From an optimization exercise on the open Yosys and OpenROAD flow, aimed at small area and a short achievable clock period; shortcuts taken in it are not production practice.
RTL that was checked went through simulation tests only; none was proved equivalent to the original.
Not every run is shown, and edits may drop behaviour that the tests do not exercise.
Only the layout flow was run in runs 1 to 3, 7 and 14 to 22; the RTL was not checked for function there.

`flow/design.v`:
```
module alu(operand_1, ps, pc, cin, arith, sel_ms, sel_mc, zfix, a31, b31,
           c_from_shifter, v_old, result, c_flag, v_flag);
	input  [31:0] operand_1, ps, pc;
	input         cin, arith, sel_ms, sel_mc, zfix, a31, b31;
	input         c_from_shifter, v_old;
	output [31:0] result;
	output        c_flag, v_flag;
	wire [32:0] kk = {1'b0, ps} + {1'b0, pc};
	wire [31:0] kl = {1'b0, ps[30:0]} + {1'b0, pc[30:0]};
	wire k32 = kk[32], k31 = kl[31];
	wire [31:0] ms = operand_1 ^ ps ^ pc;
	wire [31:0] mc = (operand_1 & ps) | (operand_1 & pc) | (ps & pc);
	wire [32:0] sum  = {1'b0, ms} + {1'b0, mc[30:0], cin};
	wire        cout = sum[32];
	wire        c31  = sum[31] ^ ms[31] ^ mc[30];
	wire cs   = mc[31] ^ cout ^ k32;    
	wire c31s = mc[30] ^ c31 ^ k31;     
	wire zc31 = ~c31s;
	wire zc   = (zc31 & a31) | (zc31 & b31) | (a31 & b31);
	wire [31:0] logic_r = (ms & {32{sel_ms}}) | (mc & {32{sel_mc}});
	assign result = arith ? sum[31:0] : logic_r;
	assign c_flag = ~arith ? c_from_shifter : zfix ? zc : cs;
	assign v_flag = ~arith ? v_old : zfix ? (zc31 ^ zc) : (c31s ^ cs);
endmodule
module bshift(instr_bit_25, imm_value, Rm, Rs, cin, operand2, c_to_alu);
	input        instr_bit_25;
	input [11:0] imm_value;
	input [31:0] Rm;
	input [7:0]  Rs;
	input        cin;
	output reg [31:0] operand2;
	output reg        c_to_alu;
	wire [2:0] sh   = imm_value[6:4];
	wire       reg_form = sh[0];
	wire [7:0] amt  = reg_form ? Rs : {3'd0, imm_value[11:7]};
	wire [4:0] a5   = amt[4:0];
	wire       hi   = |amt[7:5];           
	wire       a5z  = (a5 == 5'd0);
	wire       lsl  = (sh[2:1] == 2'd0);
	wire       lsr  = (sh[2:1] == 2'd1);
	wire       asr  = (sh[2:1] == 2'd2);
	wire       ror  = (sh[2:1] == 2'd3);
	wire       rrx  = ror & ~reg_form & a5z;
	wire       sign = Rm[31];
	wire [31:0] src = instr_bit_25 ? {24'd0, imm_value[7:0]} : Rm;
	wire [4:0]  r   = instr_bit_25 ? {imm_value[11:8], 1'b0} :
	                  lsl ? (5'd0 - a5) :
	                  rrx ? 5'd1 : a5;
	wire [31:0] s0 = r[0] ? {src[0],    src[31:1]}  : src;
	wire [31:0] s1 = r[1] ? {s0[1:0],   s0[31:2]}   : s0;
	wire [31:0] s2 = r[2] ? {s1[3:0],   s1[31:4]}   : s1;
	wire [31:0] s3 = r[3] ? {s2[7:0],   s2[31:8]}   : s2;
	wire [31:0] rot = r[4] ? {s3[15:0], s3[31:16]}  : s3;
	wire [31:0] rmask = 32'hffffffff >> a5;
	wire [31:0] lmask = 32'hffffffff << a5;
	always @* begin
		if (instr_bit_25) begin
			operand2 = rot;
			c_to_alu = (imm_value[11:8] == 4'd0) ? cin : rot[31];
		end else if (lsl) begin
			if (amt == 8'd0) begin
				operand2 = Rm;
				c_to_alu = cin;
			end else if (hi) begin
				operand2 = 32'd0;
				c_to_alu = (amt == 8'd32) ? Rm[0] : 1'b0;
			end else begin
				operand2 = rot & lmask;
				c_to_alu = rot[0];
			end
		end else if (lsr) begin
			if (amt == 8'd0) begin
				operand2 = Rm;
				c_to_alu = cin;
			end else if (hi) begin
				operand2 = 32'd0;
				c_to_alu = (amt == 8'd32) ? Rm[31] : 1'b0;
			end else begin
				operand2 = rot & rmask;
				c_to_alu = rot[31];
			end
		end else if (asr) begin
			if (amt == 8'd0) begin
				operand2 = Rm;
				c_to_alu = cin;
			end else if (!hi) begin
				operand2 = (rot & rmask) | ({32{sign}} & ~rmask);
				c_to_alu = rot[31];
			end else if (amt == 8'd32) begin
				operand2 = {32{sign}};
				c_to_alu = sign;
			end else if (amt <= 8'd64) begin
				operand2 = (sign && amt != 8'd64) ? rmask : 32'd0;
				c_to_alu = sign;
			end else begin
				operand2 = 32'd0;
				c_to_alu = 1'b0;
			end
		end else begin  
			if (rrx) begin
				operand2 = {cin, rot[30:0]};
				c_to_alu = rot[31];
			end else if (a5z) begin
				operand2 = Rm;
				c_to_alu = cin;
			end else begin
				operand2 = rot;
				c_to_alu = rot[31];
			end
		end
	end
endmodule
module cond(nzcv, condition_code, will_this_be_executed);
	input  [3:0] nzcv;
	input  [3:0] condition_code;
	output reg   will_this_be_executed;
	wire n = nzcv[3], z = nzcv[2], c = nzcv[1], v = nzcv[0];
	always @* begin
		case (condition_code)
			4'd0:  will_this_be_executed = z;
			4'd1:  will_this_be_executed = ~z;
			4'd2:  will_this_be_executed = c;
			4'd3:  will_this_be_executed = ~c;
			4'd4:  will_this_be_executed = n;
			4'd5:  will_this_be_executed = ~n;
			4'd6:  will_this_be_executed = v;
			4'd7:  will_this_be_executed = ~v;
			4'd8:  will_this_be_executed = c & ~z;
			4'd9:  will_this_be_executed = ~c & z;
			4'd10: will_this_be_executed = (n == v);
			4'd11: will_this_be_executed = (n != v);
			4'd12: will_this_be_executed = ~z & (n == v);
			4'd13: will_this_be_executed = ~z | (n != v);
			default: will_this_be_executed = 1'b1;
		endcase
	end
endmodule
module multiplier(m, m3, s1, s2, s3, s4, ng, dot0, S, C);
input wire [31:0] m, m3;
input wire [10:0] s1, s2, s3, s4;
input wire [9:0] ng;
input wire dot0;
output wire [31:0] S, C;
wire pp0_0 = ((s1[0] & m[0]) | (s3[0] & m3[0])) ^ ng[0];
wire pp0_1 = ((s1[0] & m[1]) | (s3[0] & m3[1]) | (s2[0] & m[0])) ^ ng[0];
wire pp0_2 = ((s1[0] & m[2]) | (s3[0] & m3[2]) | (s2[0] & m[1]) | (s4[0] & m[0])) ^ ng[0];
wire pp0_3 = ((s1[0] & m[3]) | (s3[0] & m3[3]) | (s2[0] & m[2]) | (s4[0] & m[1])) ^ ng[0];
wire pp0_4 = ((s1[0] & m[4]) | (s3[0] & m3[4]) | (s2[0] & m[3]) | (s4[0] & m[2])) ^ ng[0];
wire pp0_5 = ((s1[0] & m[5]) | (s3[0] & m3[5]) | (s2[0] & m[4]) | (s4[0] & m[3])) ^ ng[0];
wire pp0_6 = ((s1[0] & m[6]) | (s3[0] & m3[6]) | (s2[0] & m[5]) | (s4[0] & m[4])) ^ ng[0];
wire pp0_7 = ((s1[0] & m[7]) | (s3[0] & m3[7]) | (s2[0] & m[6]) | (s4[0] & m[5])) ^ ng[0];
wire pp0_8 = ((s1[0] & m[8]) | (s3[0] & m3[8]) | (s2[0] & m[7]) | (s4[0] & m[6])) ^ ng[0];
wire pp0_9 = ((s1[0] & m[9]) | (s3[0] & m3[9]) | (s2[0] & m[8]) | (s4[0] & m[7])) ^ ng[0];
wire pp0_10 = ((s1[0] & m[10]) | (s3[0] & m3[10]) | (s2[0] & m[9]) | (s4[0] & m[8])) ^ ng[0];
wire pp0_11 = ((s1[0] & m[11]) | (s3[0] & m3[11]) | (s2[0] & m[10]) | (s4[0] & m[9])) ^ ng[0];
wire pp0_12 = ((s1[0] & m[12]) | (s3[0] & m3[12]) | (s2[0] & m[11]) | (s4[0] & m[10])) ^ ng[0];
wire pp0_13 = ((s1[0] & m[13]) | (s3[0] & m3[13]) | (s2[0] & m[12]) | (s4[0] & m[11])) ^ ng[0];
wire pp0_14 = ((s1[0] & m[14]) | (s3[0] & m3[14]) | (s2[0] & m[13]) | (s4[0] & m[12])) ^ ng[0];
wire pp0_15 = ((s1[0] & m[15]) | (s3[0] & m3[15]) | (s2[0] & m[14]) | (s4[0] & m[13])) ^ ng[0];
wire pp0_16 = ((s1[0] & m[16]) | (s3[0] & m3[16]) | (s2[0] & m[15]) | (s4[0] & m[14])) ^ ng[0];
wire pp0_17 = ((s1[0] & m[17]) | (s3[0] & m3[17]) | (s2[0] & m[16]) | (s4[0] & m[15])) ^ ng[0];
wire pp0_18 = ((s1[0] & m[18]) | (s3[0] & m3[18]) | (s2[0] & m[17]) | (s4[0] & m[16])) ^ ng[0];
wire pp0_19 = ((s1[0] & m[19]) | (s3[0] & m3[19]) | (s2[0] & m[18]) | (s4[0] & m[17])) ^ ng[0];
wire pp0_20 = ((s1[0] & m[20]) | (s3[0] & m3[20]) | (s2[0] & m[19]) | (s4[0] & m[18])) ^ ng[0];
wire pp0_21 = ((s1[0] & m[21]) | (s3[0] & m3[21]) | (s2[0] & m[20]) | (s4[0] & m[19])) ^ ng[0];
wire pp0_22 = ((s1[0] & m[22]) | (s3[0] & m3[22]) | (s2[0] & m[21]) | (s4[0] & m[20])) ^ ng[0];
wire pp0_23 = ((s1[0] & m[23]) | (s3[0] & m3[23]) | (s2[0] & m[22]) | (s4[0] & m[21])) ^ ng[0];
wire pp0_24 = ((s1[0] & m[24]) | (s3[0] & m3[24]) | (s2[0] & m[23]) | (s4[0] & m[22])) ^ ng[0];
wire pp0_25 = ((s1[0] & m[25]) | (s3[0] & m3[25]) | (s2[0] & m[24]) | (s4[0] & m[23])) ^ ng[0];
wire pp0_26 = ((s1[0] & m[26]) | (s3[0] & m3[26]) | (s2[0] & m[25]) | (s4[0] & m[24])) ^ ng[0];
wire pp0_27 = ((s1[0] & m[27]) | (s3[0] & m3[27]) | (s2[0] & m[26]) | (s4[0] & m[25])) ^ ng[0];
wire pp0_28 = ((s1[0] & m[28]) | (s3[0] & m3[28]) | (s2[0] & m[27]) | (s4[0] & m[26])) ^ ng[0];
wire pp0_29 = ((s1[0] & m[29]) | (s3[0] & m3[29]) | (s2[0] & m[28]) | (s4[0] & m[27])) ^ ng[0];
wire pp0_30 = ((s1[0] & m[30]) | (s3[0] & m3[30]) | (s2[0] & m[29]) | (s4[0] & m[28])) ^ ng[0];
wire pp0_31 = ((s1[0] & m[31]) | (s3[0] & m3[31]) | (s2[0] & m[30]) | (s4[0] & m[29])) ^ ng[0];
wire pp1_0 = ((s1[1] & m[0]) | (s3[1] & m3[0])) ^ ng[1];
wire pp1_1 = ((s1[1] & m[1]) | (s3[1] & m3[1]) | (s2[1] & m[0])) ^ ng[1];
wire pp1_2 = ((s1[1] & m[2]) | (s3[1] & m3[2]) | (s2[1] & m[1]) | (s4[1] & m[0])) ^ ng[1];
wire pp1_3 = ((s1[1] & m[3]) | (s3[1] & m3[3]) | (s2[1] & m[2]) | (s4[1] & m[1])) ^ ng[1];
wire pp1_4 = ((s1[1] & m[4]) | (s3[1] & m3[4]) | (s2[1] & m[3]) | (s4[1] & m[2])) ^ ng[1];
wire pp1_5 = ((s1[1] & m[5]) | (s3[1] & m3[5]) | (s2[1] & m[4]) | (s4[1] & m[3])) ^ ng[1];
wire pp1_6 = ((s1[1] & m[6]) | (s3[1] & m3[6]) | (s2[1] & m[5]) | (s4[1] & m[4])) ^ ng[1];
wire pp1_7 = ((s1[1] & m[7]) | (s3[1] & m3[7]) | (s2[1] & m[6]) | (s4[1] & m[5])) ^ ng[1];
wire pp1_8 = ((s1[1] & m[8]) | (s3[1] & m3[8]) | (s2[1] & m[7]) | (s4[1] & m[6])) ^ ng[1];
wire pp1_9 = ((s1[1] & m[9]) | (s3[1] & m3[9]) | (s2[1] & m[8]) | (s4[1] & m[7])) ^ ng[1];
wire pp1_10 = ((s1[1] & m[10]) | (s3[1] & m3[10]) | (s2[1] & m[9]) | (s4[1] & m[8])) ^ ng[1];
wire pp1_11 = ((s1[1] & m[11]) | (s3[1] & m3[11]) | (s2[1] & m[10]) | (s4[1] & m[9])) ^ ng[1];
wire pp1_12 = ((s1[1] & m[12]) | (s3[1] & m3[12]) | (s2[1] & m[11]) | (s4[1] & m[10])) ^ ng[1];
wire pp1_13 = ((s1[1] & m[13]) | (s3[1] & m3[13]) | (s2[1] & m[12]) | (s4[1] & m[11])) ^ ng[1];
wire pp1_14 = ((s1[1] & m[14]) | (s3[1] & m3[14]) | (s2[1] & m[13]) | (s4[1] & m[12])) ^ ng[1];
wire pp1_15 = ((s1[1] & m[15]) | (s3[1] & m3[15]) | (s2[1] & m[14]) | (s4[1] & m[13])) ^ ng[1];
wire pp1_16 = ((s1[1] & m[16]) | (s3[1] & m3[16]) | (s2[1] & m[15]) | (s4[1] & m[14])) ^ ng[1];
wire pp1_17 = ((s1[1] & m[17]) | (s3[1] & m3[17]) | (s2[1] & m[16]) | (s4[1] & m[15])) ^ ng[1];
wire pp1_18 = ((s1[1] & m[18]) | (s3[1] & m3[18]) | (s2[1] & m[17]) | (s4[1] & m[16])) ^ ng[1];
wire pp1_19 = ((s1[1] & m[19]) | (s3[1] & m3[19]) | (s2[1] & m[18]) | (s4[1] & m[17])) ^ ng[1];
wire pp1_20 = ((s1[1] & m[20]) | (s3[1] & m3[20]) | (s2[1] & m[19]) | (s4[1] & m[18])) ^ ng[1];
wire pp1_21 = ((s1[1] & m[21]) | (s3[1] & m3[21]) | (s2[1] & m[20]) | (s4[1] & m[19])) ^ ng[1];
wire pp1_22 = ((s1[1] & m[22]) | (s3[1] & m3[22]) | (s2[1] & m[21]) | (s4[1] & m[20])) ^ ng[1];
wire pp1_23 = ((s1[1] & m[23]) | (s3[1] & m3[23]) | (s2[1] & m[22]) | (s4[1] & m[21])) ^ ng[1];
wire pp1_24 = ((s1[1] & m[24]) | (s3[1] & m3[24]) | (s2[1] & m[23]) | (s4[1] & m[22])) ^ ng[1];
wire pp1_25 = ((s1[1] & m[25]) | (s3[1] & m3[25]) | (s2[1] & m[24]) | (s4[1] & m[23])) ^ ng[1];
wire pp1_26 = ((s1[1] & m[26]) | (s3[1] & m3[26]) | (s2[1] & m[25]) | (s4[1] & m[24])) ^ ng[1];
wire pp1_27 = ((s1[1] & m[27]) | (s3[1] & m3[27]) | (s2[1] & m[26]) | (s4[1] & m[25])) ^ ng[1];
wire pp1_28 = ((s1[1] & m[28]) | (s3[1] & m3[28]) | (s2[1] & m[27]) | (s4[1] & m[26])) ^ ng[1];
wire pp2_0 = ((s1[2] & m[0]) | (s3[2] & m3[0])) ^ ng[2];
wire pp2_1 = ((s1[2] & m[1]) | (s3[2] & m3[1]) | (s2[2] & m[0])) ^ ng[2];
wire pp2_2 = ((s1[2] & m[2]) | (s3[2] & m3[2]) | (s2[2] & m[1]) | (s4[2] & m[0])) ^ ng[2];
wire pp2_3 = ((s1[2] & m[3]) | (s3[2] & m3[3]) | (s2[2] & m[2]) | (s4[2] & m[1])) ^ ng[2];
wire pp2_4 = ((s1[2] & m[4]) | (s3[2] & m3[4]) | (s2[2] & m[3]) | (s4[2] & m[2])) ^ ng[2];
wire pp2_5 = ((s1[2] & m[5]) | (s3[2] & m3[5]) | (s2[2] & m[4]) | (s4[2] & m[3])) ^ ng[2];
wire pp2_6 = ((s1[2] & m[6]) | (s3[2] & m3[6]) | (s2[2] & m[5]) | (s4[2] & m[4])) ^ ng[2];
wire pp2_7 = ((s1[2] & m[7]) | (s3[2] & m3[7]) | (s2[2] & m[6]) | (s4[2] & m[5])) ^ ng[2];
wire pp2_8 = ((s1[2] & m[8]) | (s3[2] & m3[8]) | (s2[2] & m[7]) | (s4[2] & m[6])) ^ ng[2];
wire pp2_9 = ((s1[2] & m[9]) | (s3[2] & m3[9]) | (s2[2] & m[8]) | (s4[2] & m[7])) ^ ng[2];
wire pp2_10 = ((s1[2] & m[10]) | (s3[2] & m3[10]) | (s2[2] & m[9]) | (s4[2] & m[8])) ^ ng[2];
wire pp2_11 = ((s1[2] & m[11]) | (s3[2] & m3[11]) | (s2[2] & m[10]) | (s4[2] & m[9])) ^ ng[2];
wire pp2_12 = ((s1[2] & m[12]) | (s3[2] & m3[12]) | (s2[2] & m[11]) | (s4[2] & m[10])) ^ ng[2];
wire pp2_13 = ((s1[2] & m[13]) | (s3[2] & m3[13]) | (s2[2] & m[12]) | (s4[2] & m[11])) ^ ng[2];
wire pp2_14 = ((s1[2] & m[14]) | (s3[2] & m3[14]) | (s2[2] & m[13]) | (s4[2] & m[12])) ^ ng[2];
wire pp2_15 = ((s1[2] & m[15]) | (s3[2] & m3[15]) | (s2[2] & m[14]) | (s4[2] & m[13])) ^ ng[2];
wire pp2_16 = ((s1[2] & m[16]) | (s3[2] & m3[16]) | (s2[2] & m[15]) | (s4[2] & m[14])) ^ ng[2];
wire pp2_17 = ((s1[2] & m[17]) | (s3[2] & m3[17]) | (s2[2] & m[16]) | (s4[2] & m[15])) ^ ng[2];
wire pp2_18 = ((s1[2] & m[18]) | (s3[2] & m3[18]) | (s2[2] & m[17]) | (s4[2] & m[16])) ^ ng[2];
wire pp2_19 = ((s1[2] & m[19]) | (s3[2] & m3[19]) | (s2[2] & m[18]) | (s4[2] & m[17])) ^ ng[2];
wire pp2_20 = ((s1[2] & m[20]) | (s3[2] & m3[20]) | (s2[2] & m[19]) | (s4[2] & m[18])) ^ ng[2];
wire pp2_21 = ((s1[2] & m[21]) | (s3[2] & m3[21]) | (s2[2] & m[20]) | (s4[2] & m[19])) ^ ng[2];
wire pp2_22 = ((s1[2] & m[22]) | (s3[2] & m3[22]) | (s2[2] & m[21]) | (s4[2] & m[20])) ^ ng[2];
wire pp2_23 = ((s1[2] & m[23]) | (s3[2] & m3[23]) | (s2[2] & m[22]) | (s4[2] & m[21])) ^ ng[2];
wire pp2_24 = ((s1[2] & m[24]) | (s3[2] & m3[24]) | (s2[2] & m[23]) | (s4[2] & m[22])) ^ ng[2];
wire pp2_25 = ((s1[2] & m[25]) | (s3[2] & m3[25]) | (s2[2] & m[24]) | (s4[2] & m[23])) ^ ng[2];
wire pp3_0 = ((s1[3] & m[0]) | (s3[3] & m3[0])) ^ ng[3];
wire pp3_1 = ((s1[3] & m[1]) | (s3[3] & m3[1]) | (s2[3] & m[0])) ^ ng[3];
wire pp3_2 = ((s1[3] & m[2]) | (s3[3] & m3[2]) | (s2[3] & m[1]) | (s4[3] & m[0])) ^ ng[3];
wire pp3_3 = ((s1[3] & m[3]) | (s3[3] & m3[3]) | (s2[3] & m[2]) | (s4[3] & m[1])) ^ ng[3];
wire pp3_4 = ((s1[3] & m[4]) | (s3[3] & m3[4]) | (s2[3] & m[3]) | (s4[3] & m[2])) ^ ng[3];
wire pp3_5 = ((s1[3] & m[5]) | (s3[3] & m3[5]) | (s2[3] & m[4]) | (s4[3] & m[3])) ^ ng[3];
wire pp3_6 = ((s1[3] & m[6]) | (s3[3] & m3[6]) | (s2[3] & m[5]) | (s4[3] & m[4])) ^ ng[3];
wire pp3_7 = ((s1[3] & m[7]) | (s3[3] & m3[7]) | (s2[3] & m[6]) | (s4[3] & m[5])) ^ ng[3];
wire pp3_8 = ((s1[3] & m[8]) | (s3[3] & m3[8]) | (s2[3] & m[7]) | (s4[3] & m[6])) ^ ng[3];
wire pp3_9 = ((s1[3] & m[9]) | (s3[3] & m3[9]) | (s2[3] & m[8]) | (s4[3] & m[7])) ^ ng[3];
wire pp3_10 = ((s1[3] & m[10]) | (s3[3] & m3[10]) | (s2[3] & m[9]) | (s4[3] & m[8])) ^ ng[3];
wire pp3_11 = ((s1[3] & m[11]) | (s3[3] & m3[11]) | (s2[3] & m[10]) | (s4[3] & m[9])) ^ ng[3];
wire pp3_12 = ((s1[3] & m[12]) | (s3[3] & m3[12]) | (s2[3] & m[11]) | (s4[3] & m[10])) ^ ng[3];
wire pp3_13 = ((s1[3] & m[13]) | (s3[3] & m3[13]) | (s2[3] & m[12]) | (s4[3] & m[11])) ^ ng[3];
wire pp3_14 = ((s1[3] & m[14]) | (s3[3] & m3[14]) | (s2[3] & m[13]) | (s4[3] & m[12])) ^ ng[3];
wire pp3_15 = ((s1[3] & m[15]) | (s3[3] & m3[15]) | (s2[3] & m[14]) | (s4[3] & m[13])) ^ ng[3];
wire pp3_16 = ((s1[3] & m[16]) | (s3[3] & m3[16]) | (s2[3] & m[15]) | (s4[3] & m[14])) ^ ng[3];
wire pp3_17 = ((s1[3] & m[17]) | (s3[3] & m3[17]) | (s2[3] & m[16]) | (s4[3] & m[15])) ^ ng[3];
wire pp3_18 = ((s1[3] & m[18]) | (s3[3] & m3[18]) | (s2[3] & m[17]) | (s4[3] & m[16])) ^ ng[3];
wire pp3_19 = ((s1[3] & m[19]) | (s3[3] & m3[19]) | (s2[3] & m[18]) | (s4[3] & m[17])) ^ ng[3];
wire pp3_20 = ((s1[3] & m[20]) | (s3[3] & m3[20]) | (s2[3] & m[19]) | (s4[3] & m[18])) ^ ng[3];
wire pp3_21 = ((s1[3] & m[21]) | (s3[3] & m3[21]) | (s2[3] & m[20]) | (s4[3] & m[19])) ^ ng[3];
wire pp3_22 = ((s1[3] & m[22]) | (s3[3] & m3[22]) | (s2[3] & m[21]) | (s4[3] & m[20])) ^ ng[3];
wire pp4_0 = ((s1[4] & m[0]) | (s3[4] & m3[0])) ^ ng[4];
wire pp4_1 = ((s1[4] & m[1]) | (s3[4] & m3[1]) | (s2[4] & m[0])) ^ ng[4];
wire pp4_2 = ((s1[4] & m[2]) | (s3[4] & m3[2]) | (s2[4] & m[1]) | (s4[4] & m[0])) ^ ng[4];
wire pp4_3 = ((s1[4] & m[3]) | (s3[4] & m3[3]) | (s2[4] & m[2]) | (s4[4] & m[1])) ^ ng[4];
wire pp4_4 = ((s1[4] & m[4]) | (s3[4] & m3[4]) | (s2[4] & m[3]) | (s4[4] & m[2])) ^ ng[4];
wire pp4_5 = ((s1[4] & m[5]) | (s3[4] & m3[5]) | (s2[4] & m[4]) | (s4[4] & m[3])) ^ ng[4];
wire pp4_6 = ((s1[4] & m[6]) | (s3[4] & m3[6]) | (s2[4] & m[5]) | (s4[4] & m[4])) ^ ng[4];
wire pp4_7 = ((s1[4] & m[7]) | (s3[4] & m3[7]) | (s2[4] & m[6]) | (s4[4] & m[5])) ^ ng[4];
wire pp4_8 = ((s1[4] & m[8]) | (s3[4] & m3[8]) | (s2[4] & m[7]) | (s4[4] & m[6])) ^ ng[4];
wire pp4_9 = ((s1[4] & m[9]) | (s3[4] & m3[9]) | (s2[4] & m[8]) | (s4[4] & m[7])) ^ ng[4];
wire pp4_10 = ((s1[4] & m[10]) | (s3[4] & m3[10]) | (s2[4] & m[9]) | (s4[4] & m[8])) ^ ng[4];
wire pp4_11 = ((s1[4] & m[11]) | (s3[4] & m3[11]) | (s2[4] & m[10]) | (s4[4] & m[9])) ^ ng[4];
wire pp4_12 = ((s1[4] & m[12]) | (s3[4] & m3[12]) | (s2[4] & m[11]) | (s4[4] & m[10])) ^ ng[4];
wire pp4_13 = ((s1[4] & m[13]) | (s3[4] & m3[13]) | (s2[4] & m[12]) | (s4[4] & m[11])) ^ ng[4];
wire pp4_14 = ((s1[4] & m[14]) | (s3[4] & m3[14]) | (s2[4] & m[13]) | (s4[4] & m[12])) ^ ng[4];
wire pp4_15 = ((s1[4] & m[15]) | (s3[4] & m3[15]) | (s2[4] & m[14]) | (s4[4] & m[13])) ^ ng[4];
wire pp4_16 = ((s1[4] & m[16]) | (s3[4] & m3[16]) | (s2[4] & m[15]) | (s4[4] & m[14])) ^ ng[4];
wire pp4_17 = ((s1[4] & m[17]) | (s3[4] & m3[17]) | (s2[4] & m[16]) | (s4[4] & m[15])) ^ ng[4];
wire pp4_18 = ((s1[4] & m[18]) | (s3[4] & m3[18]) | (s2[4] & m[17]) | (s4[4] & m[16])) ^ ng[4];
wire pp4_19 = ((s1[4] & m[19]) | (s3[4] & m3[19]) | (s2[4] & m[18]) | (s4[4] & m[17])) ^ ng[4];
wire pp5_0 = ((s1[5] & m[0]) | (s3[5] & m3[0])) ^ ng[5];
wire pp5_1 = ((s1[5] & m[1]) | (s3[5] & m3[1]) | (s2[5] & m[0])) ^ ng[5];
wire pp5_2 = ((s1[5] & m[2]) | (s3[5] & m3[2]) | (s2[5] & m[1]) | (s4[5] & m[0])) ^ ng[5];
wire pp5_3 = ((s1[5] & m[3]) | (s3[5] & m3[3]) | (s2[5] & m[2]) | (s4[5] & m[1])) ^ ng[5];
wire pp5_4 = ((s1[5] & m[4]) | (s3[5] & m3[4]) | (s2[5] & m[3]) | (s4[5] & m[2])) ^ ng[5];
wire pp5_5 = ((s1[5] & m[5]) | (s3[5] & m3[5]) | (s2[5] & m[4]) | (s4[5] & m[3])) ^ ng[5];
wire pp5_6 = ((s1[5] & m[6]) | (s3[5] & m3[6]) | (s2[5] & m[5]) | (s4[5] & m[4])) ^ ng[5];
wire pp5_7 = ((s1[5] & m[7]) | (s3[5] & m3[7]) | (s2[5] & m[6]) | (s4[5] & m[5])) ^ ng[5];
wire pp5_8 = ((s1[5] & m[8]) | (s3[5] & m3[8]) | (s2[5] & m[7]) | (s4[5] & m[6])) ^ ng[5];
wire pp5_9 = ((s1[5] & m[9]) | (s3[5] & m3[9]) | (s2[5] & m[8]) | (s4[5] & m[7])) ^ ng[5];
wire pp5_10 = ((s1[5] & m[10]) | (s3[5] & m3[10]) | (s2[5] & m[9]) | (s4[5] & m[8])) ^ ng[5];
wire pp5_11 = ((s1[5] & m[11]) | (s3[5] & m3[11]) | (s2[5] & m[10]) | (s4[5] & m[9])) ^ ng[5];
wire pp5_12 = ((s1[5] & m[12]) | (s3[5] & m3[12]) | (s2[5] & m[11]) | (s4[5] & m[10])) ^ ng[5];
wire pp5_13 = ((s1[5] & m[13]) | (s3[5] & m3[13]) | (s2[5] & m[12]) | (s4[5] & m[11])) ^ ng[5];
wire pp5_14 = ((s1[5] & m[14]) | (s3[5] & m3[14]) | (s2[5] & m[13]) | (s4[5] & m[12])) ^ ng[5];
wire pp5_15 = ((s1[5] & m[15]) | (s3[5] & m3[15]) | (s2[5] & m[14]) | (s4[5] & m[13])) ^ ng[5];
wire pp5_16 = ((s1[5] & m[16]) | (s3[5] & m3[16]) | (s2[5] & m[15]) | (s4[5] & m[14])) ^ ng[5];
wire pp6_0 = ((s1[6] & m[0]) | (s3[6] & m3[0])) ^ ng[6];
wire pp6_1 = ((s1[6] & m[1]) | (s3[6] & m3[1]) | (s2[6] & m[0])) ^ ng[6];
wire pp6_2 = ((s1[6] & m[2]) | (s3[6] & m3[2]) | (s2[6] & m[1]) | (s4[6] & m[0])) ^ ng[6];
wire pp6_3 = ((s1[6] & m[3]) | (s3[6] & m3[3]) | (s2[6] & m[2]) | (s4[6] & m[1])) ^ ng[6];
wire pp6_4 = ((s1[6] & m[4]) | (s3[6] & m3[4]) | (s2[6] & m[3]) | (s4[6] & m[2])) ^ ng[6];
wire pp6_5 = ((s1[6] & m[5]) | (s3[6] & m3[5]) | (s2[6] & m[4]) | (s4[6] & m[3])) ^ ng[6];
wire pp6_6 = ((s1[6] & m[6]) | (s3[6] & m3[6]) | (s2[6] & m[5]) | (s4[6] & m[4])) ^ ng[6];
wire pp6_7 = ((s1[6] & m[7]) | (s3[6] & m3[7]) | (s2[6] & m[6]) | (s4[6] & m[5])) ^ ng[6];
wire pp6_8 = ((s1[6] & m[8]) | (s3[6] & m3[8]) | (s2[6] & m[7]) | (s4[6] & m[6])) ^ ng[6];
wire pp6_9 = ((s1[6] & m[9]) | (s3[6] & m3[9]) | (s2[6] & m[8]) | (s4[6] & m[7])) ^ ng[6];
wire pp6_10 = ((s1[6] & m[10]) | (s3[6] & m3[10]) | (s2[6] & m[9]) | (s4[6] & m[8])) ^ ng[6];
wire pp6_11 = ((s1[6] & m[11]) | (s3[6] & m3[11]) | (s2[6] & m[10]) | (s4[6] & m[9])) ^ ng[6];
wire pp6_12 = ((s1[6] & m[12]) | (s3[6] & m3[12]) | (s2[6] & m[11]) | (s4[6] & m[10])) ^ ng[6];
wire pp6_13 = ((s1[6] & m[13]) | (s3[6] & m3[13]) | (s2[6] & m[12]) | (s4[6] & m[11])) ^ ng[6];
wire pp7_0 = ((s1[7] & m[0]) | (s3[7] & m3[0])) ^ ng[7];
wire pp7_1 = ((s1[7] & m[1]) | (s3[7] & m3[1]) | (s2[7] & m[0])) ^ ng[7];
wire pp7_2 = ((s1[7] & m[2]) | (s3[7] & m3[2]) | (s2[7] & m[1]) | (s4[7] & m[0])) ^ ng[7];
wire pp7_3 = ((s1[7] & m[3]) | (s3[7] & m3[3]) | (s2[7] & m[2]) | (s4[7] & m[1])) ^ ng[7];
wire pp7_4 = ((s1[7] & m[4]) | (s3[7] & m3[4]) | (s2[7] & m[3]) | (s4[7] & m[2])) ^ ng[7];
wire pp7_5 = ((s1[7] & m[5]) | (s3[7] & m3[5]) | (s2[7] & m[4]) | (s4[7] & m[3])) ^ ng[7];
wire pp7_6 = ((s1[7] & m[6]) | (s3[7] & m3[6]) | (s2[7] & m[5]) | (s4[7] & m[4])) ^ ng[7];
wire pp7_7 = ((s1[7] & m[7]) | (s3[7] & m3[7]) | (s2[7] & m[6]) | (s4[7] & m[5])) ^ ng[7];
wire pp7_8 = ((s1[7] & m[8]) | (s3[7] & m3[8]) | (s2[7] & m[7]) | (s4[7] & m[6])) ^ ng[7];
wire pp7_9 = ((s1[7] & m[9]) | (s3[7] & m3[9]) | (s2[7] & m[8]) | (s4[7] & m[7])) ^ ng[7];
wire pp7_10 = ((s1[7] & m[10]) | (s3[7] & m3[10]) | (s2[7] & m[9]) | (s4[7] & m[8])) ^ ng[7];
wire pp8_0 = ((s1[8] & m[0]) | (s3[8] & m3[0])) ^ ng[8];
wire pp8_1 = ((s1[8] & m[1]) | (s3[8] & m3[1]) | (s2[8] & m[0])) ^ ng[8];
wire pp8_2 = ((s1[8] & m[2]) | (s3[8] & m3[2]) | (s2[8] & m[1]) | (s4[8] & m[0])) ^ ng[8];
wire pp8_3 = ((s1[8] & m[3]) | (s3[8] & m3[3]) | (s2[8] & m[2]) | (s4[8] & m[1])) ^ ng[8];
wire pp8_4 = ((s1[8] & m[4]) | (s3[8] & m3[4]) | (s2[8] & m[3]) | (s4[8] & m[2])) ^ ng[8];
wire pp8_5 = ((s1[8] & m[5]) | (s3[8] & m3[5]) | (s2[8] & m[4]) | (s4[8] & m[3])) ^ ng[8];
wire pp8_6 = ((s1[8] & m[6]) | (s3[8] & m3[6]) | (s2[8] & m[5]) | (s4[8] & m[4])) ^ ng[8];
wire pp8_7 = ((s1[8] & m[7]) | (s3[8] & m3[7]) | (s2[8] & m[6]) | (s4[8] & m[5])) ^ ng[8];
wire pp9_0 = ((s1[9] & m[0]) | (s3[9] & m3[0])) ^ ng[9];
wire pp9_1 = ((s1[9] & m[1]) | (s3[9] & m3[1]) | (s2[9] & m[0])) ^ ng[9];
wire pp9_2 = ((s1[9] & m[2]) | (s3[9] & m3[2]) | (s2[9] & m[1]) | (s4[9] & m[0])) ^ ng[9];
wire pp9_3 = ((s1[9] & m[3]) | (s3[9] & m3[3]) | (s2[9] & m[2]) | (s4[9] & m[1])) ^ ng[9];
wire pp9_4 = ((s1[9] & m[4]) | (s3[9] & m3[4]) | (s2[9] & m[3]) | (s4[9] & m[2])) ^ ng[9];
wire pp10_0 = (s1[10] & m[0]) | (s3[10] & m3[0]);
wire pp10_1 = (s1[10] & m[1]) | (s3[10] & m3[1]) | (s2[10] & m[0]);
wire hs187 = ng[8] ^ pp0_24;
wire hc187 = ng[8] & pp0_24;
wire hs189 = pp0_25 ^ pp1_22;
wire hc189 = pp0_25 & pp1_22;
wire hs191 = pp0_26 ^ pp1_23;
wire hc191 = pp0_26 & pp1_23;
wire fs193 = ng[9] ^ pp0_27 ^ pp1_24;
wire fc193 = (ng[9] & pp0_27) | (ng[9] & pp1_24) | (pp0_27 & pp1_24);
wire hs195 = pp2_21 ^ pp3_18;
wire hc195 = pp2_21 & pp3_18;
wire fs197 = pp0_28 ^ pp1_25 ^ pp2_22;
wire fc197 = (pp0_28 & pp1_25) | (pp0_28 & pp2_22) | (pp1_25 & pp2_22);
wire hs199 = pp3_19 ^ pp4_16;
wire hc199 = pp3_19 & pp4_16;
wire fs201 = pp0_29 ^ pp1_26 ^ pp2_23;
wire fc201 = (pp0_29 & pp1_26) | (pp0_29 & pp2_23) | (pp1_26 & pp2_23);
wire hs203 = pp3_20 ^ pp4_17;
wire hc203 = pp3_20 & pp4_17;
wire fs205 = pp0_30 ^ pp10_0 ^ pp1_27;
wire fc205 = (pp0_30 & pp10_0) | (pp0_30 & pp1_27) | (pp10_0 & pp1_27);
wire fs207 = pp2_24 ^ pp3_21 ^ pp4_18;
wire fc207 = (pp2_24 & pp3_21) | (pp2_24 & pp4_18) | (pp3_21 & pp4_18);
wire fs209 = pp0_31 ^ pp10_1 ^ pp1_28;
wire fc209 = (pp0_31 & pp10_1) | (pp0_31 & pp1_28) | (pp10_1 & pp1_28);
wire fs211 = pp2_25 ^ pp3_22 ^ pp4_19;
wire fc211 = (pp2_25 & pp3_22) | (pp2_25 & pp4_19) | (pp3_22 & pp4_19);
wire hs213 = ng[5] ^ pp0_15;
wire hc213 = ng[5] & pp0_15;
wire hs215 = pp0_16 ^ pp1_13;
wire hc215 = pp0_16 & pp1_13;
wire hs217 = pp0_17 ^ pp1_14;
wire hc217 = pp0_17 & pp1_14;
wire fs219 = ng[6] ^ pp0_18 ^ pp1_15;
wire fc219 = (ng[6] & pp0_18) | (ng[6] & pp1_15) | (pp0_18 & pp1_15);
wire hs221 = pp2_12 ^ pp3_9;
wire hc221 = pp2_12 & pp3_9;
wire fs223 = pp0_19 ^ pp1_16 ^ pp2_13;
wire fc223 = (pp0_19 & pp1_16) | (pp0_19 & pp2_13) | (pp1_16 & pp2_13);
wire hs225 = pp3_10 ^ pp4_7;
wire hc225 = pp3_10 & pp4_7;
wire fs227 = pp0_20 ^ pp1_17 ^ pp2_14;
wire fc227 = (pp0_20 & pp1_17) | (pp0_20 & pp2_14) | (pp1_17 & pp2_14);
wire hs229 = pp3_11 ^ pp4_8;
wire hc229 = pp3_11 & pp4_8;
wire fs231 = ng[7] ^ pp0_21 ^ pp1_18;
wire fc231 = (ng[7] & pp0_21) | (ng[7] & pp1_18) | (pp0_21 & pp1_18);
wire fs233 = pp2_15 ^ pp3_12 ^ pp4_9;
wire fc233 = (pp2_15 & pp3_12) | (pp2_15 & pp4_9) | (pp3_12 & pp4_9);
wire hs235 = pp5_6 ^ pp6_3;
wire hc235 = pp5_6 & pp6_3;
wire fs237 = pp0_22 ^ pp1_19 ^ pp2_16;
wire fc237 = (pp0_22 & pp1_19) | (pp0_22 & pp2_16) | (pp1_19 & pp2_16);
wire fs239 = pp3_13 ^ pp4_10 ^ pp5_7;
wire fc239 = (pp3_13 & pp4_10) | (pp3_13 & pp5_7) | (pp4_10 & pp5_7);
wire hs241 = pp6_4 ^ pp7_1;
wire hc241 = pp6_4 & pp7_1;
wire fs243 = pp0_23 ^ pp1_20 ^ pp2_17;
wire fc243 = (pp0_23 & pp1_20) | (pp0_23 & pp2_17) | (pp1_20 & pp2_17);
wire fs245 = pp3_14 ^ pp4_11 ^ pp5_8;
wire fc245 = (pp3_14 & pp4_11) | (pp3_14 & pp5_8) | (pp4_11 & pp5_8);
wire hs247 = pp6_5 ^ pp7_2;
wire hc247 = pp6_5 & pp7_2;
wire fs249 = pp1_21 ^ pp2_18 ^ pp3_15;
wire fc249 = (pp1_21 & pp2_18) | (pp1_21 & pp3_15) | (pp2_18 & pp3_15);
wire fs251 = pp4_12 ^ pp5_9 ^ pp6_6;
wire fc251 = (pp4_12 & pp5_9) | (pp4_12 & pp6_6) | (pp5_9 & pp6_6);
wire fs253 = pp7_3 ^ pp8_0 ^ hs187;
wire fc253 = (pp7_3 & pp8_0) | (pp7_3 & hs187) | (pp8_0 & hs187);
wire fs255 = pp2_19 ^ pp3_16 ^ pp4_13;
wire fc255 = (pp2_19 & pp3_16) | (pp2_19 & pp4_13) | (pp3_16 & pp4_13);
wire fs257 = pp5_10 ^ pp6_7 ^ pp7_4;
wire fc257 = (pp5_10 & pp6_7) | (pp5_10 & pp7_4) | (pp6_7 & pp7_4);
wire fs259 = pp8_1 ^ hc187 ^ hs189;
wire fc259 = (pp8_1 & hc187) | (pp8_1 & hs189) | (hc187 & hs189);
wire fs261 = pp2_20 ^ pp3_17 ^ pp4_14;
wire fc261 = (pp2_20 & pp3_17) | (pp2_20 & pp4_14) | (pp3_17 & pp4_14);
wire fs263 = pp5_11 ^ pp6_8 ^ pp7_5;
wire fc263 = (pp5_11 & pp6_8) | (pp5_11 & pp7_5) | (pp6_8 & pp7_5);
wire fs265 = pp8_2 ^ hc189 ^ hs191;
wire fc265 = (pp8_2 & hc189) | (pp8_2 & hs191) | (hc189 & hs191);
wire fs267 = pp4_15 ^ pp5_12 ^ pp6_9;
wire fc267 = (pp4_15 & pp5_12) | (pp4_15 & pp6_9) | (pp5_12 & pp6_9);
wire fs269 = pp7_6 ^ pp8_3 ^ pp9_0;
wire fc269 = (pp7_6 & pp8_3) | (pp7_6 & pp9_0) | (pp8_3 & pp9_0);
wire fs271 = hc191 ^ hs195 ^ fs193;
wire fc271 = (hc191 & hs195) | (hc191 & fs193) | (hs195 & fs193);
wire fs273 = pp5_13 ^ pp6_10 ^ pp7_7;
wire fc273 = (pp5_13 & pp6_10) | (pp5_13 & pp7_7) | (pp6_10 & pp7_7);
wire fs275 = pp8_4 ^ pp9_1 ^ hc195;
wire fc275 = (pp8_4 & pp9_1) | (pp8_4 & hc195) | (pp9_1 & hc195);
wire fs277 = hs199 ^ fc193 ^ fs197;
wire fc277 = (hs199 & fc193) | (hs199 & fs197) | (fc193 & fs197);
wire fs279 = pp5_14 ^ pp6_11 ^ pp7_8;
wire fc279 = (pp5_14 & pp6_11) | (pp5_14 & pp7_8) | (pp6_11 & pp7_8);
wire fs281 = pp8_5 ^ pp9_2 ^ hc199;
wire fc281 = (pp8_5 & pp9_2) | (pp8_5 & hc199) | (pp9_2 & hc199);
wire fs283 = hs203 ^ fc197 ^ fs201;
wire fc283 = (hs203 & fc197) | (hs203 & fs201) | (fc197 & fs201);
wire fs285 = pp5_15 ^ pp6_12 ^ pp7_9;
wire fc285 = (pp5_15 & pp6_12) | (pp5_15 & pp7_9) | (pp6_12 & pp7_9);
wire fs287 = pp8_6 ^ pp9_3 ^ hc203;
wire fc287 = (pp8_6 & pp9_3) | (pp8_6 & hc203) | (pp9_3 & hc203);
wire fs289 = fc201 ^ fs205 ^ fs207;
wire fc289 = (fc201 & fs205) | (fc201 & fs207) | (fs205 & fs207);
wire fs291 = pp5_16 ^ pp6_13 ^ pp7_10;
wire fc291 = (pp5_16 & pp6_13) | (pp5_16 & pp7_10) | (pp6_13 & pp7_10);
wire fs293 = pp8_7 ^ pp9_4 ^ fc205;
wire fc293 = (pp8_7 & pp9_4) | (pp8_7 & fc205) | (pp9_4 & fc205);
wire fs295 = fc207 ^ fs209 ^ fs211;
wire fc295 = (fc207 & fs209) | (fc207 & fs211) | (fs209 & fs211);
wire hs297 = ng[3] ^ pp0_9;
wire hc297 = ng[3] & pp0_9;
wire hs299 = pp0_10 ^ pp1_7;
wire hc299 = pp0_10 & pp1_7;
wire hs301 = pp0_11 ^ pp1_8;
wire hc301 = pp0_11 & pp1_8;
wire fs303 = ng[4] ^ pp0_12 ^ pp1_9;
wire fc303 = (ng[4] & pp0_12) | (ng[4] & pp1_9) | (pp0_12 & pp1_9);
wire hs305 = pp2_6 ^ pp3_3;
wire hc305 = pp2_6 & pp3_3;
wire fs307 = pp0_13 ^ pp1_10 ^ pp2_7;
wire fc307 = (pp0_13 & pp1_10) | (pp0_13 & pp2_7) | (pp1_10 & pp2_7);
wire hs309 = pp3_4 ^ pp4_1;
wire hc309 = pp3_4 & pp4_1;
wire fs311 = pp0_14 ^ pp1_11 ^ pp2_8;
wire fc311 = (pp0_14 & pp1_11) | (pp0_14 & pp2_8) | (pp1_11 & pp2_8);
wire hs313 = pp3_5 ^ pp4_2;
wire hc313 = pp3_5 & pp4_2;
wire fs315 = pp1_12 ^ pp2_9 ^ pp3_6;
wire fc315 = (pp1_12 & pp2_9) | (pp1_12 & pp3_6) | (pp2_9 & pp3_6);
wire fs317 = pp4_3 ^ pp5_0 ^ hs213;
wire fc317 = (pp4_3 & pp5_0) | (pp4_3 & hs213) | (pp5_0 & hs213);
wire fs319 = pp2_10 ^ pp3_7 ^ pp4_4;
wire fc319 = (pp2_10 & pp3_7) | (pp2_10 & pp4_4) | (pp3_7 & pp4_4);
wire fs321 = pp5_1 ^ hc213 ^ hs215;
wire fc321 = (pp5_1 & hc213) | (pp5_1 & hs215) | (hc213 & hs215);
wire fs323 = pp2_11 ^ pp3_8 ^ pp4_5;
wire fc323 = (pp2_11 & pp3_8) | (pp2_11 & pp4_5) | (pp3_8 & pp4_5);
wire fs325 = pp5_2 ^ hc215 ^ hs217;
wire fc325 = (pp5_2 & hc215) | (pp5_2 & hs217) | (hc215 & hs217);
wire fs327 = pp4_6 ^ pp5_3 ^ pp6_0;
wire fc327 = (pp4_6 & pp5_3) | (pp4_6 & pp6_0) | (pp5_3 & pp6_0);
wire fs329 = hc217 ^ hs221 ^ fs219;
wire fc329 = (hc217 & hs221) | (hc217 & fs219) | (hs221 & fs219);
wire fs331 = pp5_4 ^ pp6_1 ^ hc221;
wire fc331 = (pp5_4 & pp6_1) | (pp5_4 & hc221) | (pp6_1 & hc221);
wire fs333 = hs225 ^ fc219 ^ fs223;
wire fc333 = (hs225 & fc219) | (hs225 & fs223) | (fc219 & fs223);
wire fs335 = pp5_5 ^ pp6_2 ^ hc225;
wire fc335 = (pp5_5 & pp6_2) | (pp5_5 & hc225) | (pp6_2 & hc225);
wire fs337 = hs229 ^ fc223 ^ fs227;
wire fc337 = (hs229 & fc223) | (hs229 & fs227) | (fc223 & fs227);
wire fs339 = pp7_0 ^ hc229 ^ hs235;
wire fc339 = (pp7_0 & hc229) | (pp7_0 & hs235) | (hc229 & hs235);
wire fs341 = fc227 ^ fs231 ^ fs233;
wire fc341 = (fc227 & fs231) | (fc227 & fs233) | (fs231 & fs233);
wire fs343 = hc235 ^ hs241 ^ fc231;
wire fc343 = (hc235 & hs241) | (hc235 & fc231) | (hs241 & fc231);
wire fs345 = fc233 ^ fs237 ^ fs239;
wire fc345 = (fc233 & fs237) | (fc233 & fs239) | (fs237 & fs239);
wire fs347 = hc241 ^ hs247 ^ fc237;
wire fc347 = (hc241 & hs247) | (hc241 & fc237) | (hs247 & fc237);
wire fs349 = fc239 ^ fs243 ^ fs245;
wire fc349 = (fc239 & fs243) | (fc239 & fs245) | (fs243 & fs245);
wire fs351 = hc247 ^ fc243 ^ fc245;
wire fc351 = (hc247 & fc243) | (hc247 & fc245) | (fc243 & fc245);
wire fs353 = fs249 ^ fs251 ^ fs253;
wire fc353 = (fs249 & fs251) | (fs249 & fs253) | (fs251 & fs253);
wire fs355 = fc249 ^ fc251 ^ fs255;
wire fc355 = (fc249 & fc251) | (fc249 & fs255) | (fc251 & fs255);
wire fs357 = fs257 ^ fc253 ^ fs259;
wire fc357 = (fs257 & fc253) | (fs257 & fs259) | (fc253 & fs259);
wire fs359 = fc255 ^ fc257 ^ fs261;
wire fc359 = (fc255 & fc257) | (fc255 & fs261) | (fc257 & fs261);
wire fs361 = fs263 ^ fc259 ^ fs265;
wire fc361 = (fs263 & fc259) | (fs263 & fs265) | (fc259 & fs265);
wire fs363 = fc261 ^ fc263 ^ fs267;
wire fc363 = (fc261 & fc263) | (fc261 & fs267) | (fc263 & fs267);
wire fs365 = fs269 ^ fc265 ^ fs271;
wire fc365 = (fs269 & fc265) | (fs269 & fs271) | (fc265 & fs271);
wire fs367 = fc267 ^ fc269 ^ fs273;
wire fc367 = (fc267 & fc269) | (fc267 & fs273) | (fc269 & fs273);
wire fs369 = fs275 ^ fc271 ^ fs277;
wire fc369 = (fs275 & fc271) | (fs275 & fs277) | (fc271 & fs277);
wire fs371 = fc273 ^ fs279 ^ fc275;
wire fc371 = (fc273 & fs279) | (fc273 & fc275) | (fs279 & fc275);
wire fs373 = fs281 ^ fc277 ^ fs283;
wire fc373 = (fs281 & fc277) | (fs281 & fs283) | (fc277 & fs283);
wire fs375 = fc279 ^ fs285 ^ fc281;
wire fc375 = (fc279 & fs285) | (fc279 & fc281) | (fs285 & fc281);
wire fs377 = fs287 ^ fc283 ^ fs289;
wire fc377 = (fs287 & fc283) | (fs287 & fs289) | (fc283 & fs289);
wire fs379 = fc285 ^ fs291 ^ fc287;
wire fc379 = (fc285 & fs291) | (fc285 & fc287) | (fs291 & fc287);
wire fs381 = fs293 ^ fc289 ^ fs295;
wire fc381 = (fs293 & fc289) | (fs293 & fs295) | (fc289 & fs295);
wire hs383 = ng[2] ^ pp0_6;
wire hc383 = ng[2] & pp0_6;
wire hs385 = pp0_7 ^ pp1_4;
wire hc385 = pp0_7 & pp1_4;
wire hs387 = pp0_8 ^ pp1_5;
wire hc387 = pp0_8 & pp1_5;
wire fs389 = pp1_6 ^ pp2_3 ^ pp3_0;
wire fc389 = (pp1_6 & pp2_3) | (pp1_6 & pp3_0) | (pp2_3 & pp3_0);
wire fs391 = pp2_4 ^ pp3_1 ^ hc297;
wire fc391 = (pp2_4 & pp3_1) | (pp2_4 & hc297) | (pp3_1 & hc297);
wire fs393 = pp2_5 ^ pp3_2 ^ hc299;
wire fc393 = (pp2_5 & pp3_2) | (pp2_5 & hc299) | (pp3_2 & hc299);
wire fs395 = pp4_0 ^ hc301 ^ hs305;
wire fc395 = (pp4_0 & hc301) | (pp4_0 & hs305) | (hc301 & hs305);
wire fs397 = hc305 ^ hs309 ^ fc303;
wire fc397 = (hc305 & hs309) | (hc305 & fc303) | (hs309 & fc303);
wire fs399 = hc309 ^ hs313 ^ fc307;
wire fc399 = (hc309 & hs313) | (hc309 & fc307) | (hs313 & fc307);
wire fs401 = hc313 ^ fc311 ^ fs315;
wire fc401 = (hc313 & fc311) | (hc313 & fs315) | (fc311 & fs315);
wire fs403 = fc315 ^ fs319 ^ fc317;
wire fc403 = (fc315 & fs319) | (fc315 & fc317) | (fs319 & fc317);
wire fs405 = fc319 ^ fs323 ^ fc321;
wire fc405 = (fc319 & fs323) | (fc319 & fc321) | (fs323 & fc321);
wire fs407 = fc323 ^ fs327 ^ fc325;
wire fc407 = (fc323 & fs327) | (fc323 & fc325) | (fs327 & fc325);
wire fs409 = fc327 ^ fs331 ^ fc329;
wire fc409 = (fc327 & fs331) | (fc327 & fc329) | (fs331 & fc329);
wire fs411 = fc331 ^ fs335 ^ fc333;
wire fc411 = (fc331 & fs335) | (fc331 & fc333) | (fs335 & fc333);
wire fs413 = fc335 ^ fs339 ^ fc337;
wire fc413 = (fc335 & fs339) | (fc335 & fc337) | (fs339 & fc337);
wire fs415 = fc339 ^ fs343 ^ fc341;
wire fc415 = (fc339 & fs343) | (fc339 & fc341) | (fs343 & fc341);
wire fs417 = fc343 ^ fs347 ^ fc345;
wire fc417 = (fc343 & fs347) | (fc343 & fc345) | (fs347 & fc345);
wire fs419 = fc347 ^ fs351 ^ fc349;
wire fc419 = (fc347 & fs351) | (fc347 & fc349) | (fs351 & fc349);
wire fs421 = fc351 ^ fs355 ^ fc353;
wire fc421 = (fc351 & fs355) | (fc351 & fc353) | (fs355 & fc353);
wire fs423 = fc355 ^ fs359 ^ fc357;
wire fc423 = (fc355 & fs359) | (fc355 & fc357) | (fs359 & fc357);
wire fs425 = fc359 ^ fs363 ^ fc361;
wire fc425 = (fc359 & fs363) | (fc359 & fc361) | (fs363 & fc361);
wire fs427 = fc363 ^ fs367 ^ fc365;
wire fc427 = (fc363 & fs367) | (fc363 & fc365) | (fs367 & fc365);
wire fs429 = fc367 ^ fs371 ^ fc369;
wire fc429 = (fc367 & fs371) | (fc367 & fc369) | (fs371 & fc369);
wire fs431 = fc371 ^ fs375 ^ fc373;
wire fc431 = (fc371 & fs375) | (fc371 & fc373) | (fs375 & fc373);
wire fs433 = fc375 ^ fs379 ^ fc377;
wire fc433 = (fc375 & fs379) | (fc375 & fc377) | (fs379 & fc377);
wire hs435 = ng[1] ^ pp0_3;
wire hc435 = ng[1] & pp0_3;
wire hs437 = pp0_4 ^ pp1_1;
wire hc437 = pp0_4 & pp1_1;
wire hs439 = pp0_5 ^ pp1_2;
wire hc439 = pp0_5 & pp1_2;
wire fs441 = pp1_3 ^ pp2_0 ^ hs383;
wire fc441 = (pp1_3 & pp2_0) | (pp1_3 & hs383) | (pp2_0 & hs383);
wire fs443 = pp2_1 ^ hc383 ^ hs385;
wire fc443 = (pp2_1 & hc383) | (pp2_1 & hs385) | (hc383 & hs385);
wire fs445 = pp2_2 ^ hc385 ^ hs387;
wire fc445 = (pp2_2 & hc385) | (pp2_2 & hs387) | (hc385 & hs387);
wire fs447 = hc387 ^ hs297 ^ fs389;
wire fc447 = (hc387 & hs297) | (hc387 & fs389) | (hs297 & fs389);
wire fs449 = hs299 ^ fc389 ^ fs391;
wire fc449 = (hs299 & fc389) | (hs299 & fs391) | (fc389 & fs391);
wire fs451 = hs301 ^ fc391 ^ fs393;
wire fc451 = (hs301 & fc391) | (hs301 & fs393) | (fc391 & fs393);
wire fs453 = fs303 ^ fc393 ^ fs395;
wire fc453 = (fs303 & fc393) | (fs303 & fs395) | (fc393 & fs395);
wire fs455 = fs307 ^ fc395 ^ fs397;
wire fc455 = (fs307 & fc395) | (fs307 & fs397) | (fc395 & fs397);
wire fs457 = fs311 ^ fc397 ^ fs399;
wire fc457 = (fs311 & fc397) | (fs311 & fs399) | (fc397 & fs399);
wire fs459 = fs317 ^ fc399 ^ fs401;
wire fc459 = (fs317 & fc399) | (fs317 & fs401) | (fc399 & fs401);
wire fs461 = fs321 ^ fc401 ^ fs403;
wire fc461 = (fs321 & fc401) | (fs321 & fs403) | (fc401 & fs403);
wire fs463 = fs325 ^ fc403 ^ fs405;
wire fc463 = (fs325 & fc403) | (fs325 & fs405) | (fc403 & fs405);
wire fs465 = fs329 ^ fc405 ^ fs407;
wire fc465 = (fs329 & fc405) | (fs329 & fs407) | (fc405 & fs407);
wire fs467 = fs333 ^ fc407 ^ fs409;
wire fc467 = (fs333 & fc407) | (fs333 & fs409) | (fc407 & fs409);
wire fs469 = fs337 ^ fc409 ^ fs411;
wire fc469 = (fs337 & fc409) | (fs337 & fs411) | (fc409 & fs411);
wire fs471 = fs341 ^ fc411 ^ fs413;
wire fc471 = (fs341 & fc411) | (fs341 & fs413) | (fc411 & fs413);
wire fs473 = fs345 ^ fc413 ^ fs415;
wire fc473 = (fs345 & fc413) | (fs345 & fs415) | (fc413 & fs415);
wire fs475 = fs349 ^ fc415 ^ fs417;
wire fc475 = (fs349 & fc415) | (fs349 & fs417) | (fc415 & fs417);
wire fs477 = fs353 ^ fc417 ^ fs419;
wire fc477 = (fs353 & fc417) | (fs353 & fs419) | (fc417 & fs419);
wire fs479 = fs357 ^ fc419 ^ fs421;
wire fc479 = (fs357 & fc419) | (fs357 & fs421) | (fc419 & fs421);
wire fs481 = fs361 ^ fc421 ^ fs423;
wire fc481 = (fs361 & fc421) | (fs361 & fs423) | (fc421 & fs423);
wire fs483 = fs365 ^ fc423 ^ fs425;
wire fc483 = (fs365 & fc423) | (fs365 & fs425) | (fc423 & fs425);
wire fs485 = fs369 ^ fc425 ^ fs427;
wire fc485 = (fs369 & fc425) | (fs369 & fs427) | (fc425 & fs427);
wire fs487 = fs373 ^ fc427 ^ fs429;
wire fc487 = (fs373 & fc427) | (fs373 & fs429) | (fc427 & fs429);
wire fs489 = fs377 ^ fc429 ^ fs431;
wire fc489 = (fs377 & fc429) | (fs377 & fs431) | (fc429 & fs431);
wire fs491 = fs381 ^ fc431 ^ fs433;
wire fc491 = (fs381 & fc431) | (fs381 & fs433) | (fc431 & fs433);
assign S = {fc489, fc487, fc485, fc483, fc481, fc479, fc477, fc475, fc473, fc471, fc469, fc467, fc465, fc463, fc461, fc459, fc457, fc455, fc453, fc451, fc449, fc447, fc445, fc443, fc441, hc439, hc437, hc435, pp1_0, pp0_2, pp0_1, dot0};
assign C = {fs491, fs489, fs487, fs485, fs483, fs481, fs479, fs477, fs475, fs473, fs471, fs469, fs467, fs465, fs463, fs461, fs459, fs457, fs455, fs453, fs451, fs449, fs447, fs445, fs443, fs441, hs439, hs437, hs435, 1'b0, 1'b0, pp0_0};
endmodule
module inst_decode(ir, is_dp, is_mul, is_ls, is_br);
	input  [31:0] ir;
	output is_dp, is_mul, is_ls, is_br;
	wire c000 = (ir[27:25] == 3'b000);
	wire bx   = (ir[11:4] == 8'hf1);
	assign is_dp  = (ir[27:25] == 3'b001) | (c000 & ~bx & ~(ir[7] & ir[4]));
	assign is_mul = c000 & ir[7] & ir[4] & ~ir[6] & ~ir[5] & ~ir[24] & ~ir[23];
	assign is_ls  = (ir[27:26] == 2'b01) & (~ir[25] | ~ir[4]);
	assign is_br  = (ir[27:25] == 3'b101);
endmodule
module arm7_execute (
	input             clk,
	input      [31:0] instr_i,   
	input      [31:0] rn_i,      
	input      [31:0] rd_i,      
	input      [31:0] rs_i,      
	input      [31:0] rm_i,      
	input      [31:0] pc_i,      
	input      [3:0]  nzcv_i,    
	output     [31:0] result_o,
	output     [3:0]  nzcv_o,
	output reg        wb_o,
	output reg        exec_o
);
wire is_dp, is_mul, is_ls, is_br;
inst_decode InstructionDecoder(
	.ir(instr_i), .is_dp(is_dp), .is_mul(is_mul), .is_ls(is_ls), .is_br(is_br));
wire [3:0] op = is_dp ? instr_i[24:21] : (is_ls & ~instr_i[23]) ? 4'd2 : 4'd4;
reg arith, inv1, inv2, sub, wb, zero1, sel_ms, sel_mc;
reg [1:0] cmode;    
always @* begin
	arith = 1'b0; inv1 = 1'b0; inv2 = 1'b0; sub = 1'b0; wb = 1'b1;
	zero1 = 1'b0; sel_ms = 1'b0; sel_mc = 1'b0; cmode = 2'd0;
	case (op)
		4'd0:  sel_mc = 1'b1;                                         
		4'd1:  sel_ms = 1'b1;                                         
		4'd2:  begin arith = 1'b1; inv2 = 1'b1; sub = 1'b1; cmode = 2'd1; end  
		4'd3:  begin arith = 1'b1; inv1 = 1'b1; sub = 1'b1; cmode = 2'd1; end  
		4'd4:  arith = 1'b1;                                          
		4'd5:  begin arith = 1'b1; cmode = 2'd2; end                  
		4'd6:  begin arith = 1'b1; inv2 = 1'b1; sub = 1'b1; cmode = 2'd2; end  
		4'd7:  begin arith = 1'b1; inv1 = 1'b1; sub = 1'b1; cmode = 2'd2; end  
		4'd8:  begin sel_mc = 1'b1; wb = 1'b0; end                    
		4'd9:  begin sel_ms = 1'b1; wb = 1'b0; end                    
		4'd10: begin arith = 1'b1; inv2 = 1'b1; sub = 1'b1; cmode = 2'd1; wb = 1'b0; end  
		4'd11: begin arith = 1'b1; wb = 1'b0; end                     
		4'd12: begin sel_ms = 1'b1; sel_mc = 1'b1; end                
		4'd13: begin sel_ms = 1'b1; zero1 = 1'b1; end                 
		4'd14: begin sel_mc = 1'b1; inv2 = 1'b1; end                  
		default: begin sel_ms = 1'b1; zero1 = 1'b1; inv2 = 1'b1; end  
	endcase
end
wire [31:0] op1_raw = is_mul ? (instr_i[21] ? rd_i : 32'd0) :
                      is_br  ? (pc_i - 32'd4) : rn_i;
wire [31:0] op1_d   = zero1 ? 32'd0 : (op1_raw ^ {32{inv1}});
wire [31:0] sh_out;
wire        sh_c;
bshift BarrelShifter(
	.instr_bit_25(instr_i[25]), .imm_value(instr_i[11:0]), .Rm(rm_i), .Rs(rs_i[7:0]),
	.cin(nzcv_i[1]), .operand2(sh_out), .c_to_alu(sh_c));
wire [31:0] op2_raw = is_br ? {{6{instr_i[23]}}, instr_i[23:0], 2'b00} : sh_out;
wire [31:0] m3_d    = is_mul ? (rm_i + {rm_i[30:0], 1'b0}) : op2_raw;
wire zfix_d = sub & (inv1 ? (op1_raw[30:0] == 31'd0) : (op2_raw[30:0] == 31'd0));
reg [10:0] s1_d, s2_d, s3_d, s4_d;
reg [9:0]  ng_d;
reg        dot0_d;
integer j;
reg [3:0] bb;
reg [2:0] q;
always @* begin
	for (j = 0; j < 11; j = j + 1) begin
		bb[0] = (j == 0) ? 1'b0 : rs_i[3*j-1];
		bb[1] = rs_i[3*j];
		bb[2] = rs_i[3*j+1];
		bb[3] = (j == 10) ? 1'b0 : rs_i[3*j+2];
		q = bb[2:0] ^ {3{bb[3]}};
		s1_d[j] = is_mul & ~q[2] & (q[1] ^ q[0]);
		s2_d[j] = is_mul & ((~q[2] & q[1] & q[0]) | (q[2] & ~q[1] & ~q[0]));
		s3_d[j] = is_mul ? (q[2] & (q[1] ^ q[0])) : (j == 0);
		s4_d[j] = is_mul & q[2] & q[1] & q[0];
		if (j < 10) ng_d[j] = is_mul ? bb[3] : ((j == 0) & inv2);
	end
	dot0_d = is_mul & rs_i[2];
end
wire exec_d;
cond conditionFieldChecker(
	.nzcv(nzcv_i), .condition_code(instr_i[31:28]),
	.will_this_be_executed(exec_d));
reg [31:0] op1_q, rm_q, m3_q;
reg [10:0] s1_q, s2_q, s3_q, s4_q;
reg [9:0]  ng_q;
reg        dot0_q, cin_q, arith_q, sel_ms_q, sel_mc_q, zfix_q, a31_q, b31_q;
reg        csh_q, v_q, wb_q, exec_q;
always @(posedge clk) begin
	op1_q    <= op1_d;
	rm_q     <= rm_i;
	m3_q     <= m3_d;
	s1_q     <= s1_d;
	s2_q     <= s2_d;
	s3_q     <= s3_d;
	s4_q     <= s4_d;
	ng_q     <= ng_d;
	dot0_q   <= dot0_d;
	cin_q    <= (cmode == 2'd1) | ((cmode == 2'd2) & nzcv_i[1]);
	arith_q  <= arith;
	sel_ms_q <= sel_ms;
	sel_mc_q <= sel_mc;
	zfix_q   <= zfix_d;
	a31_q    <= op1_raw[31];
	b31_q    <= op2_raw[31];
	csh_q    <= sh_c;
	v_q      <= nzcv_i[0];
	wb_q     <= wb;
	exec_q   <= exec_d;
end
wire [31:0] ps, pc_;
multiplier Multiplier(
	.m(rm_q), .m3(m3_q), .s1(s1_q), .s2(s2_q), .s3(s3_q), .s4(s4_q),
	.ng(ng_q), .dot0(dot0_q), .S(ps), .C(pc_));
wire [31:0] alu_result;
wire        alu_c, alu_v;
alu ALU(
	.operand_1(op1_q), .ps(ps), .pc(pc_), .cin(cin_q), .arith(arith_q),
	.sel_ms(sel_ms_q), .sel_mc(sel_mc_q), .zfix(zfix_q), .a31(a31_q), .b31(b31_q),
	.c_from_shifter(csh_q), .v_old(v_q),
	.result(alu_result), .c_flag(alu_c), .v_flag(alu_v));
reg [31:0] res_q;
reg        c_o, v_o;
always @(posedge clk) begin
	res_q  <= alu_result;
	c_o    <= alu_c;
	v_o    <= alu_v;
	wb_o   <= wb_q;
	exec_o <= exec_q;
end
assign result_o = res_q;
assign nzcv_o   = {res_q[31], ~|res_q, c_o, v_o};
endmodule
```
`flow/run.sh`:
```
#!/bin/bash
# synth_recipe.tcl (not shown) runs the flow's synth.tcl, then flattens the netlist and writes it again
# the make line also repeats each setting of config.mk as NAME=value (left out here)
make -C /OpenROAD-flow-scripts/flow DESIGN_CONFIG=/design/flow/config.mk WORK_HOME=/design/flow/orfs CLKGATE_MAP_FILE= SYNTH_SCRIPT=/design/flow/synth_recipe.tcl finish
```
`flow/config.mk`:
```
export PLATFORM = sky130hd
export DESIGN_NAME = arm7_execute
export DESIGN_NICKNAME = arm7_execute
export VERILOG_FILES = /design/flow/design.v
export SDC_FILE = /design/flow/constraint.sdc
export NUM_CORES = 4
export LEC_CHECK = 0
export CAP_MARGIN = 20
export CORE_MARGIN = 2
export CORE_UTILIZATION = 40
export SETUP_SLACK_MARGIN = 5
export SLEW_MARGIN = 20
```
`flow/constraint.sdc`:
```
create_clock -name core_clock -period 13.0 [get_ports {clk}]
set_input_delay 2.6000 -clock core_clock [delete_from_list [all_inputs] [get_ports {clk}]]
set_output_delay 2.6000 -clock core_clock [all_outputs]
set_load 0.01 [all_outputs]
```
==> impl_results.md, run 1 <==
* Status: timing/DRC/antenna clean
* Critical path class: in2reg
* Synth Instances at 3224
* Clock latency on the worst-skew pair at 0.51 ns
* Worst Hold Class: reg2reg
* Starting DRT DRC Count at 3385
* Placer congestion estimate at 1.051
* Dpl hpwl at 99.20 mm
* Syn avg cell area at 8.163 sq um
* Area occupied by multi-input gates at 20580 sq um
* Final worst-path cycle share at 62.22%
* All-Layer GR Usage at 37.20%
* Clock skew at 0.02825 ns
* Crit-path leading delay family: simple AND/OR/NAND/NOR gates
* Largest net degree at the start of global routing at 74
* RSZ-0062 raised after global routing: yes
* Seq/Total Area, Yosys at 14.99%
* Crit end category: flop
* Max-slew headroom at 21.05%
* Share of cells above drive strength 1 at 6.571%
* Clock sinks at 197
* DRC errors left at 0
* Register Area at 3950 sq um
* Drt pass-1 iters at 8
* GRT overflow at 0
[run 1: cell type report]
type | instances | share of cell area, %
inverter | 162 | 2.060
clock buffer | 17 | 1.426
tap | 864 | 3.624
multi-input combinational | 2565 | 68.99
timing repair buffer | 316 | 9.925
sequential | 197 | 13.24
clock inverter | 15 | 0.6922
antenna | 5 | 0.04195
[run 1: per-stage QoR]
stage               cells  hold WS, ns  instance area [sq um]
floorplan            3224       0.3096                  26320
global placement     4102       0.3113                  29120
detailed placement   4102       0.3188                  29120
CTS                  4136       0.3192                  29790
global route         4136       0.3408                  29810
finish               4141       0.3213                  29830
[run 1: cells by family (layout without fill, tap and decap cells)]
logic type | after synthesis | in the layout | share of synthesized area [%]
AOI/OAI and AO/OA | 1113 | 1113 | 30.58
muxes | 104 | 104 | 4.588
DFF | 197 | 197 | 14.99
xor gates and xnor gates | 336 | 336 | 11.18
other | 0 | 5 | 0
buffers and inverters | 463 | 510 | 7.075
and+or+nand+nor | 735 | 736 | 14.23
adders and majority gates | 276 | 276 | 17.36
[run 1: timing repair]
action	in CTS	in global routing
pin swaps	0	0
gates resized for setup	5	7
setup endpoints to repair	30	6
gates cloned	1	0
buffers inserted	1	0
[run 1: registers in the layout, indices dropped and copies added, names as in the netlist, 10 cells and up]
signal / count
s3_q: 11
m3_q: 32
rm_q: 32
ng_q: 10
s4_q: 10
res_q: 32
s1_q: 11
op1_q: 32
s2_q: 11
[run 1: worst register-to-register path, cell delays in order, from the launching register on]
cell       delay [ns]
dfxtp_1          0.31
buf_4            0.24
a22o_1           0.29
a221oi_1         0.28
xnor2_1          0.14
fa_1             0.52
fa_1             0.53
fa_1             0.62
fa_1             0.46
ha_1             0.37
nand4_1          0.17
or2_2            0.33
a2111oi_1        0.52
o21ai_0          0.37
a21oi_1          0.35
o31a_1           0.21
o21ai_0          0.11
o31a_1           0.34
xnor2_1          0.58
nand2b_1         0.21
o21a_1           0.15
a41oi_1          0.39
[run 1: synthesized netlist by cell type, drive strengths merged, types with 40 or more instances]
library cell,count,area share [%]
a22oi,40,1.1
xor2,129,4.3
dfxtp,197,15
a31oi,42,1.0
nand3,53,1.0
a211oi,64,1.8
o21ai,140,2.7
nor3,58,1.1
nor2,203,2.9
ha,126,6.0
a22o,170,5.7
nand2,178,2.6
a21oi,227,4.3
a221oi,214,7.1
inv,161,2.3
xnor2,207,6.9
clkbuf,215,3.1
buf,86,1.7
mux2i,69,2.8
fa,149,11
[run 1: final timing paths]
kind                   start              to  depth (start not counted)
min reg2reg  wb_q$_SDFF_PN1_    wb_o$_DFF_P_                          0
max reg2reg  rm_q[5]$_DFF_P_     c_o$_DFF_P_                         21
min          wb_q$_SDFF_PN1_    wb_o$_DFF_P_                          0
max              instr_i[11]  zfix_q$_DFF_P_                         17
[run 1: routing by layer]
| layer | vias to the layer above | track usage (%) | share of wire, % | wire [um] |
|---|---|---|---|---|
| met5 | - | 0 | 0.010 | 13 |
| met4 | 2 | 23.92 | 7.3 | 9372 |
| met3 | 413 | 6.566 | 7.8 | 10020 |
| met2 | 1636 | 60.87 | 46 | 59500 |
| met1 | 13722 | 45.07 | 39 | 49560 |
| li1 | 12072 | - | - | - |
Run 1, placement by cell class:
Fill, decap, tap and diode cells in grey.
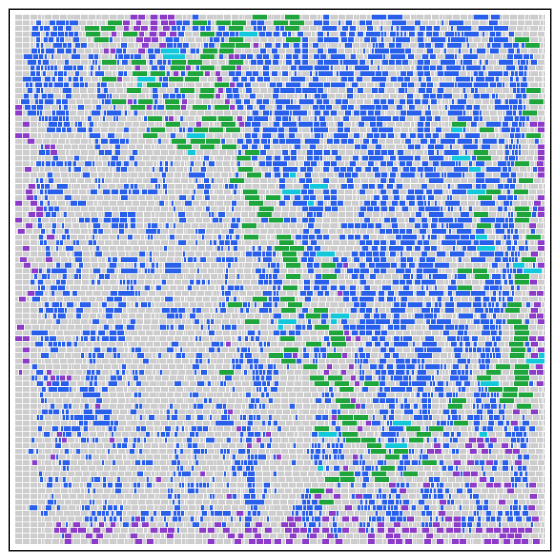
Blue shows combinational and other logic, cells 2727, share of their area 74%. Purple shows other buffers and delay cells, cells 316, share of their area 10%. Green shows flops, cells 197, share of their area 14%. Cyan shows clock drivers and dummy loads, cells 32, share of their area 2.2%.

Run 1, wires at chosen ports, followed through buffers:
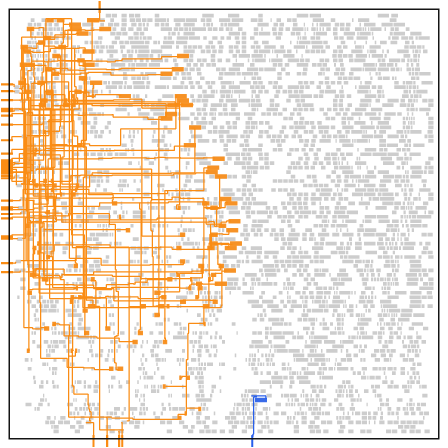
Blue shows exec_o, direction output, edge south, end cells 1, buffers 1, wire 38.3 um. Orange shows rm_i, direction input, edge 27 west, 4 south, 1 north, end cells 152, buffers 33, wire 9010 um.

Run 1, the whole layout, all layers:
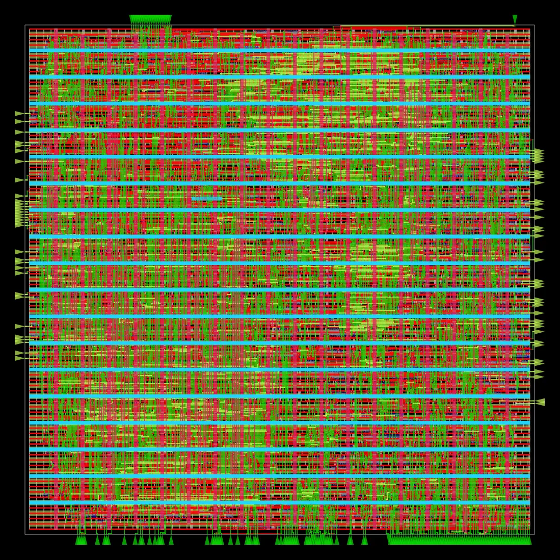
Die Area: 67860 sq um
std cell rows: 94
design area: 29830 sq um

Run 1, sequential cells coloured by netlist name:
The bar under the picture is 100 um long.
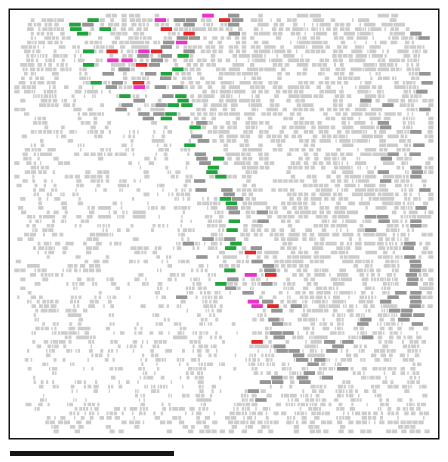
Red shows s2_q, placed flops 11. Green shows rm_q, placed flops 32. Magenta shows s4_q, placed flops 10.

==> run 1 -> run 2 <==
--- a/flow/config.mk
+++ b/flow/config.mk
@@ -9,4 +9,3 @@
 export CORE_MARGIN = 2
 export CORE_UTILIZATION = 40
-export SETUP_SLACK_MARGIN = 5
 export SLEW_MARGIN = 20
==> impl_results.md, run 2 <==
* Clock skew at 0.03048 ns
* Post-synth EDFFs at 0
* Hold_buf cts at 0
* Critical Path Fanout Max at 41
* Seq/Total Area, Yosys at 14.99%
* Post-CTS sizing at 0
* Share of cells above drive strength 1 at 6.300%
* Core area at 65390 sq um
* Crit end category: flop
* Drt total wl at 128.2 mm
* Worst Hold Class: reg2reg
* Std cell rows at 94
* Max stage delay on crit path at 0.78 ns
* Largest net degree at the start of global routing at 74
* Top-area cell type share of the netlist area at 14.99%
* Synth Instances at 3224
* Clock sinks at 197
* Dominant cell type by area after synthesis: dfxtp_1
* Top-count cell post-synth: a21oi_1
* Drt pass-1 iters at 7
* Post-synth top cells: a21oi_1 (227), clkbuf_1 (215), a221oi_1 (214)
* Most used DFF post-synth: dfxtp_1
* Dpl hpwl at 99.20 mm
* Syn avg cell area at 8.163 sq um
* Critical path class: in2reg
* FMAX at 108.6 MHz
* Starting DRT DRC Count at 3404
* Setup ws final at 3.791 ns
* Yosys warnings at 3
* Synth top area cells: dfxtp_1 (15%), fa_1 (11%), a221oi_1 (7.1%)
* Placer congestion estimate at 1.051
* Setup repair bufs after CTS at 0
* Max-slew headroom at 17.87%
* All-Layer GR Usage at 37.12%
* Min Clock Period, post-route at 9.209 ns
* Cts bufs inserted at 17
* Worst-Margin Slew at 1.222 ns
* Final worst-path cycle share at 70.84%
* RSZ-0062 raised after global routing: no
* Clock latency on the worst-skew pair at 0.51 ns
* Status: timing/DRC/antenna clean
* WP data arrival at 9.63 ns
* Clk root buf: clkbuf_16
* Layout area overhead at 13.08%
* DRC errors left at 0
* GRT overflow at 0
* Die Area at 67860 sq um
[run 2: critical path, delay by kind of cell]
| family | cells | cell delay (ns) |
|---|---|---|
| AOI/OAI and AO/OA | 4 | 0.92 |
| and+or+nand+nor | 7 | 2.61 |
| buffers and inverters | 3 | 1.04 |
| muxes | 3 | 1.37 |
| adders and majority gates | 2 | 1.04 |
[run 2: logic make-up after synthesis]
group,count (synthesis),synth area share (%)
buffers and inverters,463,7.075
AO/OA/AOI/OAI,1113,30.58
XOR/XNOR,336,11.18
flip-flops,197,14.99
AND/OR/NAND/NOR,735,14.23
adder cells (fa/ha/maj),276,17.36
multiplexers,104,4.588
[run 2: metal layers]
| layer | vias to the layer above | GRT usage, % | routed length (um) |
|---|---|---|---|
| li1 | 12047 | - | - |
| met1 | 13571 | 45.20 | 49410 |
| met2 | 1647 | 60.92 | 59600 |
| met3 | 387 | 6.410 | 10080 |
| met4 | 0 | 23.11 | 9090 |
| met5 | - | 0 | 0 |
[run 2: area by class of cell]
type                            count  area (sq um)
Timing Repair Buffer              315          2945
Clock buffer                       17         425.4
Multi-Input combinational cell   2564         20530
Tap cell                          864          1081
Inverter                          162         613.1
Antenna cell                        2         5.005
Clock inverter                     15         206.4
Sequential cell                   197          3948
Fill cell                        6539         35630
[run 2: worst paths after layout]
path,from,endpoint,cells after the start
hold / removal,wb_q$_SDFF_PN1_,wb_o$_DFF_P_,0
setup / recovery,instr_i[4],zfix_q$_DFF_P_,19
setup reg to reg,ng_q[4]$_SDFF_PN0_,c_o$_DFF_P_,19
hold reg to reg,wb_q$_SDFF_PN1_,wb_o$_DFF_P_,0
[run 2: metrics by stage]
stage | cells | utilization, % | hold slack [ns] | instance area, sq um
floorplan | 3224 | - | 0.3096 | 26320
global placement | 4102 | 44.53 | 0.3113 | 29120
detailed placement | 4102 | 44.53 | 0.3188 | 29120
CTS | 4134 | 45.50 | 0.3192 | 29750
global route | 4134 | 45.50 | 0.3408 | 29750
finish | 4136 | 45.51 | 0.3197 | 29760
Run 2, the whole layout, all layers:
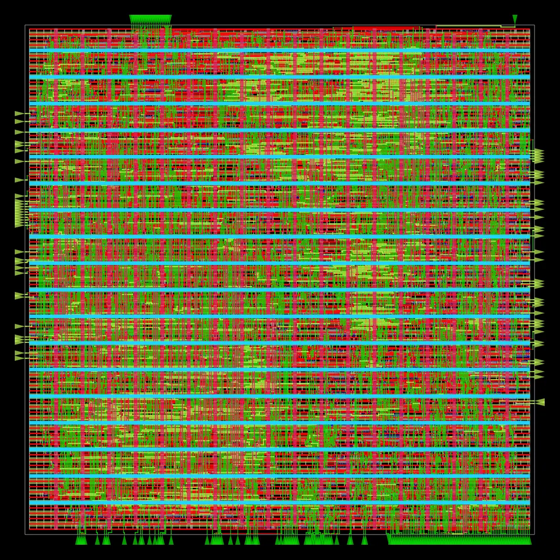
Die Ht: 260.5 um
Die X: 260.5 um
# IOs: 235

Run 2, wires at chosen ports, followed through buffers:
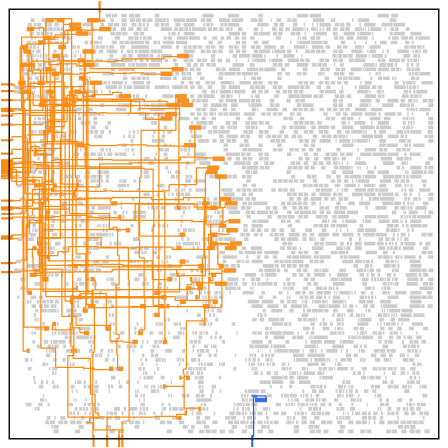
Blue shows exec_o, direction output, edge south, end cells 1, buffers 1, wire 38.3 um. Orange shows rm_i, direction input, edge 27 west, 4 south, 1 north, end cells 152, buffers 33, wire 8930 um.

==> run 2 -> run 3 <==
--- a/flow/design.v
+++ b/flow/design.v
@@ -29,20 +29,23 @@
 	input [7:0]  Rs;
 	input        cin;
-	output reg [31:0] operand2;
-	output reg        c_to_alu;
-	wire [2:0] sh   = imm_value[6:4];
+	output [31:0] operand2;
+	output        c_to_alu;
+	wire [2:0] sh       = imm_value[6:4];
 	wire       reg_form = sh[0];
 	wire [7:0] amt  = reg_form ? Rs : {3'd0, imm_value[11:7]};
 	wire [4:0] a5   = amt[4:0];
-	wire       hi   = |amt[7:5];           
-	wire       a5z  = (a5 == 5'd0);
+	wire       hi   = |amt[7:5];                  
+	wire       az   = ~hi & (a5 == 5'd0);         
+	wire       a32  = (amt[7:5] == 3'd1) & (a5 == 5'd0);
+	wire       le64 = (amt[7:6] == 2'd0) | (amt == 8'd64);
 	wire       lsl  = (sh[2:1] == 2'd0);
 	wire       lsr  = (sh[2:1] == 2'd1);
 	wire       asr  = (sh[2:1] == 2'd2);
 	wire       ror  = (sh[2:1] == 2'd3);
-	wire       rrx  = ror & ~reg_form & a5z;
+	wire       rrx  = ror & ~reg_form & (a5 == 5'd0);
 	wire       sign = Rm[31];
-	wire [31:0] src = instr_bit_25 ? {24'd0, imm_value[7:0]} : Rm;
-	wire [4:0]  r   = instr_bit_25 ? {imm_value[11:8], 1'b0} :
+	wire       imm  = instr_bit_25;
+	wire [31:0] src = imm ? {24'd0, imm_value[7:0]} : Rm;
+	wire [4:0]  r   = imm ? {imm_value[11:8], 1'b0} :
 	                  lsl ? (5'd0 - a5) :
 	                  rrx ? 5'd1 : a5;
@@ -52,62 +55,21 @@
 	wire [31:0] s3 = r[3] ? {s2[7:0],   s2[31:8]}   : s2;
 	wire [31:0] rot = r[4] ? {s3[15:0], s3[31:16]}  : s3;
-	wire [31:0] rmask = 32'hffffffff >> a5;
-	wire [31:0] lmask = 32'hffffffff << a5;
-	always @* begin
-		if (instr_bit_25) begin
-			operand2 = rot;
-			c_to_alu = (imm_value[11:8] == 4'd0) ? cin : rot[31];
-		end else if (lsl) begin
-			if (amt == 8'd0) begin
-				operand2 = Rm;
-				c_to_alu = cin;
-			end else if (hi) begin
-				operand2 = 32'd0;
-				c_to_alu = (amt == 8'd32) ? Rm[0] : 1'b0;
-			end else begin
-				operand2 = rot & lmask;
-				c_to_alu = rot[0];
-			end
-		end else if (lsr) begin
-			if (amt == 8'd0) begin
-				operand2 = Rm;
-				c_to_alu = cin;
-			end else if (hi) begin
-				operand2 = 32'd0;
-				c_to_alu = (amt == 8'd32) ? Rm[31] : 1'b0;
-			end else begin
-				operand2 = rot & rmask;
-				c_to_alu = rot[31];
-			end
-		end else if (asr) begin
-			if (amt == 8'd0) begin
-				operand2 = Rm;
-				c_to_alu = cin;
-			end else if (!hi) begin
-				operand2 = (rot & rmask) | ({32{sign}} & ~rmask);
-				c_to_alu = rot[31];
-			end else if (amt == 8'd32) begin
-				operand2 = {32{sign}};
-				c_to_alu = sign;
-			end else if (amt <= 8'd64) begin
-				operand2 = (sign && amt != 8'd64) ? rmask : 32'd0;
-				c_to_alu = sign;
-			end else begin
-				operand2 = 32'd0;
-				c_to_alu = 1'b0;
-			end
-		end else begin  
-			if (rrx) begin
-				operand2 = {cin, rot[30:0]};
-				c_to_alu = rot[31];
-			end else if (a5z) begin
-				operand2 = Rm;
-				c_to_alu = cin;
-			end else begin
-				operand2 = rot;
-				c_to_alu = rot[31];
-			end
-		end
-	end
+	wire m_ones = imm | ((ror | az) & ~rrx);
+	wire m_left = ~imm & lsl & ~az & ~hi;
+	wire m_right = ~imm & ((lsr & ~az & ~hi) | (asr & ~az & ~hi) | rrx |
+	                       (asr & hi & ~a32 & sign & le64 & (amt != 8'd64)));
+	wire [4:0] ma = rrx ? 5'd1 : a5;
+	wire [31:0] rmask = 32'hffffffff >> ma;
+	wire [31:0] lmask = 32'hffffffff << ma;
+	wire [31:0] M = {32{m_ones}} | ({32{m_left}} & lmask) | ({32{m_right}} & rmask);
+	wire f1   = ~imm & asr & hi;                  
+	wire fill = ~imm & ((asr & ~az & ~hi) | (asr & a32) ? sign : (rrx ? cin : 1'b0));
+	assign operand2 = ((rot | {32{f1}}) & M) | ({32{fill}} & ~M);
+	wire c_rot31 = imm ? (imm_value[11:8] != 4'd0) :
+	               ((lsr | asr) & ~az & ~hi) | (lsr & a32) | rrx | (ror & ~rrx & (a5 != 5'd0));
+	wire c_rot0  = ~imm & lsl & ~az & (~hi | a32);
+	wire c_const = (imm | az | (ror & ~rrx)) ? cin :
+	               (asr & hi & le64) ? sign : 1'b0;
+	assign c_to_alu = c_rot31 ? rot[31] : c_rot0 ? rot[0] : c_const;
 endmodule
 module cond(nzcv, condition_code, will_this_be_executed);
==> flow/flow/run.sh (new file) <==
#!/bin/bash
set -euo pipefail
MARGIN=$(cat flow/margin)
bash standard.sh SETUP_SLACK_MARGIN=$MARGIN finish > flow_standard.log 2>&1
==> flow/flow/margin (new file) <==
7
==> flow/standard.sh (new file) <==
#!/bin/bash
# synth_recipe.tcl (not shown) runs the flow's synth.tcl, then flattens the netlist and writes it again
# the make line also repeats each setting of config.mk as NAME=value (left out here)
make -C /OpenROAD-flow-scripts/flow DESIGN_CONFIG=/design/flow/config.mk WORK_HOME=/design/flow/orfs CLKGATE_MAP_FILE= SYNTH_SCRIPT=/design/flow/synth_recipe.tcl "${@:-finish}"
removed: flow/run.sh
==> impl_results.md, run 3 <==
* Std cell rows at 90
* Layout area overhead at 22.13%
* Share of cells above drive strength 1 at 15.02%
* Max-slew headroom at 32.51%
* Drt pass-1 iters at 8
* Die Ht at 252.1 um
* Placer congestion estimate at 0.9597
* All-Layer GR Usage at 31.80%
* Crit end category: flop
* Status: timing/DRC/antenna clean
* Synth Instances at 2916
* Top-count cell post-synth: xnor2_1
* Max stage delay on crit path at 0.59 ns
* Top-area cell type share of the netlist area at 16.02%
* Synth top area cells: dfxtp_1 (16%), fa_1 (12%), xnor2_1 (7.5%)
* Die X at 252.1 um
* Min Clock Period, post-route at 6.519 ns
* Starting DRT DRC Count at 2783
* Clk root buf: clkbuf_16
* Crit-path leading delay family: simple AND/OR/NAND/NOR gates
* # IOs at 235
* Syn avg cell area at 8.441 sq um
* Core area at 60580 sq um
* GRT overflow at 0
* Placed Area at 27400 sq um
* Drt total wl at 104.2 mm
* Yosys warnings at 2
* Worst-Margin Slew at 1.011 ns
* # diodes at 0
* FMAX at 153.4 MHz
* Clock latency on the worst-skew pair at 0.50 ns
* Critical path buffers and inverters at 5
* Seq/Total Area, Yosys at 16.02%
* Critical Path Fanout Max at 9
* Final cell count without fillers at 3824
* DP Cell Count at 3714
* Worst Hold Class: reg2reg
* Critical path class: in2reg
* Largest net degree at the start of global routing at 81
* RSZ-0062 raised after global routing: yes
==> run 3: changes by cell type after synthesis, moves of 11 or more <==
cell,before,now
nor2b_1,32,43
mux2_2,24,12
a21oi_1,227,164
a221oi_1,214,195
nor2_1,201,184
a22oi_1,40,24
o21ai_0,128,108
o22ai_1,19,35
mux2i_1,64,124
clkbuf_1,215,196
a211oi_1,64,34
o31ai_1,16,5
a221o_1,15,2
nand2_1,176,126
==> run 3: path summary, 6_finish.rpt <==
kind                                 startpoint        endpoint  depth (start not counted)
worst min register to register  wb_q$_SDFF_PN1_    wb_o$_DFF_P_                          0
worst max-delay path                 instr_i[8]  zfix_q$_DFF_P_                         21
worst max register to register  s4_q[1]$_DFF_P_     v_o$_DFF_P_                         21
worst min-delay path            wb_q$_SDFF_PN1_    wb_o$_DFF_P_                          0
==> run 3: cells by family after synthesis <==
| family | Yosys count | synth area share, % |
|---|---|---|
| muxes | 149 | 6.669 |
| and+or+nand+nor | 630 | 12.97 |
| adders and majority gates | 276 | 18.57 |
| DFF | 197 | 16.02 |
| AOI/OAI and AO/OA | 906 | 26.86 |
| xor gates and xnor gates | 339 | 12.12 |
| buffers and inverters | 419 | 6.781 |
==> run 3: cell type report <==
| cell class | count | area, sq um |
|---|---|---|
| Fill cell | 5762 | 30520 |
| Multi-Input combinational cell | 2302 | 20280 |
| Sequential cell | 197 | 3993 |
| Timing Repair Buffer | 360 | 3649 |
| Tap cell | 782 | 978.4 |
| Inverter | 151 | 580.6 |
| Clock buffer | 20 | 478.0 |
| Clock inverter | 12 | 106.4 |
==> run 3: per-layer routing <==
layer | global-route usage [%] | share of wire [%]
met5 | 0 | 0
met4 | 14.08 | 5.2
met3 | 5.984 | 8.3
met2 | 50.45 | 45
met1 | 42.04 | 41
==> run 3: what timing repair did <==
item / CTS / global route
resized for setup: 153 / 191
hold endpoints to repair: 0 / 0
buffers inserted: 52 / 15
hold buffers: 0 / 0
pin swaps: 36 / 66
endpoints found under the setup margin: 48 / 39
gates cloned: 9 / 2
==> run 3: through the flow <==
stage               setup slack (ns)  hold WS [ns]  utilization, %
floorplan                      6.672        0.3096               -
detailed placement             4.308        0.3164           45.22
global placement               4.398        0.3140           45.22
finish                         6.481        0.3327           49.62
global route                   6.409        0.3371           49.62
CTS                            6.588        0.3357           47.95
Run 3, sequential cells coloured by netlist name:
The bar under the picture is 100 um long.
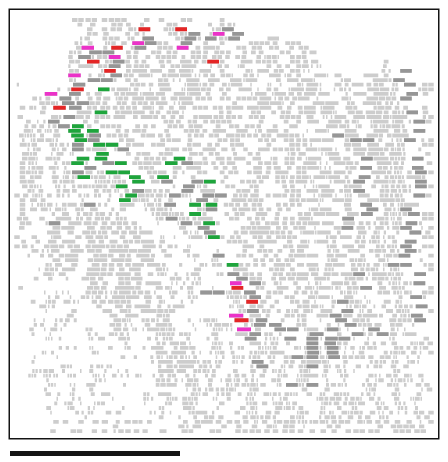
Register Area: 3993 sq um
post-layout util: 49.62%
fraction of area in registers: 13.28%

Run 3, wires at chosen ports, followed through buffers:
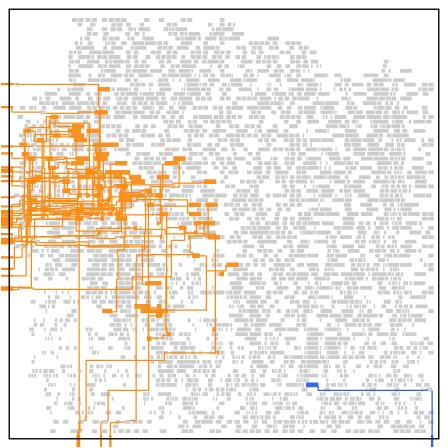
Orange shows rm_i, direction input, edge 28 west, 4 south, end cells 105, buffers 32, wire 4720 um. Blue shows exec_o, direction output, edge south, end cells 1, buffers 1, wire 94.4 um.

==> run 3 -> run 4 <==
--- a/flow/design.v
+++ b/flow/design.v
@@ -662,5 +662,4 @@
 wire [31:0] op2_raw = is_br ? {{6{instr_i[23]}}, instr_i[23:0], 2'b00} : sh_out;
 wire [31:0] m3_d    = is_mul ? (rm_i + {rm_i[30:0], 1'b0}) : op2_raw;
-wire zfix_d = sub & (inv1 ? (op1_raw[30:0] == 31'd0) : (op2_raw[30:0] == 31'd0));
 reg [10:0] s1_d, s2_d, s3_d, s4_d;
 reg [9:0]  ng_d;
@@ -691,5 +690,5 @@
 reg [10:0] s1_q, s2_q, s3_q, s4_q;
 reg [9:0]  ng_q;
-reg        dot0_q, cin_q, arith_q, sel_ms_q, sel_mc_q, zfix_q, a31_q, b31_q;
+reg        dot0_q, cin_q, arith_q, sel_ms_q, sel_mc_q, sub_q, inv1_q, a31_q;
 reg        csh_q, v_q, wb_q, exec_q;
 always @(posedge clk) begin
@@ -707,7 +706,7 @@
 	sel_ms_q <= sel_ms;
 	sel_mc_q <= sel_mc;
-	zfix_q   <= zfix_d;
+	sub_q    <= sub;
+	inv1_q   <= inv1;
 	a31_q    <= op1_raw[31];
-	b31_q    <= op2_raw[31];
 	csh_q    <= sh_c;
 	v_q      <= nzcv_i[0];
@@ -715,4 +714,5 @@
 	exec_q   <= exec_d;
 end
+wire zfix = sub_q & (inv1_q ? (op1_q[30:0] == 31'h7fffffff) : (m3_q[30:0] == 31'd0));
 wire [31:0] ps, pc_;
 multiplier Multiplier(
@@ -723,5 +723,5 @@
 alu ALU(
 	.operand_1(op1_q), .ps(ps), .pc(pc_), .cin(cin_q), .arith(arith_q),
-	.sel_ms(sel_ms_q), .sel_mc(sel_mc_q), .zfix(zfix_q), .a31(a31_q), .b31(b31_q),
+	.sel_ms(sel_ms_q), .sel_mc(sel_mc_q), .zfix(zfix), .a31(a31_q), .b31(m3_q[31]),
 	.c_from_shifter(csh_q), .v_old(v_q),
 	.result(alu_result), .c_flag(alu_c), .v_flag(alu_v));
==> flow/flow/margin (replaced) <==
10
==> impl_results.md, run 4 <==
* GRT overflow at 0
* Drt total wl at 118.3 mm
* Worst Reg2Reg Path Length in Cells at 19
* Setup ws final at 6.686 ns
* Syn avg cell area at 8.305 sq um
* Placed Area at 28780 sq um
* Post-synth top cells: xnor2_1 (231), clkbuf_1 (214), a21oi_1 (213)
* Placer congestion estimate at 0.9659
* Design area at 35250 sq um
* Share of cells above drive strength 1 at 34.58%
* Clk root buf: clkbuf_16
* Filler instances at 5454
* RSZ-0062 raised after global routing: yes
* Std cell rows at 91
* Min Clock Period, post-route at 6.314 ns
* Seq/Total Area, Yosys at 15.80%
* Hold_buf cts at 0
* Yosys warnings at 2
* Critical path class: reg2reg
* Worst-Margin Slew at 1.059 ns
* Final worst-path cycle share at 48.57%
* Synth Instances at 3006
* FMAX at 158.4 MHz
* Critical Path Fanout Max at 29
* Clock latency on the worst-skew pair at 0.50 ns
* Dominant cell type by area after synthesis: dfxtp_1
* Drt pass-1 iters at 7
* Core area at 61710 sq um
* Clock skew at 0.01980 ns
* Dpl hpwl at 81.49 mm
* WHS Path Cells at 0
* Cts bufs inserted at 17
* DRC errors left at 0
* Status: timing/DRC/antenna clean
* Hold_sp: exec_q$_DFF_P_
* Synth top area cells: dfxtp_1 (16%), fa_1 (12%), xnor2_1 (8.1%)
* Crit end category: flop
* All-Layer GR Usage at 35.72%
* Top-count cell post-synth: xnor2_1
* Worst Hold Class: reg2reg
* Dpl ws at 5.010 ns
* Die X at 253.8 um
* Layout area overhead at 41.19%
* Hold path endpoint: exec_o$_DFF_P_
* DP Cell Count at 3845
* Max stage delay on crit path at 0.67 ns
* Most used DFF post-synth: dfxtp_1
* WP data arrival at 6.62 ns
-- run 4: final cells by class --
class,instances,area (sq um),share of cell area [%]
multi-input combinational,2368,23290,66.07
timing repair buffer,509,5553,15.75
sequential,197,4061,11.52
tap,837,1047,2.971
inverter,156,640.6,1.818
clock buffer,17,425.4,1.207
clock inverter,15,182.7,0.5183
timing repair inverter,3,47.55,0.1349
antenna,1,2.502,0.007100
-- run 4: cell families (layout without fill, tap and decap cells) --
| family | after synthesis | in the layout | share of synthesized area, % |
|---|---|---|---|
| DFF | 197 | 197 | 15.80 |
| adders and majority gates | 277 | 277 | 18.36 |
| xor gates and xnor gates | 338 | 338 | 11.91 |
| muxes | 89 | 89 | 4.165 |
| buffers and inverters | 442 | 700 | 7.082 |
| and+or+nand+nor | 636 | 637 | 12.90 |
| other | 0 | 1 | 0 |
| AOI/OAI and AO/OA | 1027 | 1027 | 29.78 |
-- run 4: what timing repair did --
action	in CTS	in global routing
pin swaps	210	146
setup buffers	147	49
resized for setup	1105	212
gates cloned	28	1
setup endpoints to repair	209	204
-- run 4: critical path: cells and delay by family, from the launching register on --
kind | cells | cell delay (ns)
fa+ha+maj | 8 | 3.77
buf+inv | 3 | 0.60
xor+xnor | 2 | 0.52
simple gates | 3 | 0.50
compound gates | 3 | 0.39
flops | 1 | 0.32
-- run 4: worst max path at each step --
stage / slack (ns) / cells after the start / end / start
2_1_floorplan: 6.90 / 21 / m3_q[11]$_DFF_P_ / instr_i[4]
3_3_place_gp: 5.17 / 14 / m3_q[30]$_DFF_P_ / instr_i[4]
3_5_place_dp: 5.01 / 14 / csh_q$_DFF_P_ / instr_i[4]
4_1_cts: 6.70 / 22 / c_o$_DFF_P_ / s4_q[1]$_DFF_P_
5_1_grt: 6.49 / 21 / c_o$_DFF_P_ / s4_q[1]$_DFF_P_
6_report: 6.69 / 19 / c_o$_DFF_P_ / s1_q[1]$_DFF_P_
-- run 4: through the flow --
stage / hold slack [ns] / util, %
2_1_floorplan: 0.3096 / -
3_3_place_gp: 0.3140 / 46.64
3_5_place_dp: 0.3121 / 46.64
4_1_cts: 0.3298 / 54.91
5_1_grt: 0.3397 / 57.11
6_report: 0.3303 / 57.11
-- run 4: metal layers --
metal  global-route usage [%]  vias to the layer above  part of all wire [%]
met5                        0                        -                0.0093
met4                    19.51                        2                   6.5
met3                    7.242                      408                   8.5
met2                    55.75                     1517                    44
met1                    46.23                    13426                    40
li1                         -                    11708                     -
Run 4, close-up of the layout:
The bar under the picture is 20 um long. Region (165, 38) to (215, 88) um. Cells in grey, sequential cells in the stronger grey; small squares are vias.
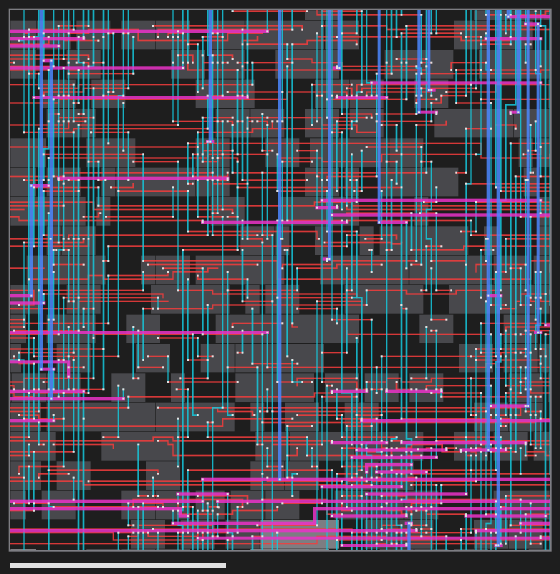
Magenta shows metal 3. Cyan shows metal 2. Red shows metal 1. Blue shows metal 4.
137 logic cells have their middle in the window. Most frequent: xnor2_1 (34), a221oi_1 (22), a22o_1 (21). Sequential cells in the window: 1. Netlist names of flops here include ng_q (1).

Run 4, wires at chosen ports, followed through buffers:
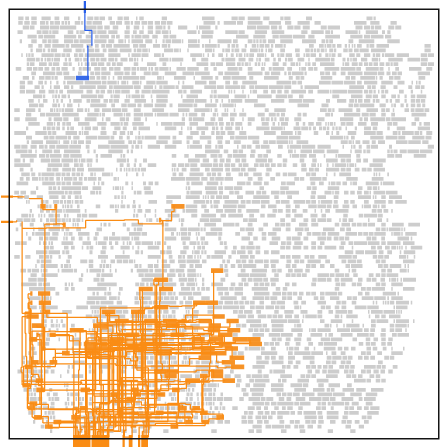
Blue shows exec_o, direction output, edge north, end cells 1, buffers 1, wire 44.8 um. Orange shows rm_i, direction input, edge 30 south, 2 west, end cells 106, buffers 32, wire 7050 um.

==> run 4 -> run 5 <==
==> flow/flow/margin (replaced) <==
8
==> impl_results.md, run 5 <==
* Status: timing/DRC/antenna clean
* Top-count cell post-synth: xnor2_1
* WP data arrival at 6.51 ns
* DRC errors left at 0
* Yosys warnings at 2
* Most used DFF post-synth: dfxtp_1
* Largest net degree at the start of global routing at 76
* Core area at 61710 sq um
* Cts bufs inserted at 17
* Worst-Margin Slew at 1.053 ns
* Dpl hpwl at 81.14 mm
* Filler instances at 5722
* Synth top area cells: dfxtp_1 (16%), fa_1 (12%), xnor2_1 (8.1%)
* Worst r2r src: s1_q[0]$_DFF_P_
* Worst reg2reg endpoint: c_o$_DFF_P_
* Max stage delay on crit path at 0.58 ns
* # diodes at 0
* GRT overflow at 0
* Top-area cell type share of the netlist area at 15.80%
* Clk root buf: clkbuf_16
* Placer congestion estimate at 0.9363
* Die Area at 64420 sq um
* FMAX at 162.2 MHz
* Dominant cell type by area after synthesis: dfxtp_1
* Synth Instances at 3006
* Critical Path Fanout Max at 32
* Starting DRT DRC Count at 2681
* Clock latency on the worst-skew pair at 0.51 ns
* Post-synth top cells: xnor2_1 (231), clkbuf_1 (214), a21oi_1 (213)
* All-Layer GR Usage at 33.75%
* Clock sinks at 197
* Share of cells above drive strength 1 at 21.91%
* Worst Reg2Reg Path Length in Cells at 18
* Drt pass-1 iters at 6
-- run 5: cell counts after synthesis --
No cell type changed its count.
-- run 5: cells by family (layout without fill, tap and decap cells) --
| family | Yosys count | count (layout) | synth area share, % |
|---|---|---|---|
| flops | 197 | 197 | 15.80 |
| buf+inv | 442 | 601 | 7.082 |
| xor+xnor | 338 | 338 | 11.91 |
| mux | 89 | 89 | 4.165 |
| compound gates | 1027 | 1028 | 29.78 |
| simple gates | 636 | 637 | 12.90 |
| fa+ha+maj | 277 | 277 | 18.36 |
-- run 5: through the flow --
stage,cells,cell area [sq um],setup slack (ns)
2_1_floorplan,3006,25680,6.905
3_3_place_gp,3848,28100,5.559
3_5_place_dp,3848,28100,5.473
4_1_cts,3969,31130,6.952
5_1_grt,4004,32100,6.672
6_report,4004,32100,6.835
-- run 5: cell type report --
class,count,share of cell area [%]
clock inverters,15,0.6392
flip-flops and latches,197,12.57
clock buffers,17,1.325
repair buffers,412,13.01
well taps,837,3.262
repair inverters,1,0.01559
multi-input cells,2369,67.31
inverters,156,1.867
-- run 5: how the worst max path moves through the flow --
stage | slack (ns) | to | depth (start not counted) | from
floorplan | 6.90 | m3_q[11]$_DFF_P_ | 21 | instr_i[4]
global placement | 5.56 | m3_q[19]$_DFF_P_ | 16 | instr_i[4]
detailed placement | 5.47 | m3_q[29]$_DFF_P_ | 15 | instr_i[4]
CTS | 6.95 | c_o$_DFF_P_ | 20 | s4_q[0]$_DFF_P_
global route | 6.67 | c_o$_DFF_P_ | 19 | s4_q[3]$_DFF_P_
finish | 6.83 | c_o$_DFF_P_ | 18 | s1_q[0]$_DFF_P_
-- run 5: what timing repair did --
| item | in CTS | in global routing |
|---|---|---|
| cloned | 11 | 2 |
| resized for setup | 440 | 154 |
| hold buffers | 0 | 0 |
| buffers inserted | 78 | 33 |
| setup endpoints to repair | 89 | 73 |
| pin swaps | 152 | 89 |
-- run 5: critical path, delay by kind of cell, from the launching register on --
kind / cells / cell delay [ns]
DFF: 1 / 0.33
and+or+nand+nor: 4 / 0.62
adders and majority gates: 8 / 3.56
xor gates and xnor gates: 2 / 0.69
AOI/OAI and AO/OA: 3 / 0.46
buffers and inverters: 1 / 0.32
-- run 5: metal layers --
layer  vias to the layer above  track usage, %  share of wire, %
met3                       358           6.176               8.2
met5                         -               0            0.0089
met4                         2           18.82               6.4
li1                      11500               -                 -
met2                      1475           54.60                46
met1                     12816           42.36                40
Run 5, wires at chosen ports, followed through buffers:
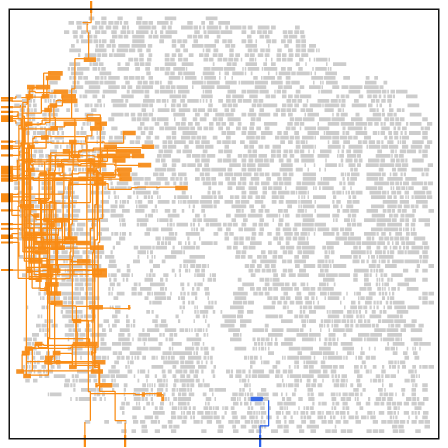
Blue shows exec_o, direction output, edge south, end cells 1, buffers 1, wire 28.1 um. Orange shows rm_i, direction input, edge 29 west, 2 south, 1 north, end cells 106, buffers 33, wire 5670 um.

Run 5, the whole layout, all layers:
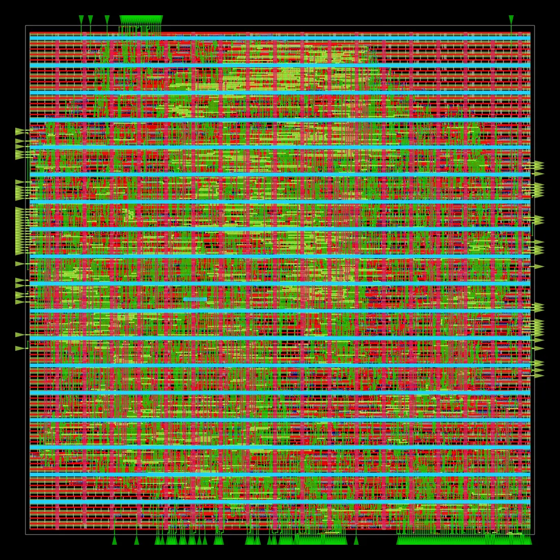
Die Ht: 253.8 um
design area: 32100 sq um
post-layout util: 52.02%
std cell rows: 91

==> run 5 -> run 6 <==
--- a/flow/config.mk
+++ b/flow/config.mk
@@ -10,2 +10,3 @@
 export CORE_UTILIZATION = 40
 export SLEW_MARGIN = 20
+export TNS_END_PERCENT = 0
==> impl_results.md, run 6 <==
* Max-slew headroom at 31.99%
* Die Ht at 253.8 um
* Status: timing/DRC/antenna clean
* GR peak layer: met2
* Critical Path Fanout Max at 14
* Placer congestion estimate at 0.9947
* Worst-Margin Slew at 1.020 ns
* Std cell rows at 91
* Dominant cell type by area after synthesis: dfxtp_1
* WP data arrival at 6.55 ns
* Hold_buf cts at 0
* Design area at 29510 sq um
* FMAX at 160.3 MHz
* Final worst-path cycle share at 48.00%
* Critical path buffers and inverters at 4
* Min Clock Period, post-route at 6.240 ns
* Clock sinks at 197
* Most used DFF post-synth: dfxtp_1
* Met3 GRT Util at 5.173%
* Worst Hold Class: reg2reg
* Cts bufs inserted at 17
* Max stage delay on crit path at 0.59 ns
* Clk root buf: clkbuf_16
* Starting DRT DRC Count at 2643
* Crit end category: flop
* Die X at 253.8 um
* Dpl hpwl at 81.89 mm
* Top-count cell post-synth: xnor2_1
* Post-synth EDFFs at 0
* Hold path endpoint: exec_o$_DFF_P_
* Hold_sp: exec_q$_DFF_P_
* Met1 usage at 42.42%
* Largest net degree at the start of global routing at 76
* Die Area at 64420 sq um
* GRT overflow at 0
## run 6: metal layers
| layer | share of wire (%) | up-vias |
|---|---|---|
| met5 | 0 | - |
| met2 | 46 | 1369 |
| met1 | 41 | 12434 |
| met4 | 5.8 | 0 |
| li1 | - | 11309 |
| met3 | 7.4 | 285 |
## run 6: cell families (layout without fill, tap and decap cells)
kind of cell,Yosys count,after routing,synth area share (%)
xor+xnor,338,338,11.91
fa+ha+maj,277,277,18.36
flops,197,197,15.80
compound gates,1027,1027,29.78
buf+inv,442,515,7.082
simple gates,636,636,12.90
other cells,0,1,0
mux,89,89,4.165
## run 6: cell type report
class | count | area [sq um] | share of cell area, %
timing repair buffer | 327 | 3279 | 11.11
sequential | 197 | 4011 | 13.59
clock buffer | 18 | 439.2 | 1.488
multi-input combinational | 2367 | 19980 | 67.72
antenna | 1 | 2.502 | 0.008480
clock inverter | 14 | 152.6 | 0.5173
inverter | 156 | 593.1 | 2.010
tap | 837 | 1047 | 3.549
## run 6: worst max-delay path by stage
stage | startpoint | to | slack, ns
3_3_place_gp | instr_i[4] | m3_q[25]$_DFF_P_ | 5.13
6_report | s2_q[0]$_DFF_P_ | c_o$_DFF_P_ | 6.76
4_1_cts | s2_q[0]$_DFF_P_ | c_o$_DFF_P_ | 6.92
2_1_floorplan | instr_i[4] | m3_q[11]$_DFF_P_ | 6.90
5_1_grt | rm_q[7]$_DFF_P_ | c_o$_DFF_P_ | 6.59
3_5_place_dp | instr_i[4] | m3_q[25]$_DFF_P_ | 5.24
## run 6: worst reg2reg max path, stage by stage, from the launching register on
cell      delay, ns
dfxtp_4        0.35
buf_12         0.14
a22o_1         0.26
a221oi_2       0.25
xor2_1         0.23
fa_1           0.45
fa_1           0.50
inv_1          0.05
fa_2           0.33
inv_2          0.06
fa_2           0.44
fa_2           0.59
inv_2          0.06
fa_2           0.48
ha_4           0.29
and4_4         0.23
nand3_1        0.08
o211ai_1       0.26
xnor3_1        0.41
maj3_2         0.34
nor3b_2        0.18
a311oi_1       0.07
## run 6: what timing repair did
item	CTS	global route
setup endpoints to repair	88	88
gates resized for setup	171	38
gates cloned	6	0
pin swaps	58	36
setup buffers	23	5
endpoints found under the hold margin	0	0
## run 6: per-stage QoR
step                      setup WS (ns)  cells
after floorplan                   6.904   3006
after global routing              6.595   3916
after CTS                         6.924   3911
after detailed placement          5.245   3850
final                             6.760   3917
after global placement            5.127   3850
Run 6, wires at chosen ports, followed through buffers:
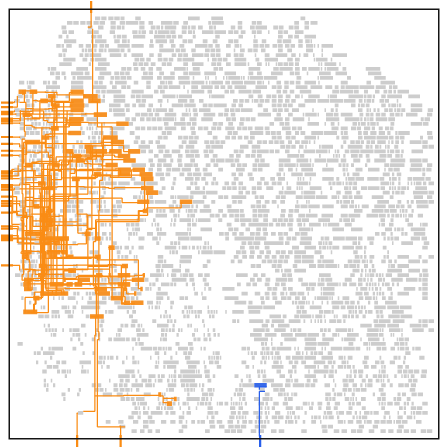
Orange shows rm_i, direction input, edge 29 west, 2 south, 1 north, end cells 106, buffers 32, wire 5420 um. Blue shows exec_o, direction output, edge south, end cells 1, buffers 1, wire 36.9 um.

Run 6, sequential cells coloured by netlist name:
The bar under the picture is 100 um long.
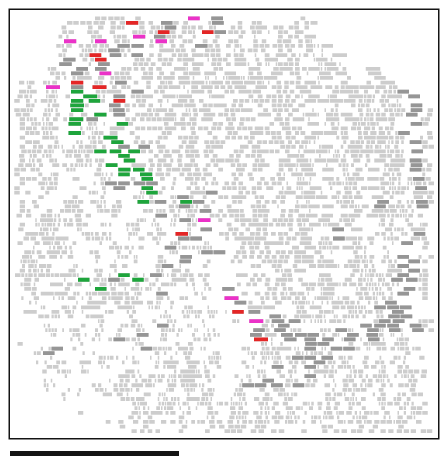
Red shows s2_q, placed flops 11. Magenta shows s4_q, placed flops 10. Green shows rm_q, placed flops 32.
Another 144 sequential cells are not coloured.

==> run 6 -> run 7 <==
--- a/flow/design.v
+++ b/flow/design.v
@@ -1,9 +1,8 @@
-module alu(operand_1, ps, pc, cin, arith, sel_ms, sel_mc, zfix, a31, b31,
-           c_from_shifter, v_old, result, c_flag, v_flag);
+module alu(operand_1, ps, pc, cin, arith, sel_ms, sel_mc,
+           result, cout, c31, e32, e31);
 	input  [31:0] operand_1, ps, pc;
-	input         cin, arith, sel_ms, sel_mc, zfix, a31, b31;
-	input         c_from_shifter, v_old;
+	input         cin, arith, sel_ms, sel_mc;
 	output [31:0] result;
-	output        c_flag, v_flag;
+	output        cout, c31, e32, e31;
 	wire [32:0] kk = {1'b0, ps} + {1'b0, pc};
 	wire [31:0] kl = {1'b0, ps[30:0]} + {1'b0, pc[30:0]};
@@ -12,12 +11,19 @@
 	wire [31:0] mc = (operand_1 & ps) | (operand_1 & pc) | (ps & pc);
 	wire [32:0] sum  = {1'b0, ms} + {1'b0, mc[30:0], cin};
-	wire        cout = sum[32];
-	wire        c31  = sum[31] ^ ms[31] ^ mc[30];
-	wire cs   = mc[31] ^ cout ^ k32;    
-	wire c31s = mc[30] ^ c31 ^ k31;     
-	wire zc31 = ~c31s;
-	wire zc   = (zc31 & a31) | (zc31 & b31) | (a31 & b31);
+	assign cout = sum[32];
+	assign c31  = sum[31] ^ ms[31] ^ mc[30];
+	assign e32 = mc[31] ^ k32;
+	assign e31 = mc[30] ^ k31;
 	wire [31:0] logic_r = (ms & {32{sel_ms}}) | (mc & {32{sel_mc}});
 	assign result = arith ? sum[31:0] : logic_r;
+endmodule
+module alu_flags(cout, c31, e32, e31, arith, zfix, a31, b31, c_from_shifter, v_old,
+                 c_flag, v_flag);
+	input  cout, c31, e32, e31, arith, zfix, a31, b31, c_from_shifter, v_old;
+	output c_flag, v_flag;
+	wire cs   = cout ^ e32;    
+	wire c31s = c31 ^ e31;     
+	wire zc31 = ~c31s;
+	wire zc   = (zc31 & a31) | (zc31 & b31) | (a31 & b31);
 	assign c_flag = ~arith ? c_from_shifter : zfix ? zc : cs;
 	assign v_flag = ~arith ? v_old : zfix ? (zc31 ^ zc) : (c31s ^ cs);
@@ -47,8 +53,9 @@
 	wire       imm  = instr_bit_25;
 	wire [31:0] src = imm ? {24'd0, imm_value[7:0]} : Rm;
+	wire        pre = ~imm & lsl;
 	wire [4:0]  r   = imm ? {imm_value[11:8], 1'b0} :
-	                  lsl ? (5'd0 - a5) :
-	                  rrx ? 5'd1 : a5;
-	wire [31:0] s0 = r[0] ? {src[0],    src[31:1]}  : src;
+	                  rrx ? 5'd1 : (a5 ^ {5{lsl}});
+	wire [31:0] sp = pre  ? {src[0],    src[31:1]}  : src;
+	wire [31:0] s0 = r[0] ? {sp[0],     sp[31:1]}   : sp;
 	wire [31:0] s1 = r[1] ? {s0[1:0],   s0[31:2]}   : s0;
 	wire [31:0] s2 = r[2] ? {s1[3:0],   s1[31:4]}   : s1;
@@ -720,20 +727,32 @@
 	.ng(ng_q), .dot0(dot0_q), .S(ps), .C(pc_));
 wire [31:0] alu_result;
-wire        alu_c, alu_v;
+wire        alu_cout, alu_c31, alu_e32, alu_e31;
 alu ALU(
 	.operand_1(op1_q), .ps(ps), .pc(pc_), .cin(cin_q), .arith(arith_q),
-	.sel_ms(sel_ms_q), .sel_mc(sel_mc_q), .zfix(zfix), .a31(a31_q), .b31(m3_q[31]),
-	.c_from_shifter(csh_q), .v_old(v_q),
-	.result(alu_result), .c_flag(alu_c), .v_flag(alu_v));
+	.sel_ms(sel_ms_q), .sel_mc(sel_mc_q),
+	.result(alu_result), .cout(alu_cout), .c31(alu_c31), .e32(alu_e32), .e31(alu_e31));
 reg [31:0] res_q;
-reg        c_o, v_o;
+reg        cout_o, c31_o, e32_o, e31_o, arith_o, zfix_o, a31_o, b31_o, csh_o, v_o;
 always @(posedge clk) begin
 	res_q  <= alu_result;
-	c_o    <= alu_c;
-	v_o    <= alu_v;
+	cout_o <= alu_cout;
+	c31_o  <= alu_c31;
+	e32_o  <= alu_e32;
+	e31_o  <= alu_e31;
+	arith_o <= arith_q;
+	zfix_o <= zfix;
+	a31_o  <= a31_q;
+	b31_o  <= m3_q[31];
+	csh_o  <= csh_q;
+	v_o    <= v_q;
 	wb_o   <= wb_q;
 	exec_o <= exec_q;
 end
+wire c_flag, v_flag;
+alu_flags Flags(
+	.cout(cout_o), .c31(c31_o), .e32(e32_o), .e31(e31_o), .arith(arith_o), .zfix(zfix_o),
+	.a31(a31_o), .b31(b31_o), .c_from_shifter(csh_o), .v_old(v_o),
+	.c_flag(c_flag), .v_flag(v_flag));
 assign result_o = res_q;
-assign nzcv_o   = {res_q[31], ~|res_q, c_o, v_o};
+assign nzcv_o   = {res_q[31], ~|res_q, c_flag, v_flag};
 endmodule
==> flow/flow/run.sh (replaced) <==
#!/bin/bash
set -euo pipefail
MARGIN=$(cat flow/margin)
bash standard.sh SETUP_SLACK_MARGIN=$MARGIN \
  "BUFFER_PORTS_ARGS=-buffer_cell sky130_fd_sc_hd__buf_2" finish > flow_standard.log 2>&1
==> impl_results.md, run 7 <==
* Worst reg2reg endpoint: res_q[26]$_DFF_P_
* Dpl hpwl at 87.26 mm
* DP Cell Count at 3924
* Drt total wl at 115.9 mm
* Status: timing/DRC/antenna clean
* Worst Hold Class: reg2reg
* Die Ht at 256.8 um
* # IOs at 235
* Core area at 63080 sq um
* FMAX at 174.6 MHz
* DRC errors left at 0
* Drt pass-1 iters at 9
* Seq/Total Area, Yosys at 16.05%
* Max-slew headroom at 36.46%
* Die Area at 65950 sq um
* All-Layer GR Usage at 33.81%
* Final worst-path cycle share at 44.06%
* Top-count cell post-synth: xnor2_1
* Worst Setup SP: instr_i[5]
* Yosys warnings at 2
* Clock skew at 0.02043 ns
* Post-synth top cells: xnor2_1 (221), a21oi_1 (210), a221oi_1 (209)
* Placer congestion estimate at 1.044
* Worst-Margin Slew at 0.9484 ns
* Layout area overhead at 12.74%
* Filler instances at 6304
* Syn avg cell area at 8.311 sq um
* WHS Path Cells at 0
* Area occupied by multi-input gates at 20270 sq um
* Largest net degree at the start of global routing at 80
* Clock latency on the worst-skew pair at 0.56 ns
* Cts bufs inserted at 25
* GRT overflow at 0
* Worst Reg2Reg Path Length in Cells at 16
* Vias per Instance at 6.635
* Hold path endpoint: exec_o$_DFF_P_
* Register Area at 4182 sq um
* Dominant cell type by area after synthesis: dfxtp_1
* # diodes at 0
* Hold_sp: exec_q$_DFF_P_
* Die X at 256.8 um
* Share of cells above drive strength 1 at 17.19%
* Most used DFF post-synth: dfxtp_1
* Starting DRT DRC Count at 2611
* Critical path class: in2reg
* Top-area cell type share of the netlist area at 16.05%
* Clk root buf: clkbuf_16
* Post-synth EDFFs at 0
* Synth top area cells: dfxtp_1 (16%), fa_1 (12%), xnor2_1 (7.6%)
* Critical Path Fanout Max at 23
* Crit end category: flop
* WP data arrival at 6.22 ns
## run 7: cell types whose count changed after synthesis, sizes merged, moves of 11 or more
cell | before | now
clkbuf | 217 | 198
buf | 69 | 89
nand3 | 47 | 63
mux2i | 61 | 74
o211ai | 27 | 16
or3 | 4 | 16
## run 7: area by class of cell
class / instances / share of cell area (%)
tap: 846 / 3.673
multi-input combinational: 2433 / 70.31
clock inverter: 11 / 0.5079
timing repair buffer: 307 / 6.564
inverter: 152 / 2.010
sequential: 205 / 14.51
clock buffer: 34 / 2.427
## run 7: what timing repair did
| item | CTS | global route |
|---|---|---|
| pin swaps | 25 | 15 |
| endpoints found under the setup margin | 90 | 88 |
| hold buffers | 0 | 0 |
| gates resized for setup | 109 | 24 |
| cloned | 3 | 1 |
| setup buffers | 13 | 2 |
## run 7: how the worst max path moves through the flow
stage                        endpoint  slack, ns  cells past startpoint
global route            c31_o$_DFF_P_       7.15                     23
global placement     m3_q[29]$_DFF_P_       6.44                     10
finish               m3_q[20]$_DFF_P_       7.27                     13
floorplan           res_q[28]$_DFF_P_       7.66                     21
CTS                     c31_o$_DFF_P_       7.45                     18
detailed placement    m3_q[6]$_DFF_P_       6.29                     10
## run 7: stage by stage
stage	cell area (sq um)	setup WS, ns	hold WS, ns
after floorplan	25940	7.656	0.3096
after detailed placement	27300	6.287	0.3186
after CTS	28660	7.448	0.3349
after global placement	27300	6.438	0.3114
after global routing	28820	7.154	0.3400
final	28820	7.273	0.3354
## run 7: logic make-up after synthesis
kind of cell,synth area share [%]
flip-flops,16.05
AO/OA/AOI/OAI,30.64
buffers and inverters,6.764
multiplexers,3.935
adder cells (fa/ha/maj),17.79
AND/OR/NAND/NOR,13.20
XOR/XNOR,11.62
## run 7: routing by layer
layer | routed length (um) | GRT usage (%)
met4 | 7350 | 18.39
met1 | 45900 | 42.51
met5 | 11 | 0
met3 | 8980 | 5.447
met2 | 53620 | 55.36
## run 7: worst max-delay path: stages
cell	delay (ns)
buf_2	0.15
ha_1	0.38
nor4b_4	0.34
buf_4	0.20
and2_1	0.22
buf_4	0.35
o21ai_0	0.18
and3_1	0.20
a21o_1	0.20
a21oi_1	0.54
a2111oi_0	0.23
a2111oi_0	0.43
a221o_1	0.18
Run 7, path with the least slack:
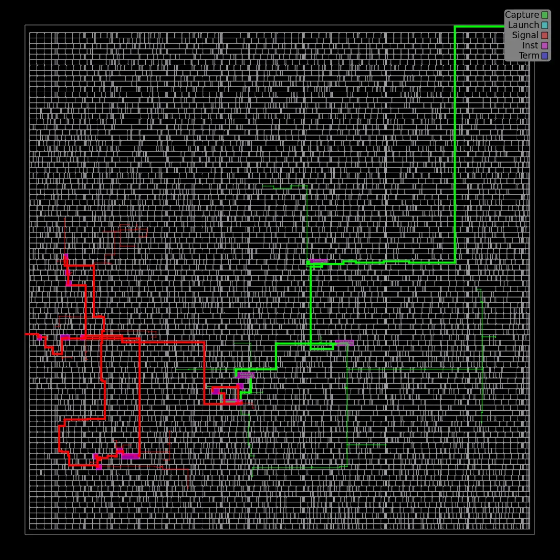
Min Clock Period, post-route: 5.727 ns
setup ws final: 7.273 ns
setup_tns: 0 ns
post-layout util: 45.69%
final cell count without fillers: 3988

Run 7, placement by cell class:
Fill, decap, tap and diode cells in grey.
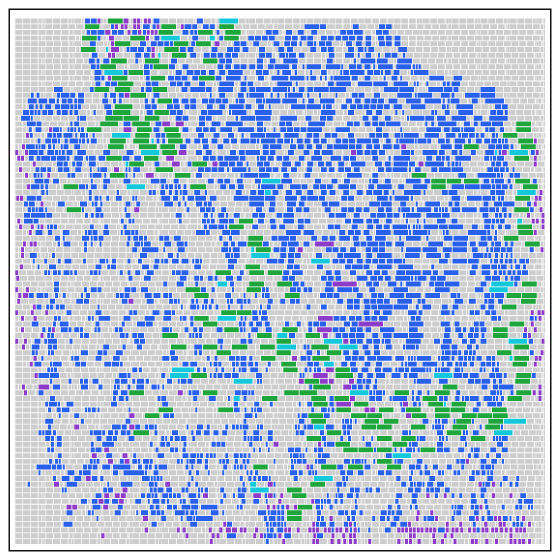
Green shows flops, cells 205, share of their area 15%. Cyan shows clock drivers and dummy loads, cells 45, share of their area 3.0%. Blue shows combinational and other logic, cells 2585, share of their area 75%. Purple shows other buffers and delay cells, cells 307, share of their area 6.8%.

==> run 7 -> run 8 <==
--- a/flow/design.v
+++ b/flow/design.v
@@ -53,9 +53,8 @@
 	wire       imm  = instr_bit_25;
 	wire [31:0] src = imm ? {24'd0, imm_value[7:0]} : Rm;
-	wire        pre = ~imm & lsl;
 	wire [4:0]  r   = imm ? {imm_value[11:8], 1'b0} :
-	                  rrx ? 5'd1 : (a5 ^ {5{lsl}});
-	wire [31:0] sp = pre  ? {src[0],    src[31:1]}  : src;
-	wire [31:0] s0 = r[0] ? {sp[0],     sp[31:1]}   : sp;
+	                  lsl ? (5'd0 - a5) :
+	                  rrx ? 5'd1 : a5;
+	wire [31:0] s0 = r[0] ? {src[0],    src[31:1]}  : src;
 	wire [31:0] s1 = r[1] ? {s0[1:0],   s0[31:2]}   : s0;
 	wire [31:0] s2 = r[2] ? {s1[3:0],   s1[31:4]}   : s1;
==> impl_results.md, run 8 <==
* Status: timing/DRC/antenna clean
* Crit end category: flop
* Cts bufs inserted at 24
* Setup_tns at 0 ns
* Die Area at 63960 sq um
* Critical Path Fanout Max at 8
* Synth top area cells: dfxtp_1 (17%), fa_1 (12%), xnor2_1 (7.9%)
* Vias per Instance at 6.571
* Min Clock Period, post-route at 5.688 ns
* Worst path cell trace: buf_12 > a22o_1 > a221oi_2 > xnor2_2 > ha_1 > fa_1 > fa_1 > fa_1 > fa_2 > fa_1 > ha_4 > a21oi_1 > o21ai_2 > a21oi_2 > o21ai_2 > a221o_1 > xnor2_1 > a21oi_1
* Core area at 61480 sq um
* Crit-path leading delay family: adder cells
* Synth Instances at 2964
* WHS Path Cells at 0
* Clk root buf: clkbuf_16
* Met1 usage at 42.54%
* DRC errors left at 0
* Dpl hpwl at 81.98 mm
* Syn avg cell area at 8.361 sq um
* Worst r2r src: s2_q[0]$_DFF_P_
* CP Depth at 18
* Worst Hold Class: reg2reg
* Largest net degree at the start of global routing at 76
* Most used DFF post-synth: dfxtp_1
* FMAX at 175.8 MHz
* CP most frequent cell: fa_1
* Clock sinks at 205
* Post-synth EDFFs at 0
* Std cell rows at 91
* Worst Setup SP: s2_q[0]$_DFF_P_
* All-Layer GR Usage at 33.21%
* RSZ-0062 raised after global routing: yes
* Seq/Total Area, Yosys at 16.56%
* Critical path class: reg2reg
## run 8: logic make-up (layout without fill, tap and decap cells)
| kind of cell | count (synthesis) | in the layout | synth area share [%] |
|---|---|---|---|
| AO/OA/AOI/OAI | 1042 | 1044 | 30.31 |
| XOR/XNOR | 335 | 335 | 11.84 |
| adder cells (fa/ha/maj) | 276 | 276 | 18.45 |
| buffers and inverters | 427 | 522 | 6.831 |
| flip-flops | 205 | 205 | 16.56 |
| multiplexers | 89 | 90 | 3.726 |
| other | 0 | 3 | 0 |
| AND/OR/NAND/NOR | 590 | 593 | 12.28 |
## run 8: timing repair
item,in CTS,in global routing
gates resized for setup,147,73
pin swaps,43,37
endpoints found under the setup margin,79,82
cloned,7,1
hold buffers,0,0
buffers inserted,26,2
## run 8: stage by stage
step	instances	area (sq um)	worst slack (ns)	hold slack, ns
after floorplan	2964	25000	7.509	0.3096
after global placement	3776	26430	4.894	0.3113
after detailed placement	3776	26430	4.796	0.3150
after CTS	3852	28250	7.419	0.3165
after global routing	3855	28590	7.176	0.3300
final	3858	28600	7.312	0.3191
## run 8: area by class of cell
| type | instances | area (sq um) |
|---|---|---|
| clock buffers | 34 | 729.5 |
| inverters | 150 | 580.6 |
| repair buffers | 329 | 2056 |
| clock inverters | 9 | 155.1 |
| flip-flops and latches | 205 | 4133 |
| fillers | 5996 | 32880 |
| multi-input cells | 2338 | 19950 |
| well taps | 790 | 988.4 |
| diodes | 3 | 7.507 |
## run 8: path summary, 6_finish.rpt
path                                           to  slack [ns]
worst max-delay path            res_q[30]$_DFF_P_        7.31
worst min-delay path                 wb_o$_DFF_P_        0.32
worst max register to register  res_q[30]$_DFF_P_        7.31
worst min register to register       wb_o$_DFF_P_        0.32
## run 8: metal layers
layer / vias up / wire, um
li1: 11260 / -
met1: 12440 / 43930
met2: 1349 / 49930
met3: 299 / 9099
met4: 2 / 6355
met5: - / 10
Run 8, wires at chosen ports, followed through buffers:
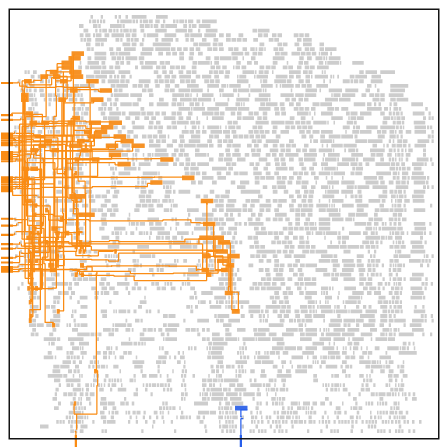
Port Buffer Count: 234

Run 8, the whole layout, all layers:
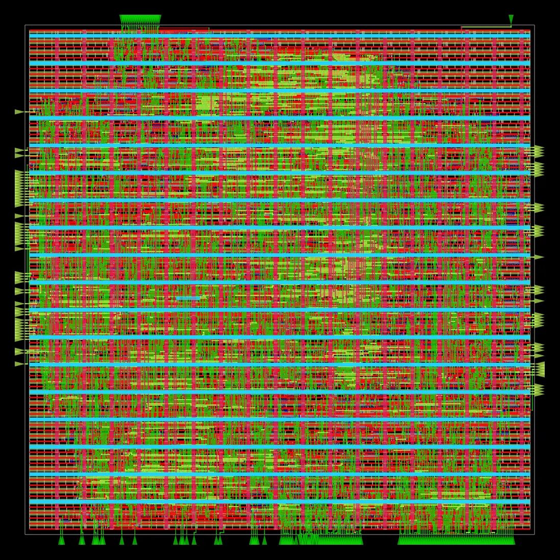
post-layout util: 46.52%
Die X: 252.9 um

==> run 8 -> run 9 <==
==> flow/flow/margin (replaced) <==
9
==> impl_results.md, run 9 <==
* GRT overflow at 0
* Clk root buf: clkbuf_16
* Uppermost layer routed: met5
* Length of routed met2 wiring at 49.93 mm
* RSZ-0062 raised after global routing: yes
* Routed wl met3 at 9.099 mm
* Syn avg cell area at 8.361 sq um
* Critical path buffers and inverters at 1
* Dpl hpwl at 81.98 mm
* Hold_buf cts at 0
* Worst Hold Class: reg2reg
* Die Area at 63960 sq um
* Critical Path Fanout Max at 8
* Final worst-path cycle share at 43.76%
* Synth Instances at 2964
* Seq/Total Area, Yosys at 16.56%
* WP data arrival at 6.11 ns
* Placer congestion estimate at 1.019
* Core area at 61480 sq um
* Top-count cell post-synth: xnor2_1
* Dominant cell type by area after synthesis: dfxtp_1
* Worst path cell trace: buf_12 > a22o_1 > a221oi_2 > xnor2_2 > ha_1 > fa_1 > fa_1 > fa_1 > fa_2 > fa_1 > ha_4 > a21oi_1 > o21ai_2 > a21oi_2 > o21ai_2 > a221o_1 > xnor2_1 > a21oi_1
* Max stage delay on crit path at 0.60 ns
* Crit-path leading delay family: adder cells
* Clock sinks at 205
* Max-slew headroom at 33.14%
* DRC errors left at 0
* Std cell rows at 91
* DP Cell Count at 3776
* Status: timing/DRC/antenna clean
* Share of cells above drive strength 1 at 19.97%
* WHS at 0.3191 ns
* # IOs at 235
* Most used DFF post-synth: dfxtp_1
* All-Layer GR Usage at 33.21%
* Design area at 28600 sq um
* CP most frequent cell: fa_1
-- run 9: cell counts after synthesis --
Identical to the previous run, type by type.
-- run 9: cell type report --
| cell class | count | area, sq um |
|---|---|---|
| Antenna cell | 3 | 7.507 |
| Clock buffer | 34 | 729.5 |
| Clock inverter | 9 | 155.1 |
| Fill cell | 5996 | 32880 |
| Inverter | 150 | 580.6 |
| Multi-Input combinational cell | 2338 | 19950 |
| Sequential cell | 205 | 4133 |
| Tap cell | 790 | 988.4 |
| Timing Repair Buffer | 329 | 2056 |
-- run 9: kinds of logic after synthesis --
logic type	after synthesis	share of synthesized area, %
compound gates	1042	30.31
buf+inv	427	6.831
simple gates	590	12.28
flops	205	16.56
xor+xnor	335	11.84
mux	89	3.726
fa+ha+maj	276	18.45
-- run 9: timing repair --
item | CTS | global route
pin swaps | 43 | 37
gates cloned | 7 | 1
gates resized for setup | 147 | 73
setup endpoints to repair | 151 | 159
setup buffers | 26 | 2
-- run 9: path summary, 6_finish.rpt --
path / from / to / slack (ns) / cells after the start
hold reg to reg: wb_q$_SDFF_PN1_ / wb_o$_DFF_P_ / 0.32 / 0
hold / removal: wb_q$_SDFF_PN1_ / wb_o$_DFF_P_ / 0.32 / 0
setup / recovery: s2_q[0]$_DFF_P_ / res_q[30]$_DFF_P_ / 7.31 / 18
setup reg to reg: s2_q[0]$_DFF_P_ / res_q[30]$_DFF_P_ / 7.31 / 18
-- run 9: through the flow --
| step | worst slack [ns] | utilization, % |
|---|---|---|
| 2_1_floorplan | 7.509 | - |
| 3_3_place_gp | 4.894 | 42.99 |
| 3_5_place_dp | 4.796 | 42.99 |
| 4_1_cts | 7.419 | 45.95 |
| 5_1_grt | 7.176 | 46.50 |
| 6_report | 7.312 | 46.52 |
-- run 9: per-layer routing --
| layer | track usage [%] | vias up |
|---|---|---|
| li1 | - | 11260 |
| met1 | 42.54 | 12440 |
| met2 | 54.18 | 1349 |
| met3 | 5.294 | 299 |
| met4 | 16.55 | 2 |
| met5 | 0 | - |
-- run 9: worst register-to-register path: stages, from the launching register on --
cell and delay (ns):
dfxtp_4 0.39, buf_12 0.15, a22o_1 0.22, a221oi_2 0.24, xnor2_2 0.14, ha_1 0.35
fa_1 0.53, fa_1 0.46, fa_1 0.54, fa_2 0.60, fa_1 0.48, ha_4 0.29
a21oi_1 0.18, o21ai_2 0.11, a21oi_2 0.20, o21ai_2 0.10, a221o_1 0.34, xnor2_1 0.15
a21oi_1 0.10
Run 9, sequential cells coloured by netlist name:
The bar under the picture is 100 um long.
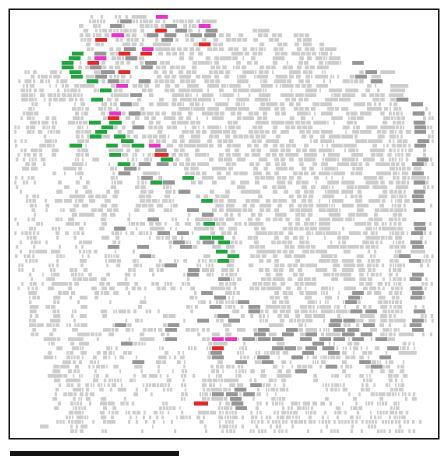
fraction of area in registers: 14.45%
Register Area: 4133 sq um

Run 9, path with the least slack:
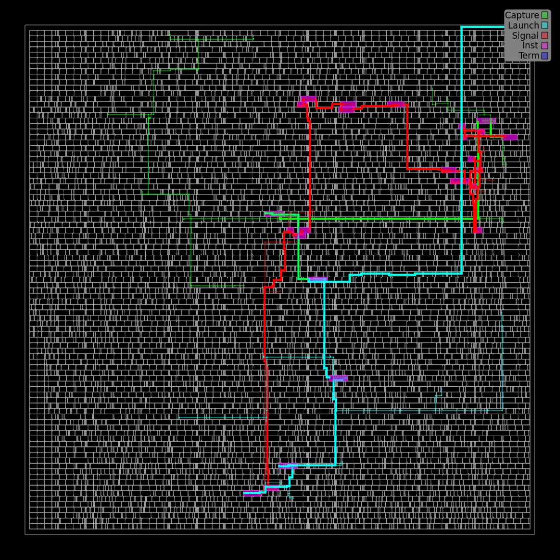
Min Clock Period, post-route: 5.688 ns
final cell count without fillers: 3858
setup ws final: 7.312 ns

==> run 9 -> run 10 <==
==> flow/flow/margin (replaced) <==
7.3
==> impl_results.md, run 10 <==
* Simple-gate share of the synthesized area at 12.28%
* Clock latency on the worst-skew pair at 0.57 ns
* Starting DRT DRC Count at 2716
* WP data arrival at 6.12 ns
* Synth Area in Compound Gates at 30.31%
* Worst-Margin Slew at 0.9850 ns
* Seq/Total Area, Yosys at 16.56%
* Design area at 28590 sq um
* WHS Path Cells at 0
* Xor/xnor share of the synthesized area at 11.84%
* Largest net degree at the start of global routing at 60
* All-Layer GR Usage at 32.13%
* Final cell count without fillers at 3871
* Critical Path Fanout Max at 15
* Crit end category: flop
* Share of cells above drive strength 1 at 19.38%
* Clk root buf: clkbuf_16
* Dpl ws at 4.059 ns
* Layout area overhead at 15.35%
* Worst Hold Class: reg2reg
* Synth top area cells: dfxtp_1 (17%), fa_1 (12%), xnor2_1 (7.9%)
* Top-count cell post-synth: xnor2_1
* DP Cell Count at 3780
* Status: timing/DRC/antenna clean
* Post-Synth Adder-Cell Area at 18.45%
* Filler instances at 6065
* Most used DFF post-synth: dfxtp_1
* Clock sinks at 205
* Dominant cell type by area after synthesis: dfxtp_1
* Top-area cell type share of the netlist area at 16.56%
* Post-layout util at 46.49%
run 10: repair_timing:
| item | in CTS | in global routing |
|---|---|---|
| resized for setup | 82 | 143 |
| setup buffers | 7 | 26 |
| setup endpoints to repair | 51 | 46 |
| pin swaps | 13 | 49 |
| gates cloned | 6 | 5 |
| hold buffers | 0 | 0 |
run 10: critical path, stage by stage, from the launching register on:
cell      delay, ns
dfxtp_4        0.35
buf_12         0.15
a22o_1         0.20
a221oi_2       0.21
xnor2_1        0.16
fa_2           0.62
inv_2          0.04
fa_2           0.34
inv_2          0.07
fa_1           0.45
fa_2           0.64
fa_2           0.49
ha_4           0.27
and2_4         0.16
a311o_1        0.28
a21oi_2        0.16
o21ai_2        0.09
a21oi_2        0.15
o21ai_2        0.08
a221o_1        0.36
xnor2_1        0.17
a21oi_1        0.10
run 10: layout make-up:
cell class	count	area [sq um]	share of cell area, %
multi-input cells	2339	19770	69.15
flip-flops and latches	205	4145	14.50
repair buffers	341	2220	7.765
well taps	790	988.4	3.458
clock buffers	31	658.1	2.302
inverters	150	584.3	2.044
clock inverters	15	222.7	0.7791
run 10: cell families (layout without fill, tap and decap cells):
| family | count (synthesis) | in the layout |
|---|---|---|
| XOR/XNOR | 335 | 335 |
| flip-flops | 205 | 205 |
| buffers and inverters | 427 | 537 |
| multiplexers | 89 | 90 |
| AO/OA/AOI/OAI | 1042 | 1044 |
| adder cells (fa/ha/maj) | 276 | 276 |
| AND/OR/NAND/NOR | 590 | 594 |
run 10: path summary, 6_finish.rpt:
check / start / to / slack, ns
max reg2reg: s4_q[0]$_DFF_P_ / res_q[30]$_DFF_P_ / 7.28
min reg2reg: v_q$_DFF_P_ / v_o$_DFF_P_ / 0.33
max: s4_q[0]$_DFF_P_ / res_q[30]$_DFF_P_ / 7.28
min: v_q$_DFF_P_ / v_o$_DFF_P_ / 0.33
run 10: metal layers:
metal	track usage (%)	vias to the layer above	part of all wire [%]
met5	0	-	0
met4	17.21	0	6.4
met3	4.790	305	8.4
met2	52.06	1456	45
met1	41.20	12388	40
li1	-	11277	-
Run 10, wires at chosen ports, followed through buffers:
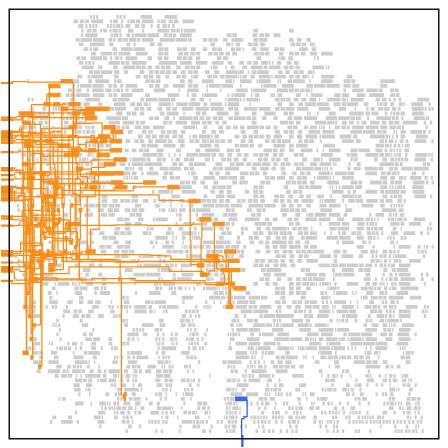

Run 10, sequential cells coloured by netlist name:
The bar under the picture is 100 um long.
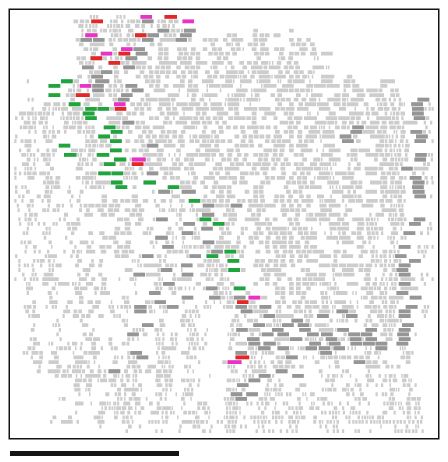
Register Area: 4145 sq um

==> run 10 -> run 11 <==
==> flow/flow/margin (replaced) <==
8
--- a/flow/config.mk
+++ b/flow/config.mk
@@ -10,3 +10,3 @@
 export CORE_UTILIZATION = 40
 export SLEW_MARGIN = 20
-export TNS_END_PERCENT = 0
+export TNS_END_PERCENT = 5
==> impl_results.md, run 11 <==
* Worst Hold Class: reg2reg
* Clock skew at 0.02755 ns
* Status: timing/DRC/antenna clean
* Port Buffer Count at 234
* Vias per Instance at 6.582
* Setup_tns at 0 ns
* Syn avg cell area at 8.361 sq um
* Synth Area in Compound Gates at 30.31%
* Setup ws final at 7.397 ns
* Min Clock Period, post-route at 5.603 ns
* Drt pass-1 iters at 9
* Post-Synth Adder-Cell Area at 18.45%
* Met3 GRT Util at 5.993%
* Hold path endpoint: wb_o$_DFF_P_
* WP data arrival at 6.07 ns
* Dpl hpwl at 80.41 mm
* Register Area at 4154 sq um
* Critical path buffers and inverters at 1
* Most used DFF post-synth: dfxtp_1
* Simple-gate share of the synthesized area at 12.28%
* Synth top area cells: dfxtp_1 (17%), fa_1 (12%), xnor2_1 (7.9%)
* WHS Path Cells at 0
* DRC errors left at 0
* Met1 usage at 41.22%
* Seq/Total Area, Yosys at 16.56%
* Worst reg2reg endpoint: res_q[29]$_DFF_P_
* Std cell rows at 91
* Worst r2r src: m3_q[8]$_DFF_P_
* Clock latency on the worst-skew pair at 0.56 ns
* Post-synth top cells: xnor2_1 (224), clkbuf_1 (209), a221oi_1 (205), dfxtp_1 (205), a21oi_1 (204)
* Clk root buf: clkbuf_16
* FMAX at 178.5 MHz
* Share of cells above drive strength 1 at 21.33%
## run 11: cell counts after synthesis
Identical to the previous run, type by type.
## run 11: cell type report
cell class              count  area share (%)
diodes                      1        0.008623
clock buffers              33           2.363
clock inverters            10          0.3622
inverters                 150           2.009
multi-input cells        2340           69.26
flip-flops and latches    205           14.31
well taps                 790           3.406
repair buffers            355           8.248
repair inverters            1         0.03018
## run 11: what timing repair did
action                                  4_1_cts  5_1_grt
endpoints found under the setup margin       80       67
pin swaps                                    46       40
hold buffers                                  0        0
gates cloned                                 13        0
gates resized for setup                     196       84
buffers inserted                             48        8
endpoints found under the hold margin         0        0
## run 11: kinds of logic after synthesis
logic type                 after synthesis
AOI/OAI and AO/OA                     1042
xor gates and xnor gates               335
adders and majority gates              276
buffers and inverters                  427
DFF                                    205
muxes                                   89
and+or+nand+nor                        590
## run 11: worst max-delay path by stage
stage	startpoint	endpoint	slack, ns	depth (start not counted)
2_1_floorplan	instr_i[4]	m3_q[30]$_DFF_P_	7.51	18
3_3_place_gp	instr_i[4]	m3_q[30]$_DFF_P_	4.94	15
3_5_place_dp	instr_i[4]	m3_q[30]$_DFF_P_	4.88	15
4_1_cts	s2_q[0]$_DFF_P_	res_q[30]$_DFF_P_	7.39	21
5_1_grt	s2_q[0]$_DFF_P_	res_q[29]$_DFF_P_	7.23	19
6_report	m3_q[8]$_DFF_P_	res_q[29]$_DFF_P_	7.40	17
## run 11: through the flow
step                hold WS, ns  util (%)  instances  area [sq um]
finish                   0.3234     47.20       3885         29020
detailed placement       0.3132     42.93       3772         26400
global placement         0.3143     42.93       3772         26400
floorplan                0.3096         -       2964         25000
CTS                      0.3251     46.47       3876         28570
global route             0.3339     47.19       3884         29020
## run 11: layer usage
layer	share of wire (%)	routed length, um
met5	0.012	13
met1	39	43230
met4	7.4	8144
met3	8.1	8844
met2	45	49360
Run 11, wires at chosen ports, followed through buffers:
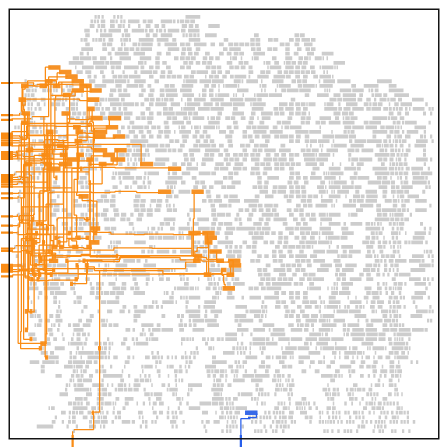
Blue shows exec_o, direction output, edge south, end cells 1, buffers 1, wire 24.0 um. Orange shows rm_i, direction input, edge 31 west, 1 south, end cells 129, buffers 32, wire 5290 um.

Run 11, the whole layout, all layers:
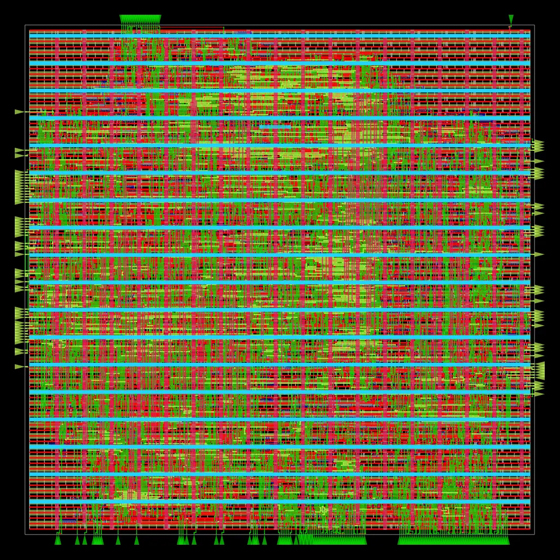
post-layout util: 47.20%
design area: 29020 sq um
Die Ht: 252.9 um

==> run 11 -> run 12 <==
--- a/flow/config.mk
+++ b/flow/config.mk
@@ -8,5 +8,5 @@
 export CAP_MARGIN = 20
 export CORE_MARGIN = 2
-export CORE_UTILIZATION = 40
+export CORE_UTILIZATION = 55
 export SLEW_MARGIN = 20
-export TNS_END_PERCENT = 5
+export TNS_END_PERCENT = 0
==> impl_results.md, run 12 <==
* Status: timing/DRC/antenna clean
* Max stage delay on crit path at 0.68 ns
* DP Cell Count at 3566
* Worst-Margin Slew at 1.082 ns
* RSZ-0062 raised after global routing: yes
* Die X at 216.3 um
* Hold_buf cts at 0
* Dominant cell type by area after synthesis: dfxtp_1
* Synth top area cells: dfxtp_1 (17%), fa_1 (12%), xnor2_1 (7.9%)
* Core area at 44320 sq um
* Vias per Instance at 7.170
* Worst Setup SP: s2_q[0]$_DFF_P_
* WHS Path Cells at 0
* Top-area cell type share of the netlist area at 16.56%
* Worst Reg2Reg Path Length in Cells at 20
* Clock skew at 0.01342 ns
* Share of cells above drive strength 1 at 18.15%
* Port Buffer Count at 234
* Starting DRT DRC Count at 3418
* Synth Instances at 2964
* Dpl hpwl at 75.63 mm
* Top-count cell post-synth: xnor2_1
* Dpl ws at 5.087 ns
* Yosys warnings at 2
* Post-synth top cells: xnor2_1 (224), clkbuf_1 (209), a221oi_1 (205), dfxtp_1 (205), a21oi_1 (204)
* DRC errors left at 0
* # IOs at 235
* Crit end category: flop
* FMAX at 174.0 MHz
* Setup_tns at 0 ns
* Clock latency on the worst-skew pair at 0.57 ns
* Most used DFF post-synth: dfxtp_1
==> run 12: final cells by class <==
class | count | area (sq um)
sequential | 205 | 4177
clock inverter | 15 | 196.4
inverter | 150 | 580.6
tap | 592 | 740.7
timing repair buffer | 309 | 1919
antenna | 7 | 17.52
clock buffer | 30 | 674.4
multi-input combinational | 2337 | 19630
fill | 3871 | 16380
==> run 12: metal layers <==
metal | global-route usage, % | vias up | part of all wire (%)
li1 | - | 11211 | -
met1 | 55.77 | 12639 | 39
met2 | 63.14 | 1874 | 43
met3 | 8.575 | 410 | 11
met4 | 25.73 | 2 | 7.5
met5 | 0 | - | 0.013
==> run 12: final timing paths <==
path	slack, ns	endpoint
worst max-delay path	7.25	c31_o$_DFF_P_
worst max register to register	7.25	c31_o$_DFF_P_
worst min-delay path	0.33	v_o$_DFF_P_
worst min register to register	0.33	v_o$_DFF_P_
==> run 12: kinds of logic after synthesis <==
group | synth area share [%]
AOI/OAI and AO/OA | 30.31
and+or+nand+nor | 12.28
buffers and inverters | 6.831
xor gates and xnor gates | 11.84
adders and majority gates | 18.45
DFF | 16.56
muxes | 3.726
==> run 12: what timing repair did <==
action	in CTS	in global routing
buffers inserted	15	4
endpoints found under the setup margin	63	85
gates cloned	5	3
pin swaps	31	31
resized for setup	116	63
==> run 12: critical path, delay by kind of cell (launching register included) <==
kind | cells | cell delay, ns
AO/OA/AOI/OAI | 4 | 0.83
XOR/XNOR | 3 | 0.49
adder cells (fa/ha/maj) | 7 | 3.32
buffers and inverters | 4 | 0.44
flip-flops | 1 | 0.35
AND/OR/NAND/NOR | 2 | 0.24
==> run 12: per-stage QoR <==
| stage | area, sq um | hold slack, ns | util [%] |
|---|---|---|---|
| CTS | 27540 | 0.3295 | 62.14 |
| floorplan | 25000 | 0.3096 | - |
| finish | 27940 | 0.3278 | 63.04 |
| global route | 27920 | 0.3389 | 63.00 |
| detailed placement | 26090 | 0.3154 | 58.88 |
| global placement | 26080 | 0.3102 | 58.85 |
Run 12, the whole layout, all layers:
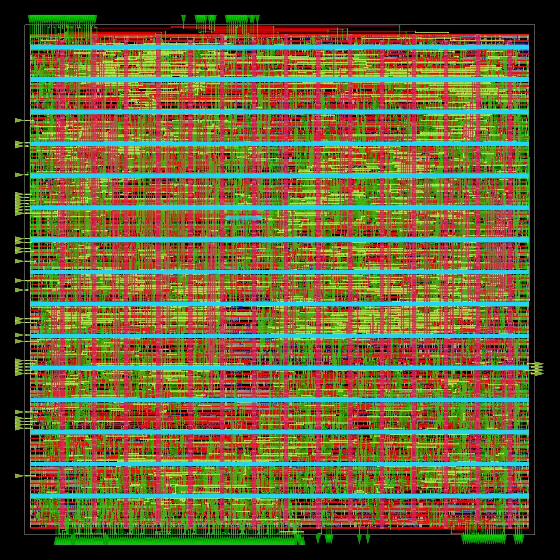
drt total wl: 102.8 mm
std cell rows: 77
Die Area: 46770 sq um

Run 12, path with the least slack:
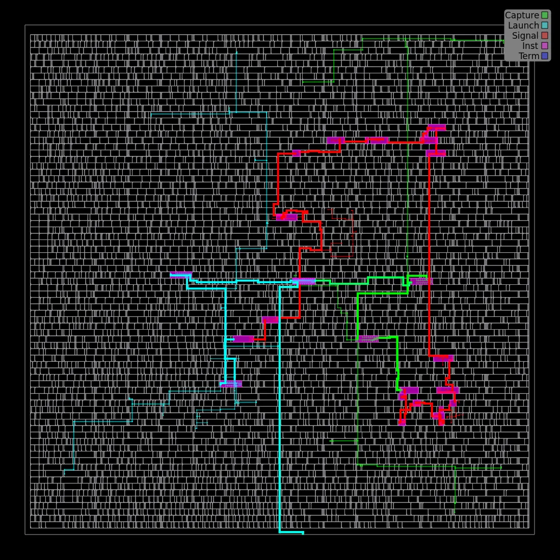
post-layout util: 63.04%
Min Clock Period, post-route: 5.746 ns
setup ws final: 7.254 ns
final cell count without fillers: 3645

==> run 12 -> run 13 <==
--- a/flow/config.mk
+++ b/flow/config.mk
@@ -6,7 +6,7 @@
 export NUM_CORES = 4
 export LEC_CHECK = 0
-export CAP_MARGIN = 20
+export CAP_MARGIN = 5
 export CORE_MARGIN = 2
-export CORE_UTILIZATION = 55
-export SLEW_MARGIN = 20
+export CORE_UTILIZATION = 40
+export SLEW_MARGIN = 5
 export TNS_END_PERCENT = 0
==> impl_results.md, run 13 <==
* Dpl ws at 4.796 ns
* WHS Path Cells at 0
* Area occupied by multi-input gates at 19950 sq um
* Port Buffer Count at 234
* Share of cells above drive strength 1 at 19.90%
* Max stage delay on crit path at 0.60 ns
* Post-synth EDFFs at 0
* All-Layer GR Usage at 33.21%
* Status: timing/DRC/antenna clean
* Filler instances at 5996
* Most used DFF post-synth: dfxtp_1
* Die Ht at 252.9 um
* Syn avg cell area at 8.361 sq um
* Synth Instances at 2964
* RSZ-0062 raised after global routing: yes
* GRT overflow at 0
* WP data arrival at 6.17 ns
* Starting DRT DRC Count at 2538
* Crit end category: flop
* Clock latency on the worst-skew pair at 0.56 ns
* Worst path cell trace: buf_12 > a22o_1 > a221oi_2 > xnor2_2 > ha_1 > fa_1 > fa_1 > fa_1 > fa_2 > fa_1 > ha_4 > a21oi_1 > o21ai_2 > a21oi_2 > o21ai_2 > a221o_1 > xnor2_1 > a21oi_1
* Worst reg2reg endpoint: res_q[30]$_DFF_P_
* Clk root buf: clkbuf_16
* Final worst-path cycle share at 43.81%
* Drt total wl at 109.2 mm
* Synth top area cells: dfxtp_1 (17%), fa_1 (12%), xnor2_1 (7.9%)
* Std cell rows at 91
* Drt pass-1 iters at 7
* FF-to-FF setup slack at 7.31 ns
* DRC errors left at 0
[run 13: critical path: cells and delay by family (launching register included)]
family                     cells  cell delay [ns]
DFF                            1             0.39
buffers and inverters          1             0.15
adders and majority gates      7             3.25
xor gates and xnor gates       2             0.28
AOI/OAI and AO/OA              8             1.53
[run 13: cell families after synthesis]
| group | count (synthesis) | synth area share (%) |
|---|---|---|
| muxes | 89 | 3.726 |
| AOI/OAI and AO/OA | 1042 | 30.31 |
| adders and majority gates | 276 | 18.45 |
| and+or+nand+nor | 590 | 12.28 |
| buffers and inverters | 427 | 6.831 |
| DFF | 205 | 16.56 |
| xor gates and xnor gates | 335 | 11.84 |
[run 13: what timing repair did]
action | in CTS | in global routing
pin swaps | 43 | 38
resized for setup | 147 | 73
gates cloned | 7 | 1
buffers inserted | 26 | 2
setup endpoints to repair | 79 | 82
[run 13: how the worst max path moves through the flow]
stage                          startpoint                 to  slack (ns)  cells after the start
final                     s2_q[0]$_DFF_P_  res_q[30]$_DFF_P_        7.31                     18
after global routing      s2_q[0]$_DFF_P_  res_q[30]$_DFF_P_        7.19                     18
after CTS                 s2_q[0]$_DFF_P_  res_q[30]$_DFF_P_        7.42                     21
after detailed placement       instr_i[4]   m3_q[30]$_DFF_P_        4.80                     15
after global placement         instr_i[4]   m3_q[30]$_DFF_P_        4.89                     15
after floorplan                instr_i[4]   m3_q[30]$_DFF_P_        7.51                     18
[run 13: metal layers]
layer / vias up / wire length [um] / global-route usage [%]
li1: 11257 / - / -
met1: 12448 / 43900 / 42.54
met2: 1366 / 49700 / 54.18
met3: 305 / 9115 / 5.294
met4: 2 / 6435 / 16.55
met5: - / 10 / 0
[run 13: through the flow]
stage	utilization (%)	hold slack (ns)	cells	instance area [sq um]
finish	46.51	0.3190	3857	28590
detailed placement	42.99	0.3150	3776	26430
global route	46.50	0.3301	3855	28590
floorplan	-	0.3096	2964	25000
global placement	42.99	0.3113	3776	26430
CTS	45.95	0.3165	3852	28250
[run 13: final cells by class]
class,count,share of cell area [%]
Multi-Input combinational cell,2338,69.77
Sequential cell,205,14.44
Timing Repair Buffer,329,7.189
Tap cell,790,3.457
Clock buffer,34,2.551
Inverter,150,2.030
Clock inverter,9,0.5426
Antenna cell,2,0.01750
Run 13, close-up of the layout:
The bar under the picture is 20 um long. Region (165, 38) to (215, 88) um. Cells in grey, sequential cells in the stronger grey; small squares are vias.
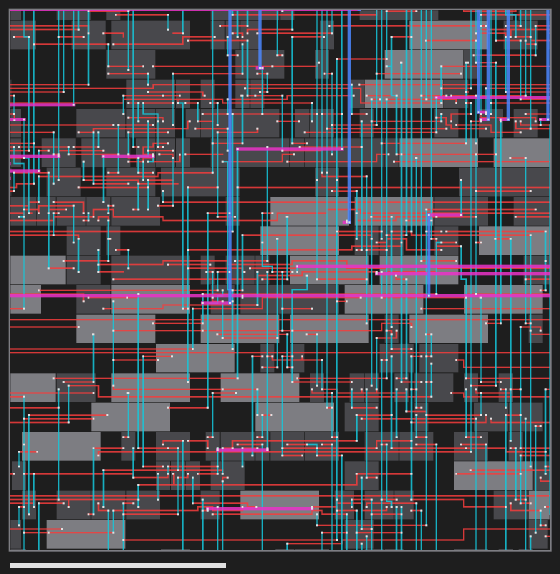
Magenta shows metal 3. Blue shows metal 4. Red shows metal 1. Cyan shows metal 2.
Netlist names of flops here include op1_q (26). 142 logic cells have their middle in the window. Sequential cells in the window: 29. Most frequent: dfxtp_1 (29), nor2_1 (20), inv_1 (19).

Run 13, path with the least slack:
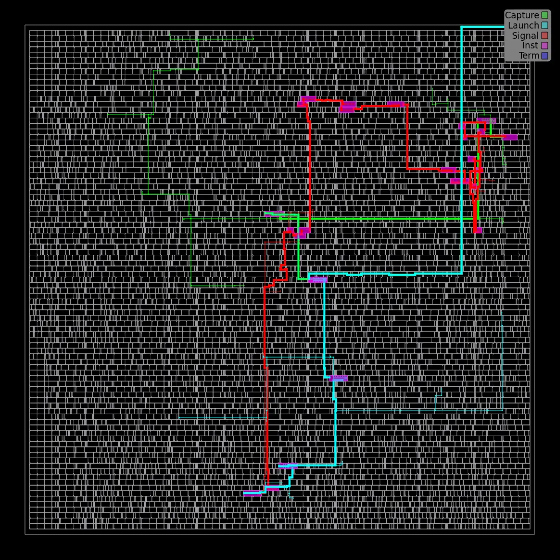
setup ws final: 7.305 ns
post-layout util: 46.51%
final cell count without fillers: 3857
Min Clock Period, post-route: 5.695 ns

==> run 13 -> run 14 <==
--- a/flow/design.v
+++ b/flow/design.v
@@ -5,16 +5,17 @@
 	output [31:0] result;
 	output        cout, c31, e32, e31;
-	wire [32:0] kk = {1'b0, ps} + {1'b0, pc};
-	wire [31:0] kl = {1'b0, ps[30:0]} + {1'b0, pc[30:0]};
-	wire k32 = kk[32], k31 = kl[31];
+	wire k31, k32;
+	carry31_32 K(.a(ps), .b(pc), .k31(k31), .k32(k32));
 	wire [31:0] ms = operand_1 ^ ps ^ pc;
 	wire [31:0] mc = (operand_1 & ps) | (operand_1 & pc) | (ps & pc);
-	wire [32:0] sum  = {1'b0, ms} + {1'b0, mc[30:0], cin};
-	assign cout = sum[32];
-	assign c31  = sum[31] ^ ms[31] ^ mc[30];
+	wire [31:0] hs = ms ^ {mc[30:0], 1'b0};
+	wire [31:0] logic_r = (ms & {32{sel_ms}}) | (mc & {32{sel_mc}});
+	wire [32:0] c;
+	add32_sk A(.a(ms), .b({mc[30:0], 1'b0}), .cin(cin), .c(c));
+	assign result = (arith ? hs : logic_r) ^ (c[31:0] & {32{arith}});
+	assign cout = c[32];
+	assign c31  = c[31];
 	assign e32 = mc[31] ^ k32;
 	assign e31 = mc[30] ^ k31;
-	wire [31:0] logic_r = (ms & {32{sel_ms}}) | (mc & {32{sel_mc}});
-	assign result = arith ? sum[31:0] : logic_r;
 endmodule
 module alu_flags(cout, c31, e32, e31, arith, zfix, a31, b31, c_from_shifter, v_old,
@@ -29,4 +30,207 @@
 	assign v_flag = ~arith ? v_old : zfix ? (zc31 ^ zc) : (c31s ^ cs);
 endmodule
+module add32_sk(a, b, cin, c);
+input [31:0] a, b; input cin; output [32:0] c;
+wire [31:0] p0 = a ^ b;
+wire [31:0] g0 = a & b;
+wire gg0_0 = g0[0] | (p0[0] & cin);
+wire g1_1 = g0[1] | (p0[1] & gg0_0);
+wire g1_3 = g0[3] | (p0[3] & g0[2]);
+wire p1_3 = p0[3] & p0[2];
+wire g1_5 = g0[5] | (p0[5] & g0[4]);
+wire p1_5 = p0[5] & p0[4];
+wire g1_7 = g0[7] | (p0[7] & g0[6]);
+wire p1_7 = p0[7] & p0[6];
+wire g1_9 = g0[9] | (p0[9] & g0[8]);
+wire p1_9 = p0[9] & p0[8];
+wire g1_11 = g0[11] | (p0[11] & g0[10]);
+wire p1_11 = p0[11] & p0[10];
+wire g1_13 = g0[13] | (p0[13] & g0[12]);
+wire p1_13 = p0[13] & p0[12];
+wire g1_15 = g0[15] | (p0[15] & g0[14]);
+wire p1_15 = p0[15] & p0[14];
+wire g1_17 = g0[17] | (p0[17] & g0[16]);
+wire p1_17 = p0[17] & p0[16];
+wire g1_19 = g0[19] | (p0[19] & g0[18]);
+wire p1_19 = p0[19] & p0[18];
+wire g1_21 = g0[21] | (p0[21] & g0[20]);
+wire p1_21 = p0[21] & p0[20];
+wire g1_23 = g0[23] | (p0[23] & g0[22]);
+wire p1_23 = p0[23] & p0[22];
+wire g1_25 = g0[25] | (p0[25] & g0[24]);
+wire p1_25 = p0[25] & p0[24];
+wire g1_27 = g0[27] | (p0[27] & g0[26]);
+wire p1_27 = p0[27] & p0[26];
+wire g1_29 = g0[29] | (p0[29] & g0[28]);
+wire p1_29 = p0[29] & p0[28];
+wire g1_31 = g0[31] | (p0[31] & g0[30]);
+wire p1_31 = p0[31] & p0[30];
+wire g2_2 = g0[2] | (p0[2] & g1_1);
+wire g2_3 = g1_3 | (p1_3 & g1_1);
+wire g2_6 = g0[6] | (p0[6] & g1_5);
+wire p2_6 = p0[6] & p1_5;
+wire g2_7 = g1_7 | (p1_7 & g1_5);
+wire p2_7 = p1_7 & p1_5;
+wire g2_10 = g0[10] | (p0[10] & g1_9);
+wire p2_10 = p0[10] & p1_9;
+wire g2_11 = g1_11 | (p1_11 & g1_9);
+wire p2_11 = p1_11 & p1_9;
+wire g2_14 = g0[14] | (p0[14] & g1_13);
+wire p2_14 = p0[14] & p1_13;
+wire g2_15 = g1_15 | (p1_15 & g1_13);
+wire p2_15 = p1_15 & p1_13;
+wire g2_18 = g0[18] | (p0[18] & g1_17);
+wire p2_18 = p0[18] & p1_17;
+wire g2_19 = g1_19 | (p1_19 & g1_17);
+wire p2_19 = p1_19 & p1_17;
+wire g2_22 = g0[22] | (p0[22] & g1_21);
+wire p2_22 = p0[22] & p1_21;
+wire g2_23 = g1_23 | (p1_23 & g1_21);
+wire p2_23 = p1_23 & p1_21;
+wire g2_26 = g0[26] | (p0[26] & g1_25);
+wire p2_26 = p0[26] & p1_25;
+wire g2_27 = g1_27 | (p1_27 & g1_25);
+wire p2_27 = p1_27 & p1_25;
+wire g2_30 = g0[30] | (p0[30] & g1_29);
+wire p2_30 = p0[30] & p1_29;
+wire g2_31 = g1_31 | (p1_31 & g1_29);
+wire p2_31 = p1_31 & p1_29;
+wire g3_4 = g0[4] | (p0[4] & g2_3);
+wire g3_5 = g1_5 | (p1_5 & g2_3);
+wire g3_6 = g2_6 | (p2_6 & g2_3);
+wire g3_7 = g2_7 | (p2_7 & g2_3);
+wire g3_12 = g0[12] | (p0[12] & g2_11);
+wire p3_12 = p0[12] & p2_11;
+wire g3_13 = g1_13 | (p1_13 & g2_11);
+wire p3_13 = p1_13 & p2_11;
+wire g3_14 = g2_14 | (p2_14 & g2_11);
+wire p3_14 = p2_14 & p2_11;
+wire g3_15 = g2_15 | (p2_15 & g2_11);
+wire p3_15 = p2_15 & p2_11;
+wire g3_20 = g0[20] | (p0[20] & g2_19);
+wire p3_20 = p0[20] & p2_19;
+wire g3_21 = g1_21 | (p1_21 & g2_19);
+wire p3_21 = p1_21 & p2_19;
+wire g3_22 = g2_22 | (p2_22 & g2_19);
+wire p3_22 = p2_22 & p2_19;
+wire g3_23 = g2_23 | (p2_23 & g2_19);
+wire p3_23 = p2_23 & p2_19;
+wire g3_28 = g0[28] | (p0[28] & g2_27);
+wire p3_28 = p0[28] & p2_27;
+wire g3_29 = g1_29 | (p1_29 & g2_27);
+wire p3_29 = p1_29 & p2_27;
+wire g3_30 = g2_30 | (p2_30 & g2_27);
+wire p3_30 = p2_30 & p2_27;
+wire g3_31 = g2_31 | (p2_31 & g2_27);
+wire p3_31 = p2_31 & p2_27;
+wire g4_8 = g0[8] | (p0[8] & g3_7);
+wire g4_9 = g1_9 | (p1_9 & g3_7);
+wire g4_10 = g2_10 | (p2_10 & g3_7);
+wire g4_11 = g2_11 | (p2_11 & g3_7);
+wire g4_12 = g3_12 | (p3_12 & g3_7);
+wire g4_13 = g3_13 | (p3_13 & g3_7);
+wire g4_14 = g3_14 | (p3_14 & g3_7);
+wire g4_15 = g3_15 | (p3_15 & g3_7);
+wire g4_24 = g0[24] | (p0[24] & g3_23);
+wire p4_24 = p0[24] & p3_23;
+wire g4_25 = g1_25 | (p1_25 & g3_23);
+wire p4_25 = p1_25 & p3_23;
+wire g4_26 = g2_26 | (p2_26 & g3_23);
+wire p4_26 = p2_26 & p3_23;
+wire g4_27 = g2_27 | (p2_27 & g3_23);
+wire p4_27 = p2_27 & p3_23;
+wire g4_28 = g3_28 | (p3_28 & g3_23);
+wire p4_28 = p3_28 & p3_23;
+wire g4_29 = g3_29 | (p3_29 & g3_23);
+wire p4_29 = p3_29 & p3_23;
+wire g4_30 = g3_30 | (p3_30 & g3_23);
+wire p4_30 = p3_30 & p3_23;
+wire g4_31 = g3_31 | (p3_31 & g3_23);
+wire p4_31 = p3_31 & p3_23;
+wire g5_16 = g0[16] | (p0[16] & g4_15);
+wire g5_17 = g1_17 | (p1_17 & g4_15);
+wire g5_18 = g2_18 | (p2_18 & g4_15);
+wire g5_19 = g2_19 | (p2_19 & g4_15);
+wire g5_20 = g3_20 | (p3_20 & g4_15);
+wire g5_21 = g3_21 | (p3_21 & g4_15);
+wire g5_22 = g3_22 | (p3_22 & g4_15);
+wire g5_23 = g3_23 | (p3_23 & g4_15);
+wire g5_24 = g4_24 | (p4_24 & g4_15);
+wire g5_25 = g4_25 | (p4_25 & g4_15);
+wire g5_26 = g4_26 | (p4_26 & g4_15);
+wire g5_27 = g4_27 | (p4_27 & g4_15);
+wire g5_28 = g4_28 | (p4_28 & g4_15);
+wire g5_29 = g4_29 | (p4_29 & g4_15);
+wire g5_30 = g4_30 | (p4_30 & g4_15);
+wire g5_31 = g4_31 | (p4_31 & g4_15);
+assign c = {g5_31, g5_30, g5_29, g5_28, g5_27, g5_26, g5_25, g5_24, g5_23, g5_22, g5_21, g5_20, g5_19, g5_18, g5_17, g5_16, g4_15, g4_14, g4_13, g4_12, g4_11, g4_10, g4_9, g4_8, g3_7, g3_6, g3_5, g3_4, g2_3, g2_2, g1_1, gg0_0, cin};
+endmodule
+module carry31_32(a, b, k31, k32);
+input [31:0] a, b; output k31, k32;
+wire [31:0] p0 = a ^ b;
+wire [31:0] g0 = a & b;
+wire tg1 = g0[30] | (p0[30] & g0[29]);
+wire tp1 = p0[30] & p0[29];
+wire tg2 = g0[28] | (p0[28] & g0[27]);
+wire tp2 = p0[28] & p0[27];
+wire tg3 = tg1 | (tp1 & tg2);
+wire tp3 = tp1 & tp2;
+wire tg4 = g0[26] | (p0[26] & g0[25]);
+wire tp4 = p0[26] & p0[25];
+wire tg5 = g0[24] | (p0[24] & g0[23]);
+wire tp5 = p0[24] & p0[23];
+wire tg6 = tg4 | (tp4 & tg5);
+wire tp6 = tp4 & tp5;
+wire tg7 = tg3 | (tp3 & tg6);
+wire tp7 = tp3 & tp6;
+wire tg8 = g0[22] | (p0[22] & g0[21]);
+wire tp8 = p0[22] & p0[21];
+wire tg9 = g0[20] | (p0[20] & g0[19]);
+wire tp9 = p0[20] & p0[19];
+wire tg10 = tg8 | (tp8 & tg9);
+wire tp10 = tp8 & tp9;
+wire tg11 = g0[18] | (p0[18] & g0[17]);
+wire tp11 = p0[18] & p0[17];
+wire tg12 = g0[16] | (p0[16] & g0[15]);
+wire tp12 = p0[16] & p0[15];
+wire tg13 = tg11 | (tp11 & tg12);
+wire tp13 = tp11 & tp12;
+wire tg14 = tg10 | (tp10 & tg13);
+wire tp14 = tp10 & tp13;
+wire tg15 = tg7 | (tp7 & tg14);
+wire tp15 = tp7 & tp14;
+wire tg16 = g0[14] | (p0[14] & g0[13]);
+wire tp16 = p0[14] & p0[13];
+wire tg17 = g0[12] | (p0[12] & g0[11]);
+wire tp17 = p0[12] & p0[11];
+wire tg18 = tg16 | (tp16 & tg17);
+wire tp18 = tp16 & tp17;
+wire tg19 = g0[10] | (p0[10] & g0[9]);
+wire tp19 = p0[10] & p0[9];
+wire tg20 = g0[8] | (p0[8] & g0[7]);
+wire tp20 = p0[8] & p0[7];
+wire tg21 = tg19 | (tp19 & tg20);
+wire tp21 = tp19 & tp20;
+wire tg22 = tg18 | (tp18 & tg21);
+wire tp22 = tp18 & tp21;
+wire tg23 = g0[6] | (p0[6] & g0[5]);
+wire tp23 = p0[6] & p0[5];
+wire tg24 = g0[4] | (p0[4] & g0[3]);
+wire tp24 = p0[4] & p0[3];
+wire tg25 = tg23 | (tp23 & tg24);
+wire tp25 = tp23 & tp24;
+wire tg26 = g0[2] | (p0[2] & g0[1]);
+wire tp26 = p0[2] & p0[1];
+wire tg27 = tg26 | (tp26 & g0[0]);
+wire tp27 = tp26 & p0[0];
+wire tg28 = tg25 | (tp25 & tg27);
+wire tp28 = tp25 & tp27;
+wire tg29 = tg22 | (tp22 & tg28);
+wire tp29 = tp22 & tp28;
+wire tg30 = tg15 | (tp15 & tg29);
+wire tp30 = tp15 & tp29;
+assign k31 = tg30;
+assign k32 = g0[31] | (p0[31] & tg30);
+endmodule
 module bshift(instr_bit_25, imm_value, Rm, Rs, cin, operand2, c_to_alu);
 	input        instr_bit_25;
--- a/flow/config.mk
+++ b/flow/config.mk
@@ -6,7 +6,7 @@
 export NUM_CORES = 4
 export LEC_CHECK = 0
-export CAP_MARGIN = 5
+export CAP_MARGIN = 20
 export CORE_MARGIN = 2
 export CORE_UTILIZATION = 40
-export SLEW_MARGIN = 5
+export SLEW_MARGIN = 20
 export TNS_END_PERCENT = 0
==> impl_results.md, run 14 <==
* Status: timing/DRC/antenna clean
* Worst Hold Class: reg2reg
* Setup ws final at 7.206 ns
* Post-synth top cells: xnor2_1 (228), a21oi_1 (217), inv_1 (216)
* Worst-Margin Slew at 1.099 ns
* Die Area at 64030 sq um
* DRC errors left at 0
* Routed wl met3 at 7.560 mm
* Critical path class: reg2reg
* Final worst-path cycle share at 44.57%
* Clock latency on the worst-skew pair at 0.57 ns
* Worst path cell trace: a221oi_1 > xor2_1 > fa_1 > inv_2 > fa_2 > fa_1 > fa_1 > inv_1 > fa_1 > inv_2 > ha_4 > a21o_1 > a21o_1 > a21o_1 > a21o_1 > a21o_1 > o31a_1 > xnor2_1 > a21oi_1
* Hold_buf cts at 0
* Met1 wire length at 42.36 mm
* Layout area overhead at 13.87%
* Post-synth EDFFs at 0
* WP data arrival at 6.22 ns
* Synth top area cells: dfxtp_1 (17%), fa_1 (12%), xnor2_1 (8.0%)
* Clk root buf: clkbuf_16
* Seq/Total Area, Yosys at 16.54%
* Synth Instances at 2978
* Largest net degree at the start of global routing at 66
* Starting DRT DRC Count at 2684
* Dominant cell type by area after synthesis: dfxtp_1
* Critical Path Fanout Max at 11
* Max stage delay on crit path at 0.99 ns
* Setup_tns at 0 ns
* CP max stage cell: dfxtp_1
* Dpl ws at 5.449 ns
* Clock skew at 0.03987 ns
* Die X at 253.1 um
* Drt total wl at 106.2 mm
* Post-layout util at 45.95%
* Design area at 28250 sq um
* CP most frequent cell: a21o_1
* Filler instances at 6046
* Vias per Instance at 6.460
* Critical path buffers and inverters at 3
* Length of routed met2 wiring at 50.33 mm
* Core area at 61480 sq um
* Crit-path leading delay family: adder cells
* GRT overflow at 0
* Share of cells above drive strength 1 at 17.37%
* Top-area cell type share of the netlist area at 16.54%
* Drt pass-1 iters at 9
* Dpl hpwl at 78.78 mm
run 14: final timing paths:
| path | cells after the start | endpoint | slack, ns | from |
|---|---|---|---|---|
| min | 0 | v_o$_DFF_P_ | 0.33 | v_q$_DFF_P_ |
| max | 19 | res_q[31]$_DFF_P_ | 7.21 | m3_q[3]$_DFF_P_ |
| min reg2reg | 0 | v_o$_DFF_P_ | 0.33 | v_q$_DFF_P_ |
| max reg2reg | 19 | res_q[31]$_DFF_P_ | 7.21 | m3_q[3]$_DFF_P_ |
run 14: kinds of logic (layout without fill, tap and decap cells):
kind of cell | Yosys count | in the layout | synth area share [%]
flops | 205 | 205 | 16.54
buf+inv | 504 | 584 | 7.938
other cells | 0 | 3 | 0
xor+xnor | 339 | 339 | 11.97
compound gates | 969 | 969 | 28.12
mux | 125 | 126 | 5.381
fa+ha+maj | 274 | 274 | 18.30
simple gates | 562 | 566 | 11.76
run 14: metrics by stage:
stage	std cells	hold slack (ns)
finish	3856	0.3266
global route	3853	0.3313
CTS	3843	0.3282
detailed placement	3769	0.3151
global placement	3769	0.3098
floorplan	2978	0.3096
run 14: final cells by class:
type / count / area, sq um / area share [%]
antenna: 3 / 7.507 / 0.02657
inverter: 221 / 858.3 / 3.038
timing repair buffer: 318 / 1981 / 7.011
clock inverter: 16 / 222.7 / 0.7883
tap: 790 / 988.4 / 3.499
sequential: 205 / 4141 / 14.66
clock buffer: 29 / 650.6 / 2.303
multi-input combinational: 2274 / 19400 / 68.67
run 14: metal layers:
metal	global-route usage, %	vias up
met5	0	-
met4	15.35	0
met3	4.204	299
met2	55.02	1286
met1	40.27	12266
li1	-	11057
run 14: what timing repair did:
| item | in CTS | in global routing |
|---|---|---|
| gates cloned | 6 | 2 |
| pin swaps | 26 | 26 |
| setup endpoints to repair | 79 | 91 |
| resized for setup | 81 | 69 |
| buffers inserted | 23 | 8 |
Run 14, wires at chosen ports, followed through buffers:
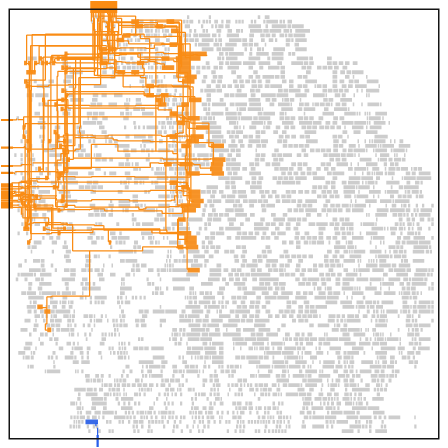

Run 14, sequential cells coloured by netlist name:
The bar under the picture is 100 um long.
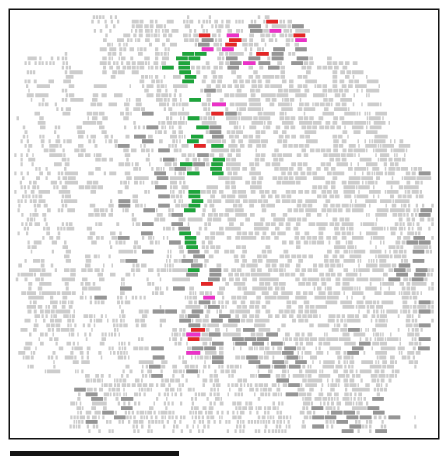
Magenta shows s4_q, placed flops 10. Green shows rm_q, placed flops 32. Red shows s2_q, placed flops 11.
Another 152 sequential cells are not coloured.

## Run 15: large edit since run 14, in outline
flow/design.v: 961 -> 717 lines; modules unchanged: 3
  alu: edited, 20 -> 19 lines
  bshift: edited, 50 -> 51 lines
  multiplier: edited, 502 -> 461 lines
  arm7_execute: edited, 140 -> 140 lines
  removed: add32_sk, carry31_32
==> module bshift as of run 15 <==
module bshift(instr_bit_25, imm_value, Rm, Rs, cin, operand2, c_to_alu);
	input        instr_bit_25;
	input [11:0] imm_value;
	input [31:0] Rm;
	input [7:0]  Rs;
	input        cin;
	output [31:0] operand2;
	output        c_to_alu;
	wire [2:0] sh       = imm_value[6:4];
	wire       reg_form = sh[0];
	wire [7:0] amt  = reg_form ? Rs : {3'd0, imm_value[11:7]};
	wire [4:0] a5   = amt[4:0];
	wire       hi   = |amt[7:5];                  
	wire       az   = ~hi & (a5 == 5'd0);         
	wire       a32  = (amt[7:5] == 3'd1) & (a5 == 5'd0);
	wire       le64 = (amt[7:6] == 2'd0) | (amt == 8'd64);
	wire       lsl  = (sh[2:1] == 2'd0);
	wire       lsr  = (sh[2:1] == 2'd1);
	wire       asr  = (sh[2:1] == 2'd2);
	wire       ror  = (sh[2:1] == 2'd3);
	wire       rrx  = ror & ~reg_form & (a5 == 5'd0);
	wire       sign = Rm[31];
	wire       imm  = instr_bit_25;
	wire [31:0] src = imm ? {24'd0, imm_value[7:0]} : Rm;
	wire        pre = ~imm & lsl;
	wire [4:0]  r   = imm ? {imm_value[11:8], 1'b0} :
	                  rrx ? 5'd1 : (a5 ^ {5{lsl}});
	wire [31:0] sp = pre  ? {src[0],    src[31:1]}  : src;
	wire [31:0] s0 = r[0] ? {sp[0],     sp[31:1]}   : sp;
	wire [31:0] s1 = r[1] ? {s0[1:0],   s0[31:2]}   : s0;
	wire [31:0] s2 = r[2] ? {s1[3:0],   s1[31:4]}   : s1;
	wire [31:0] s3 = r[3] ? {s2[7:0],   s2[31:8]}   : s2;
	wire [31:0] rot = r[4] ? {s3[15:0], s3[31:16]}  : s3;
	wire m_ones = imm | ((ror | az) & ~rrx);
	wire m_left = ~imm & lsl & ~az & ~hi;
	wire m_right = ~imm & ((lsr & ~az & ~hi) | (asr & ~az & ~hi) | rrx |
	                       (asr & hi & ~a32 & sign & le64 & (amt != 8'd64)));
	wire [4:0] ma = rrx ? 5'd1 : a5;
	wire [31:0] rmask = 32'hffffffff >> ma;
	wire [31:0] lmask = 32'hffffffff << ma;
	wire [31:0] M = {32{m_ones}} | ({32{m_left}} & lmask) | ({32{m_right}} & rmask);
	wire f1   = ~imm & asr & hi;                  
	wire fill = ~imm & ((asr & ~az & ~hi) | (asr & a32) ? sign : (rrx ? cin : 1'b0));
	assign operand2 = ((rot | {32{f1}}) & M) | ({32{fill}} & ~M);
	wire c_rot31 = imm ? (imm_value[11:8] != 4'd0) :
	               ((lsr | asr) & ~az & ~hi) | (lsr & a32) | rrx | (ror & ~rrx & (a5 != 5'd0));
	wire c_rot0  = ~imm & lsl & ~az & (~hi | a32);
	wire c_const = (imm | az | (ror & ~rrx)) ? cin :
	               (asr & hi & le64) ? sign : 1'b0;
	assign c_to_alu = c_rot31 ? rot[31] : c_rot0 ? rot[0] : c_const;
endmodule
==> module alu as of run 15 <==
module alu(operand_1, ps, pc, cin, arith, sel_ms, sel_mc,
           result, cout, c31, e32, e31);
	input  [31:0] operand_1, ps, pc;
	input         cin, arith, sel_ms, sel_mc;
	output [31:0] result;
	output        cout, c31, e32, e31;
	wire [32:0] kk = {1'b0, ps} + {1'b0, pc};
	wire [31:0] kl = {1'b0, ps[30:0]} + {1'b0, pc[30:0]};
	wire k32 = kk[32], k31 = kl[31];
	wire [31:0] ms = operand_1 ^ ps ^ pc;
	wire [31:0] mc = (operand_1 & ps) | (operand_1 & pc) | (ps & pc);
	wire [32:0] sum  = {1'b0, ms} + {1'b0, mc[30:0], cin};
	assign cout = sum[32];
	assign c31  = sum[31] ^ ms[31] ^ mc[30];
	assign e32 = mc[31] ^ k32;
	assign e31 = mc[30] ^ k31;
	wire [31:0] logic_r = (ms & {32{sel_ms}}) | (mc & {32{sel_mc}});
	assign result = arith ? sum[31:0] : logic_r;
endmodule
==> module arm7_execute as of run 15 <==
module arm7_execute (
	input             clk,
	input      [31:0] instr_i,   
	input      [31:0] rn_i,      
	input      [31:0] rd_i,      
	input      [31:0] rs_i,      
	input      [31:0] rm_i,      
	input      [31:0] pc_i,      
	input      [3:0]  nzcv_i,    
	output     [31:0] result_o,
	output     [3:0]  nzcv_o,
	output reg        wb_o,
	output reg        exec_o
);
wire is_dp, is_mul, is_ls, is_br;
inst_decode InstructionDecoder(
	.ir(instr_i), .is_dp(is_dp), .is_mul(is_mul), .is_ls(is_ls), .is_br(is_br));
wire [3:0] op = is_dp ? instr_i[24:21] : (is_ls & ~instr_i[23]) ? 4'd2 : 4'd4;
reg arith, inv1, inv2, sub, wb, zero1, sel_ms, sel_mc;
reg [1:0] cmode;    
always @* begin
	arith = 1'b0; inv1 = 1'b0; inv2 = 1'b0; sub = 1'b0; wb = 1'b1;
	zero1 = 1'b0; sel_ms = 1'b0; sel_mc = 1'b0; cmode = 2'd0;
	case (op)
		4'd0:  sel_mc = 1'b1;                                         
		4'd1:  sel_ms = 1'b1;                                         
		4'd2:  begin arith = 1'b1; inv2 = 1'b1; sub = 1'b1; cmode = 2'd1; end  
		4'd3:  begin arith = 1'b1; inv1 = 1'b1; sub = 1'b1; cmode = 2'd1; end  
		4'd4:  arith = 1'b1;                                          
		4'd5:  begin arith = 1'b1; cmode = 2'd2; end                  
		4'd6:  begin arith = 1'b1; inv2 = 1'b1; sub = 1'b1; cmode = 2'd2; end  
		4'd7:  begin arith = 1'b1; inv1 = 1'b1; sub = 1'b1; cmode = 2'd2; end  
		4'd8:  begin sel_mc = 1'b1; wb = 1'b0; end                    
		4'd9:  begin sel_ms = 1'b1; wb = 1'b0; end                    
		4'd10: begin arith = 1'b1; inv2 = 1'b1; sub = 1'b1; cmode = 2'd1; wb = 1'b0; end  
		4'd11: begin arith = 1'b1; wb = 1'b0; end                     
		4'd12: begin sel_ms = 1'b1; sel_mc = 1'b1; end                
		4'd13: begin sel_ms = 1'b1; zero1 = 1'b1; end                 
		4'd14: begin sel_mc = 1'b1; inv2 = 1'b1; end                  
		default: begin sel_ms = 1'b1; zero1 = 1'b1; inv2 = 1'b1; end  
	endcase
end
wire [31:0] op1_raw = is_mul ? (instr_i[21] ? rd_i : 32'd0) :
                      is_br  ? (pc_i - 32'd4) : rn_i;
wire [31:0] op1_d   = zero1 ? 32'd0 : (op1_raw ^ {32{inv1}});
wire [31:0] sh_out;
wire        sh_c;
bshift BarrelShifter(
	.instr_bit_25(instr_i[25]), .imm_value(instr_i[11:0]), .Rm(rm_i), .Rs(rs_i[7:0]),
	.cin(nzcv_i[1]), .operand2(sh_out), .c_to_alu(sh_c));
wire [31:0] op2_raw = is_br ? {{6{instr_i[23]}}, instr_i[23:0], 2'b00} : sh_out;
wire [31:0] m3_d    = is_mul ? (rm_i + {rm_i[30:0], 1'b0}) : op2_raw;
reg [7:0] s1_d, s2_d, s3_d, s4_d, ng_d;
reg       dot0_d;
integer j;
reg [3:0] bb;
reg [2:0] q;
always @* begin
	for (j = 0; j < 8; j = j + 1) begin
		bb[0] = (j == 0) ? 1'b0 : rs_i[3*j-1];
		bb[1] = rs_i[3*j];
		bb[2] = rs_i[3*j+1];
		bb[3] = rs_i[3*j+2];
		q = bb[2:0] ^ {3{bb[3]}};
		s1_d[j] = is_mul & ~q[2] & (q[1] ^ q[0]);
		s2_d[j] = is_mul & ((~q[2] & q[1] & q[0]) | (q[2] & ~q[1] & ~q[0]));
		s3_d[j] = is_mul ? (q[2] & (q[1] ^ q[0])) : (j == 0);
		s4_d[j] = is_mul & q[2] & q[1] & q[0];
		ng_d[j] = is_mul ? bb[3] : ((j == 0) & inv2);
	end
	dot0_d = is_mul & rs_i[2];
end
wire [7:0] hi8_d = is_mul ? (rm_i[7:0] * rs_i[31:24] + (rm_i[7:0] & {8{rs_i[23]}})) : 8'd0;
wire exec_d;
cond conditionFieldChecker(
	.nzcv(nzcv_i), .condition_code(instr_i[31:28]),
	.will_this_be_executed(exec_d));
reg [31:0] op1_q, rm_q, m3_q;
reg [7:0]  s1_q, s2_q, s3_q, s4_q, ng_q, hi8_q;
reg        dot0_q, cin_q, arith_q, sel_ms_q, sel_mc_q, sub_q, inv1_q, a31_q;
reg        csh_q, v_q, wb_q, exec_q;
always @(posedge clk) begin
	op1_q    <= op1_d;
	rm_q     <= rm_i;
	m3_q     <= m3_d;
	s1_q     <= s1_d;
	s2_q     <= s2_d;
	s3_q     <= s3_d;
	s4_q     <= s4_d;
	ng_q     <= ng_d;
	hi8_q    <= hi8_d;
	dot0_q   <= dot0_d;
	cin_q    <= (cmode == 2'd1) | ((cmode == 2'd2) & nzcv_i[1]);
	arith_q  <= arith;
	sel_ms_q <= sel_ms;
	sel_mc_q <= sel_mc;
	sub_q    <= sub;
	inv1_q   <= inv1;
	a31_q    <= op1_raw[31];
	csh_q    <= sh_c;
	v_q      <= nzcv_i[0];
	wb_q     <= wb;
	exec_q   <= exec_d;
end
wire zfix = sub_q & (inv1_q ? (op1_q[30:0] == 31'h7fffffff) : (m3_q[30:0] == 31'd0));
wire [31:0] ps, pc_;
multiplier Multiplier(
	.m(rm_q), .m3(m3_q), .s1(s1_q), .s2(s2_q), .s3(s3_q), .s4(s4_q),
	.ng(ng_q), .dot0(dot0_q), .hi8(hi8_q), .S(ps), .C(pc_));
wire [31:0] alu_result;
wire        alu_cout, alu_c31, alu_e32, alu_e31;
alu ALU(
	.operand_1(op1_q), .ps(ps), .pc(pc_), .cin(cin_q), .arith(arith_q),
	.sel_ms(sel_ms_q), .sel_mc(sel_mc_q),
	.result(alu_result), .cout(alu_cout), .c31(alu_c31), .e32(alu_e32), .e31(alu_e31));
reg [31:0] res_q;
reg        cout_o, c31_o, e32_o, e31_o, arith_o, zfix_o, a31_o, b31_o, csh_o, v_o;
always @(posedge clk) begin
	res_q  <= alu_result;
	cout_o <= alu_cout;
	c31_o  <= alu_c31;
	e32_o  <= alu_e32;
	e31_o  <= alu_e31;
	arith_o <= arith_q;
	zfix_o <= zfix;
	a31_o  <= a31_q;
	b31_o  <= m3_q[31];
	csh_o  <= csh_q;
	v_o    <= v_q;
	wb_o   <= wb_q;
	exec_o <= exec_q;
end
wire c_flag, v_flag;
alu_flags Flags(
	.cout(cout_o), .c31(c31_o), .e32(e32_o), .e31(e31_o), .arith(arith_o), .zfix(zfix_o),
	.a31(a31_o), .b31(b31_o), .c_from_shifter(csh_o), .v_old(v_o),
	.c_flag(c_flag), .v_flag(v_flag));
assign result_o = res_q;
assign nzcv_o   = {res_q[31], ~|res_q, c_flag, v_flag};
endmodule
==> impl_results.md, run 15 <==
* Clk root buf: clkbuf_16
* Largest net degree at the start of global routing at 67
* Syn avg cell area at 8.170 sq um
* Top-area cell type share of the netlist area at 15.56%
* Port Buffer Count at 234
* RSZ-0062 raised after global routing: yes
* Layout area overhead at 12.84%
* Critical path class: in2reg
* Yosys warnings at 2
* Crit end category: flop
* Max-slew headroom at 35.52%
* Status: timing/DRC/antenna clean
* Worst-Margin Slew at 0.9672 ns
* Drt pass-1 iters at 9
* Die Area at 66360 sq um
* Top-count cell post-synth: xnor2_1
* Final worst-path cycle share at 44.89%
* Synth Instances at 3149
* Clock latency on the worst-skew pair at 0.50 ns
* Post-synth top cells: xnor2_1 (230), clkbuf_1 (217), a21oi_1 (209)
* Post-synth EDFFs at 0
* Share of cells above drive strength 1 at 17.50%
* FMAX at 171.4 MHz
* GR peak layer: met2
* WP data arrival at 6.17 ns
* Placer congestion estimate at 0.9886
* Die Ht at 257.6 um
* Vias per Instance at 6.431
* Min Clock Period, post-route at 5.836 ns
* GRT overflow at 0
* Clock sinks at 200
* DRC errors left at 0
* Met1 usage at 41.69%
* Worst Hold Class: reg2reg
* Dpl hpwl at 79.33 mm
* Setup_tns at 0 ns
* # IOs at 235
* All-Layer GR Usage at 31.52%
* Met2 GRT Util at 49.12%
* Core area at 63310 sq um
* Hold_buf cts at 0
* Synth top area cells: dfxtp_1 (16%), fa_1 (13%), xnor2_1 (7.8%)
==> run 15: logic make-up (layout without fill, tap and decap cells) <==
logic type	after synthesis	after routing	share of synthesized area, %
XOR/XNOR	342	342	11.64
other	0	1	0
adder cells (fa/ha/maj)	298	298	19.22
buffers and inverters	471	549	7.179
AND/OR/NAND/NOR	699	699	13.46
multiplexers	66	66	2.719
AO/OA/AOI/OAI	1073	1074	30.21
flip-flops	200	200	15.56
==> run 15: repair_timing <==
item	CTS	global route
gates cloned	9	0
endpoints found under the setup margin	96	97
gates resized for setup	145	18
pin swaps	63	10
setup buffers	32	0
==> run 15: stage by stage <==
stage / cell area (sq um) / std cells / setup slack (ns) / utilization [%]
after global placement: 27370 / 4002 / 6.348 / 43.23
after CTS: 28960 / 4074 / 7.327 / 45.74
after floorplan: 25940 / 3149 / 7.374 / -
final: 29030 / 4075 / 7.164 / 45.85
after global routing: 29030 / 4074 / 7.067 / 45.85
after detailed placement: 27370 / 4002 / 6.229 / 43.23
==> run 15: routing by layer <==
metal,wire length (um),vias to the layer above
li1,-,11770
met1,43890,12601
met2,47490,1531
met3,10080,299
met4,5476,6
met5,40,-
==> run 15: area by class of cell <==
| type | instances | area (sq um) |
|---|---|---|
| inverters | 189 | 725.7 |
| repair buffers | 328 | 2178 |
| repair inverters | 1 | 5.005 |
| well taps | 846 | 1059 |
| clock inverters | 13 | 112.6 |
| flip-flops and latches | 200 | 4075 |
| fillers | 6330 | 34280 |
| clock buffers | 18 | 439.2 |
| multi-input cells | 2479 | 20430 |
| diodes | 1 | 2.502 |
==> run 15: path summary, 6_finish.rpt <==
| path | startpoint | endpoint | slack [ns] | cells past startpoint |
|---|---|---|---|---|
| max | instr_i[6] | m3_q[29]$_DFF_P_ | 7.16 | 13 |
| min | exec_q$_DFF_P_ | exec_o$_DFF_P_ | 0.33 | 0 |
| max reg2reg | rm_q[14]$_DFF_P_ | res_q[29]$_DFF_P_ | 7.23 | 18 |
| min reg2reg | exec_q$_DFF_P_ | exec_o$_DFF_P_ | 0.33 | 0 |
==> run 15: worst max-delay path, stage by stage <==
cell	delay (ns)
buf_2	0.18
ha_1	0.27
nor2b_1	0.34
buf_4	0.35
nand2_1	0.32
a221oi_1	0.54
or2_0	0.19
a21oi_1	0.08
o22ai_1	0.50
nand2_1	0.10
a2111oi_0	0.42
a211o_1	0.18
o211ai_1	0.09
Run 15, close-up of the layout:
The bar under the picture is 20 um long. Region (168, 39) to (218, 89) um. Cells in grey, sequential cells in the stronger grey; small squares are vias.
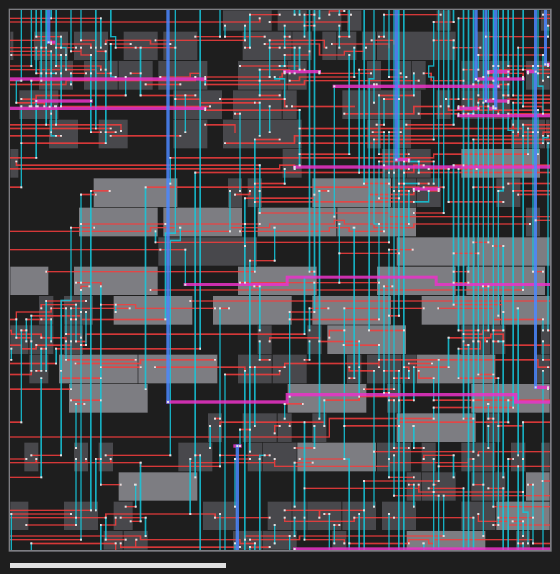

Run 15, placement by cell class:
Fill, decap, tap and diode cells in grey.
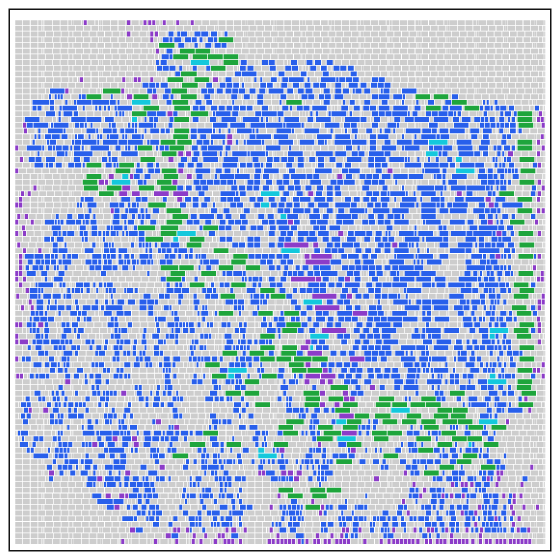
design area: 29030 sq um
std cell rows: 92
post-layout util: 45.85%

==> run 15 -> run 16 <==
--- a/flow/design.v
+++ b/flow/design.v
@@ -67,6 +67,12 @@
 	                       (asr & hi & ~a32 & sign & le64 & (amt != 8'd64)));
 	wire [4:0] ma = rrx ? 5'd1 : a5;
-	wire [31:0] rmask = 32'hffffffff >> ma;
-	wire [31:0] lmask = 32'hffffffff << ma;
+	reg  [31:0] lmask, rmask;
+	integer i;
+	always @* begin
+		for (i = 0; i < 32; i = i + 1) begin
+			lmask[i]      = (ma <= i);
+			rmask[31 - i] = (ma <= i);
+		end
+	end
 	wire [31:0] M = {32{m_ones}} | ({32{m_left}} & lmask) | ({32{m_right}} & rmask);
 	wire f1   = ~imm & asr & hi;                  
==> impl_results.md, run 16 <==
* Setup ws final at 7.117 ns
* Critical Path Fanout Max at 16
* Yosys warnings at 3
* Crit end category: flop
* DP Cell Count at 3972
* Placed Area at 27150 sq um
* Final worst-path cycle share at 45.26%
* Max-slew headroom at 32.62%
* FMAX at 170.0 MHz
* DRC errors left at 0
* Port Buffer Count at 234
* WP data arrival at 6.24 ns
* Starting DRT DRC Count at 2844
* Status: timing/DRC/antenna clean
* Post-synth top cells: xnor2_1 (223), a21oi_1 (215), clkbuf_1 (210)
* Post-synth EDFFs at 0
* Clk root buf: clkbuf_16
* All-Layer GR Usage at 30.38%
* Setup_tns at 0 ns
* Seq/Total Area, Yosys at 15.70%
* RSZ-0062 raised after global routing: yes
* Synth top area cells: dfxtp_1 (16%), fa_1 (13%), xnor2_1 (7.7%)
* GRT overflow at 0
* Die Ht at 256.5 um
* Dpl ws at 6.452 ns
* Placer congestion estimate at 0.9957
* Dominant cell type by area after synthesis: dfxtp_1
* Die Area at 65780 sq um
* Synth Instances at 3111
* Std cell rows at 92
* Clock sinks at 200
* Dpl hpwl at 77.84 mm
* # diodes at 0
* # IOs at 235
* Clock skew at 0.01345 ns
* Hold_buf cts at 0
## run 16: layout make-up
type / instances / area [sq um]
Multi-Input combinational cell: 2452 / 20010
Inverter: 181 / 680.7
Clock buffer: 18 / 439.2
Clock inverter: 14 / 148.9
Sequential cell: 200 / 4043
Timing Repair Buffer: 314 / 1917
Tap cell: 846 / 1059
Fill cell: 6407 / 34780
## run 16: logic make-up (layout without fill, tap and decap cells)
| logic type | count (synthesis) | count (layout) | share of synthesized area (%) |
|---|---|---|---|
| fa+ha+maj | 298 | 298 | 19.39 |
| simple gates | 696 | 696 | 13.46 |
| flops | 200 | 200 | 15.70 |
| buf+inv | 459 | 527 | 6.992 |
| mux | 87 | 87 | 3.734 |
| compound gates | 1030 | 1030 | 29.00 |
| xor+xnor | 341 | 341 | 11.71 |
## run 16: repair_timing
item | CTS | global route
endpoints found under the setup margin | 83 | 88
resized for setup | 56 | 35
pin swaps | 25 | 20
gates cloned | 3 | 0
buffers inserted | 14 | 4
## run 16: final timing paths
path / startpoint / to / slack, ns / cells after the start
worst max-delay path: rm_i[1] / m3_q[31]$_DFF_P_ / 7.12 / 15
worst min-delay path: wb_q$_SDFF_PN1_ / wb_o$_DFF_P_ / 0.33 / 0
worst max register to register: s2_q[0]$_DFF_P_ / res_q[31]$_DFF_P_ / 7.16 / 22
worst min register to register: wb_q$_SDFF_PN1_ / wb_o$_DFF_P_ / 0.33 / 0
## run 16: through the flow
stage	util (%)
floorplan	-
global placement	43.04
detailed placement	43.04
CTS	44.57
global route	44.86
finish	44.86
## run 16: routing by layer
metal / track usage [%] / up-vias / routed length, um
met2: 47.54 / 1259 / 45660
met4: 16.26 / 2 / 6042
met3: 5.239 / 312 / 8042
met1: 39.94 / 12158 / 42490
met5: 0 / - / 13
li1: - / 11526 / -
## run 16: worst max-delay path, cell delays in order
cell and delay [ns]:
buf_2 0.36, ha_1 0.31, inv_1 0.07, fa_1 0.42, nor2b_1 0.18, o31a_1 0.22, o31ai_1 0.13, a21oi_1 0.39
a21oi_1 0.24, o21bai_1 0.25, nand3_1 0.10, a21boi_0 0.27, o21ai_0 0.19, mux2i_1 0.37, o21ai_0 0.14
Run 16, the whole layout, all layers:
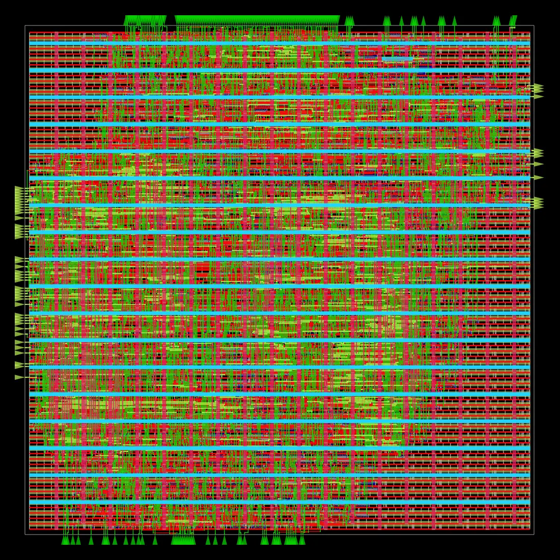
final cell count without fillers: 4025
post-layout util: 44.86%
design area: 28300 sq um
drt total wl: 102.2 mm

Run 16, placement by cell class:
Fill, decap, tap and diode cells in grey.
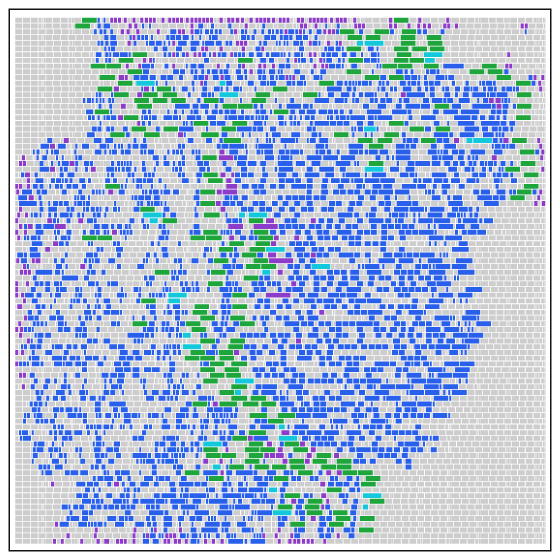
fraction of area in registers: 14.28%
core area: 63080 sq um

==> run 16 -> run 17 <==
--- a/flow/design.v
+++ b/flow/design.v
@@ -53,9 +53,8 @@
 	wire       imm  = instr_bit_25;
 	wire [31:0] src = imm ? {24'd0, imm_value[7:0]} : Rm;
-	wire        pre = ~imm & lsl;
 	wire [4:0]  r   = imm ? {imm_value[11:8], 1'b0} :
-	                  rrx ? 5'd1 : (a5 ^ {5{lsl}});
-	wire [31:0] sp = pre  ? {src[0],    src[31:1]}  : src;
-	wire [31:0] s0 = r[0] ? {sp[0],     sp[31:1]}   : sp;
+	                  lsl ? (5'd0 - a5) :
+	                  rrx ? 5'd1 : a5;
+	wire [31:0] s0 = r[0] ? {src[0],    src[31:1]}  : src;
 	wire [31:0] s1 = r[1] ? {s0[1:0],   s0[31:2]}   : s0;
 	wire [31:0] s2 = r[2] ? {s1[3:0],   s1[31:4]}   : s1;
@@ -67,12 +66,6 @@
 	                       (asr & hi & ~a32 & sign & le64 & (amt != 8'd64)));
 	wire [4:0] ma = rrx ? 5'd1 : a5;
-	reg  [31:0] lmask, rmask;
-	integer i;
-	always @* begin
-		for (i = 0; i < 32; i = i + 1) begin
-			lmask[i]      = (ma <= i);
-			rmask[31 - i] = (ma <= i);
-		end
-	end
+	wire [31:0] rmask = 32'hffffffff >> ma;
+	wire [31:0] lmask = 32'hffffffff << ma;
 	wire [31:0] M = {32{m_ones}} | ({32{m_left}} & lmask) | ({32{m_right}} & rmask);
 	wire f1   = ~imm & asr & hi;                  
==> impl_results.md, run 17 <==
* Worst Reg2Reg Path Length in Cells at 18
* Clock latency on the worst-skew pair at 0.51 ns
* Core area at 61940 sq um
* Dpl ws at 5.041 ns
* Yosys warnings at 2
* Synth Instances at 3012
* Largest net degree at the start of global routing at 66
* Die Area at 64960 sq um
* RSZ-0062 raised after global routing: yes
* Final worst-path cycle share at 46.44%
* GRT overflow at 0
* Setup_tns at 0 ns
* Std cell rows at 91
* CP most frequent cell: fa_1
* Top-area cell type share of the netlist area at 15.90%
* Status: timing/DRC/antenna clean
* Drt total wl at 110.2 mm
* Worst-Margin Slew at 1.072 ns
* DRC errors left at 0
* Die X at 254.9 um
* Post-synth top cells: xnor2_1 (217), a21oi_1 (213), clkbuf_1 (206)
* Post-synth EDFFs at 0
* Hold_buf cts at 0
* Dpl hpwl at 82.96 mm
* Maximum clock path buffer count at 2
* Synth top area cells: dfxtp_1 (16%), fa_1 (13%), xnor2_1 (7.5%)
* Critical Path Fanout Max at 8
* Clk root buf: clkbuf_16
* Max stage delay on crit path at 0.81 ns
* Worst path cell trace: a221oi_1 > xor2_1 > fa_1 > inv_1 > fa_1 > fa_2 > fa_1 > ha_1 > a21oi_1 > o21ai_0 > a311o_1 > a221o_1 > a31oi_4 > a21oi_2 > a211oi_2 > buf_4 > xor2_1 > a21oi_1
* Port Buffer Count at 234
* WP data arrival at 6.37 ns
* Die Ht at 254.9 um
* # IOs at 235
* Cts bufs inserted at 17
* CP max stage cell: dfxtp_1
* Top-count cell post-synth: xnor2_1
* FF-to-FF setup slack at 6.96 ns
* CTS tree: done
* WHS Path Cells at 0
* Placer congestion estimate at 0.9656
* FMAX at 165.7 MHz
* Worst Setup SP: m3_q[12]$_DFF_P_
* Worst r2r src: m3_q[12]$_DFF_P_
* Syn avg cell area at 8.359 sq um
* Layout area overhead at 10.51%
* Dominant cell type by area after synthesis: dfxtp_1
* Clock sinks at 200
* Drt pass-1 iters at 9
* WHS at 0.3362 ns
run 17: cell types whose count changed after synthesis, moves of 7 or more:
| cell | previous run | this run |
|---|---|---|
| nand3_1 | 35 | 52 |
| o22ai_1 | 30 | 12 |
| a22oi_1 | 35 | 26 |
| buf_1 | 36 | 29 |
| and3_1 | 9 | 17 |
| o21ai_0 | 133 | 109 |
| nor3_1 | 73 | 48 |
| o311ai_0 | 2 | 11 |
| nor3b_1 | 15 | 8 |
| nand2_1 | 178 | 166 |
| nor2_1 | 199 | 165 |
| mux2i_1 | 60 | 78 |
run 17: metal layers:
metal / vias to the layer above / share of wire (%) / track usage [%]
met1: 12497 / 42 / 44.83
met3: 261 / 8.2 / 5.522
met4: 0 / 4.6 / 14.89
met5: - / 0 / 0
met2: 1397 / 45 / 52.59
li1: 11173 / - / -
run 17: logic make-up after synthesis:
family	count (synthesis)	share of synthesized area, %
compound gates	982	28.39
xor+xnor	337	11.72
fa+ha+maj	300	19.74
buf+inv	453	7.305
flops	200	15.90
mux	103	4.413
simple gates	637	12.52
run 17: layout make-up:
cell class,count,area (sq um)
timing repair buffer,304,1802
fill,6310,34120
clock inverter,14,158.9
tap,837,1047
inverter,180,683.2
multi-input combinational,2361,19660
sequential,200,4026
antenna,3,7.507
clock buffer,18,439.2
run 17: timing repair:
action                                  CTS  global route
pin swaps                                11             6
hold endpoints to repair                  0             0
resized for setup                        63            27
gates cloned                              3             1
buffers inserted                          8             3
endpoints found under the setup margin   78            91
run 17: worst min-delay path by stage:
stage	startpoint	to	slack, ns
floorplan	a31_q$_DFF_P_	a31_o$_DFF_P_	0.31
global placement	exec_q$_DFF_P_	exec_o$_DFF_P_	0.31
detailed placement	wb_q$_SDFF_PN1_	wb_o$_DFF_P_	0.32
CTS	exec_q$_DFF_P_	exec_o$_DFF_P_	0.34
global route	wb_q$_SDFF_PN1_	wb_o$_DFF_P_	0.34
finish	exec_q$_DFF_P_	exec_o$_DFF_P_	0.34
run 17: critical path, delay by kind of cell, from the launching register on:
family	cells	cell delay, ns
DFF	1	0.81
adders and majority gates	5	2.48
xor gates and xnor gates	2	0.38
buffers and inverters	2	0.22
AOI/OAI and AO/OA	9	1.98
run 17: per-stage QoR:
stage / std cells / area [sq um]
2_1_floorplan: 3012 / 25210
3_3_place_gp: 3867 / 26700
3_5_place_dp: 3867 / 26700
4_1_cts: 3910 / 27650
5_1_grt: 3916 / 27820
6_report: 3917 / 27820
Run 17, wires at chosen ports, followed through buffers:
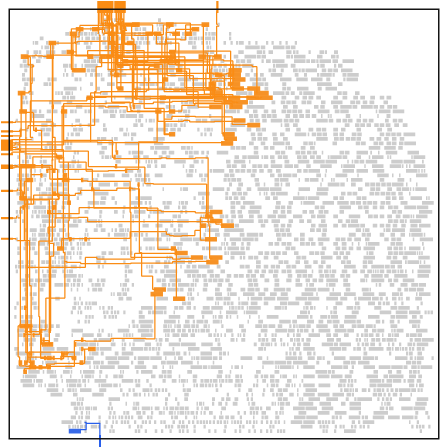

Run 17, path with the least slack:
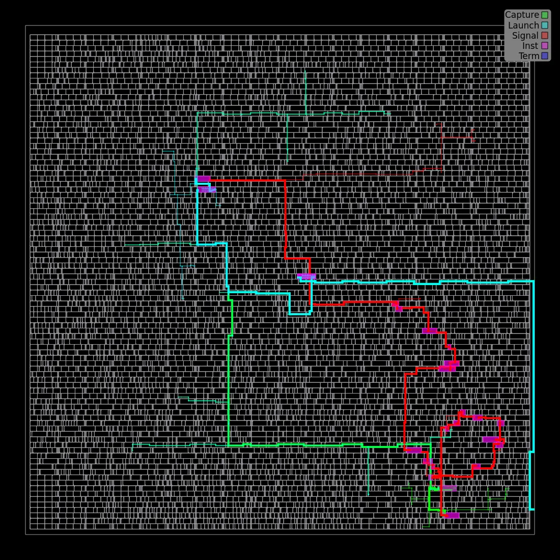
Min Clock Period, post-route: 6.037 ns
final cell count without fillers: 3917
post-layout util: 44.92%
setup ws final: 6.963 ns

==> run 17 -> run 18 <==
--- a/flow/config.mk
+++ b/flow/config.mk
@@ -10,3 +10,3 @@
 export CORE_UTILIZATION = 40
 export SLEW_MARGIN = 20
-export TNS_END_PERCENT = 0
+export TNS_END_PERCENT = 5
==> impl_results.md, run 18 <==
* Top-count cell post-synth: xnor2_1
* CP max stage cell: fa_2
* Port Buffer Count at 234
* Drt pass-1 iters at 9
* Length of routed met2 wiring at 50.41 mm
* FMAX at 170.3 MHz
* Die Area at 64960 sq um
* DRC errors left at 0
* Top-area cell type share of the netlist area at 15.90%
* Vias per Instance at 6.531
* Share of cells above drive strength 1 at 18.55%
* Die X at 254.9 um
* Synth Instances at 3012
* Synth top area cells: dfxtp_1 (16%), fa_1 (13%), xnor2_1 (7.5%)
* Std cell rows at 91
* RSZ-0062 raised after global routing: yes
* Critical Path Fanout Max at 15
* Worst path cell trace: a22o_1 > a221oi_2 > xor2_2 > fa_1 > inv_2 > fa_2 > fa_1 > fa_2 > fa_2 > ha_4 > a21boi_1 > a311o_1 > a221o_1 > a31oi_4 > a21oi_2 > a211oi_2 > a21oi_1 > xnor2_1 > a21oi_2
* Core area at 61940 sq um
* Setup_tns at 0 ns
* Maximum clock path buffer count at 2
* Die Ht at 254.9 um
* Final worst-path cycle share at 45.18%
* Max stage delay on crit path at 0.61 ns
* Cts bufs inserted at 17
* Yosys warnings at 2
* Critical path class: reg2reg
* Largest net degree at the start of global routing at 66
* Worst-Margin Slew at 1.150 ns
* Dpl hpwl at 83.19 mm
* Clk root buf: clkbuf_16
* GRT overflow at 0
* Status: timing/DRC/antenna clean
* Worst Hold Class: reg2reg
* Layout area overhead at 14.99%
* Routed wl met3 at 10.91 mm
* Seq/Total Area, Yosys at 15.90%
* Clock latency on the worst-skew pair at 0.51 ns
* Min Clock Period, post-route at 5.873 ns
* Crit end category: flop
==> run 18: metal layers <==
metal,GRT usage [%],up-vias
li1,-,11295
met1,44.21,12733
met2,53.70,1581
met3,6.946,355
met4,18.78,8
met5,0,-
==> run 18: cell type report <==
cell class	count	area, sq um
Fill cell	6212	32990
Multi-Input combinational cell	2360	20010
Sequential cell	200	4048
Timing Repair Buffer	365	2555
Tap cell	837	1047
Inverter	180	683.2
Clock buffer	20	446.7
Clock inverter	12	153.9
Antenna cell	3	7.507
==> run 18: final timing paths <==
path | start | endpoint | slack [ns] | cells after the start
max | rm_q[17]$_DFF_P_ | res_q[30]$_DFF_P_ | 7.13 | 19
min reg2reg | wb_q$_SDFF_PN1_ | wb_o$_DFF_P_ | 0.33 | 0
max reg2reg | rm_q[17]$_DFF_P_ | res_q[30]$_DFF_P_ | 7.13 | 19
min | wb_q$_SDFF_PN1_ | wb_o$_DFF_P_ | 0.33 | 0
==> run 18: repair_timing <==
| action | CTS | global route |
|---|---|---|
| hold endpoints to repair | 0 | 0 |
| gates resized for setup | 138 | 49 |
| pin swaps | 31 | 27 |
| gates cloned | 10 | 0 |
| setup buffers | 58 | 3 |
| setup endpoints to repair | 85 | 92 |
==> run 18: metrics by stage <==
stage | setup WS, ns | area, sq um | cells | hold WS (ns)
2_1_floorplan | 6.809 | 25250 | 3012 | 0.3096
5_1_grt | 7.007 | 28950 | 3976 | 0.3363
6_report | 7.127 | 28950 | 3977 | 0.3319
4_1_cts | 7.083 | 28710 | 3971 | 0.3316
3_3_place_gp | 5.117 | 26790 | 3871 | 0.3139
3_5_place_dp | 4.925 | 26790 | 3871 | 0.3132
==> run 18: kinds of logic after synthesis <==
kind of cell | after synthesis | synth area share [%]
compound gates | 982 | 28.39
simple gates | 637 | 12.52
buf+inv | 453 | 7.305
xor+xnor | 337 | 11.72
fa+ha+maj | 300 | 19.74
flops | 200 | 15.90
mux | 103 | 4.413
Run 18, wires at chosen ports, followed through buffers:
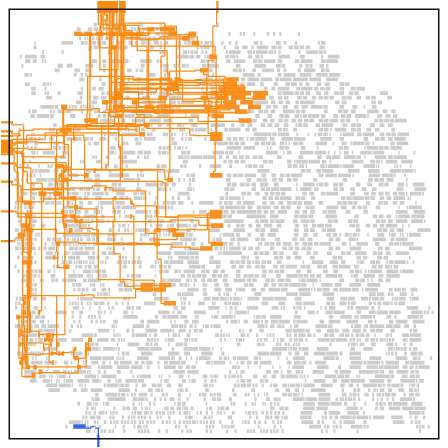

Run 18, close-up of the layout:
The bar under the picture is 20 um long. Region (166, 39) to (216, 89) um. Cells in grey, sequential cells in the stronger grey; small squares are vias.
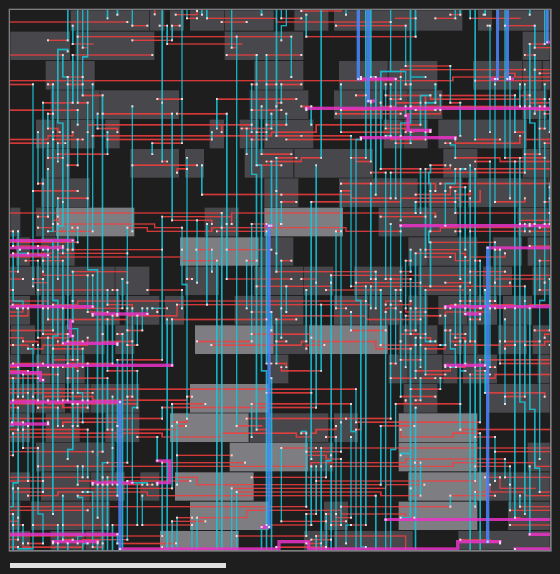

==> run 18 -> run 19 <==
--- a/flow/design.v
+++ b/flow/design.v
@@ -37,4 +37,6 @@
 	output [31:0] operand2;
 	output        c_to_alu;
+	wire   [31:0] reg_out;
+	wire          reg_c;
 	wire [2:0] sh       = imm_value[6:4];
 	wire       reg_form = sh[0];
@@ -51,10 +53,11 @@
 	wire       rrx  = ror & ~reg_form & (a5 == 5'd0);
 	wire       sign = Rm[31];
-	wire       imm  = instr_bit_25;
+	wire       imm  = 1'b0;   
 	wire [31:0] src = imm ? {24'd0, imm_value[7:0]} : Rm;
+	wire        pre = ~imm & lsl;
 	wire [4:0]  r   = imm ? {imm_value[11:8], 1'b0} :
-	                  lsl ? (5'd0 - a5) :
-	                  rrx ? 5'd1 : a5;
-	wire [31:0] s0 = r[0] ? {src[0],    src[31:1]}  : src;
+	                  rrx ? 5'd1 : (a5 ^ {5{lsl}});
+	wire [31:0] sp = pre  ? {src[0],    src[31:1]}  : src;
+	wire [31:0] s0 = r[0] ? {sp[0],     sp[31:1]}   : sp;
 	wire [31:0] s1 = r[1] ? {s0[1:0],   s0[31:2]}   : s0;
 	wire [31:0] s2 = r[2] ? {s1[3:0],   s1[31:4]}   : s1;
@@ -66,10 +69,16 @@
 	                       (asr & hi & ~a32 & sign & le64 & (amt != 8'd64)));
 	wire [4:0] ma = rrx ? 5'd1 : a5;
-	wire [31:0] rmask = 32'hffffffff >> ma;
-	wire [31:0] lmask = 32'hffffffff << ma;
+	reg  [31:0] lmask, rmask;
+	integer i;
+	always @* begin
+		for (i = 0; i < 32; i = i + 1) begin
+			lmask[i]      = (ma <= i);
+			rmask[31 - i] = (ma <= i);
+		end
+	end
 	wire [31:0] M = {32{m_ones}} | ({32{m_left}} & lmask) | ({32{m_right}} & rmask);
 	wire f1   = ~imm & asr & hi;                  
 	wire fill = ~imm & ((asr & ~az & ~hi) | (asr & a32) ? sign : (rrx ? cin : 1'b0));
-	assign operand2 = ((rot | {32{f1}}) & M) | ({32{fill}} & ~M);
+	assign reg_out = ((rot | {32{f1}}) & M) | ({32{fill}} & ~M);
 	wire c_rot31 = imm ? (imm_value[11:8] != 4'd0) :
 	               ((lsr | asr) & ~az & ~hi) | (lsr & a32) | rrx | (ror & ~rrx & (a5 != 5'd0));
@@ -77,5 +86,14 @@
 	wire c_const = (imm | az | (ror & ~rrx)) ? cin :
 	               (asr & hi & le64) ? sign : 1'b0;
-	assign c_to_alu = c_rot31 ? rot[31] : c_rot0 ? rot[0] : c_const;
+	assign reg_c = c_rot31 ? rot[31] : c_rot0 ? rot[0] : c_const;
+	wire [4:0]  ri = {imm_value[11:8], 1'b0};
+	wire [31:0] i0 = {24'd0, imm_value[7:0]};
+	wire [31:0] i1 = ri[1] ? {i0[1:0],   i0[31:2]}   : i0;
+	wire [31:0] i2 = ri[2] ? {i1[3:0],   i1[31:4]}   : i1;
+	wire [31:0] i3 = ri[3] ? {i2[7:0],   i2[31:8]}   : i2;
+	wire [31:0] iv = ri[4] ? {i3[15:0],  i3[31:16]}  : i3;
+	wire        ic = (imm_value[11:8] == 4'd0) ? cin : iv[31];
+	assign operand2 = instr_bit_25 ? iv : reg_out;
+	assign c_to_alu = instr_bit_25 ? ic : reg_c;
 endmodule
 module cond(nzcv, condition_code, will_this_be_executed);
--- a/flow/config.mk
+++ b/flow/config.mk
@@ -10,3 +10,3 @@
 export CORE_UTILIZATION = 40
 export SLEW_MARGIN = 20
-export TNS_END_PERCENT = 5
+export TNS_END_PERCENT = 0
==> impl_results.md, run 19 <==
* WP data arrival at 6.17 ns
* Seq/Total Area, Yosys at 15.14%
* Die X at 261.1 um
* Drt total wl at 109.2 mm
* Yosys warnings at 3
* Starting DRT DRC Count at 3594
* Dominant cell type by area after synthesis: dfxtp_1
* Core area at 65630 sq um
* Port Buffer Count at 234
* Vias per Instance at 6.425
* Die Area at 68190 sq um
* Setup_tns at 0 ns
* Top-area cell type share of the netlist area at 15.14%
* Dpl hpwl at 81.90 mm
* Critical Path Fanout Max at 11
* Status: timing/DRC/antenna clean
* Largest net degree at the start of global routing at 66
* Syn avg cell area at 8.058 sq um
* Die Ht at 261.1 um
* DP Cell Count at 4144
* Post-synth top cells: nand2_1 (266), xnor2_1 (226), clkbuf_1 (218)
* FMAX at 171.7 MHz
* Filler instances at 6675
* Critical path class: reg2reg
* Final worst-path cycle share at 44.80%
* Layout area overhead at 10.83%
* All-Layer GR Usage at 31.20%
* WHS at 0.3288 ns
* Std cell rows at 94
* Drt pass-1 iters at 6
* Clock sinks at 200
* Share of cells above drive strength 1 at 15.26%
* Top-count cell post-synth: nand2_1
-- run 19: timing repair --
item                                    CTS  global route
pin swaps                                21            15
cloned                                    3             0
setup buffers                            11             2
endpoints found under the setup margin   85            96
gates resized for setup                  81            32
-- run 19: critical path, cell delays in order (launching register included) --
cell	delay [ns]
dfxtp_4	0.36
buf_12	0.14
a22o_1	0.20
a221oi_1	0.27
xor2_1	0.32
fa_1	0.51
fa_1	0.41
inv_1	0.07
fa_1	0.44
fa_2	0.64
fa_1	0.47
ha_1	0.35
or2_2	0.33
a21o_1	0.20
a21oi_1	0.24
a21oi_4	0.07
a41oi_2	0.26
a21oi_2	0.11
xnor2_2	0.19
a21oi_1	0.09
-- run 19: cell families (layout without fill, tap and decap cells) --
| kind of cell | count (synthesis) | after routing | share of synthesized area (%) |
|---|---|---|---|
| buf+inv | 487 | 532 | 7.277 |
| simple gates | 792 | 792 | 14.25 |
| compound gates | 1070 | 1071 | 29.52 |
| fa+ha+maj | 298 | 298 | 18.70 |
| other cells | 0 | 2 | 0 |
| mux | 95 | 95 | 3.856 |
| xor+xnor | 340 | 340 | 11.26 |
| flops | 200 | 200 | 15.14 |
-- run 19: layout make-up --
class / count / area, sq um / area share (%)
Timing Repair Buffer: 310 / 1881 / 6.416
Inverter: 190 / 724.4 / 2.472
Tap cell: 864 / 1081 / 3.688
Sequential cell: 200 / 4036 / 13.77
Clock buffer: 19 / 442.9 / 1.511
Antenna cell: 2 / 5.005 / 0.01708
Clock inverter: 13 / 187.7 / 0.6403
Multi-Input combinational cell: 2596 / 20950 / 71.48
-- run 19: final timing paths --
check | start | end | slack, ns | cells after the start
worst max-delay path | s2_q[0]$_DFF_P_ | res_q[31]$_DFF_P_ | 7.18 | 19
worst min-delay path | a31_q$_DFF_P_ | a31_o$_DFF_P_ | 0.33 | 0
worst min register to register | a31_q$_DFF_P_ | a31_o$_DFF_P_ | 0.33 | 0
worst max register to register | s2_q[0]$_DFF_P_ | res_q[31]$_DFF_P_ | 7.18 | 19
-- run 19: routing by layer --
layer | vias to the layer above | track usage [%] | share of wire [%]
li1 | 12066 | - | -
met1 | 12955 | 40.02 | 39
met2 | 1588 | 50.07 | 46
met3 | 338 | 5.643 | 9.5
met4 | 0 | 16.19 | 5.7
met5 | - | 0 | 0
-- run 19: stage by stage --
| stage | area, sq um | setup WS [ns] |
|---|---|---|
| 6_report | 29310 | 7.177 |
| 5_1_grt | 29310 | 7.044 |
| 4_1_cts | 29150 | 7.213 |
| 3_5_place_dp | 28030 | 6.043 |
| 3_3_place_gp | 28030 | 6.085 |
| 2_1_floorplan | 26550 | 7.308 |
Run 19, placement by cell class:
Fill, decap, tap and diode cells in grey.
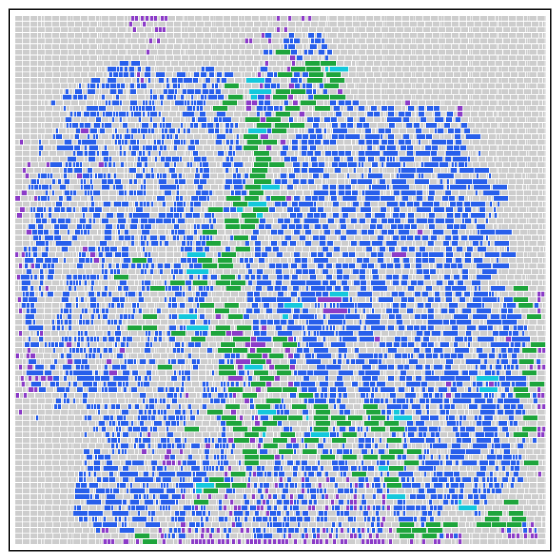
Green shows flops, cells 200, share of their area 14%. Blue shows combinational and other logic, cells 2786, share of their area 77%. Purple shows other buffers and delay cells, cells 310, share of their area 6.7%. Cyan shows clock drivers and dummy loads, cells 32, share of their area 2.2%.

Run 19, wires at chosen ports, followed through buffers:
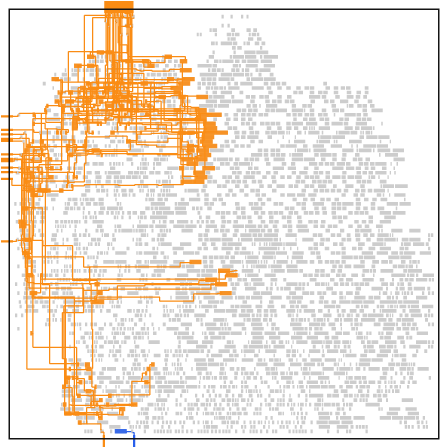

==> run 19 -> run 20 <==
--- a/flow/config.mk
+++ b/flow/config.mk
@@ -10,3 +10,3 @@
 export CORE_UTILIZATION = 40
 export SLEW_MARGIN = 20
-export TNS_END_PERCENT = 0
+export TNS_END_PERCENT = 10
==> impl_results.md, run 20 <==
* Setup_tns at 0 ns
* Die Area at 68190 sq um
* # IOs at 235
* Clock skew at 0.02127 ns
* Final cell count without fillers at 4237
* RSZ-0062 raised after global routing: yes
* Syn avg cell area at 8.058 sq um
* First-pass GRT wire length at 163.5 mm
* Top-count cell post-synth: nand2_1
* Std cell rows at 94
* Largest net degree at the start of global routing at 66
* Post-synth top cells: nand2_1 (266), xnor2_1 (226), clkbuf_1 (218)
* Cts bufs inserted at 17
* Status: timing/DRC/antenna clean
* Max-slew headroom at 36.36%
* Layout area overhead at 15.16%
* Post-synth EDFFs at 0
* Min Clock Period, post-route at 5.736 ns
* Crit end category: flop
* Met2 GRT Util at 50.90%
* Met1 usage at 39.61%
* Worst Hold Class: reg2reg
* Port Buffer Count at 234
* Die X at 261.1 um
* Maximum clock path buffer count at 2
* Synth Instances at 3282
* Yosys warnings at 3
* Die Ht at 261.1 um
* DRC errors left at 0
* Critical path class: reg2reg
* Top-area cell type share of the netlist area at 15.14%
* Clk root buf: clkbuf_16
* Core area at 65630 sq um
* Clock sinks at 200
* DP Cell Count at 4141
* GRT overflow at 0
* GR peak layer: met2
* Placer congestion estimate at 0.9874
* Crit-path leading delay family: adder cells
* Worst path cell trace: buf_6 > a221oi_4 > xor2_1 > fa_1 > inv_2 > fa_2 > fa_1 > fa_2 > fa_1 > ha_4 > and2_4 > nand3_4 > or2_4 > o22ai_4 > a31oi_4 > a21oi_4 > a41oi_2 > buf_4 > xor2_1 > a21oi_2
* Synth top area cells: dfxtp_1 (15%), fa_1 (12%), xnor2_1 (7.5%)
* CP max stage cell: fa_1
* Drt total wl at 112.1 mm
* Most used DFF post-synth: dfxtp_1
* Max stage delay on crit path at 0.60 ns
* Critical Path Fanout Max at 19
* Critical path buffers and inverters at 3
* Hold_buf cts at 0
* Drt pass-1 iters at 26
* Share of cells above drive strength 1 at 18.86%
* CTS tree: done
* CP most frequent cell: fa_1
* Clock latency on the worst-skew pair at 0.49 ns
* Dominant cell type by area after synthesis: dfxtp_1
* Final worst-path cycle share at 44.12%
* Worst-Margin Slew at 0.9540 ns
* WP data arrival at 6.12 ns
* Dpl hpwl at 81.47 mm
[run 20: cell counts after synthesis]
Identical to the previous run, type by type.
[run 20: cell families after synthesis]
| logic type | Yosys count | synth area share (%) |
|---|---|---|
| AO/OA/AOI/OAI | 1070 | 29.52 |
| XOR/XNOR | 340 | 11.26 |
| adder cells (fa/ha/maj) | 298 | 18.70 |
| AND/OR/NAND/NOR | 792 | 14.25 |
| multiplexers | 95 | 3.856 |
| flip-flops | 200 | 15.14 |
| buffers and inverters | 487 | 7.277 |
[run 20: worst register-to-register path, cell delays in order, from the launching register on]
cell and delay, ns:
dfxtp_4 0.48, buf_6 0.28, a221oi_4 0.11, xor2_1 0.21, fa_1 0.60, inv_2 0.05, fa_2 0.33, fa_1 0.47
fa_2 0.58, fa_1 0.47, ha_4 0.31, and2_4 0.18, nand3_4 0.09, or2_4 0.26, o22ai_4 0.18, a31oi_4 0.07
a21oi_4 0.21, a41oi_2 0.18, buf_4 0.18, xor2_1 0.14, a21oi_2 0.25
[run 20: path summary, 6_finish.rpt]
kind / from / cells past startpoint / to / slack, ns
worst max-delay path: s1_q[0]$_DFF_P_ / 20 / res_q[29]$_DFF_P_ / 7.26
worst min-delay path: wb_q$_SDFF_PN1_ / 0 / wb_o$_DFF_P_ / 0.33
worst max register to register: s1_q[0]$_DFF_P_ / 20 / res_q[29]$_DFF_P_ / 7.26
worst min register to register: wb_q$_SDFF_PN1_ / 0 / wb_o$_DFF_P_ / 0.33
[run 20: metrics by stage]
stage                     hold slack (ns)  setup slack [ns]  util [%]  instance area (sq um)
after floorplan                    0.3096             7.308         -                  26720
after global placement             0.3119             6.402     42.81                  28100
after detailed placement           0.3144             6.345     42.82                  28100
after CTS                          0.3304             7.278     45.52                  29870
after global routing               0.3382             7.108     46.41                  30460
final                              0.3319             7.264     46.41                  30460
[run 20: timing repair]
action,4_1_cts,5_1_grt
endpoints found under the hold margin,0,0
pin swaps,46,34
gates cloned,8,2
setup endpoints to repair,81,85
resized for setup,179,96
buffers inserted,38,15
[run 20: layout make-up]
class,count,area [sq um]
Fill cell,6519,35170
Clock buffer,21,470.5
Antenna cell,1,2.502
Sequential cell,200,4081
Clock inverter,11,133.9
Tap cell,864,1081
Multi-Input combinational cell,2599,21440
Timing Repair Buffer,351,2524
Inverter,190,719.4
[run 20: layer usage]
metal,wire length (um),up-vias
li1,-,12162
met1,43100,13003
met2,50850,1719
met3,11050,420
met4,7140,0
met5,0,-
Run 20, placement by cell class:
Fill, decap, tap and diode cells in grey.
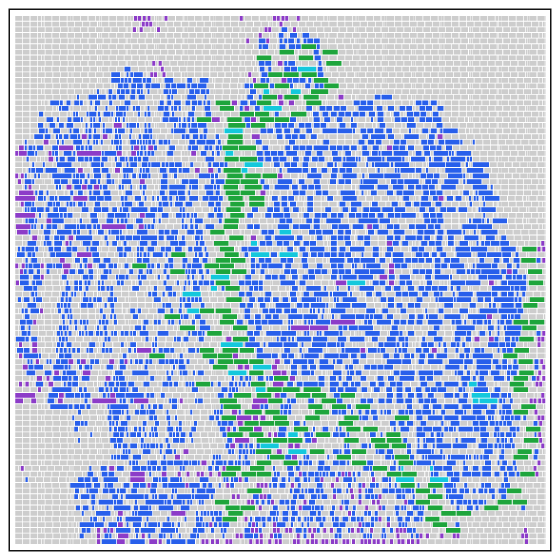
Green shows flops, cells 200, share of their area 14%. Cyan shows clock drivers and dummy loads, cells 32, share of their area 2.1%. Purple shows other buffers and delay cells, cells 351, share of their area 8.6%. Blue shows combinational and other logic, cells 2789, share of their area 75%.

Run 20, logic cells by family:
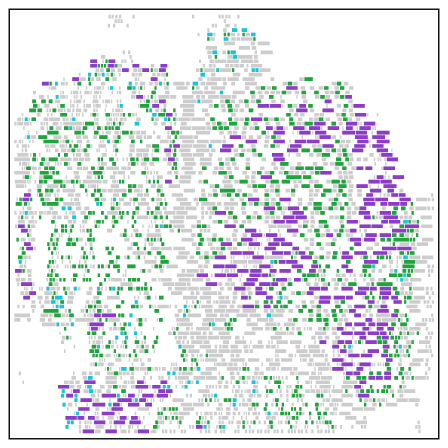
Purple shows adder and majority cells, cells 298, most used fa_1, where all over the die. Cyan shows AND and OR gates, cells 107, most used and2_1. Green shows inverting AOI/OAI gates, cells 808, most used a21oi_1, where all over the die.

==> run 20 -> run 21 <==
--- a/flow/design.v
+++ b/flow/design.v
@@ -29,14 +29,17 @@
 	assign v_flag = ~arith ? v_old : zfix ? (zc31 ^ zc) : (c31s ^ cs);
 endmodule
-module bshift(instr_bit_25, imm_value, Rm, Rs, cin, operand2, c_to_alu);
+module bshift_ctl(en, instr_bit_25, imm_value, Rs, sign, cin,
+                  r, ma, m_ones, m_left, m_right, f1, fill,
+                  c_rot31, c_rot0, c_const, imm_out);
+	input        en;              
 	input        instr_bit_25;
 	input [11:0] imm_value;
-	input [31:0] Rm;
 	input [7:0]  Rs;
+	input        sign;            
 	input        cin;
-	output [31:0] operand2;
-	output        c_to_alu;
-	wire   [31:0] reg_out;
-	wire          reg_c;
+	output [4:0] r, ma;
+	output       m_ones, m_left, m_right, f1, fill;
+	output       c_rot31, c_rot0, c_const;
+	output [31:0] imm_out;        
 	wire [2:0] sh       = imm_value[6:4];
 	wire       reg_form = sh[0];
@@ -52,21 +55,37 @@
 	wire       ror  = (sh[2:1] == 2'd3);
 	wire       rrx  = ror & ~reg_form & (a5 == 5'd0);
-	wire       sign = Rm[31];
-	wire       imm  = 1'b0;   
-	wire [31:0] src = imm ? {24'd0, imm_value[7:0]} : Rm;
-	wire        pre = ~imm & lsl;
-	wire [4:0]  r   = imm ? {imm_value[11:8], 1'b0} :
-	                  rrx ? 5'd1 : (a5 ^ {5{lsl}});
-	wire [31:0] sp = pre  ? {src[0],    src[31:1]}  : src;
-	wire [31:0] s0 = r[0] ? {sp[0],     sp[31:1]}   : sp;
+	assign r  = lsl ? (5'd0 - a5) : rrx ? 5'd1 : a5;
+	assign ma = rrx ? 5'd1 : a5;
+	assign m_ones  = en & ((ror | az) & ~rrx);
+	assign m_left  = en & lsl & ~az & ~hi;
+	assign m_right = en & ((lsr & ~az & ~hi) | (asr & ~az & ~hi) | rrx |
+	                       (asr & hi & ~a32 & sign & le64 & (amt != 8'd64)));
+	assign f1   = en & asr & hi;
+	assign fill = en & (((asr & ~az & ~hi) | (asr & a32)) ? sign : (rrx ? cin : 1'b0));
+	assign c_rot31 = en & (((lsr | asr) & ~az & ~hi) | (lsr & a32) | rrx | (ror & ~rrx & (a5 != 5'd0)));
+	assign c_rot0  = en & lsl & ~az & (~hi | a32);
+	wire [4:0]  ri = {imm_value[11:8], 1'b0};
+	wire [31:0] i0 = {24'd0, imm_value[7:0]};
+	wire [31:0] i1 = ri[1] ? {i0[1:0],   i0[31:2]}   : i0;
+	wire [31:0] i2 = ri[2] ? {i1[3:0],   i1[31:4]}   : i1;
+	wire [31:0] i3 = ri[3] ? {i2[7:0],   i2[31:8]}   : i2;
+	assign imm_out = ri[4] ? {i3[15:0],  i3[31:16]}  : i3;
+	assign c_const = instr_bit_25 ? ((imm_value[11:8] == 4'd0) ? cin : imm_out[31]) :
+	                 (az | (ror & ~rrx)) ? cin :
+	                 (asr & hi & le64) ? sign : 1'b0;
+endmodule
+module bshift_dp(Rm, r, ma, m_ones, m_left, m_right, f1, fill,
+                 c_rot31, c_rot0, c_const, operand2, c_to_alu);
+	input [31:0] Rm;
+	input [4:0]  r, ma;
+	input        m_ones, m_left, m_right, f1, fill;
+	input        c_rot31, c_rot0, c_const;
+	output [31:0] operand2;
+	output        c_to_alu;
+	wire [31:0] s0 = r[0] ? {Rm[0],     Rm[31:1]}   : Rm;
 	wire [31:0] s1 = r[1] ? {s0[1:0],   s0[31:2]}   : s0;
 	wire [31:0] s2 = r[2] ? {s1[3:0],   s1[31:4]}   : s1;
 	wire [31:0] s3 = r[3] ? {s2[7:0],   s2[31:8]}   : s2;
 	wire [31:0] rot = r[4] ? {s3[15:0], s3[31:16]}  : s3;
-	wire m_ones = imm | ((ror | az) & ~rrx);
-	wire m_left = ~imm & lsl & ~az & ~hi;
-	wire m_right = ~imm & ((lsr & ~az & ~hi) | (asr & ~az & ~hi) | rrx |
-	                       (asr & hi & ~a32 & sign & le64 & (amt != 8'd64)));
-	wire [4:0] ma = rrx ? 5'd1 : a5;
 	reg  [31:0] lmask, rmask;
 	integer i;
@@ -78,22 +97,6 @@
 	end
 	wire [31:0] M = {32{m_ones}} | ({32{m_left}} & lmask) | ({32{m_right}} & rmask);
-	wire f1   = ~imm & asr & hi;                  
-	wire fill = ~imm & ((asr & ~az & ~hi) | (asr & a32) ? sign : (rrx ? cin : 1'b0));
-	assign reg_out = ((rot | {32{f1}}) & M) | ({32{fill}} & ~M);
-	wire c_rot31 = imm ? (imm_value[11:8] != 4'd0) :
-	               ((lsr | asr) & ~az & ~hi) | (lsr & a32) | rrx | (ror & ~rrx & (a5 != 5'd0));
-	wire c_rot0  = ~imm & lsl & ~az & (~hi | a32);
-	wire c_const = (imm | az | (ror & ~rrx)) ? cin :
-	               (asr & hi & le64) ? sign : 1'b0;
-	assign reg_c = c_rot31 ? rot[31] : c_rot0 ? rot[0] : c_const;
-	wire [4:0]  ri = {imm_value[11:8], 1'b0};
-	wire [31:0] i0 = {24'd0, imm_value[7:0]};
-	wire [31:0] i1 = ri[1] ? {i0[1:0],   i0[31:2]}   : i0;
-	wire [31:0] i2 = ri[2] ? {i1[3:0],   i1[31:4]}   : i1;
-	wire [31:0] i3 = ri[3] ? {i2[7:0],   i2[31:8]}   : i2;
-	wire [31:0] iv = ri[4] ? {i3[15:0],  i3[31:16]}  : i3;
-	wire        ic = (imm_value[11:8] == 4'd0) ? cin : iv[31];
-	assign operand2 = instr_bit_25 ? iv : reg_out;
-	assign c_to_alu = instr_bit_25 ? ic : reg_c;
+	assign operand2 = ((rot | {32{f1}}) & M) | ({32{fill}} & ~M);
+	assign c_to_alu = c_rot31 ? rot[31] : c_rot0 ? rot[0] : c_const;
 endmodule
 module cond(nzcv, condition_code, will_this_be_executed);
@@ -638,11 +641,17 @@
                       is_br  ? (pc_i - 32'd4) : rn_i;
 wire [31:0] op1_d   = zero1 ? 32'd0 : (op1_raw ^ {32{inv1}});
-wire [31:0] sh_out;
-wire        sh_c;
-bshift BarrelShifter(
-	.instr_bit_25(instr_i[25]), .imm_value(instr_i[11:0]), .Rm(rm_i), .Rs(rs_i[7:0]),
-	.cin(nzcv_i[1]), .operand2(sh_out), .c_to_alu(sh_c));
-wire [31:0] op2_raw = is_br ? {{6{instr_i[23]}}, instr_i[23:0], 2'b00} : sh_out;
-wire [31:0] m3_d    = is_mul ? (rm_i + {rm_i[30:0], 1'b0}) : op2_raw;
+wire shift_en = ~is_mul & ~is_br & ~instr_i[25];
+wire pass     = ~is_mul & (is_br | instr_i[25]);
+wire [4:0]  sh_r, sh_ma;
+wire        sh_ones, sh_left, sh_right, sh_f1, sh_fill, sh_c31, sh_c0, sh_cc;
+wire [31:0] rot_imm;
+bshift_ctl ShiftControl(
+	.en(shift_en), .instr_bit_25(instr_i[25]), .imm_value(instr_i[11:0]),
+	.Rs(rs_i[7:0]), .sign(rm_i[31]), .cin(nzcv_i[1]),
+	.r(sh_r), .ma(sh_ma), .m_ones(sh_ones), .m_left(sh_left), .m_right(sh_right),
+	.f1(sh_f1), .fill(sh_fill), .c_rot31(sh_c31), .c_rot0(sh_c0), .c_const(sh_cc),
+	.imm_out(rot_imm));
+wire [31:0] m3_d = is_mul ? (rm_i + {rm_i[30:0], 1'b0}) :
+                   is_br  ? {{6{instr_i[23]}}, instr_i[23:0], 2'b00} : rot_imm;
 reg [7:0] s1_d, s2_d, s3_d, s4_d, ng_d;
 reg       dot0_d;
@@ -659,7 +668,7 @@
 		s1_d[j] = is_mul & ~q[2] & (q[1] ^ q[0]);
 		s2_d[j] = is_mul & ((~q[2] & q[1] & q[0]) | (q[2] & ~q[1] & ~q[0]));
-		s3_d[j] = is_mul ? (q[2] & (q[1] ^ q[0])) : (j == 0);
+		s3_d[j] = is_mul ? (q[2] & (q[1] ^ q[0])) : ((j == 0) & pass);
 		s4_d[j] = is_mul & q[2] & q[1] & q[0];
-		ng_d[j] = is_mul ? bb[3] : ((j == 0) & inv2);
+		ng_d[j] = is_mul ? bb[3] : ((j == 0) & pass & inv2);
 	end
 	dot0_d = is_mul & rs_i[2];
@@ -673,5 +682,7 @@
 reg [7:0]  s1_q, s2_q, s3_q, s4_q, ng_q, hi8_q;
 reg        dot0_q, cin_q, arith_q, sel_ms_q, sel_mc_q, sub_q, inv1_q, a31_q;
-reg        csh_q, v_q, wb_q, exec_q;
+reg        v_q, wb_q, exec_q;
+reg [4:0]  r_q, ma_q;
+reg        ones_q, left_q, right_q, f1_q, fill_q, c31sel_q, c0sel_q, cc_q, pass_q, invb_q;
 always @(posedge clk) begin
 	op1_q    <= op1_d;
@@ -692,18 +703,37 @@
 	inv1_q   <= inv1;
 	a31_q    <= op1_raw[31];
-	csh_q    <= sh_c;
+	r_q      <= sh_r;
+	ma_q     <= sh_ma;
+	ones_q   <= sh_ones;
+	left_q   <= sh_left;
+	right_q  <= sh_right;
+	f1_q     <= sh_f1;
+	fill_q   <= sh_fill;
+	c31sel_q <= sh_c31;
+	c0sel_q  <= sh_c0;
+	cc_q     <= sh_cc;
+	pass_q   <= pass;
+	invb_q   <= inv2 & shift_en;
 	v_q      <= nzcv_i[0];
 	wb_q     <= wb;
 	exec_q   <= exec_d;
 end
-wire zfix = sub_q & (inv1_q ? (op1_q[30:0] == 31'h7fffffff) : (m3_q[30:0] == 31'd0));
 wire [31:0] ps, pc_;
 multiplier Multiplier(
 	.m(rm_q), .m3(m3_q), .s1(s1_q), .s2(s2_q), .s3(s3_q), .s4(s4_q),
 	.ng(ng_q), .dot0(dot0_q), .hi8(hi8_q), .S(ps), .C(pc_));
+wire [31:0] sh_out;
+wire        csh_q;
+bshift_dp Shifter(
+	.Rm(rm_q), .r(r_q), .ma(ma_q), .m_ones(ones_q), .m_left(left_q), .m_right(right_q),
+	.f1(f1_q), .fill(fill_q), .c_rot31(c31sel_q), .c_rot0(c0sel_q), .c_const(cc_q),
+	.operand2(sh_out), .c_to_alu(csh_q));
+wire [31:0] op2 = sh_out | (m3_q & {32{pass_q}});
+wire [31:0] qs = ps | (sh_out ^ {32{invb_q}});
+wire zfix = sub_q & (inv1_q ? (op1_q[30:0] == 31'h7fffffff) : (op2[30:0] == 31'd0));
 wire [31:0] alu_result;
 wire        alu_cout, alu_c31, alu_e32, alu_e31;
 alu ALU(
-	.operand_1(op1_q), .ps(ps), .pc(pc_), .cin(cin_q), .arith(arith_q),
+	.operand_1(op1_q), .ps(qs), .pc(pc_), .cin(cin_q), .arith(arith_q),
 	.sel_ms(sel_ms_q), .sel_mc(sel_mc_q),
 	.result(alu_result), .cout(alu_cout), .c31(alu_c31), .e32(alu_e32), .e31(alu_e31));
@@ -719,5 +749,5 @@
 	zfix_o <= zfix;
 	a31_o  <= a31_q;
-	b31_o  <= m3_q[31];
+	b31_o  <= op2[31];
 	csh_o  <= csh_q;
 	v_o    <= v_q;
==> flow/flow/margin (replaced) <==
9
--- a/flow/config.mk
+++ b/flow/config.mk
@@ -10,3 +10,3 @@
 export CORE_UTILIZATION = 40
 export SLEW_MARGIN = 20
-export TNS_END_PERCENT = 10
+export TNS_END_PERCENT = 0
==> impl_results.md, run 21 <==
* Largest family of logic cells by synthesized area: compound AO/OA/AOI/OAI gates
* First-pass GRT wire length at 153.7 mm
* Multiplexer share of the synthesized area at 9.500%
* Clock skew at 0.03828 ns
* FMAX at 181.4 MHz
* WHS at 0.3226 ns
* Cts bufs inserted at 27
* Layout area overhead at 13.85%
* CTS tree: done
* Xor/xnor share of the synthesized area at 11.62%
* Std cell rows at 95
* Top-area cell type share of the netlist area at 16.16%
* Drt pass-1 iters at 6
* Filler instances at 6500
* Clock sinks at 219
* Core area at 67160 sq um
* Dominant cell type by area after synthesis: dfxtp_1
* Critical path class: reg2reg
* RSZ-0062 raised after global routing: yes
* WP data arrival at 5.92 ns
* Asr flop ratio synth at 0%
* Worst path cell trace: buf_16 > mux4_1 > mux2_2 > mux4_2 > o31ai_4 > xor2_1 > nand2b_1 > fa_1 > ha_2 > inv_1 > fa_2 > nor2b_1 > o31a_1 > o31ai_4 > nand3_1 > o2111ai_4 > o211ai_1 > nand3_1 > and3b_1 > xor2_1 > a21oi_1
* # IOs at 235
* Yosys warnings at 3
* Largest net degree at the start of global routing at 66
* Share of cells above drive strength 1 at 21.48%
* Most used DFF post-synth: dfxtp_1
* Crit end category: flop
* Syn avg cell area at 8.685 sq um
* Met3 GRT Util at 5.035%
* Vias per Instance at 6.366
* Die X at 264.4 um
* CP max stage cell: mux4_1
* Max-slew headroom at 29.12%
* Setup_tns at 0 ns
* Final worst-path cycle share at 42.41%
* Hold_buf cts at 0
* Clk root buf: clkbuf_16
* Seq/Total Area, Yosys at 16.16%
* Worst-Margin Slew at 1.061 ns
* All-Layer GR Usage at 28.25%
* DRC errors left at 0
* Post-Synth Adder-Cell Area at 18.32%
* Synth top area cells: dfxtp_1 (16%), fa_1 (12%), xnor2_1 (7.3%)
* Top-count cell post-synth: xnor2_1
* Drt total wl at 103.7 mm
* Placer congestion estimate at 0.9383
* Met2 GRT Util at 44.70%
* Synth Instances at 3124
* Status: timing/DRC/antenna clean
* Synth Area in Compound Gates at 24.13%
* Clock latency on the worst-skew pair at 0.58 ns
* GRT overflow at 0
* Die Area at 69930 sq um
* Starting DRT DRC Count at 3053
* Met1 usage at 37.98%
* Port Buffer Count at 234
run 21: stage by stage:
| stage | setup slack [ns] | instance area [sq um] | cells | utilization, % |
|---|---|---|---|---|
| 6_report | 7.487 | 30890 | 4056 | 46.00 |
| 5_1_grt | 7.288 | 30890 | 4055 | 45.99 |
| 4_1_cts | 7.523 | 30140 | 4035 | 44.87 |
| 3_5_place_dp | 6.776 | 28500 | 3968 | 42.43 |
| 3_3_place_gp | 6.794 | 28500 | 3968 | 42.43 |
| 2_1_floorplan | 7.386 | 27240 | 3124 | - |
run 21: what timing repair did:
item / in CTS / in global routing
pin swaps: 20 / 47
endpoints found under the setup margin: 156 / 175
gates cloned: 5 / 2
setup buffers: 12 / 16
resized for setup: 136 / 129
hold endpoints to repair: 0 / 0
run 21: layout make-up:
class | count | area, sq um | share of cell area (%)
antenna | 3 | 7.507 | 0.02430
sequential | 219 | 4516 | 14.62
timing repair inverter | 1 | 7.507 | 0.02430
tap | 873 | 1092 | 3.536
clock buffer | 34 | 742.0 | 2.402
clock inverter | 16 | 210.2 | 0.6805
multi-input combinational | 2425 | 21660 | 70.12
inverter | 180 | 683.2 | 2.212
timing repair buffer | 305 | 1972 | 6.384
run 21: cells by family (layout without fill, tap and decap cells):
kind of cell / Yosys count / count (layout)
simple gates: 700 / 700
buf+inv: 480 / 536
other cells: 0 / 3
fa+ha+maj: 300 / 300
compound gates: 904 / 904
mux: 161 / 161
xor+xnor: 360 / 360
flops: 219 / 219
run 21: path summary, 6_finish.rpt:
check	startpoint	cells after the start	to	slack, ns
worst max register to register	r_q[1]$_DFF_P_	21	res_q[30]$_DFF_P_	7.49
worst max-delay path	r_q[1]$_DFF_P_	21	res_q[30]$_DFF_P_	7.49
worst min-delay path	v_q$_DFF_P_	0	v_o$_DFF_P_	0.32
worst min register to register	v_q$_DFF_P_	0	v_o$_DFF_P_	0.32
run 21: critical path, delay by kind of cell (launching register included):
kind,cells,cell delay [ns]
adders and majority gates,3,1.08
muxes,3,1.43
xor gates and xnor gates,2,0.30
and+or+nand+nor,5,0.78
DFF,1,0.41
AOI/OAI and AO/OA,6,1.11
buffers and inverters,2,0.22
run 21: metal layers:
layer | vias up | wire length (um)
met5 | - | 0
met4 | 0 | 5351
met3 | 317 | 9875
met2 | 1509 | 46300
met1 | 12449 | 42120
li1 | 11546 | -
Run 21, path with the least slack:
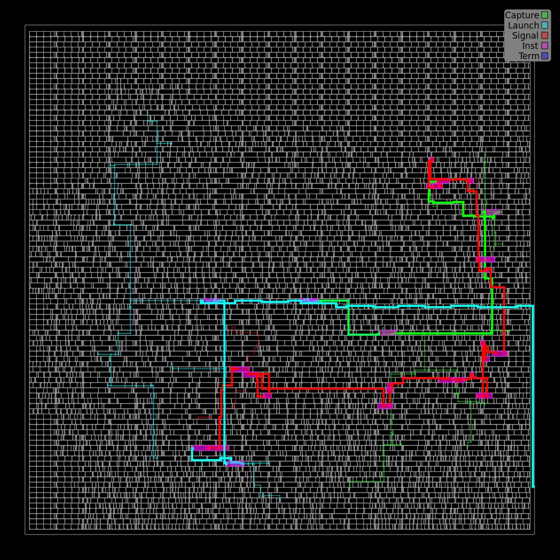
Min Clock Period, post-route: 5.513 ns
post-layout util: 46.00%
final cell count without fillers: 4056
setup ws final: 7.487 ns

Run 21, placement by cell class:
Fill, decap, tap and diode cells in grey.
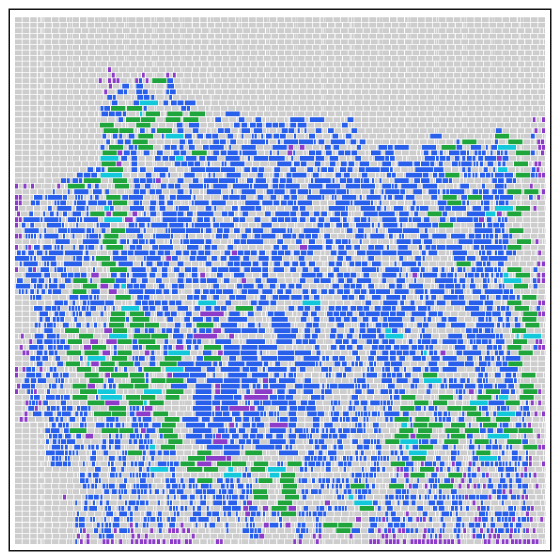
Green shows flops, cells 219, share of their area 15%. Blue shows combinational and other logic, cells 2606, share of their area 75%. Purple shows other buffers and delay cells, cells 305, share of their area 6.6%. Cyan shows clock drivers and dummy loads, cells 50, share of their area 3.2%.

==> run 21 -> run 22 <==
==> flow/flow/margin (replaced) <==
8
==> impl_results.md, run 22 <==
* Status: timing/DRC/antenna clean
* Final cell count without fillers at 4056
* Crit end category: flop
* Critical Path Fanout Max at 14
* Max-slew headroom at 29.12%
* Clock sinks at 219
* Die Ht at 264.4 um
* # IOs at 235
* DRC errors left at 0
* Drt pass-1 iters at 6
* Maximum clock path buffer count at 3
* GRT overflow at 0
* Critical path class: reg2reg
* Clk root buf: clkbuf_16
* Wire per inst at 25.56 um
* Final worst-path cycle share at 42.41%
* Port Buffer Count at 234
* Top-area cell type share of the netlist area at 16.16%
* Post-Syn Area at 27130 sq um
* Vias per Instance at 6.366
* Starting DRT DRC Count at 3053
* Drt total wl at 103.7 mm
* Cts bufs inserted at 27
* Placed Area at 28500 sq um
* Most used DFF post-synth: dfxtp_1
* Dpl hpwl at 74.38 mm
* All-Layer GR Usage at 28.25%
* Clock latency on the worst-skew pair at 0.58 ns
* Die Area at 69930 sq um
* Share of cells above drive strength 1 at 21.48%
* Dominant cell type by area after synthesis: dfxtp_1
* Placer congestion estimate at 0.9383
* WP data arrival at 5.92 ns
* DP Cell Count at 3968
* Die X at 264.4 um
* CTS tree: done
* Post-synth EDFFs at 0
* Hold_buf cts at 0
* FMAX at 181.4 MHz
* RSZ-0062 raised after global routing: yes
* Synth Instances at 3124
* Worst-Margin Slew at 1.061 ns
* Clock skew at 0.03828 ns
* Setup_tns at 0 ns
* Min Clock Period, post-route at 5.513 ns
* Syn avg cell area at 8.685 sq um
* Std cell rows at 95
* Layout area overhead at 13.85%
* Design area at 30890 sq um
* Core area at 67160 sq um
* First-pass GRT wire length at 153.7 mm
* Post-synth top cells: xnor2_1 (227), clkbuf_1 (219), dfxtp_1 (219)
* Top-count cell post-synth: xnor2_1
* Seq/Total Area, Yosys at 16.16%
* Synth top area cells: dfxtp_1 (16%), fa_1 (12%), xnor2_1 (7.3%)
==> run 22: cell counts after synthesis <==
No cell type changed its count.
==> run 22: timing repair <==
item,4_1_cts,5_1_grt
setup buffers,12,16
gates resized for setup,136,129
gates cloned,5,2
pin swaps,20,47
endpoints found under the setup margin,60,73
==> run 22: critical path, stage by stage (launching register included) <==
cell and delay, ns:
dfxtp_4 0.41, buf_16 0.16, mux4_1 0.58, mux2_2 0.29
mux4_2 0.56, o31ai_4 0.21, xor2_1 0.17, nand2b_1 0.14
fa_1 0.53, ha_2 0.19, inv_1 0.06, fa_2 0.36
nor2b_1 0.16, o31a_1 0.25, o31ai_4 0.11, nand3_1 0.16
o2111ai_4 0.16, o211ai_1 0.31, nand3_1 0.12, and3b_1 0.20
xor2_1 0.13, a21oi_1 0.07
==> run 22: final timing paths <==
kind	start	endpoint	slack, ns	cells after the start
worst max-delay path	r_q[1]$_DFF_P_	res_q[30]$_DFF_P_	7.49	21
worst min-delay path	v_q$_DFF_P_	v_o$_DFF_P_	0.32	0
worst max register to register	r_q[1]$_DFF_P_	res_q[30]$_DFF_P_	7.49	21
worst min register to register	v_q$_DFF_P_	v_o$_DFF_P_	0.32	0
==> run 22: layer usage <==
| metal | track usage, % | up-vias | part of all wire (%) |
|---|---|---|---|
| li1 | - | 11546 | - |
| met1 | 37.98 | 12449 | 41 |
| met2 | 44.70 | 1509 | 45 |
| met3 | 5.035 | 317 | 9.5 |
| met4 | 11.73 | 0 | 5.2 |
| met5 | 0 | - | 0 |
==> run 22: logic make-up (layout without fill, tap and decap cells) <==
kind of cell | count (synthesis) | count (layout) | synth area share, %
compound gates | 904 | 904 | 24.13
xor+xnor | 360 | 360 | 11.62
fa+ha+maj | 300 | 300 | 18.32
buf+inv | 480 | 536 | 7.102
flops | 219 | 219 | 16.16
mux | 161 | 161 | 9.500
other cells | 0 | 3 | 0
simple gates | 700 | 700 | 13.17
==> run 22: per-stage QoR <==
step	util (%)	hold WS, ns	setup slack, ns
after global placement	42.43	0.3104	6.794
after floorplan	-	0.3096	7.386
after CTS	44.87	0.3217	7.523
after detailed placement	42.43	0.3121	6.776
final	46.00	0.3226	7.487
after global routing	45.99	0.3268	7.288
==> run 22: cell type report <==
type                       instances  area (sq um)
timing repair buffer             305          1972
multi-input combinational       2425         21660
inverter                         180         683.2
tap                              873          1092
sequential                       219          4516
clock inverter                    16         210.2
timing repair inverter             1         7.507
clock buffer                      34         742.0
antenna                            3         7.507
fill                            6500         36270
Run 22, close-up of the layout:
The bar under the picture is 20 um long. Region (173, 41) to (223, 91) um. Cells in grey, sequential cells in the stronger grey; small squares are vias.
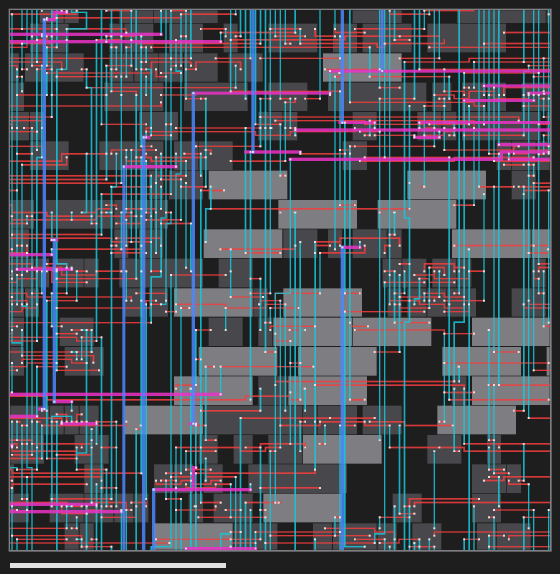
Magenta shows metal 3. Cyan shows metal 2. Blue shows metal 4. Red shows metal 1.
153 logic cells have their middle in the window. Most frequent: dfxtp_1 (23), nor2_1 (22), nand2_1 (14). Netlist names of flops here include op1_q (14). Sequential cells in the window: 23.

Run 22, wires at chosen ports, followed through buffers:
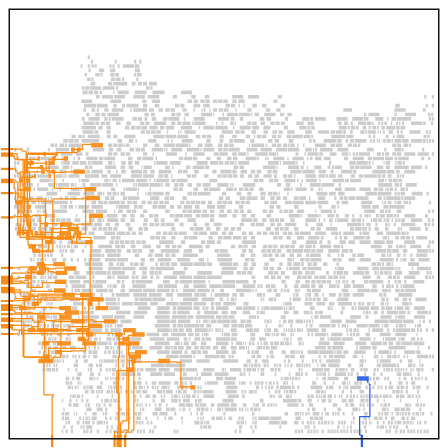


==> gallery <==
The whole layout, all layers.
(a)
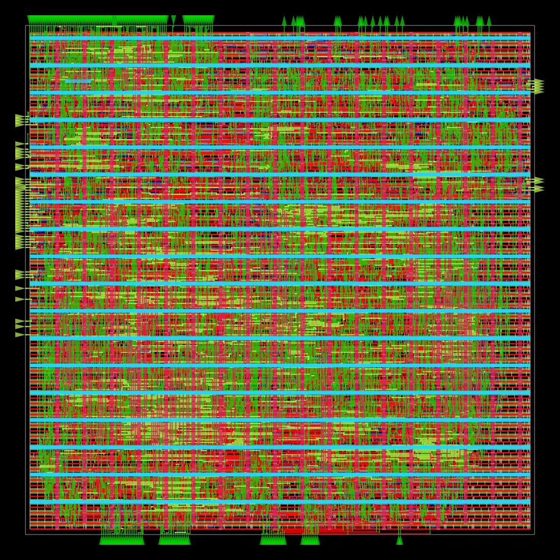
(b)
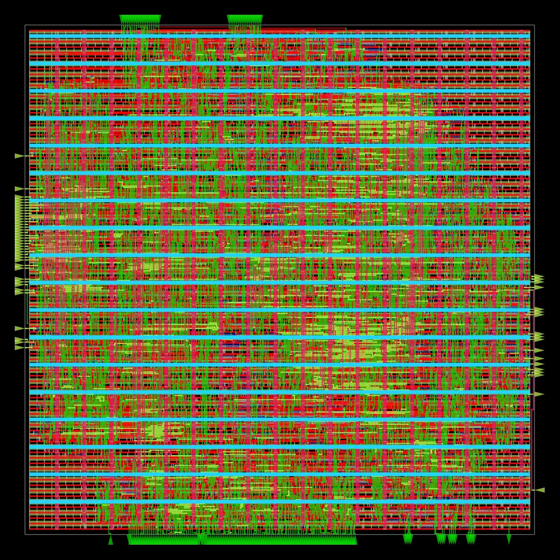
(c)
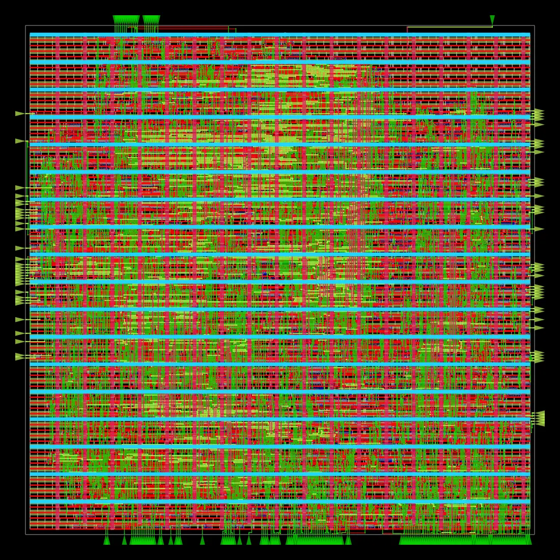
(d)
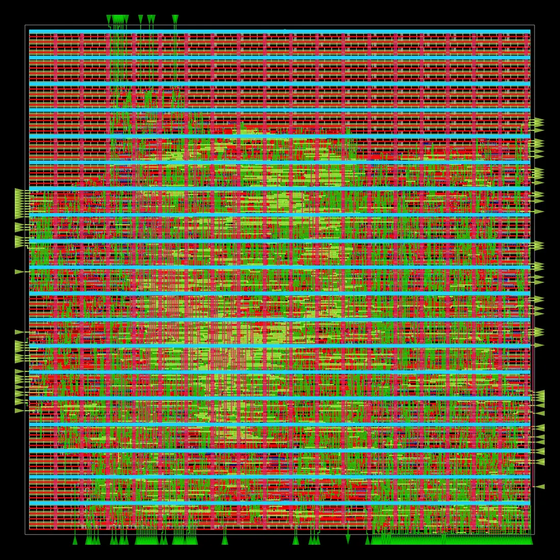
(e)
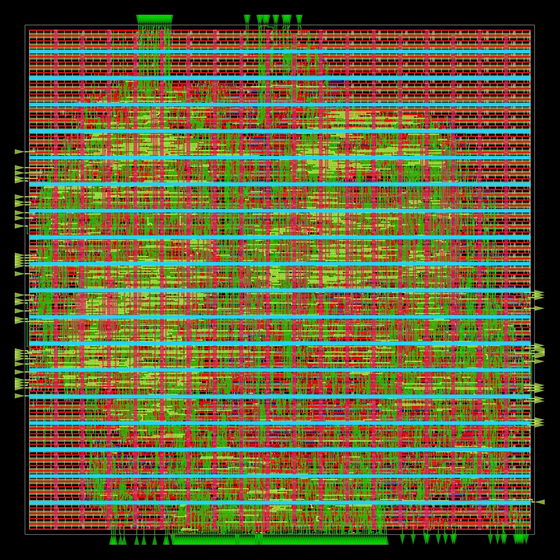
- (d) = run 21
- (c) = run 3
- (e) = run 19
- (b) = run 14
- (a) = run 4
Of these, highest utilization: (a)


==> layout pictures side by side <==
Placement by cell class.
Fill, decap, tap and diode cells in grey.
panel A
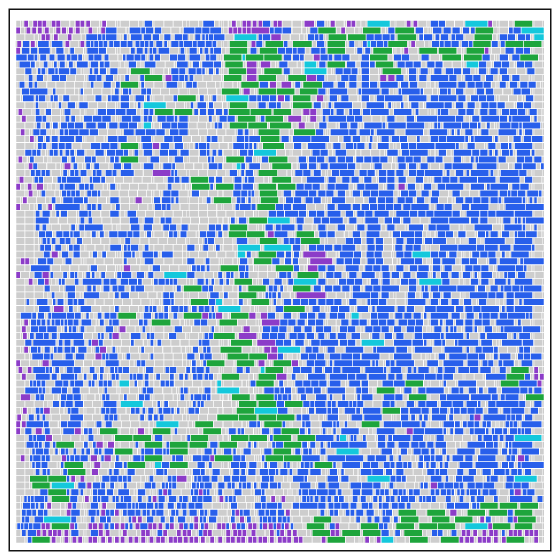
panel B
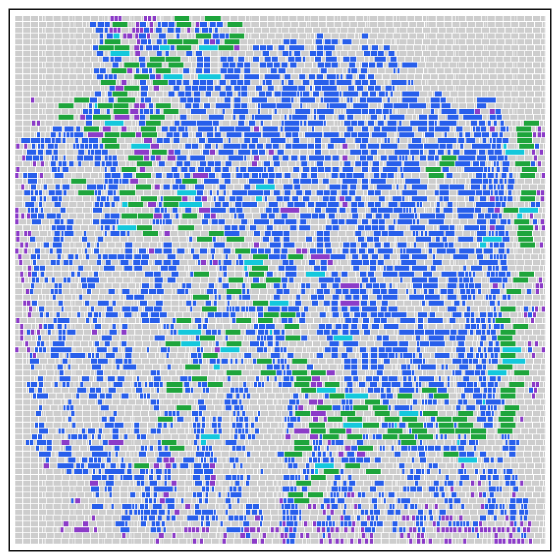
panel C
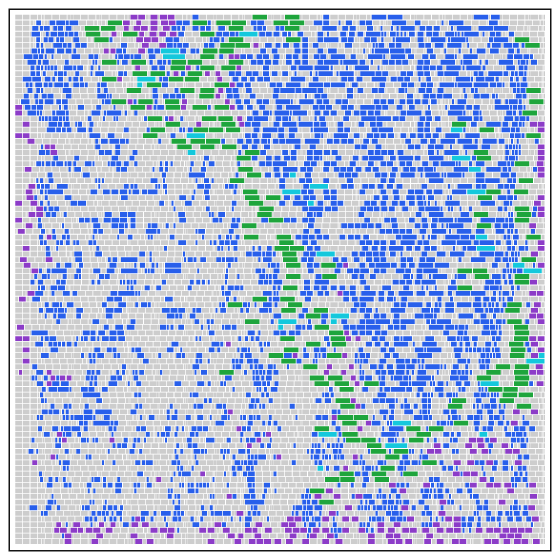
panel D
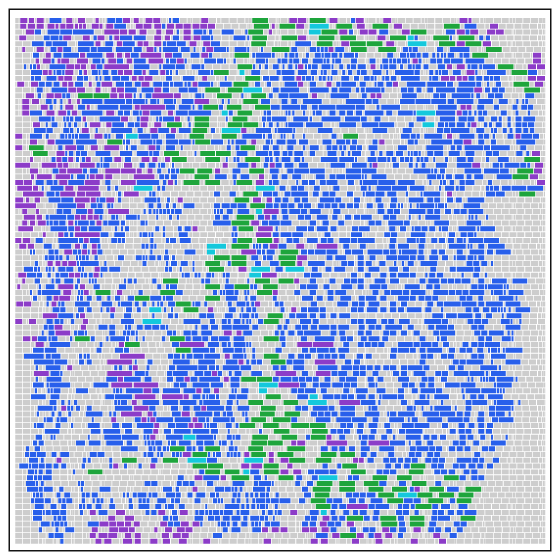
panel E
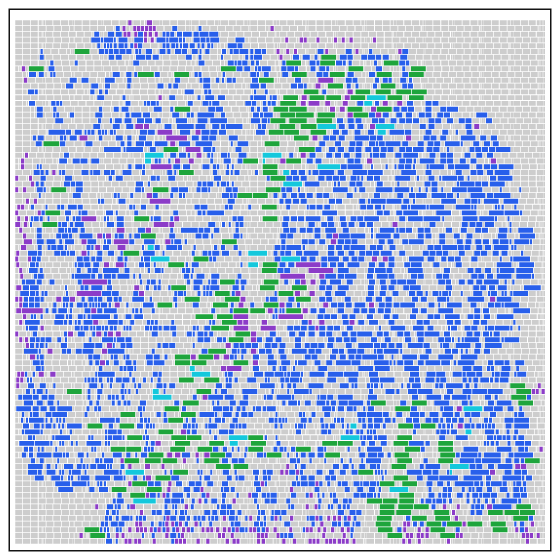
panel F
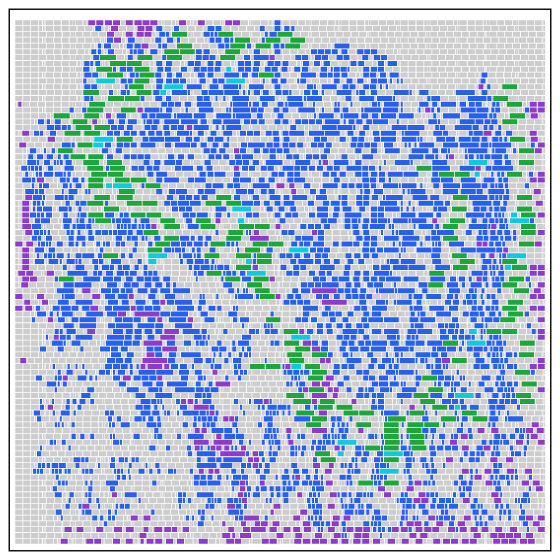
Panel F is run 3.
Panel A is run 12.
Panel E is run 18.
Panel C is run 2.
Panel B is run 10.
Panel D is run 4.

Key to panel D:
Blue shows combinational and other logic, cells 2527, share of their area 70%. Green shows flops, cells 197, share of their area 12%. Purple shows other buffers and delay cells, cells 509, share of their area 16%. Cyan shows clock drivers and dummy loads, cells 32, share of their area 1.8%.

[separate check: timing with driven ports]
In the flow no input, the clock included, has a driving cell. The finished layouts below were timed again as built, in two steps. Step 1 sets driving cells, clkbuf_16 on the clock port and buf_2 on the other inputs (assumed; they add their load-dependent delay and slew). Step 2 moves the port delays by t, midway between the first and last clock arrival at a register: inputs arrive t later, outputs are due t later. That takes back most of the time a late clock gives input paths. a / b / c = no drivers / after step 1 / after step 2; a / b = the first two.
| run | t (ns) | setup WS [ns] | latest minus earliest clock arrival (ns) | slew at the worst register clock pin (ns) | worst data-port slew with drivers (ns) |
|---|---|---|---|---|---|
| run 1 | 0.550 | 4.911 / 4.930 / 4.379 | 0.029 / 0.029 | 0.10 / 0.10 | 0.08 |
| run 2 | 0.556 | 3.791 / 3.832 / 3.276 | 0.030 / 0.030 | 0.10 / 0.10 | 0.08 |
| run 3 | 0.540 | 6.481 / 6.514 / 5.974 | 0.024 / 0.024 | 0.09 / 0.09 | 0.08 |
| run 4 | 0.557 | 6.686 / 6.686 / 6.686 | 0.022 / 0.022 | 0.09 / 0.09 | 0.12 |
| run 5 | 0.558 | 6.835 / 6.835 / 6.785 | 0.017 / 0.017 | 0.09 / 0.09 | 0.06 |
| run 6 | 0.548 | 6.760 / 6.760 / 6.312 | 0.019 / 0.019 | 0.09 / 0.09 | 0.08 |
| run 7 | 0.609 | 7.273 / 7.277 / 6.698 | 0.020 / 0.021 | 0.06 / 0.06 | 0.07 |
| run 8 | 0.603 | 7.312 / 7.312 / 6.777 | 0.037 / 0.036 | 0.06 / 0.06 | 0.07 |
| run 9 | 0.603 | 7.312 / 7.312 / 6.777 | 0.037 / 0.036 | 0.06 / 0.06 | 0.07 |
| run 10 | 0.613 | 7.276 / 7.276 / 6.732 | 0.031 / 0.031 | 0.07 / 0.07 | 0.06 |
| run 11 | 0.604 | 7.397 / 7.397 / 6.919 | 0.027 / 0.028 | 0.06 / 0.06 | 0.14 |
| run 12 | 0.608 | 7.254 / 7.254 / 6.676 | 0.014 / 0.014 | 0.07 / 0.07 | 0.14 |
| run 13 | 0.601 | 7.305 / 7.305 / 6.762 | 0.035 / 0.035 | 0.06 / 0.06 | 0.07 |
| run 14 | 0.609 | 7.206 / 7.188 / 6.579 | 0.042 / 0.042 | 0.07 / 0.07 | 0.11 |
| run 15 | 0.546 | 7.164 / 7.199 / 6.652 | 0.015 / 0.015 | 0.08 / 0.08 | 0.06 |
| run 16 | 0.555 | 7.117 / 7.154 / 6.599 | 0.014 / 0.014 | 0.08 / 0.08 | 0.06 |
| run 17 | 0.563 | 6.963 / 6.963 / 6.449 | 0.022 / 0.022 | 0.09 / 0.09 | 0.11 |
| run 18 | 0.555 | 7.127 / 7.127 / 6.655 | 0.033 / 0.032 | 0.11 / 0.11 | 0.14 |
| run 19 | 0.545 | 7.177 / 7.177 / 6.725 | 0.023 / 0.024 | 0.09 / 0.09 | 0.07 |
| run 20 | 0.536 | 7.264 / 7.264 / 6.996 | 0.021 / 0.022 | 0.09 / 0.09 | 0.12 |
| run 21 | 0.618 | 7.487 / 7.487 / 7.111 | 0.041 / 0.042 | 0.07 / 0.07 | 0.07 |
| run 22 | 0.618 | 7.487 / 7.487 / 7.111 | 0.041 / 0.042 | 0.07 / 0.07 | 0.07 |
After both steps every run listed still meets setup and hold. The setup slack of run 14, which loses most, moves by -0.018 ns with the drivers and by -0.627 ns with both steps.
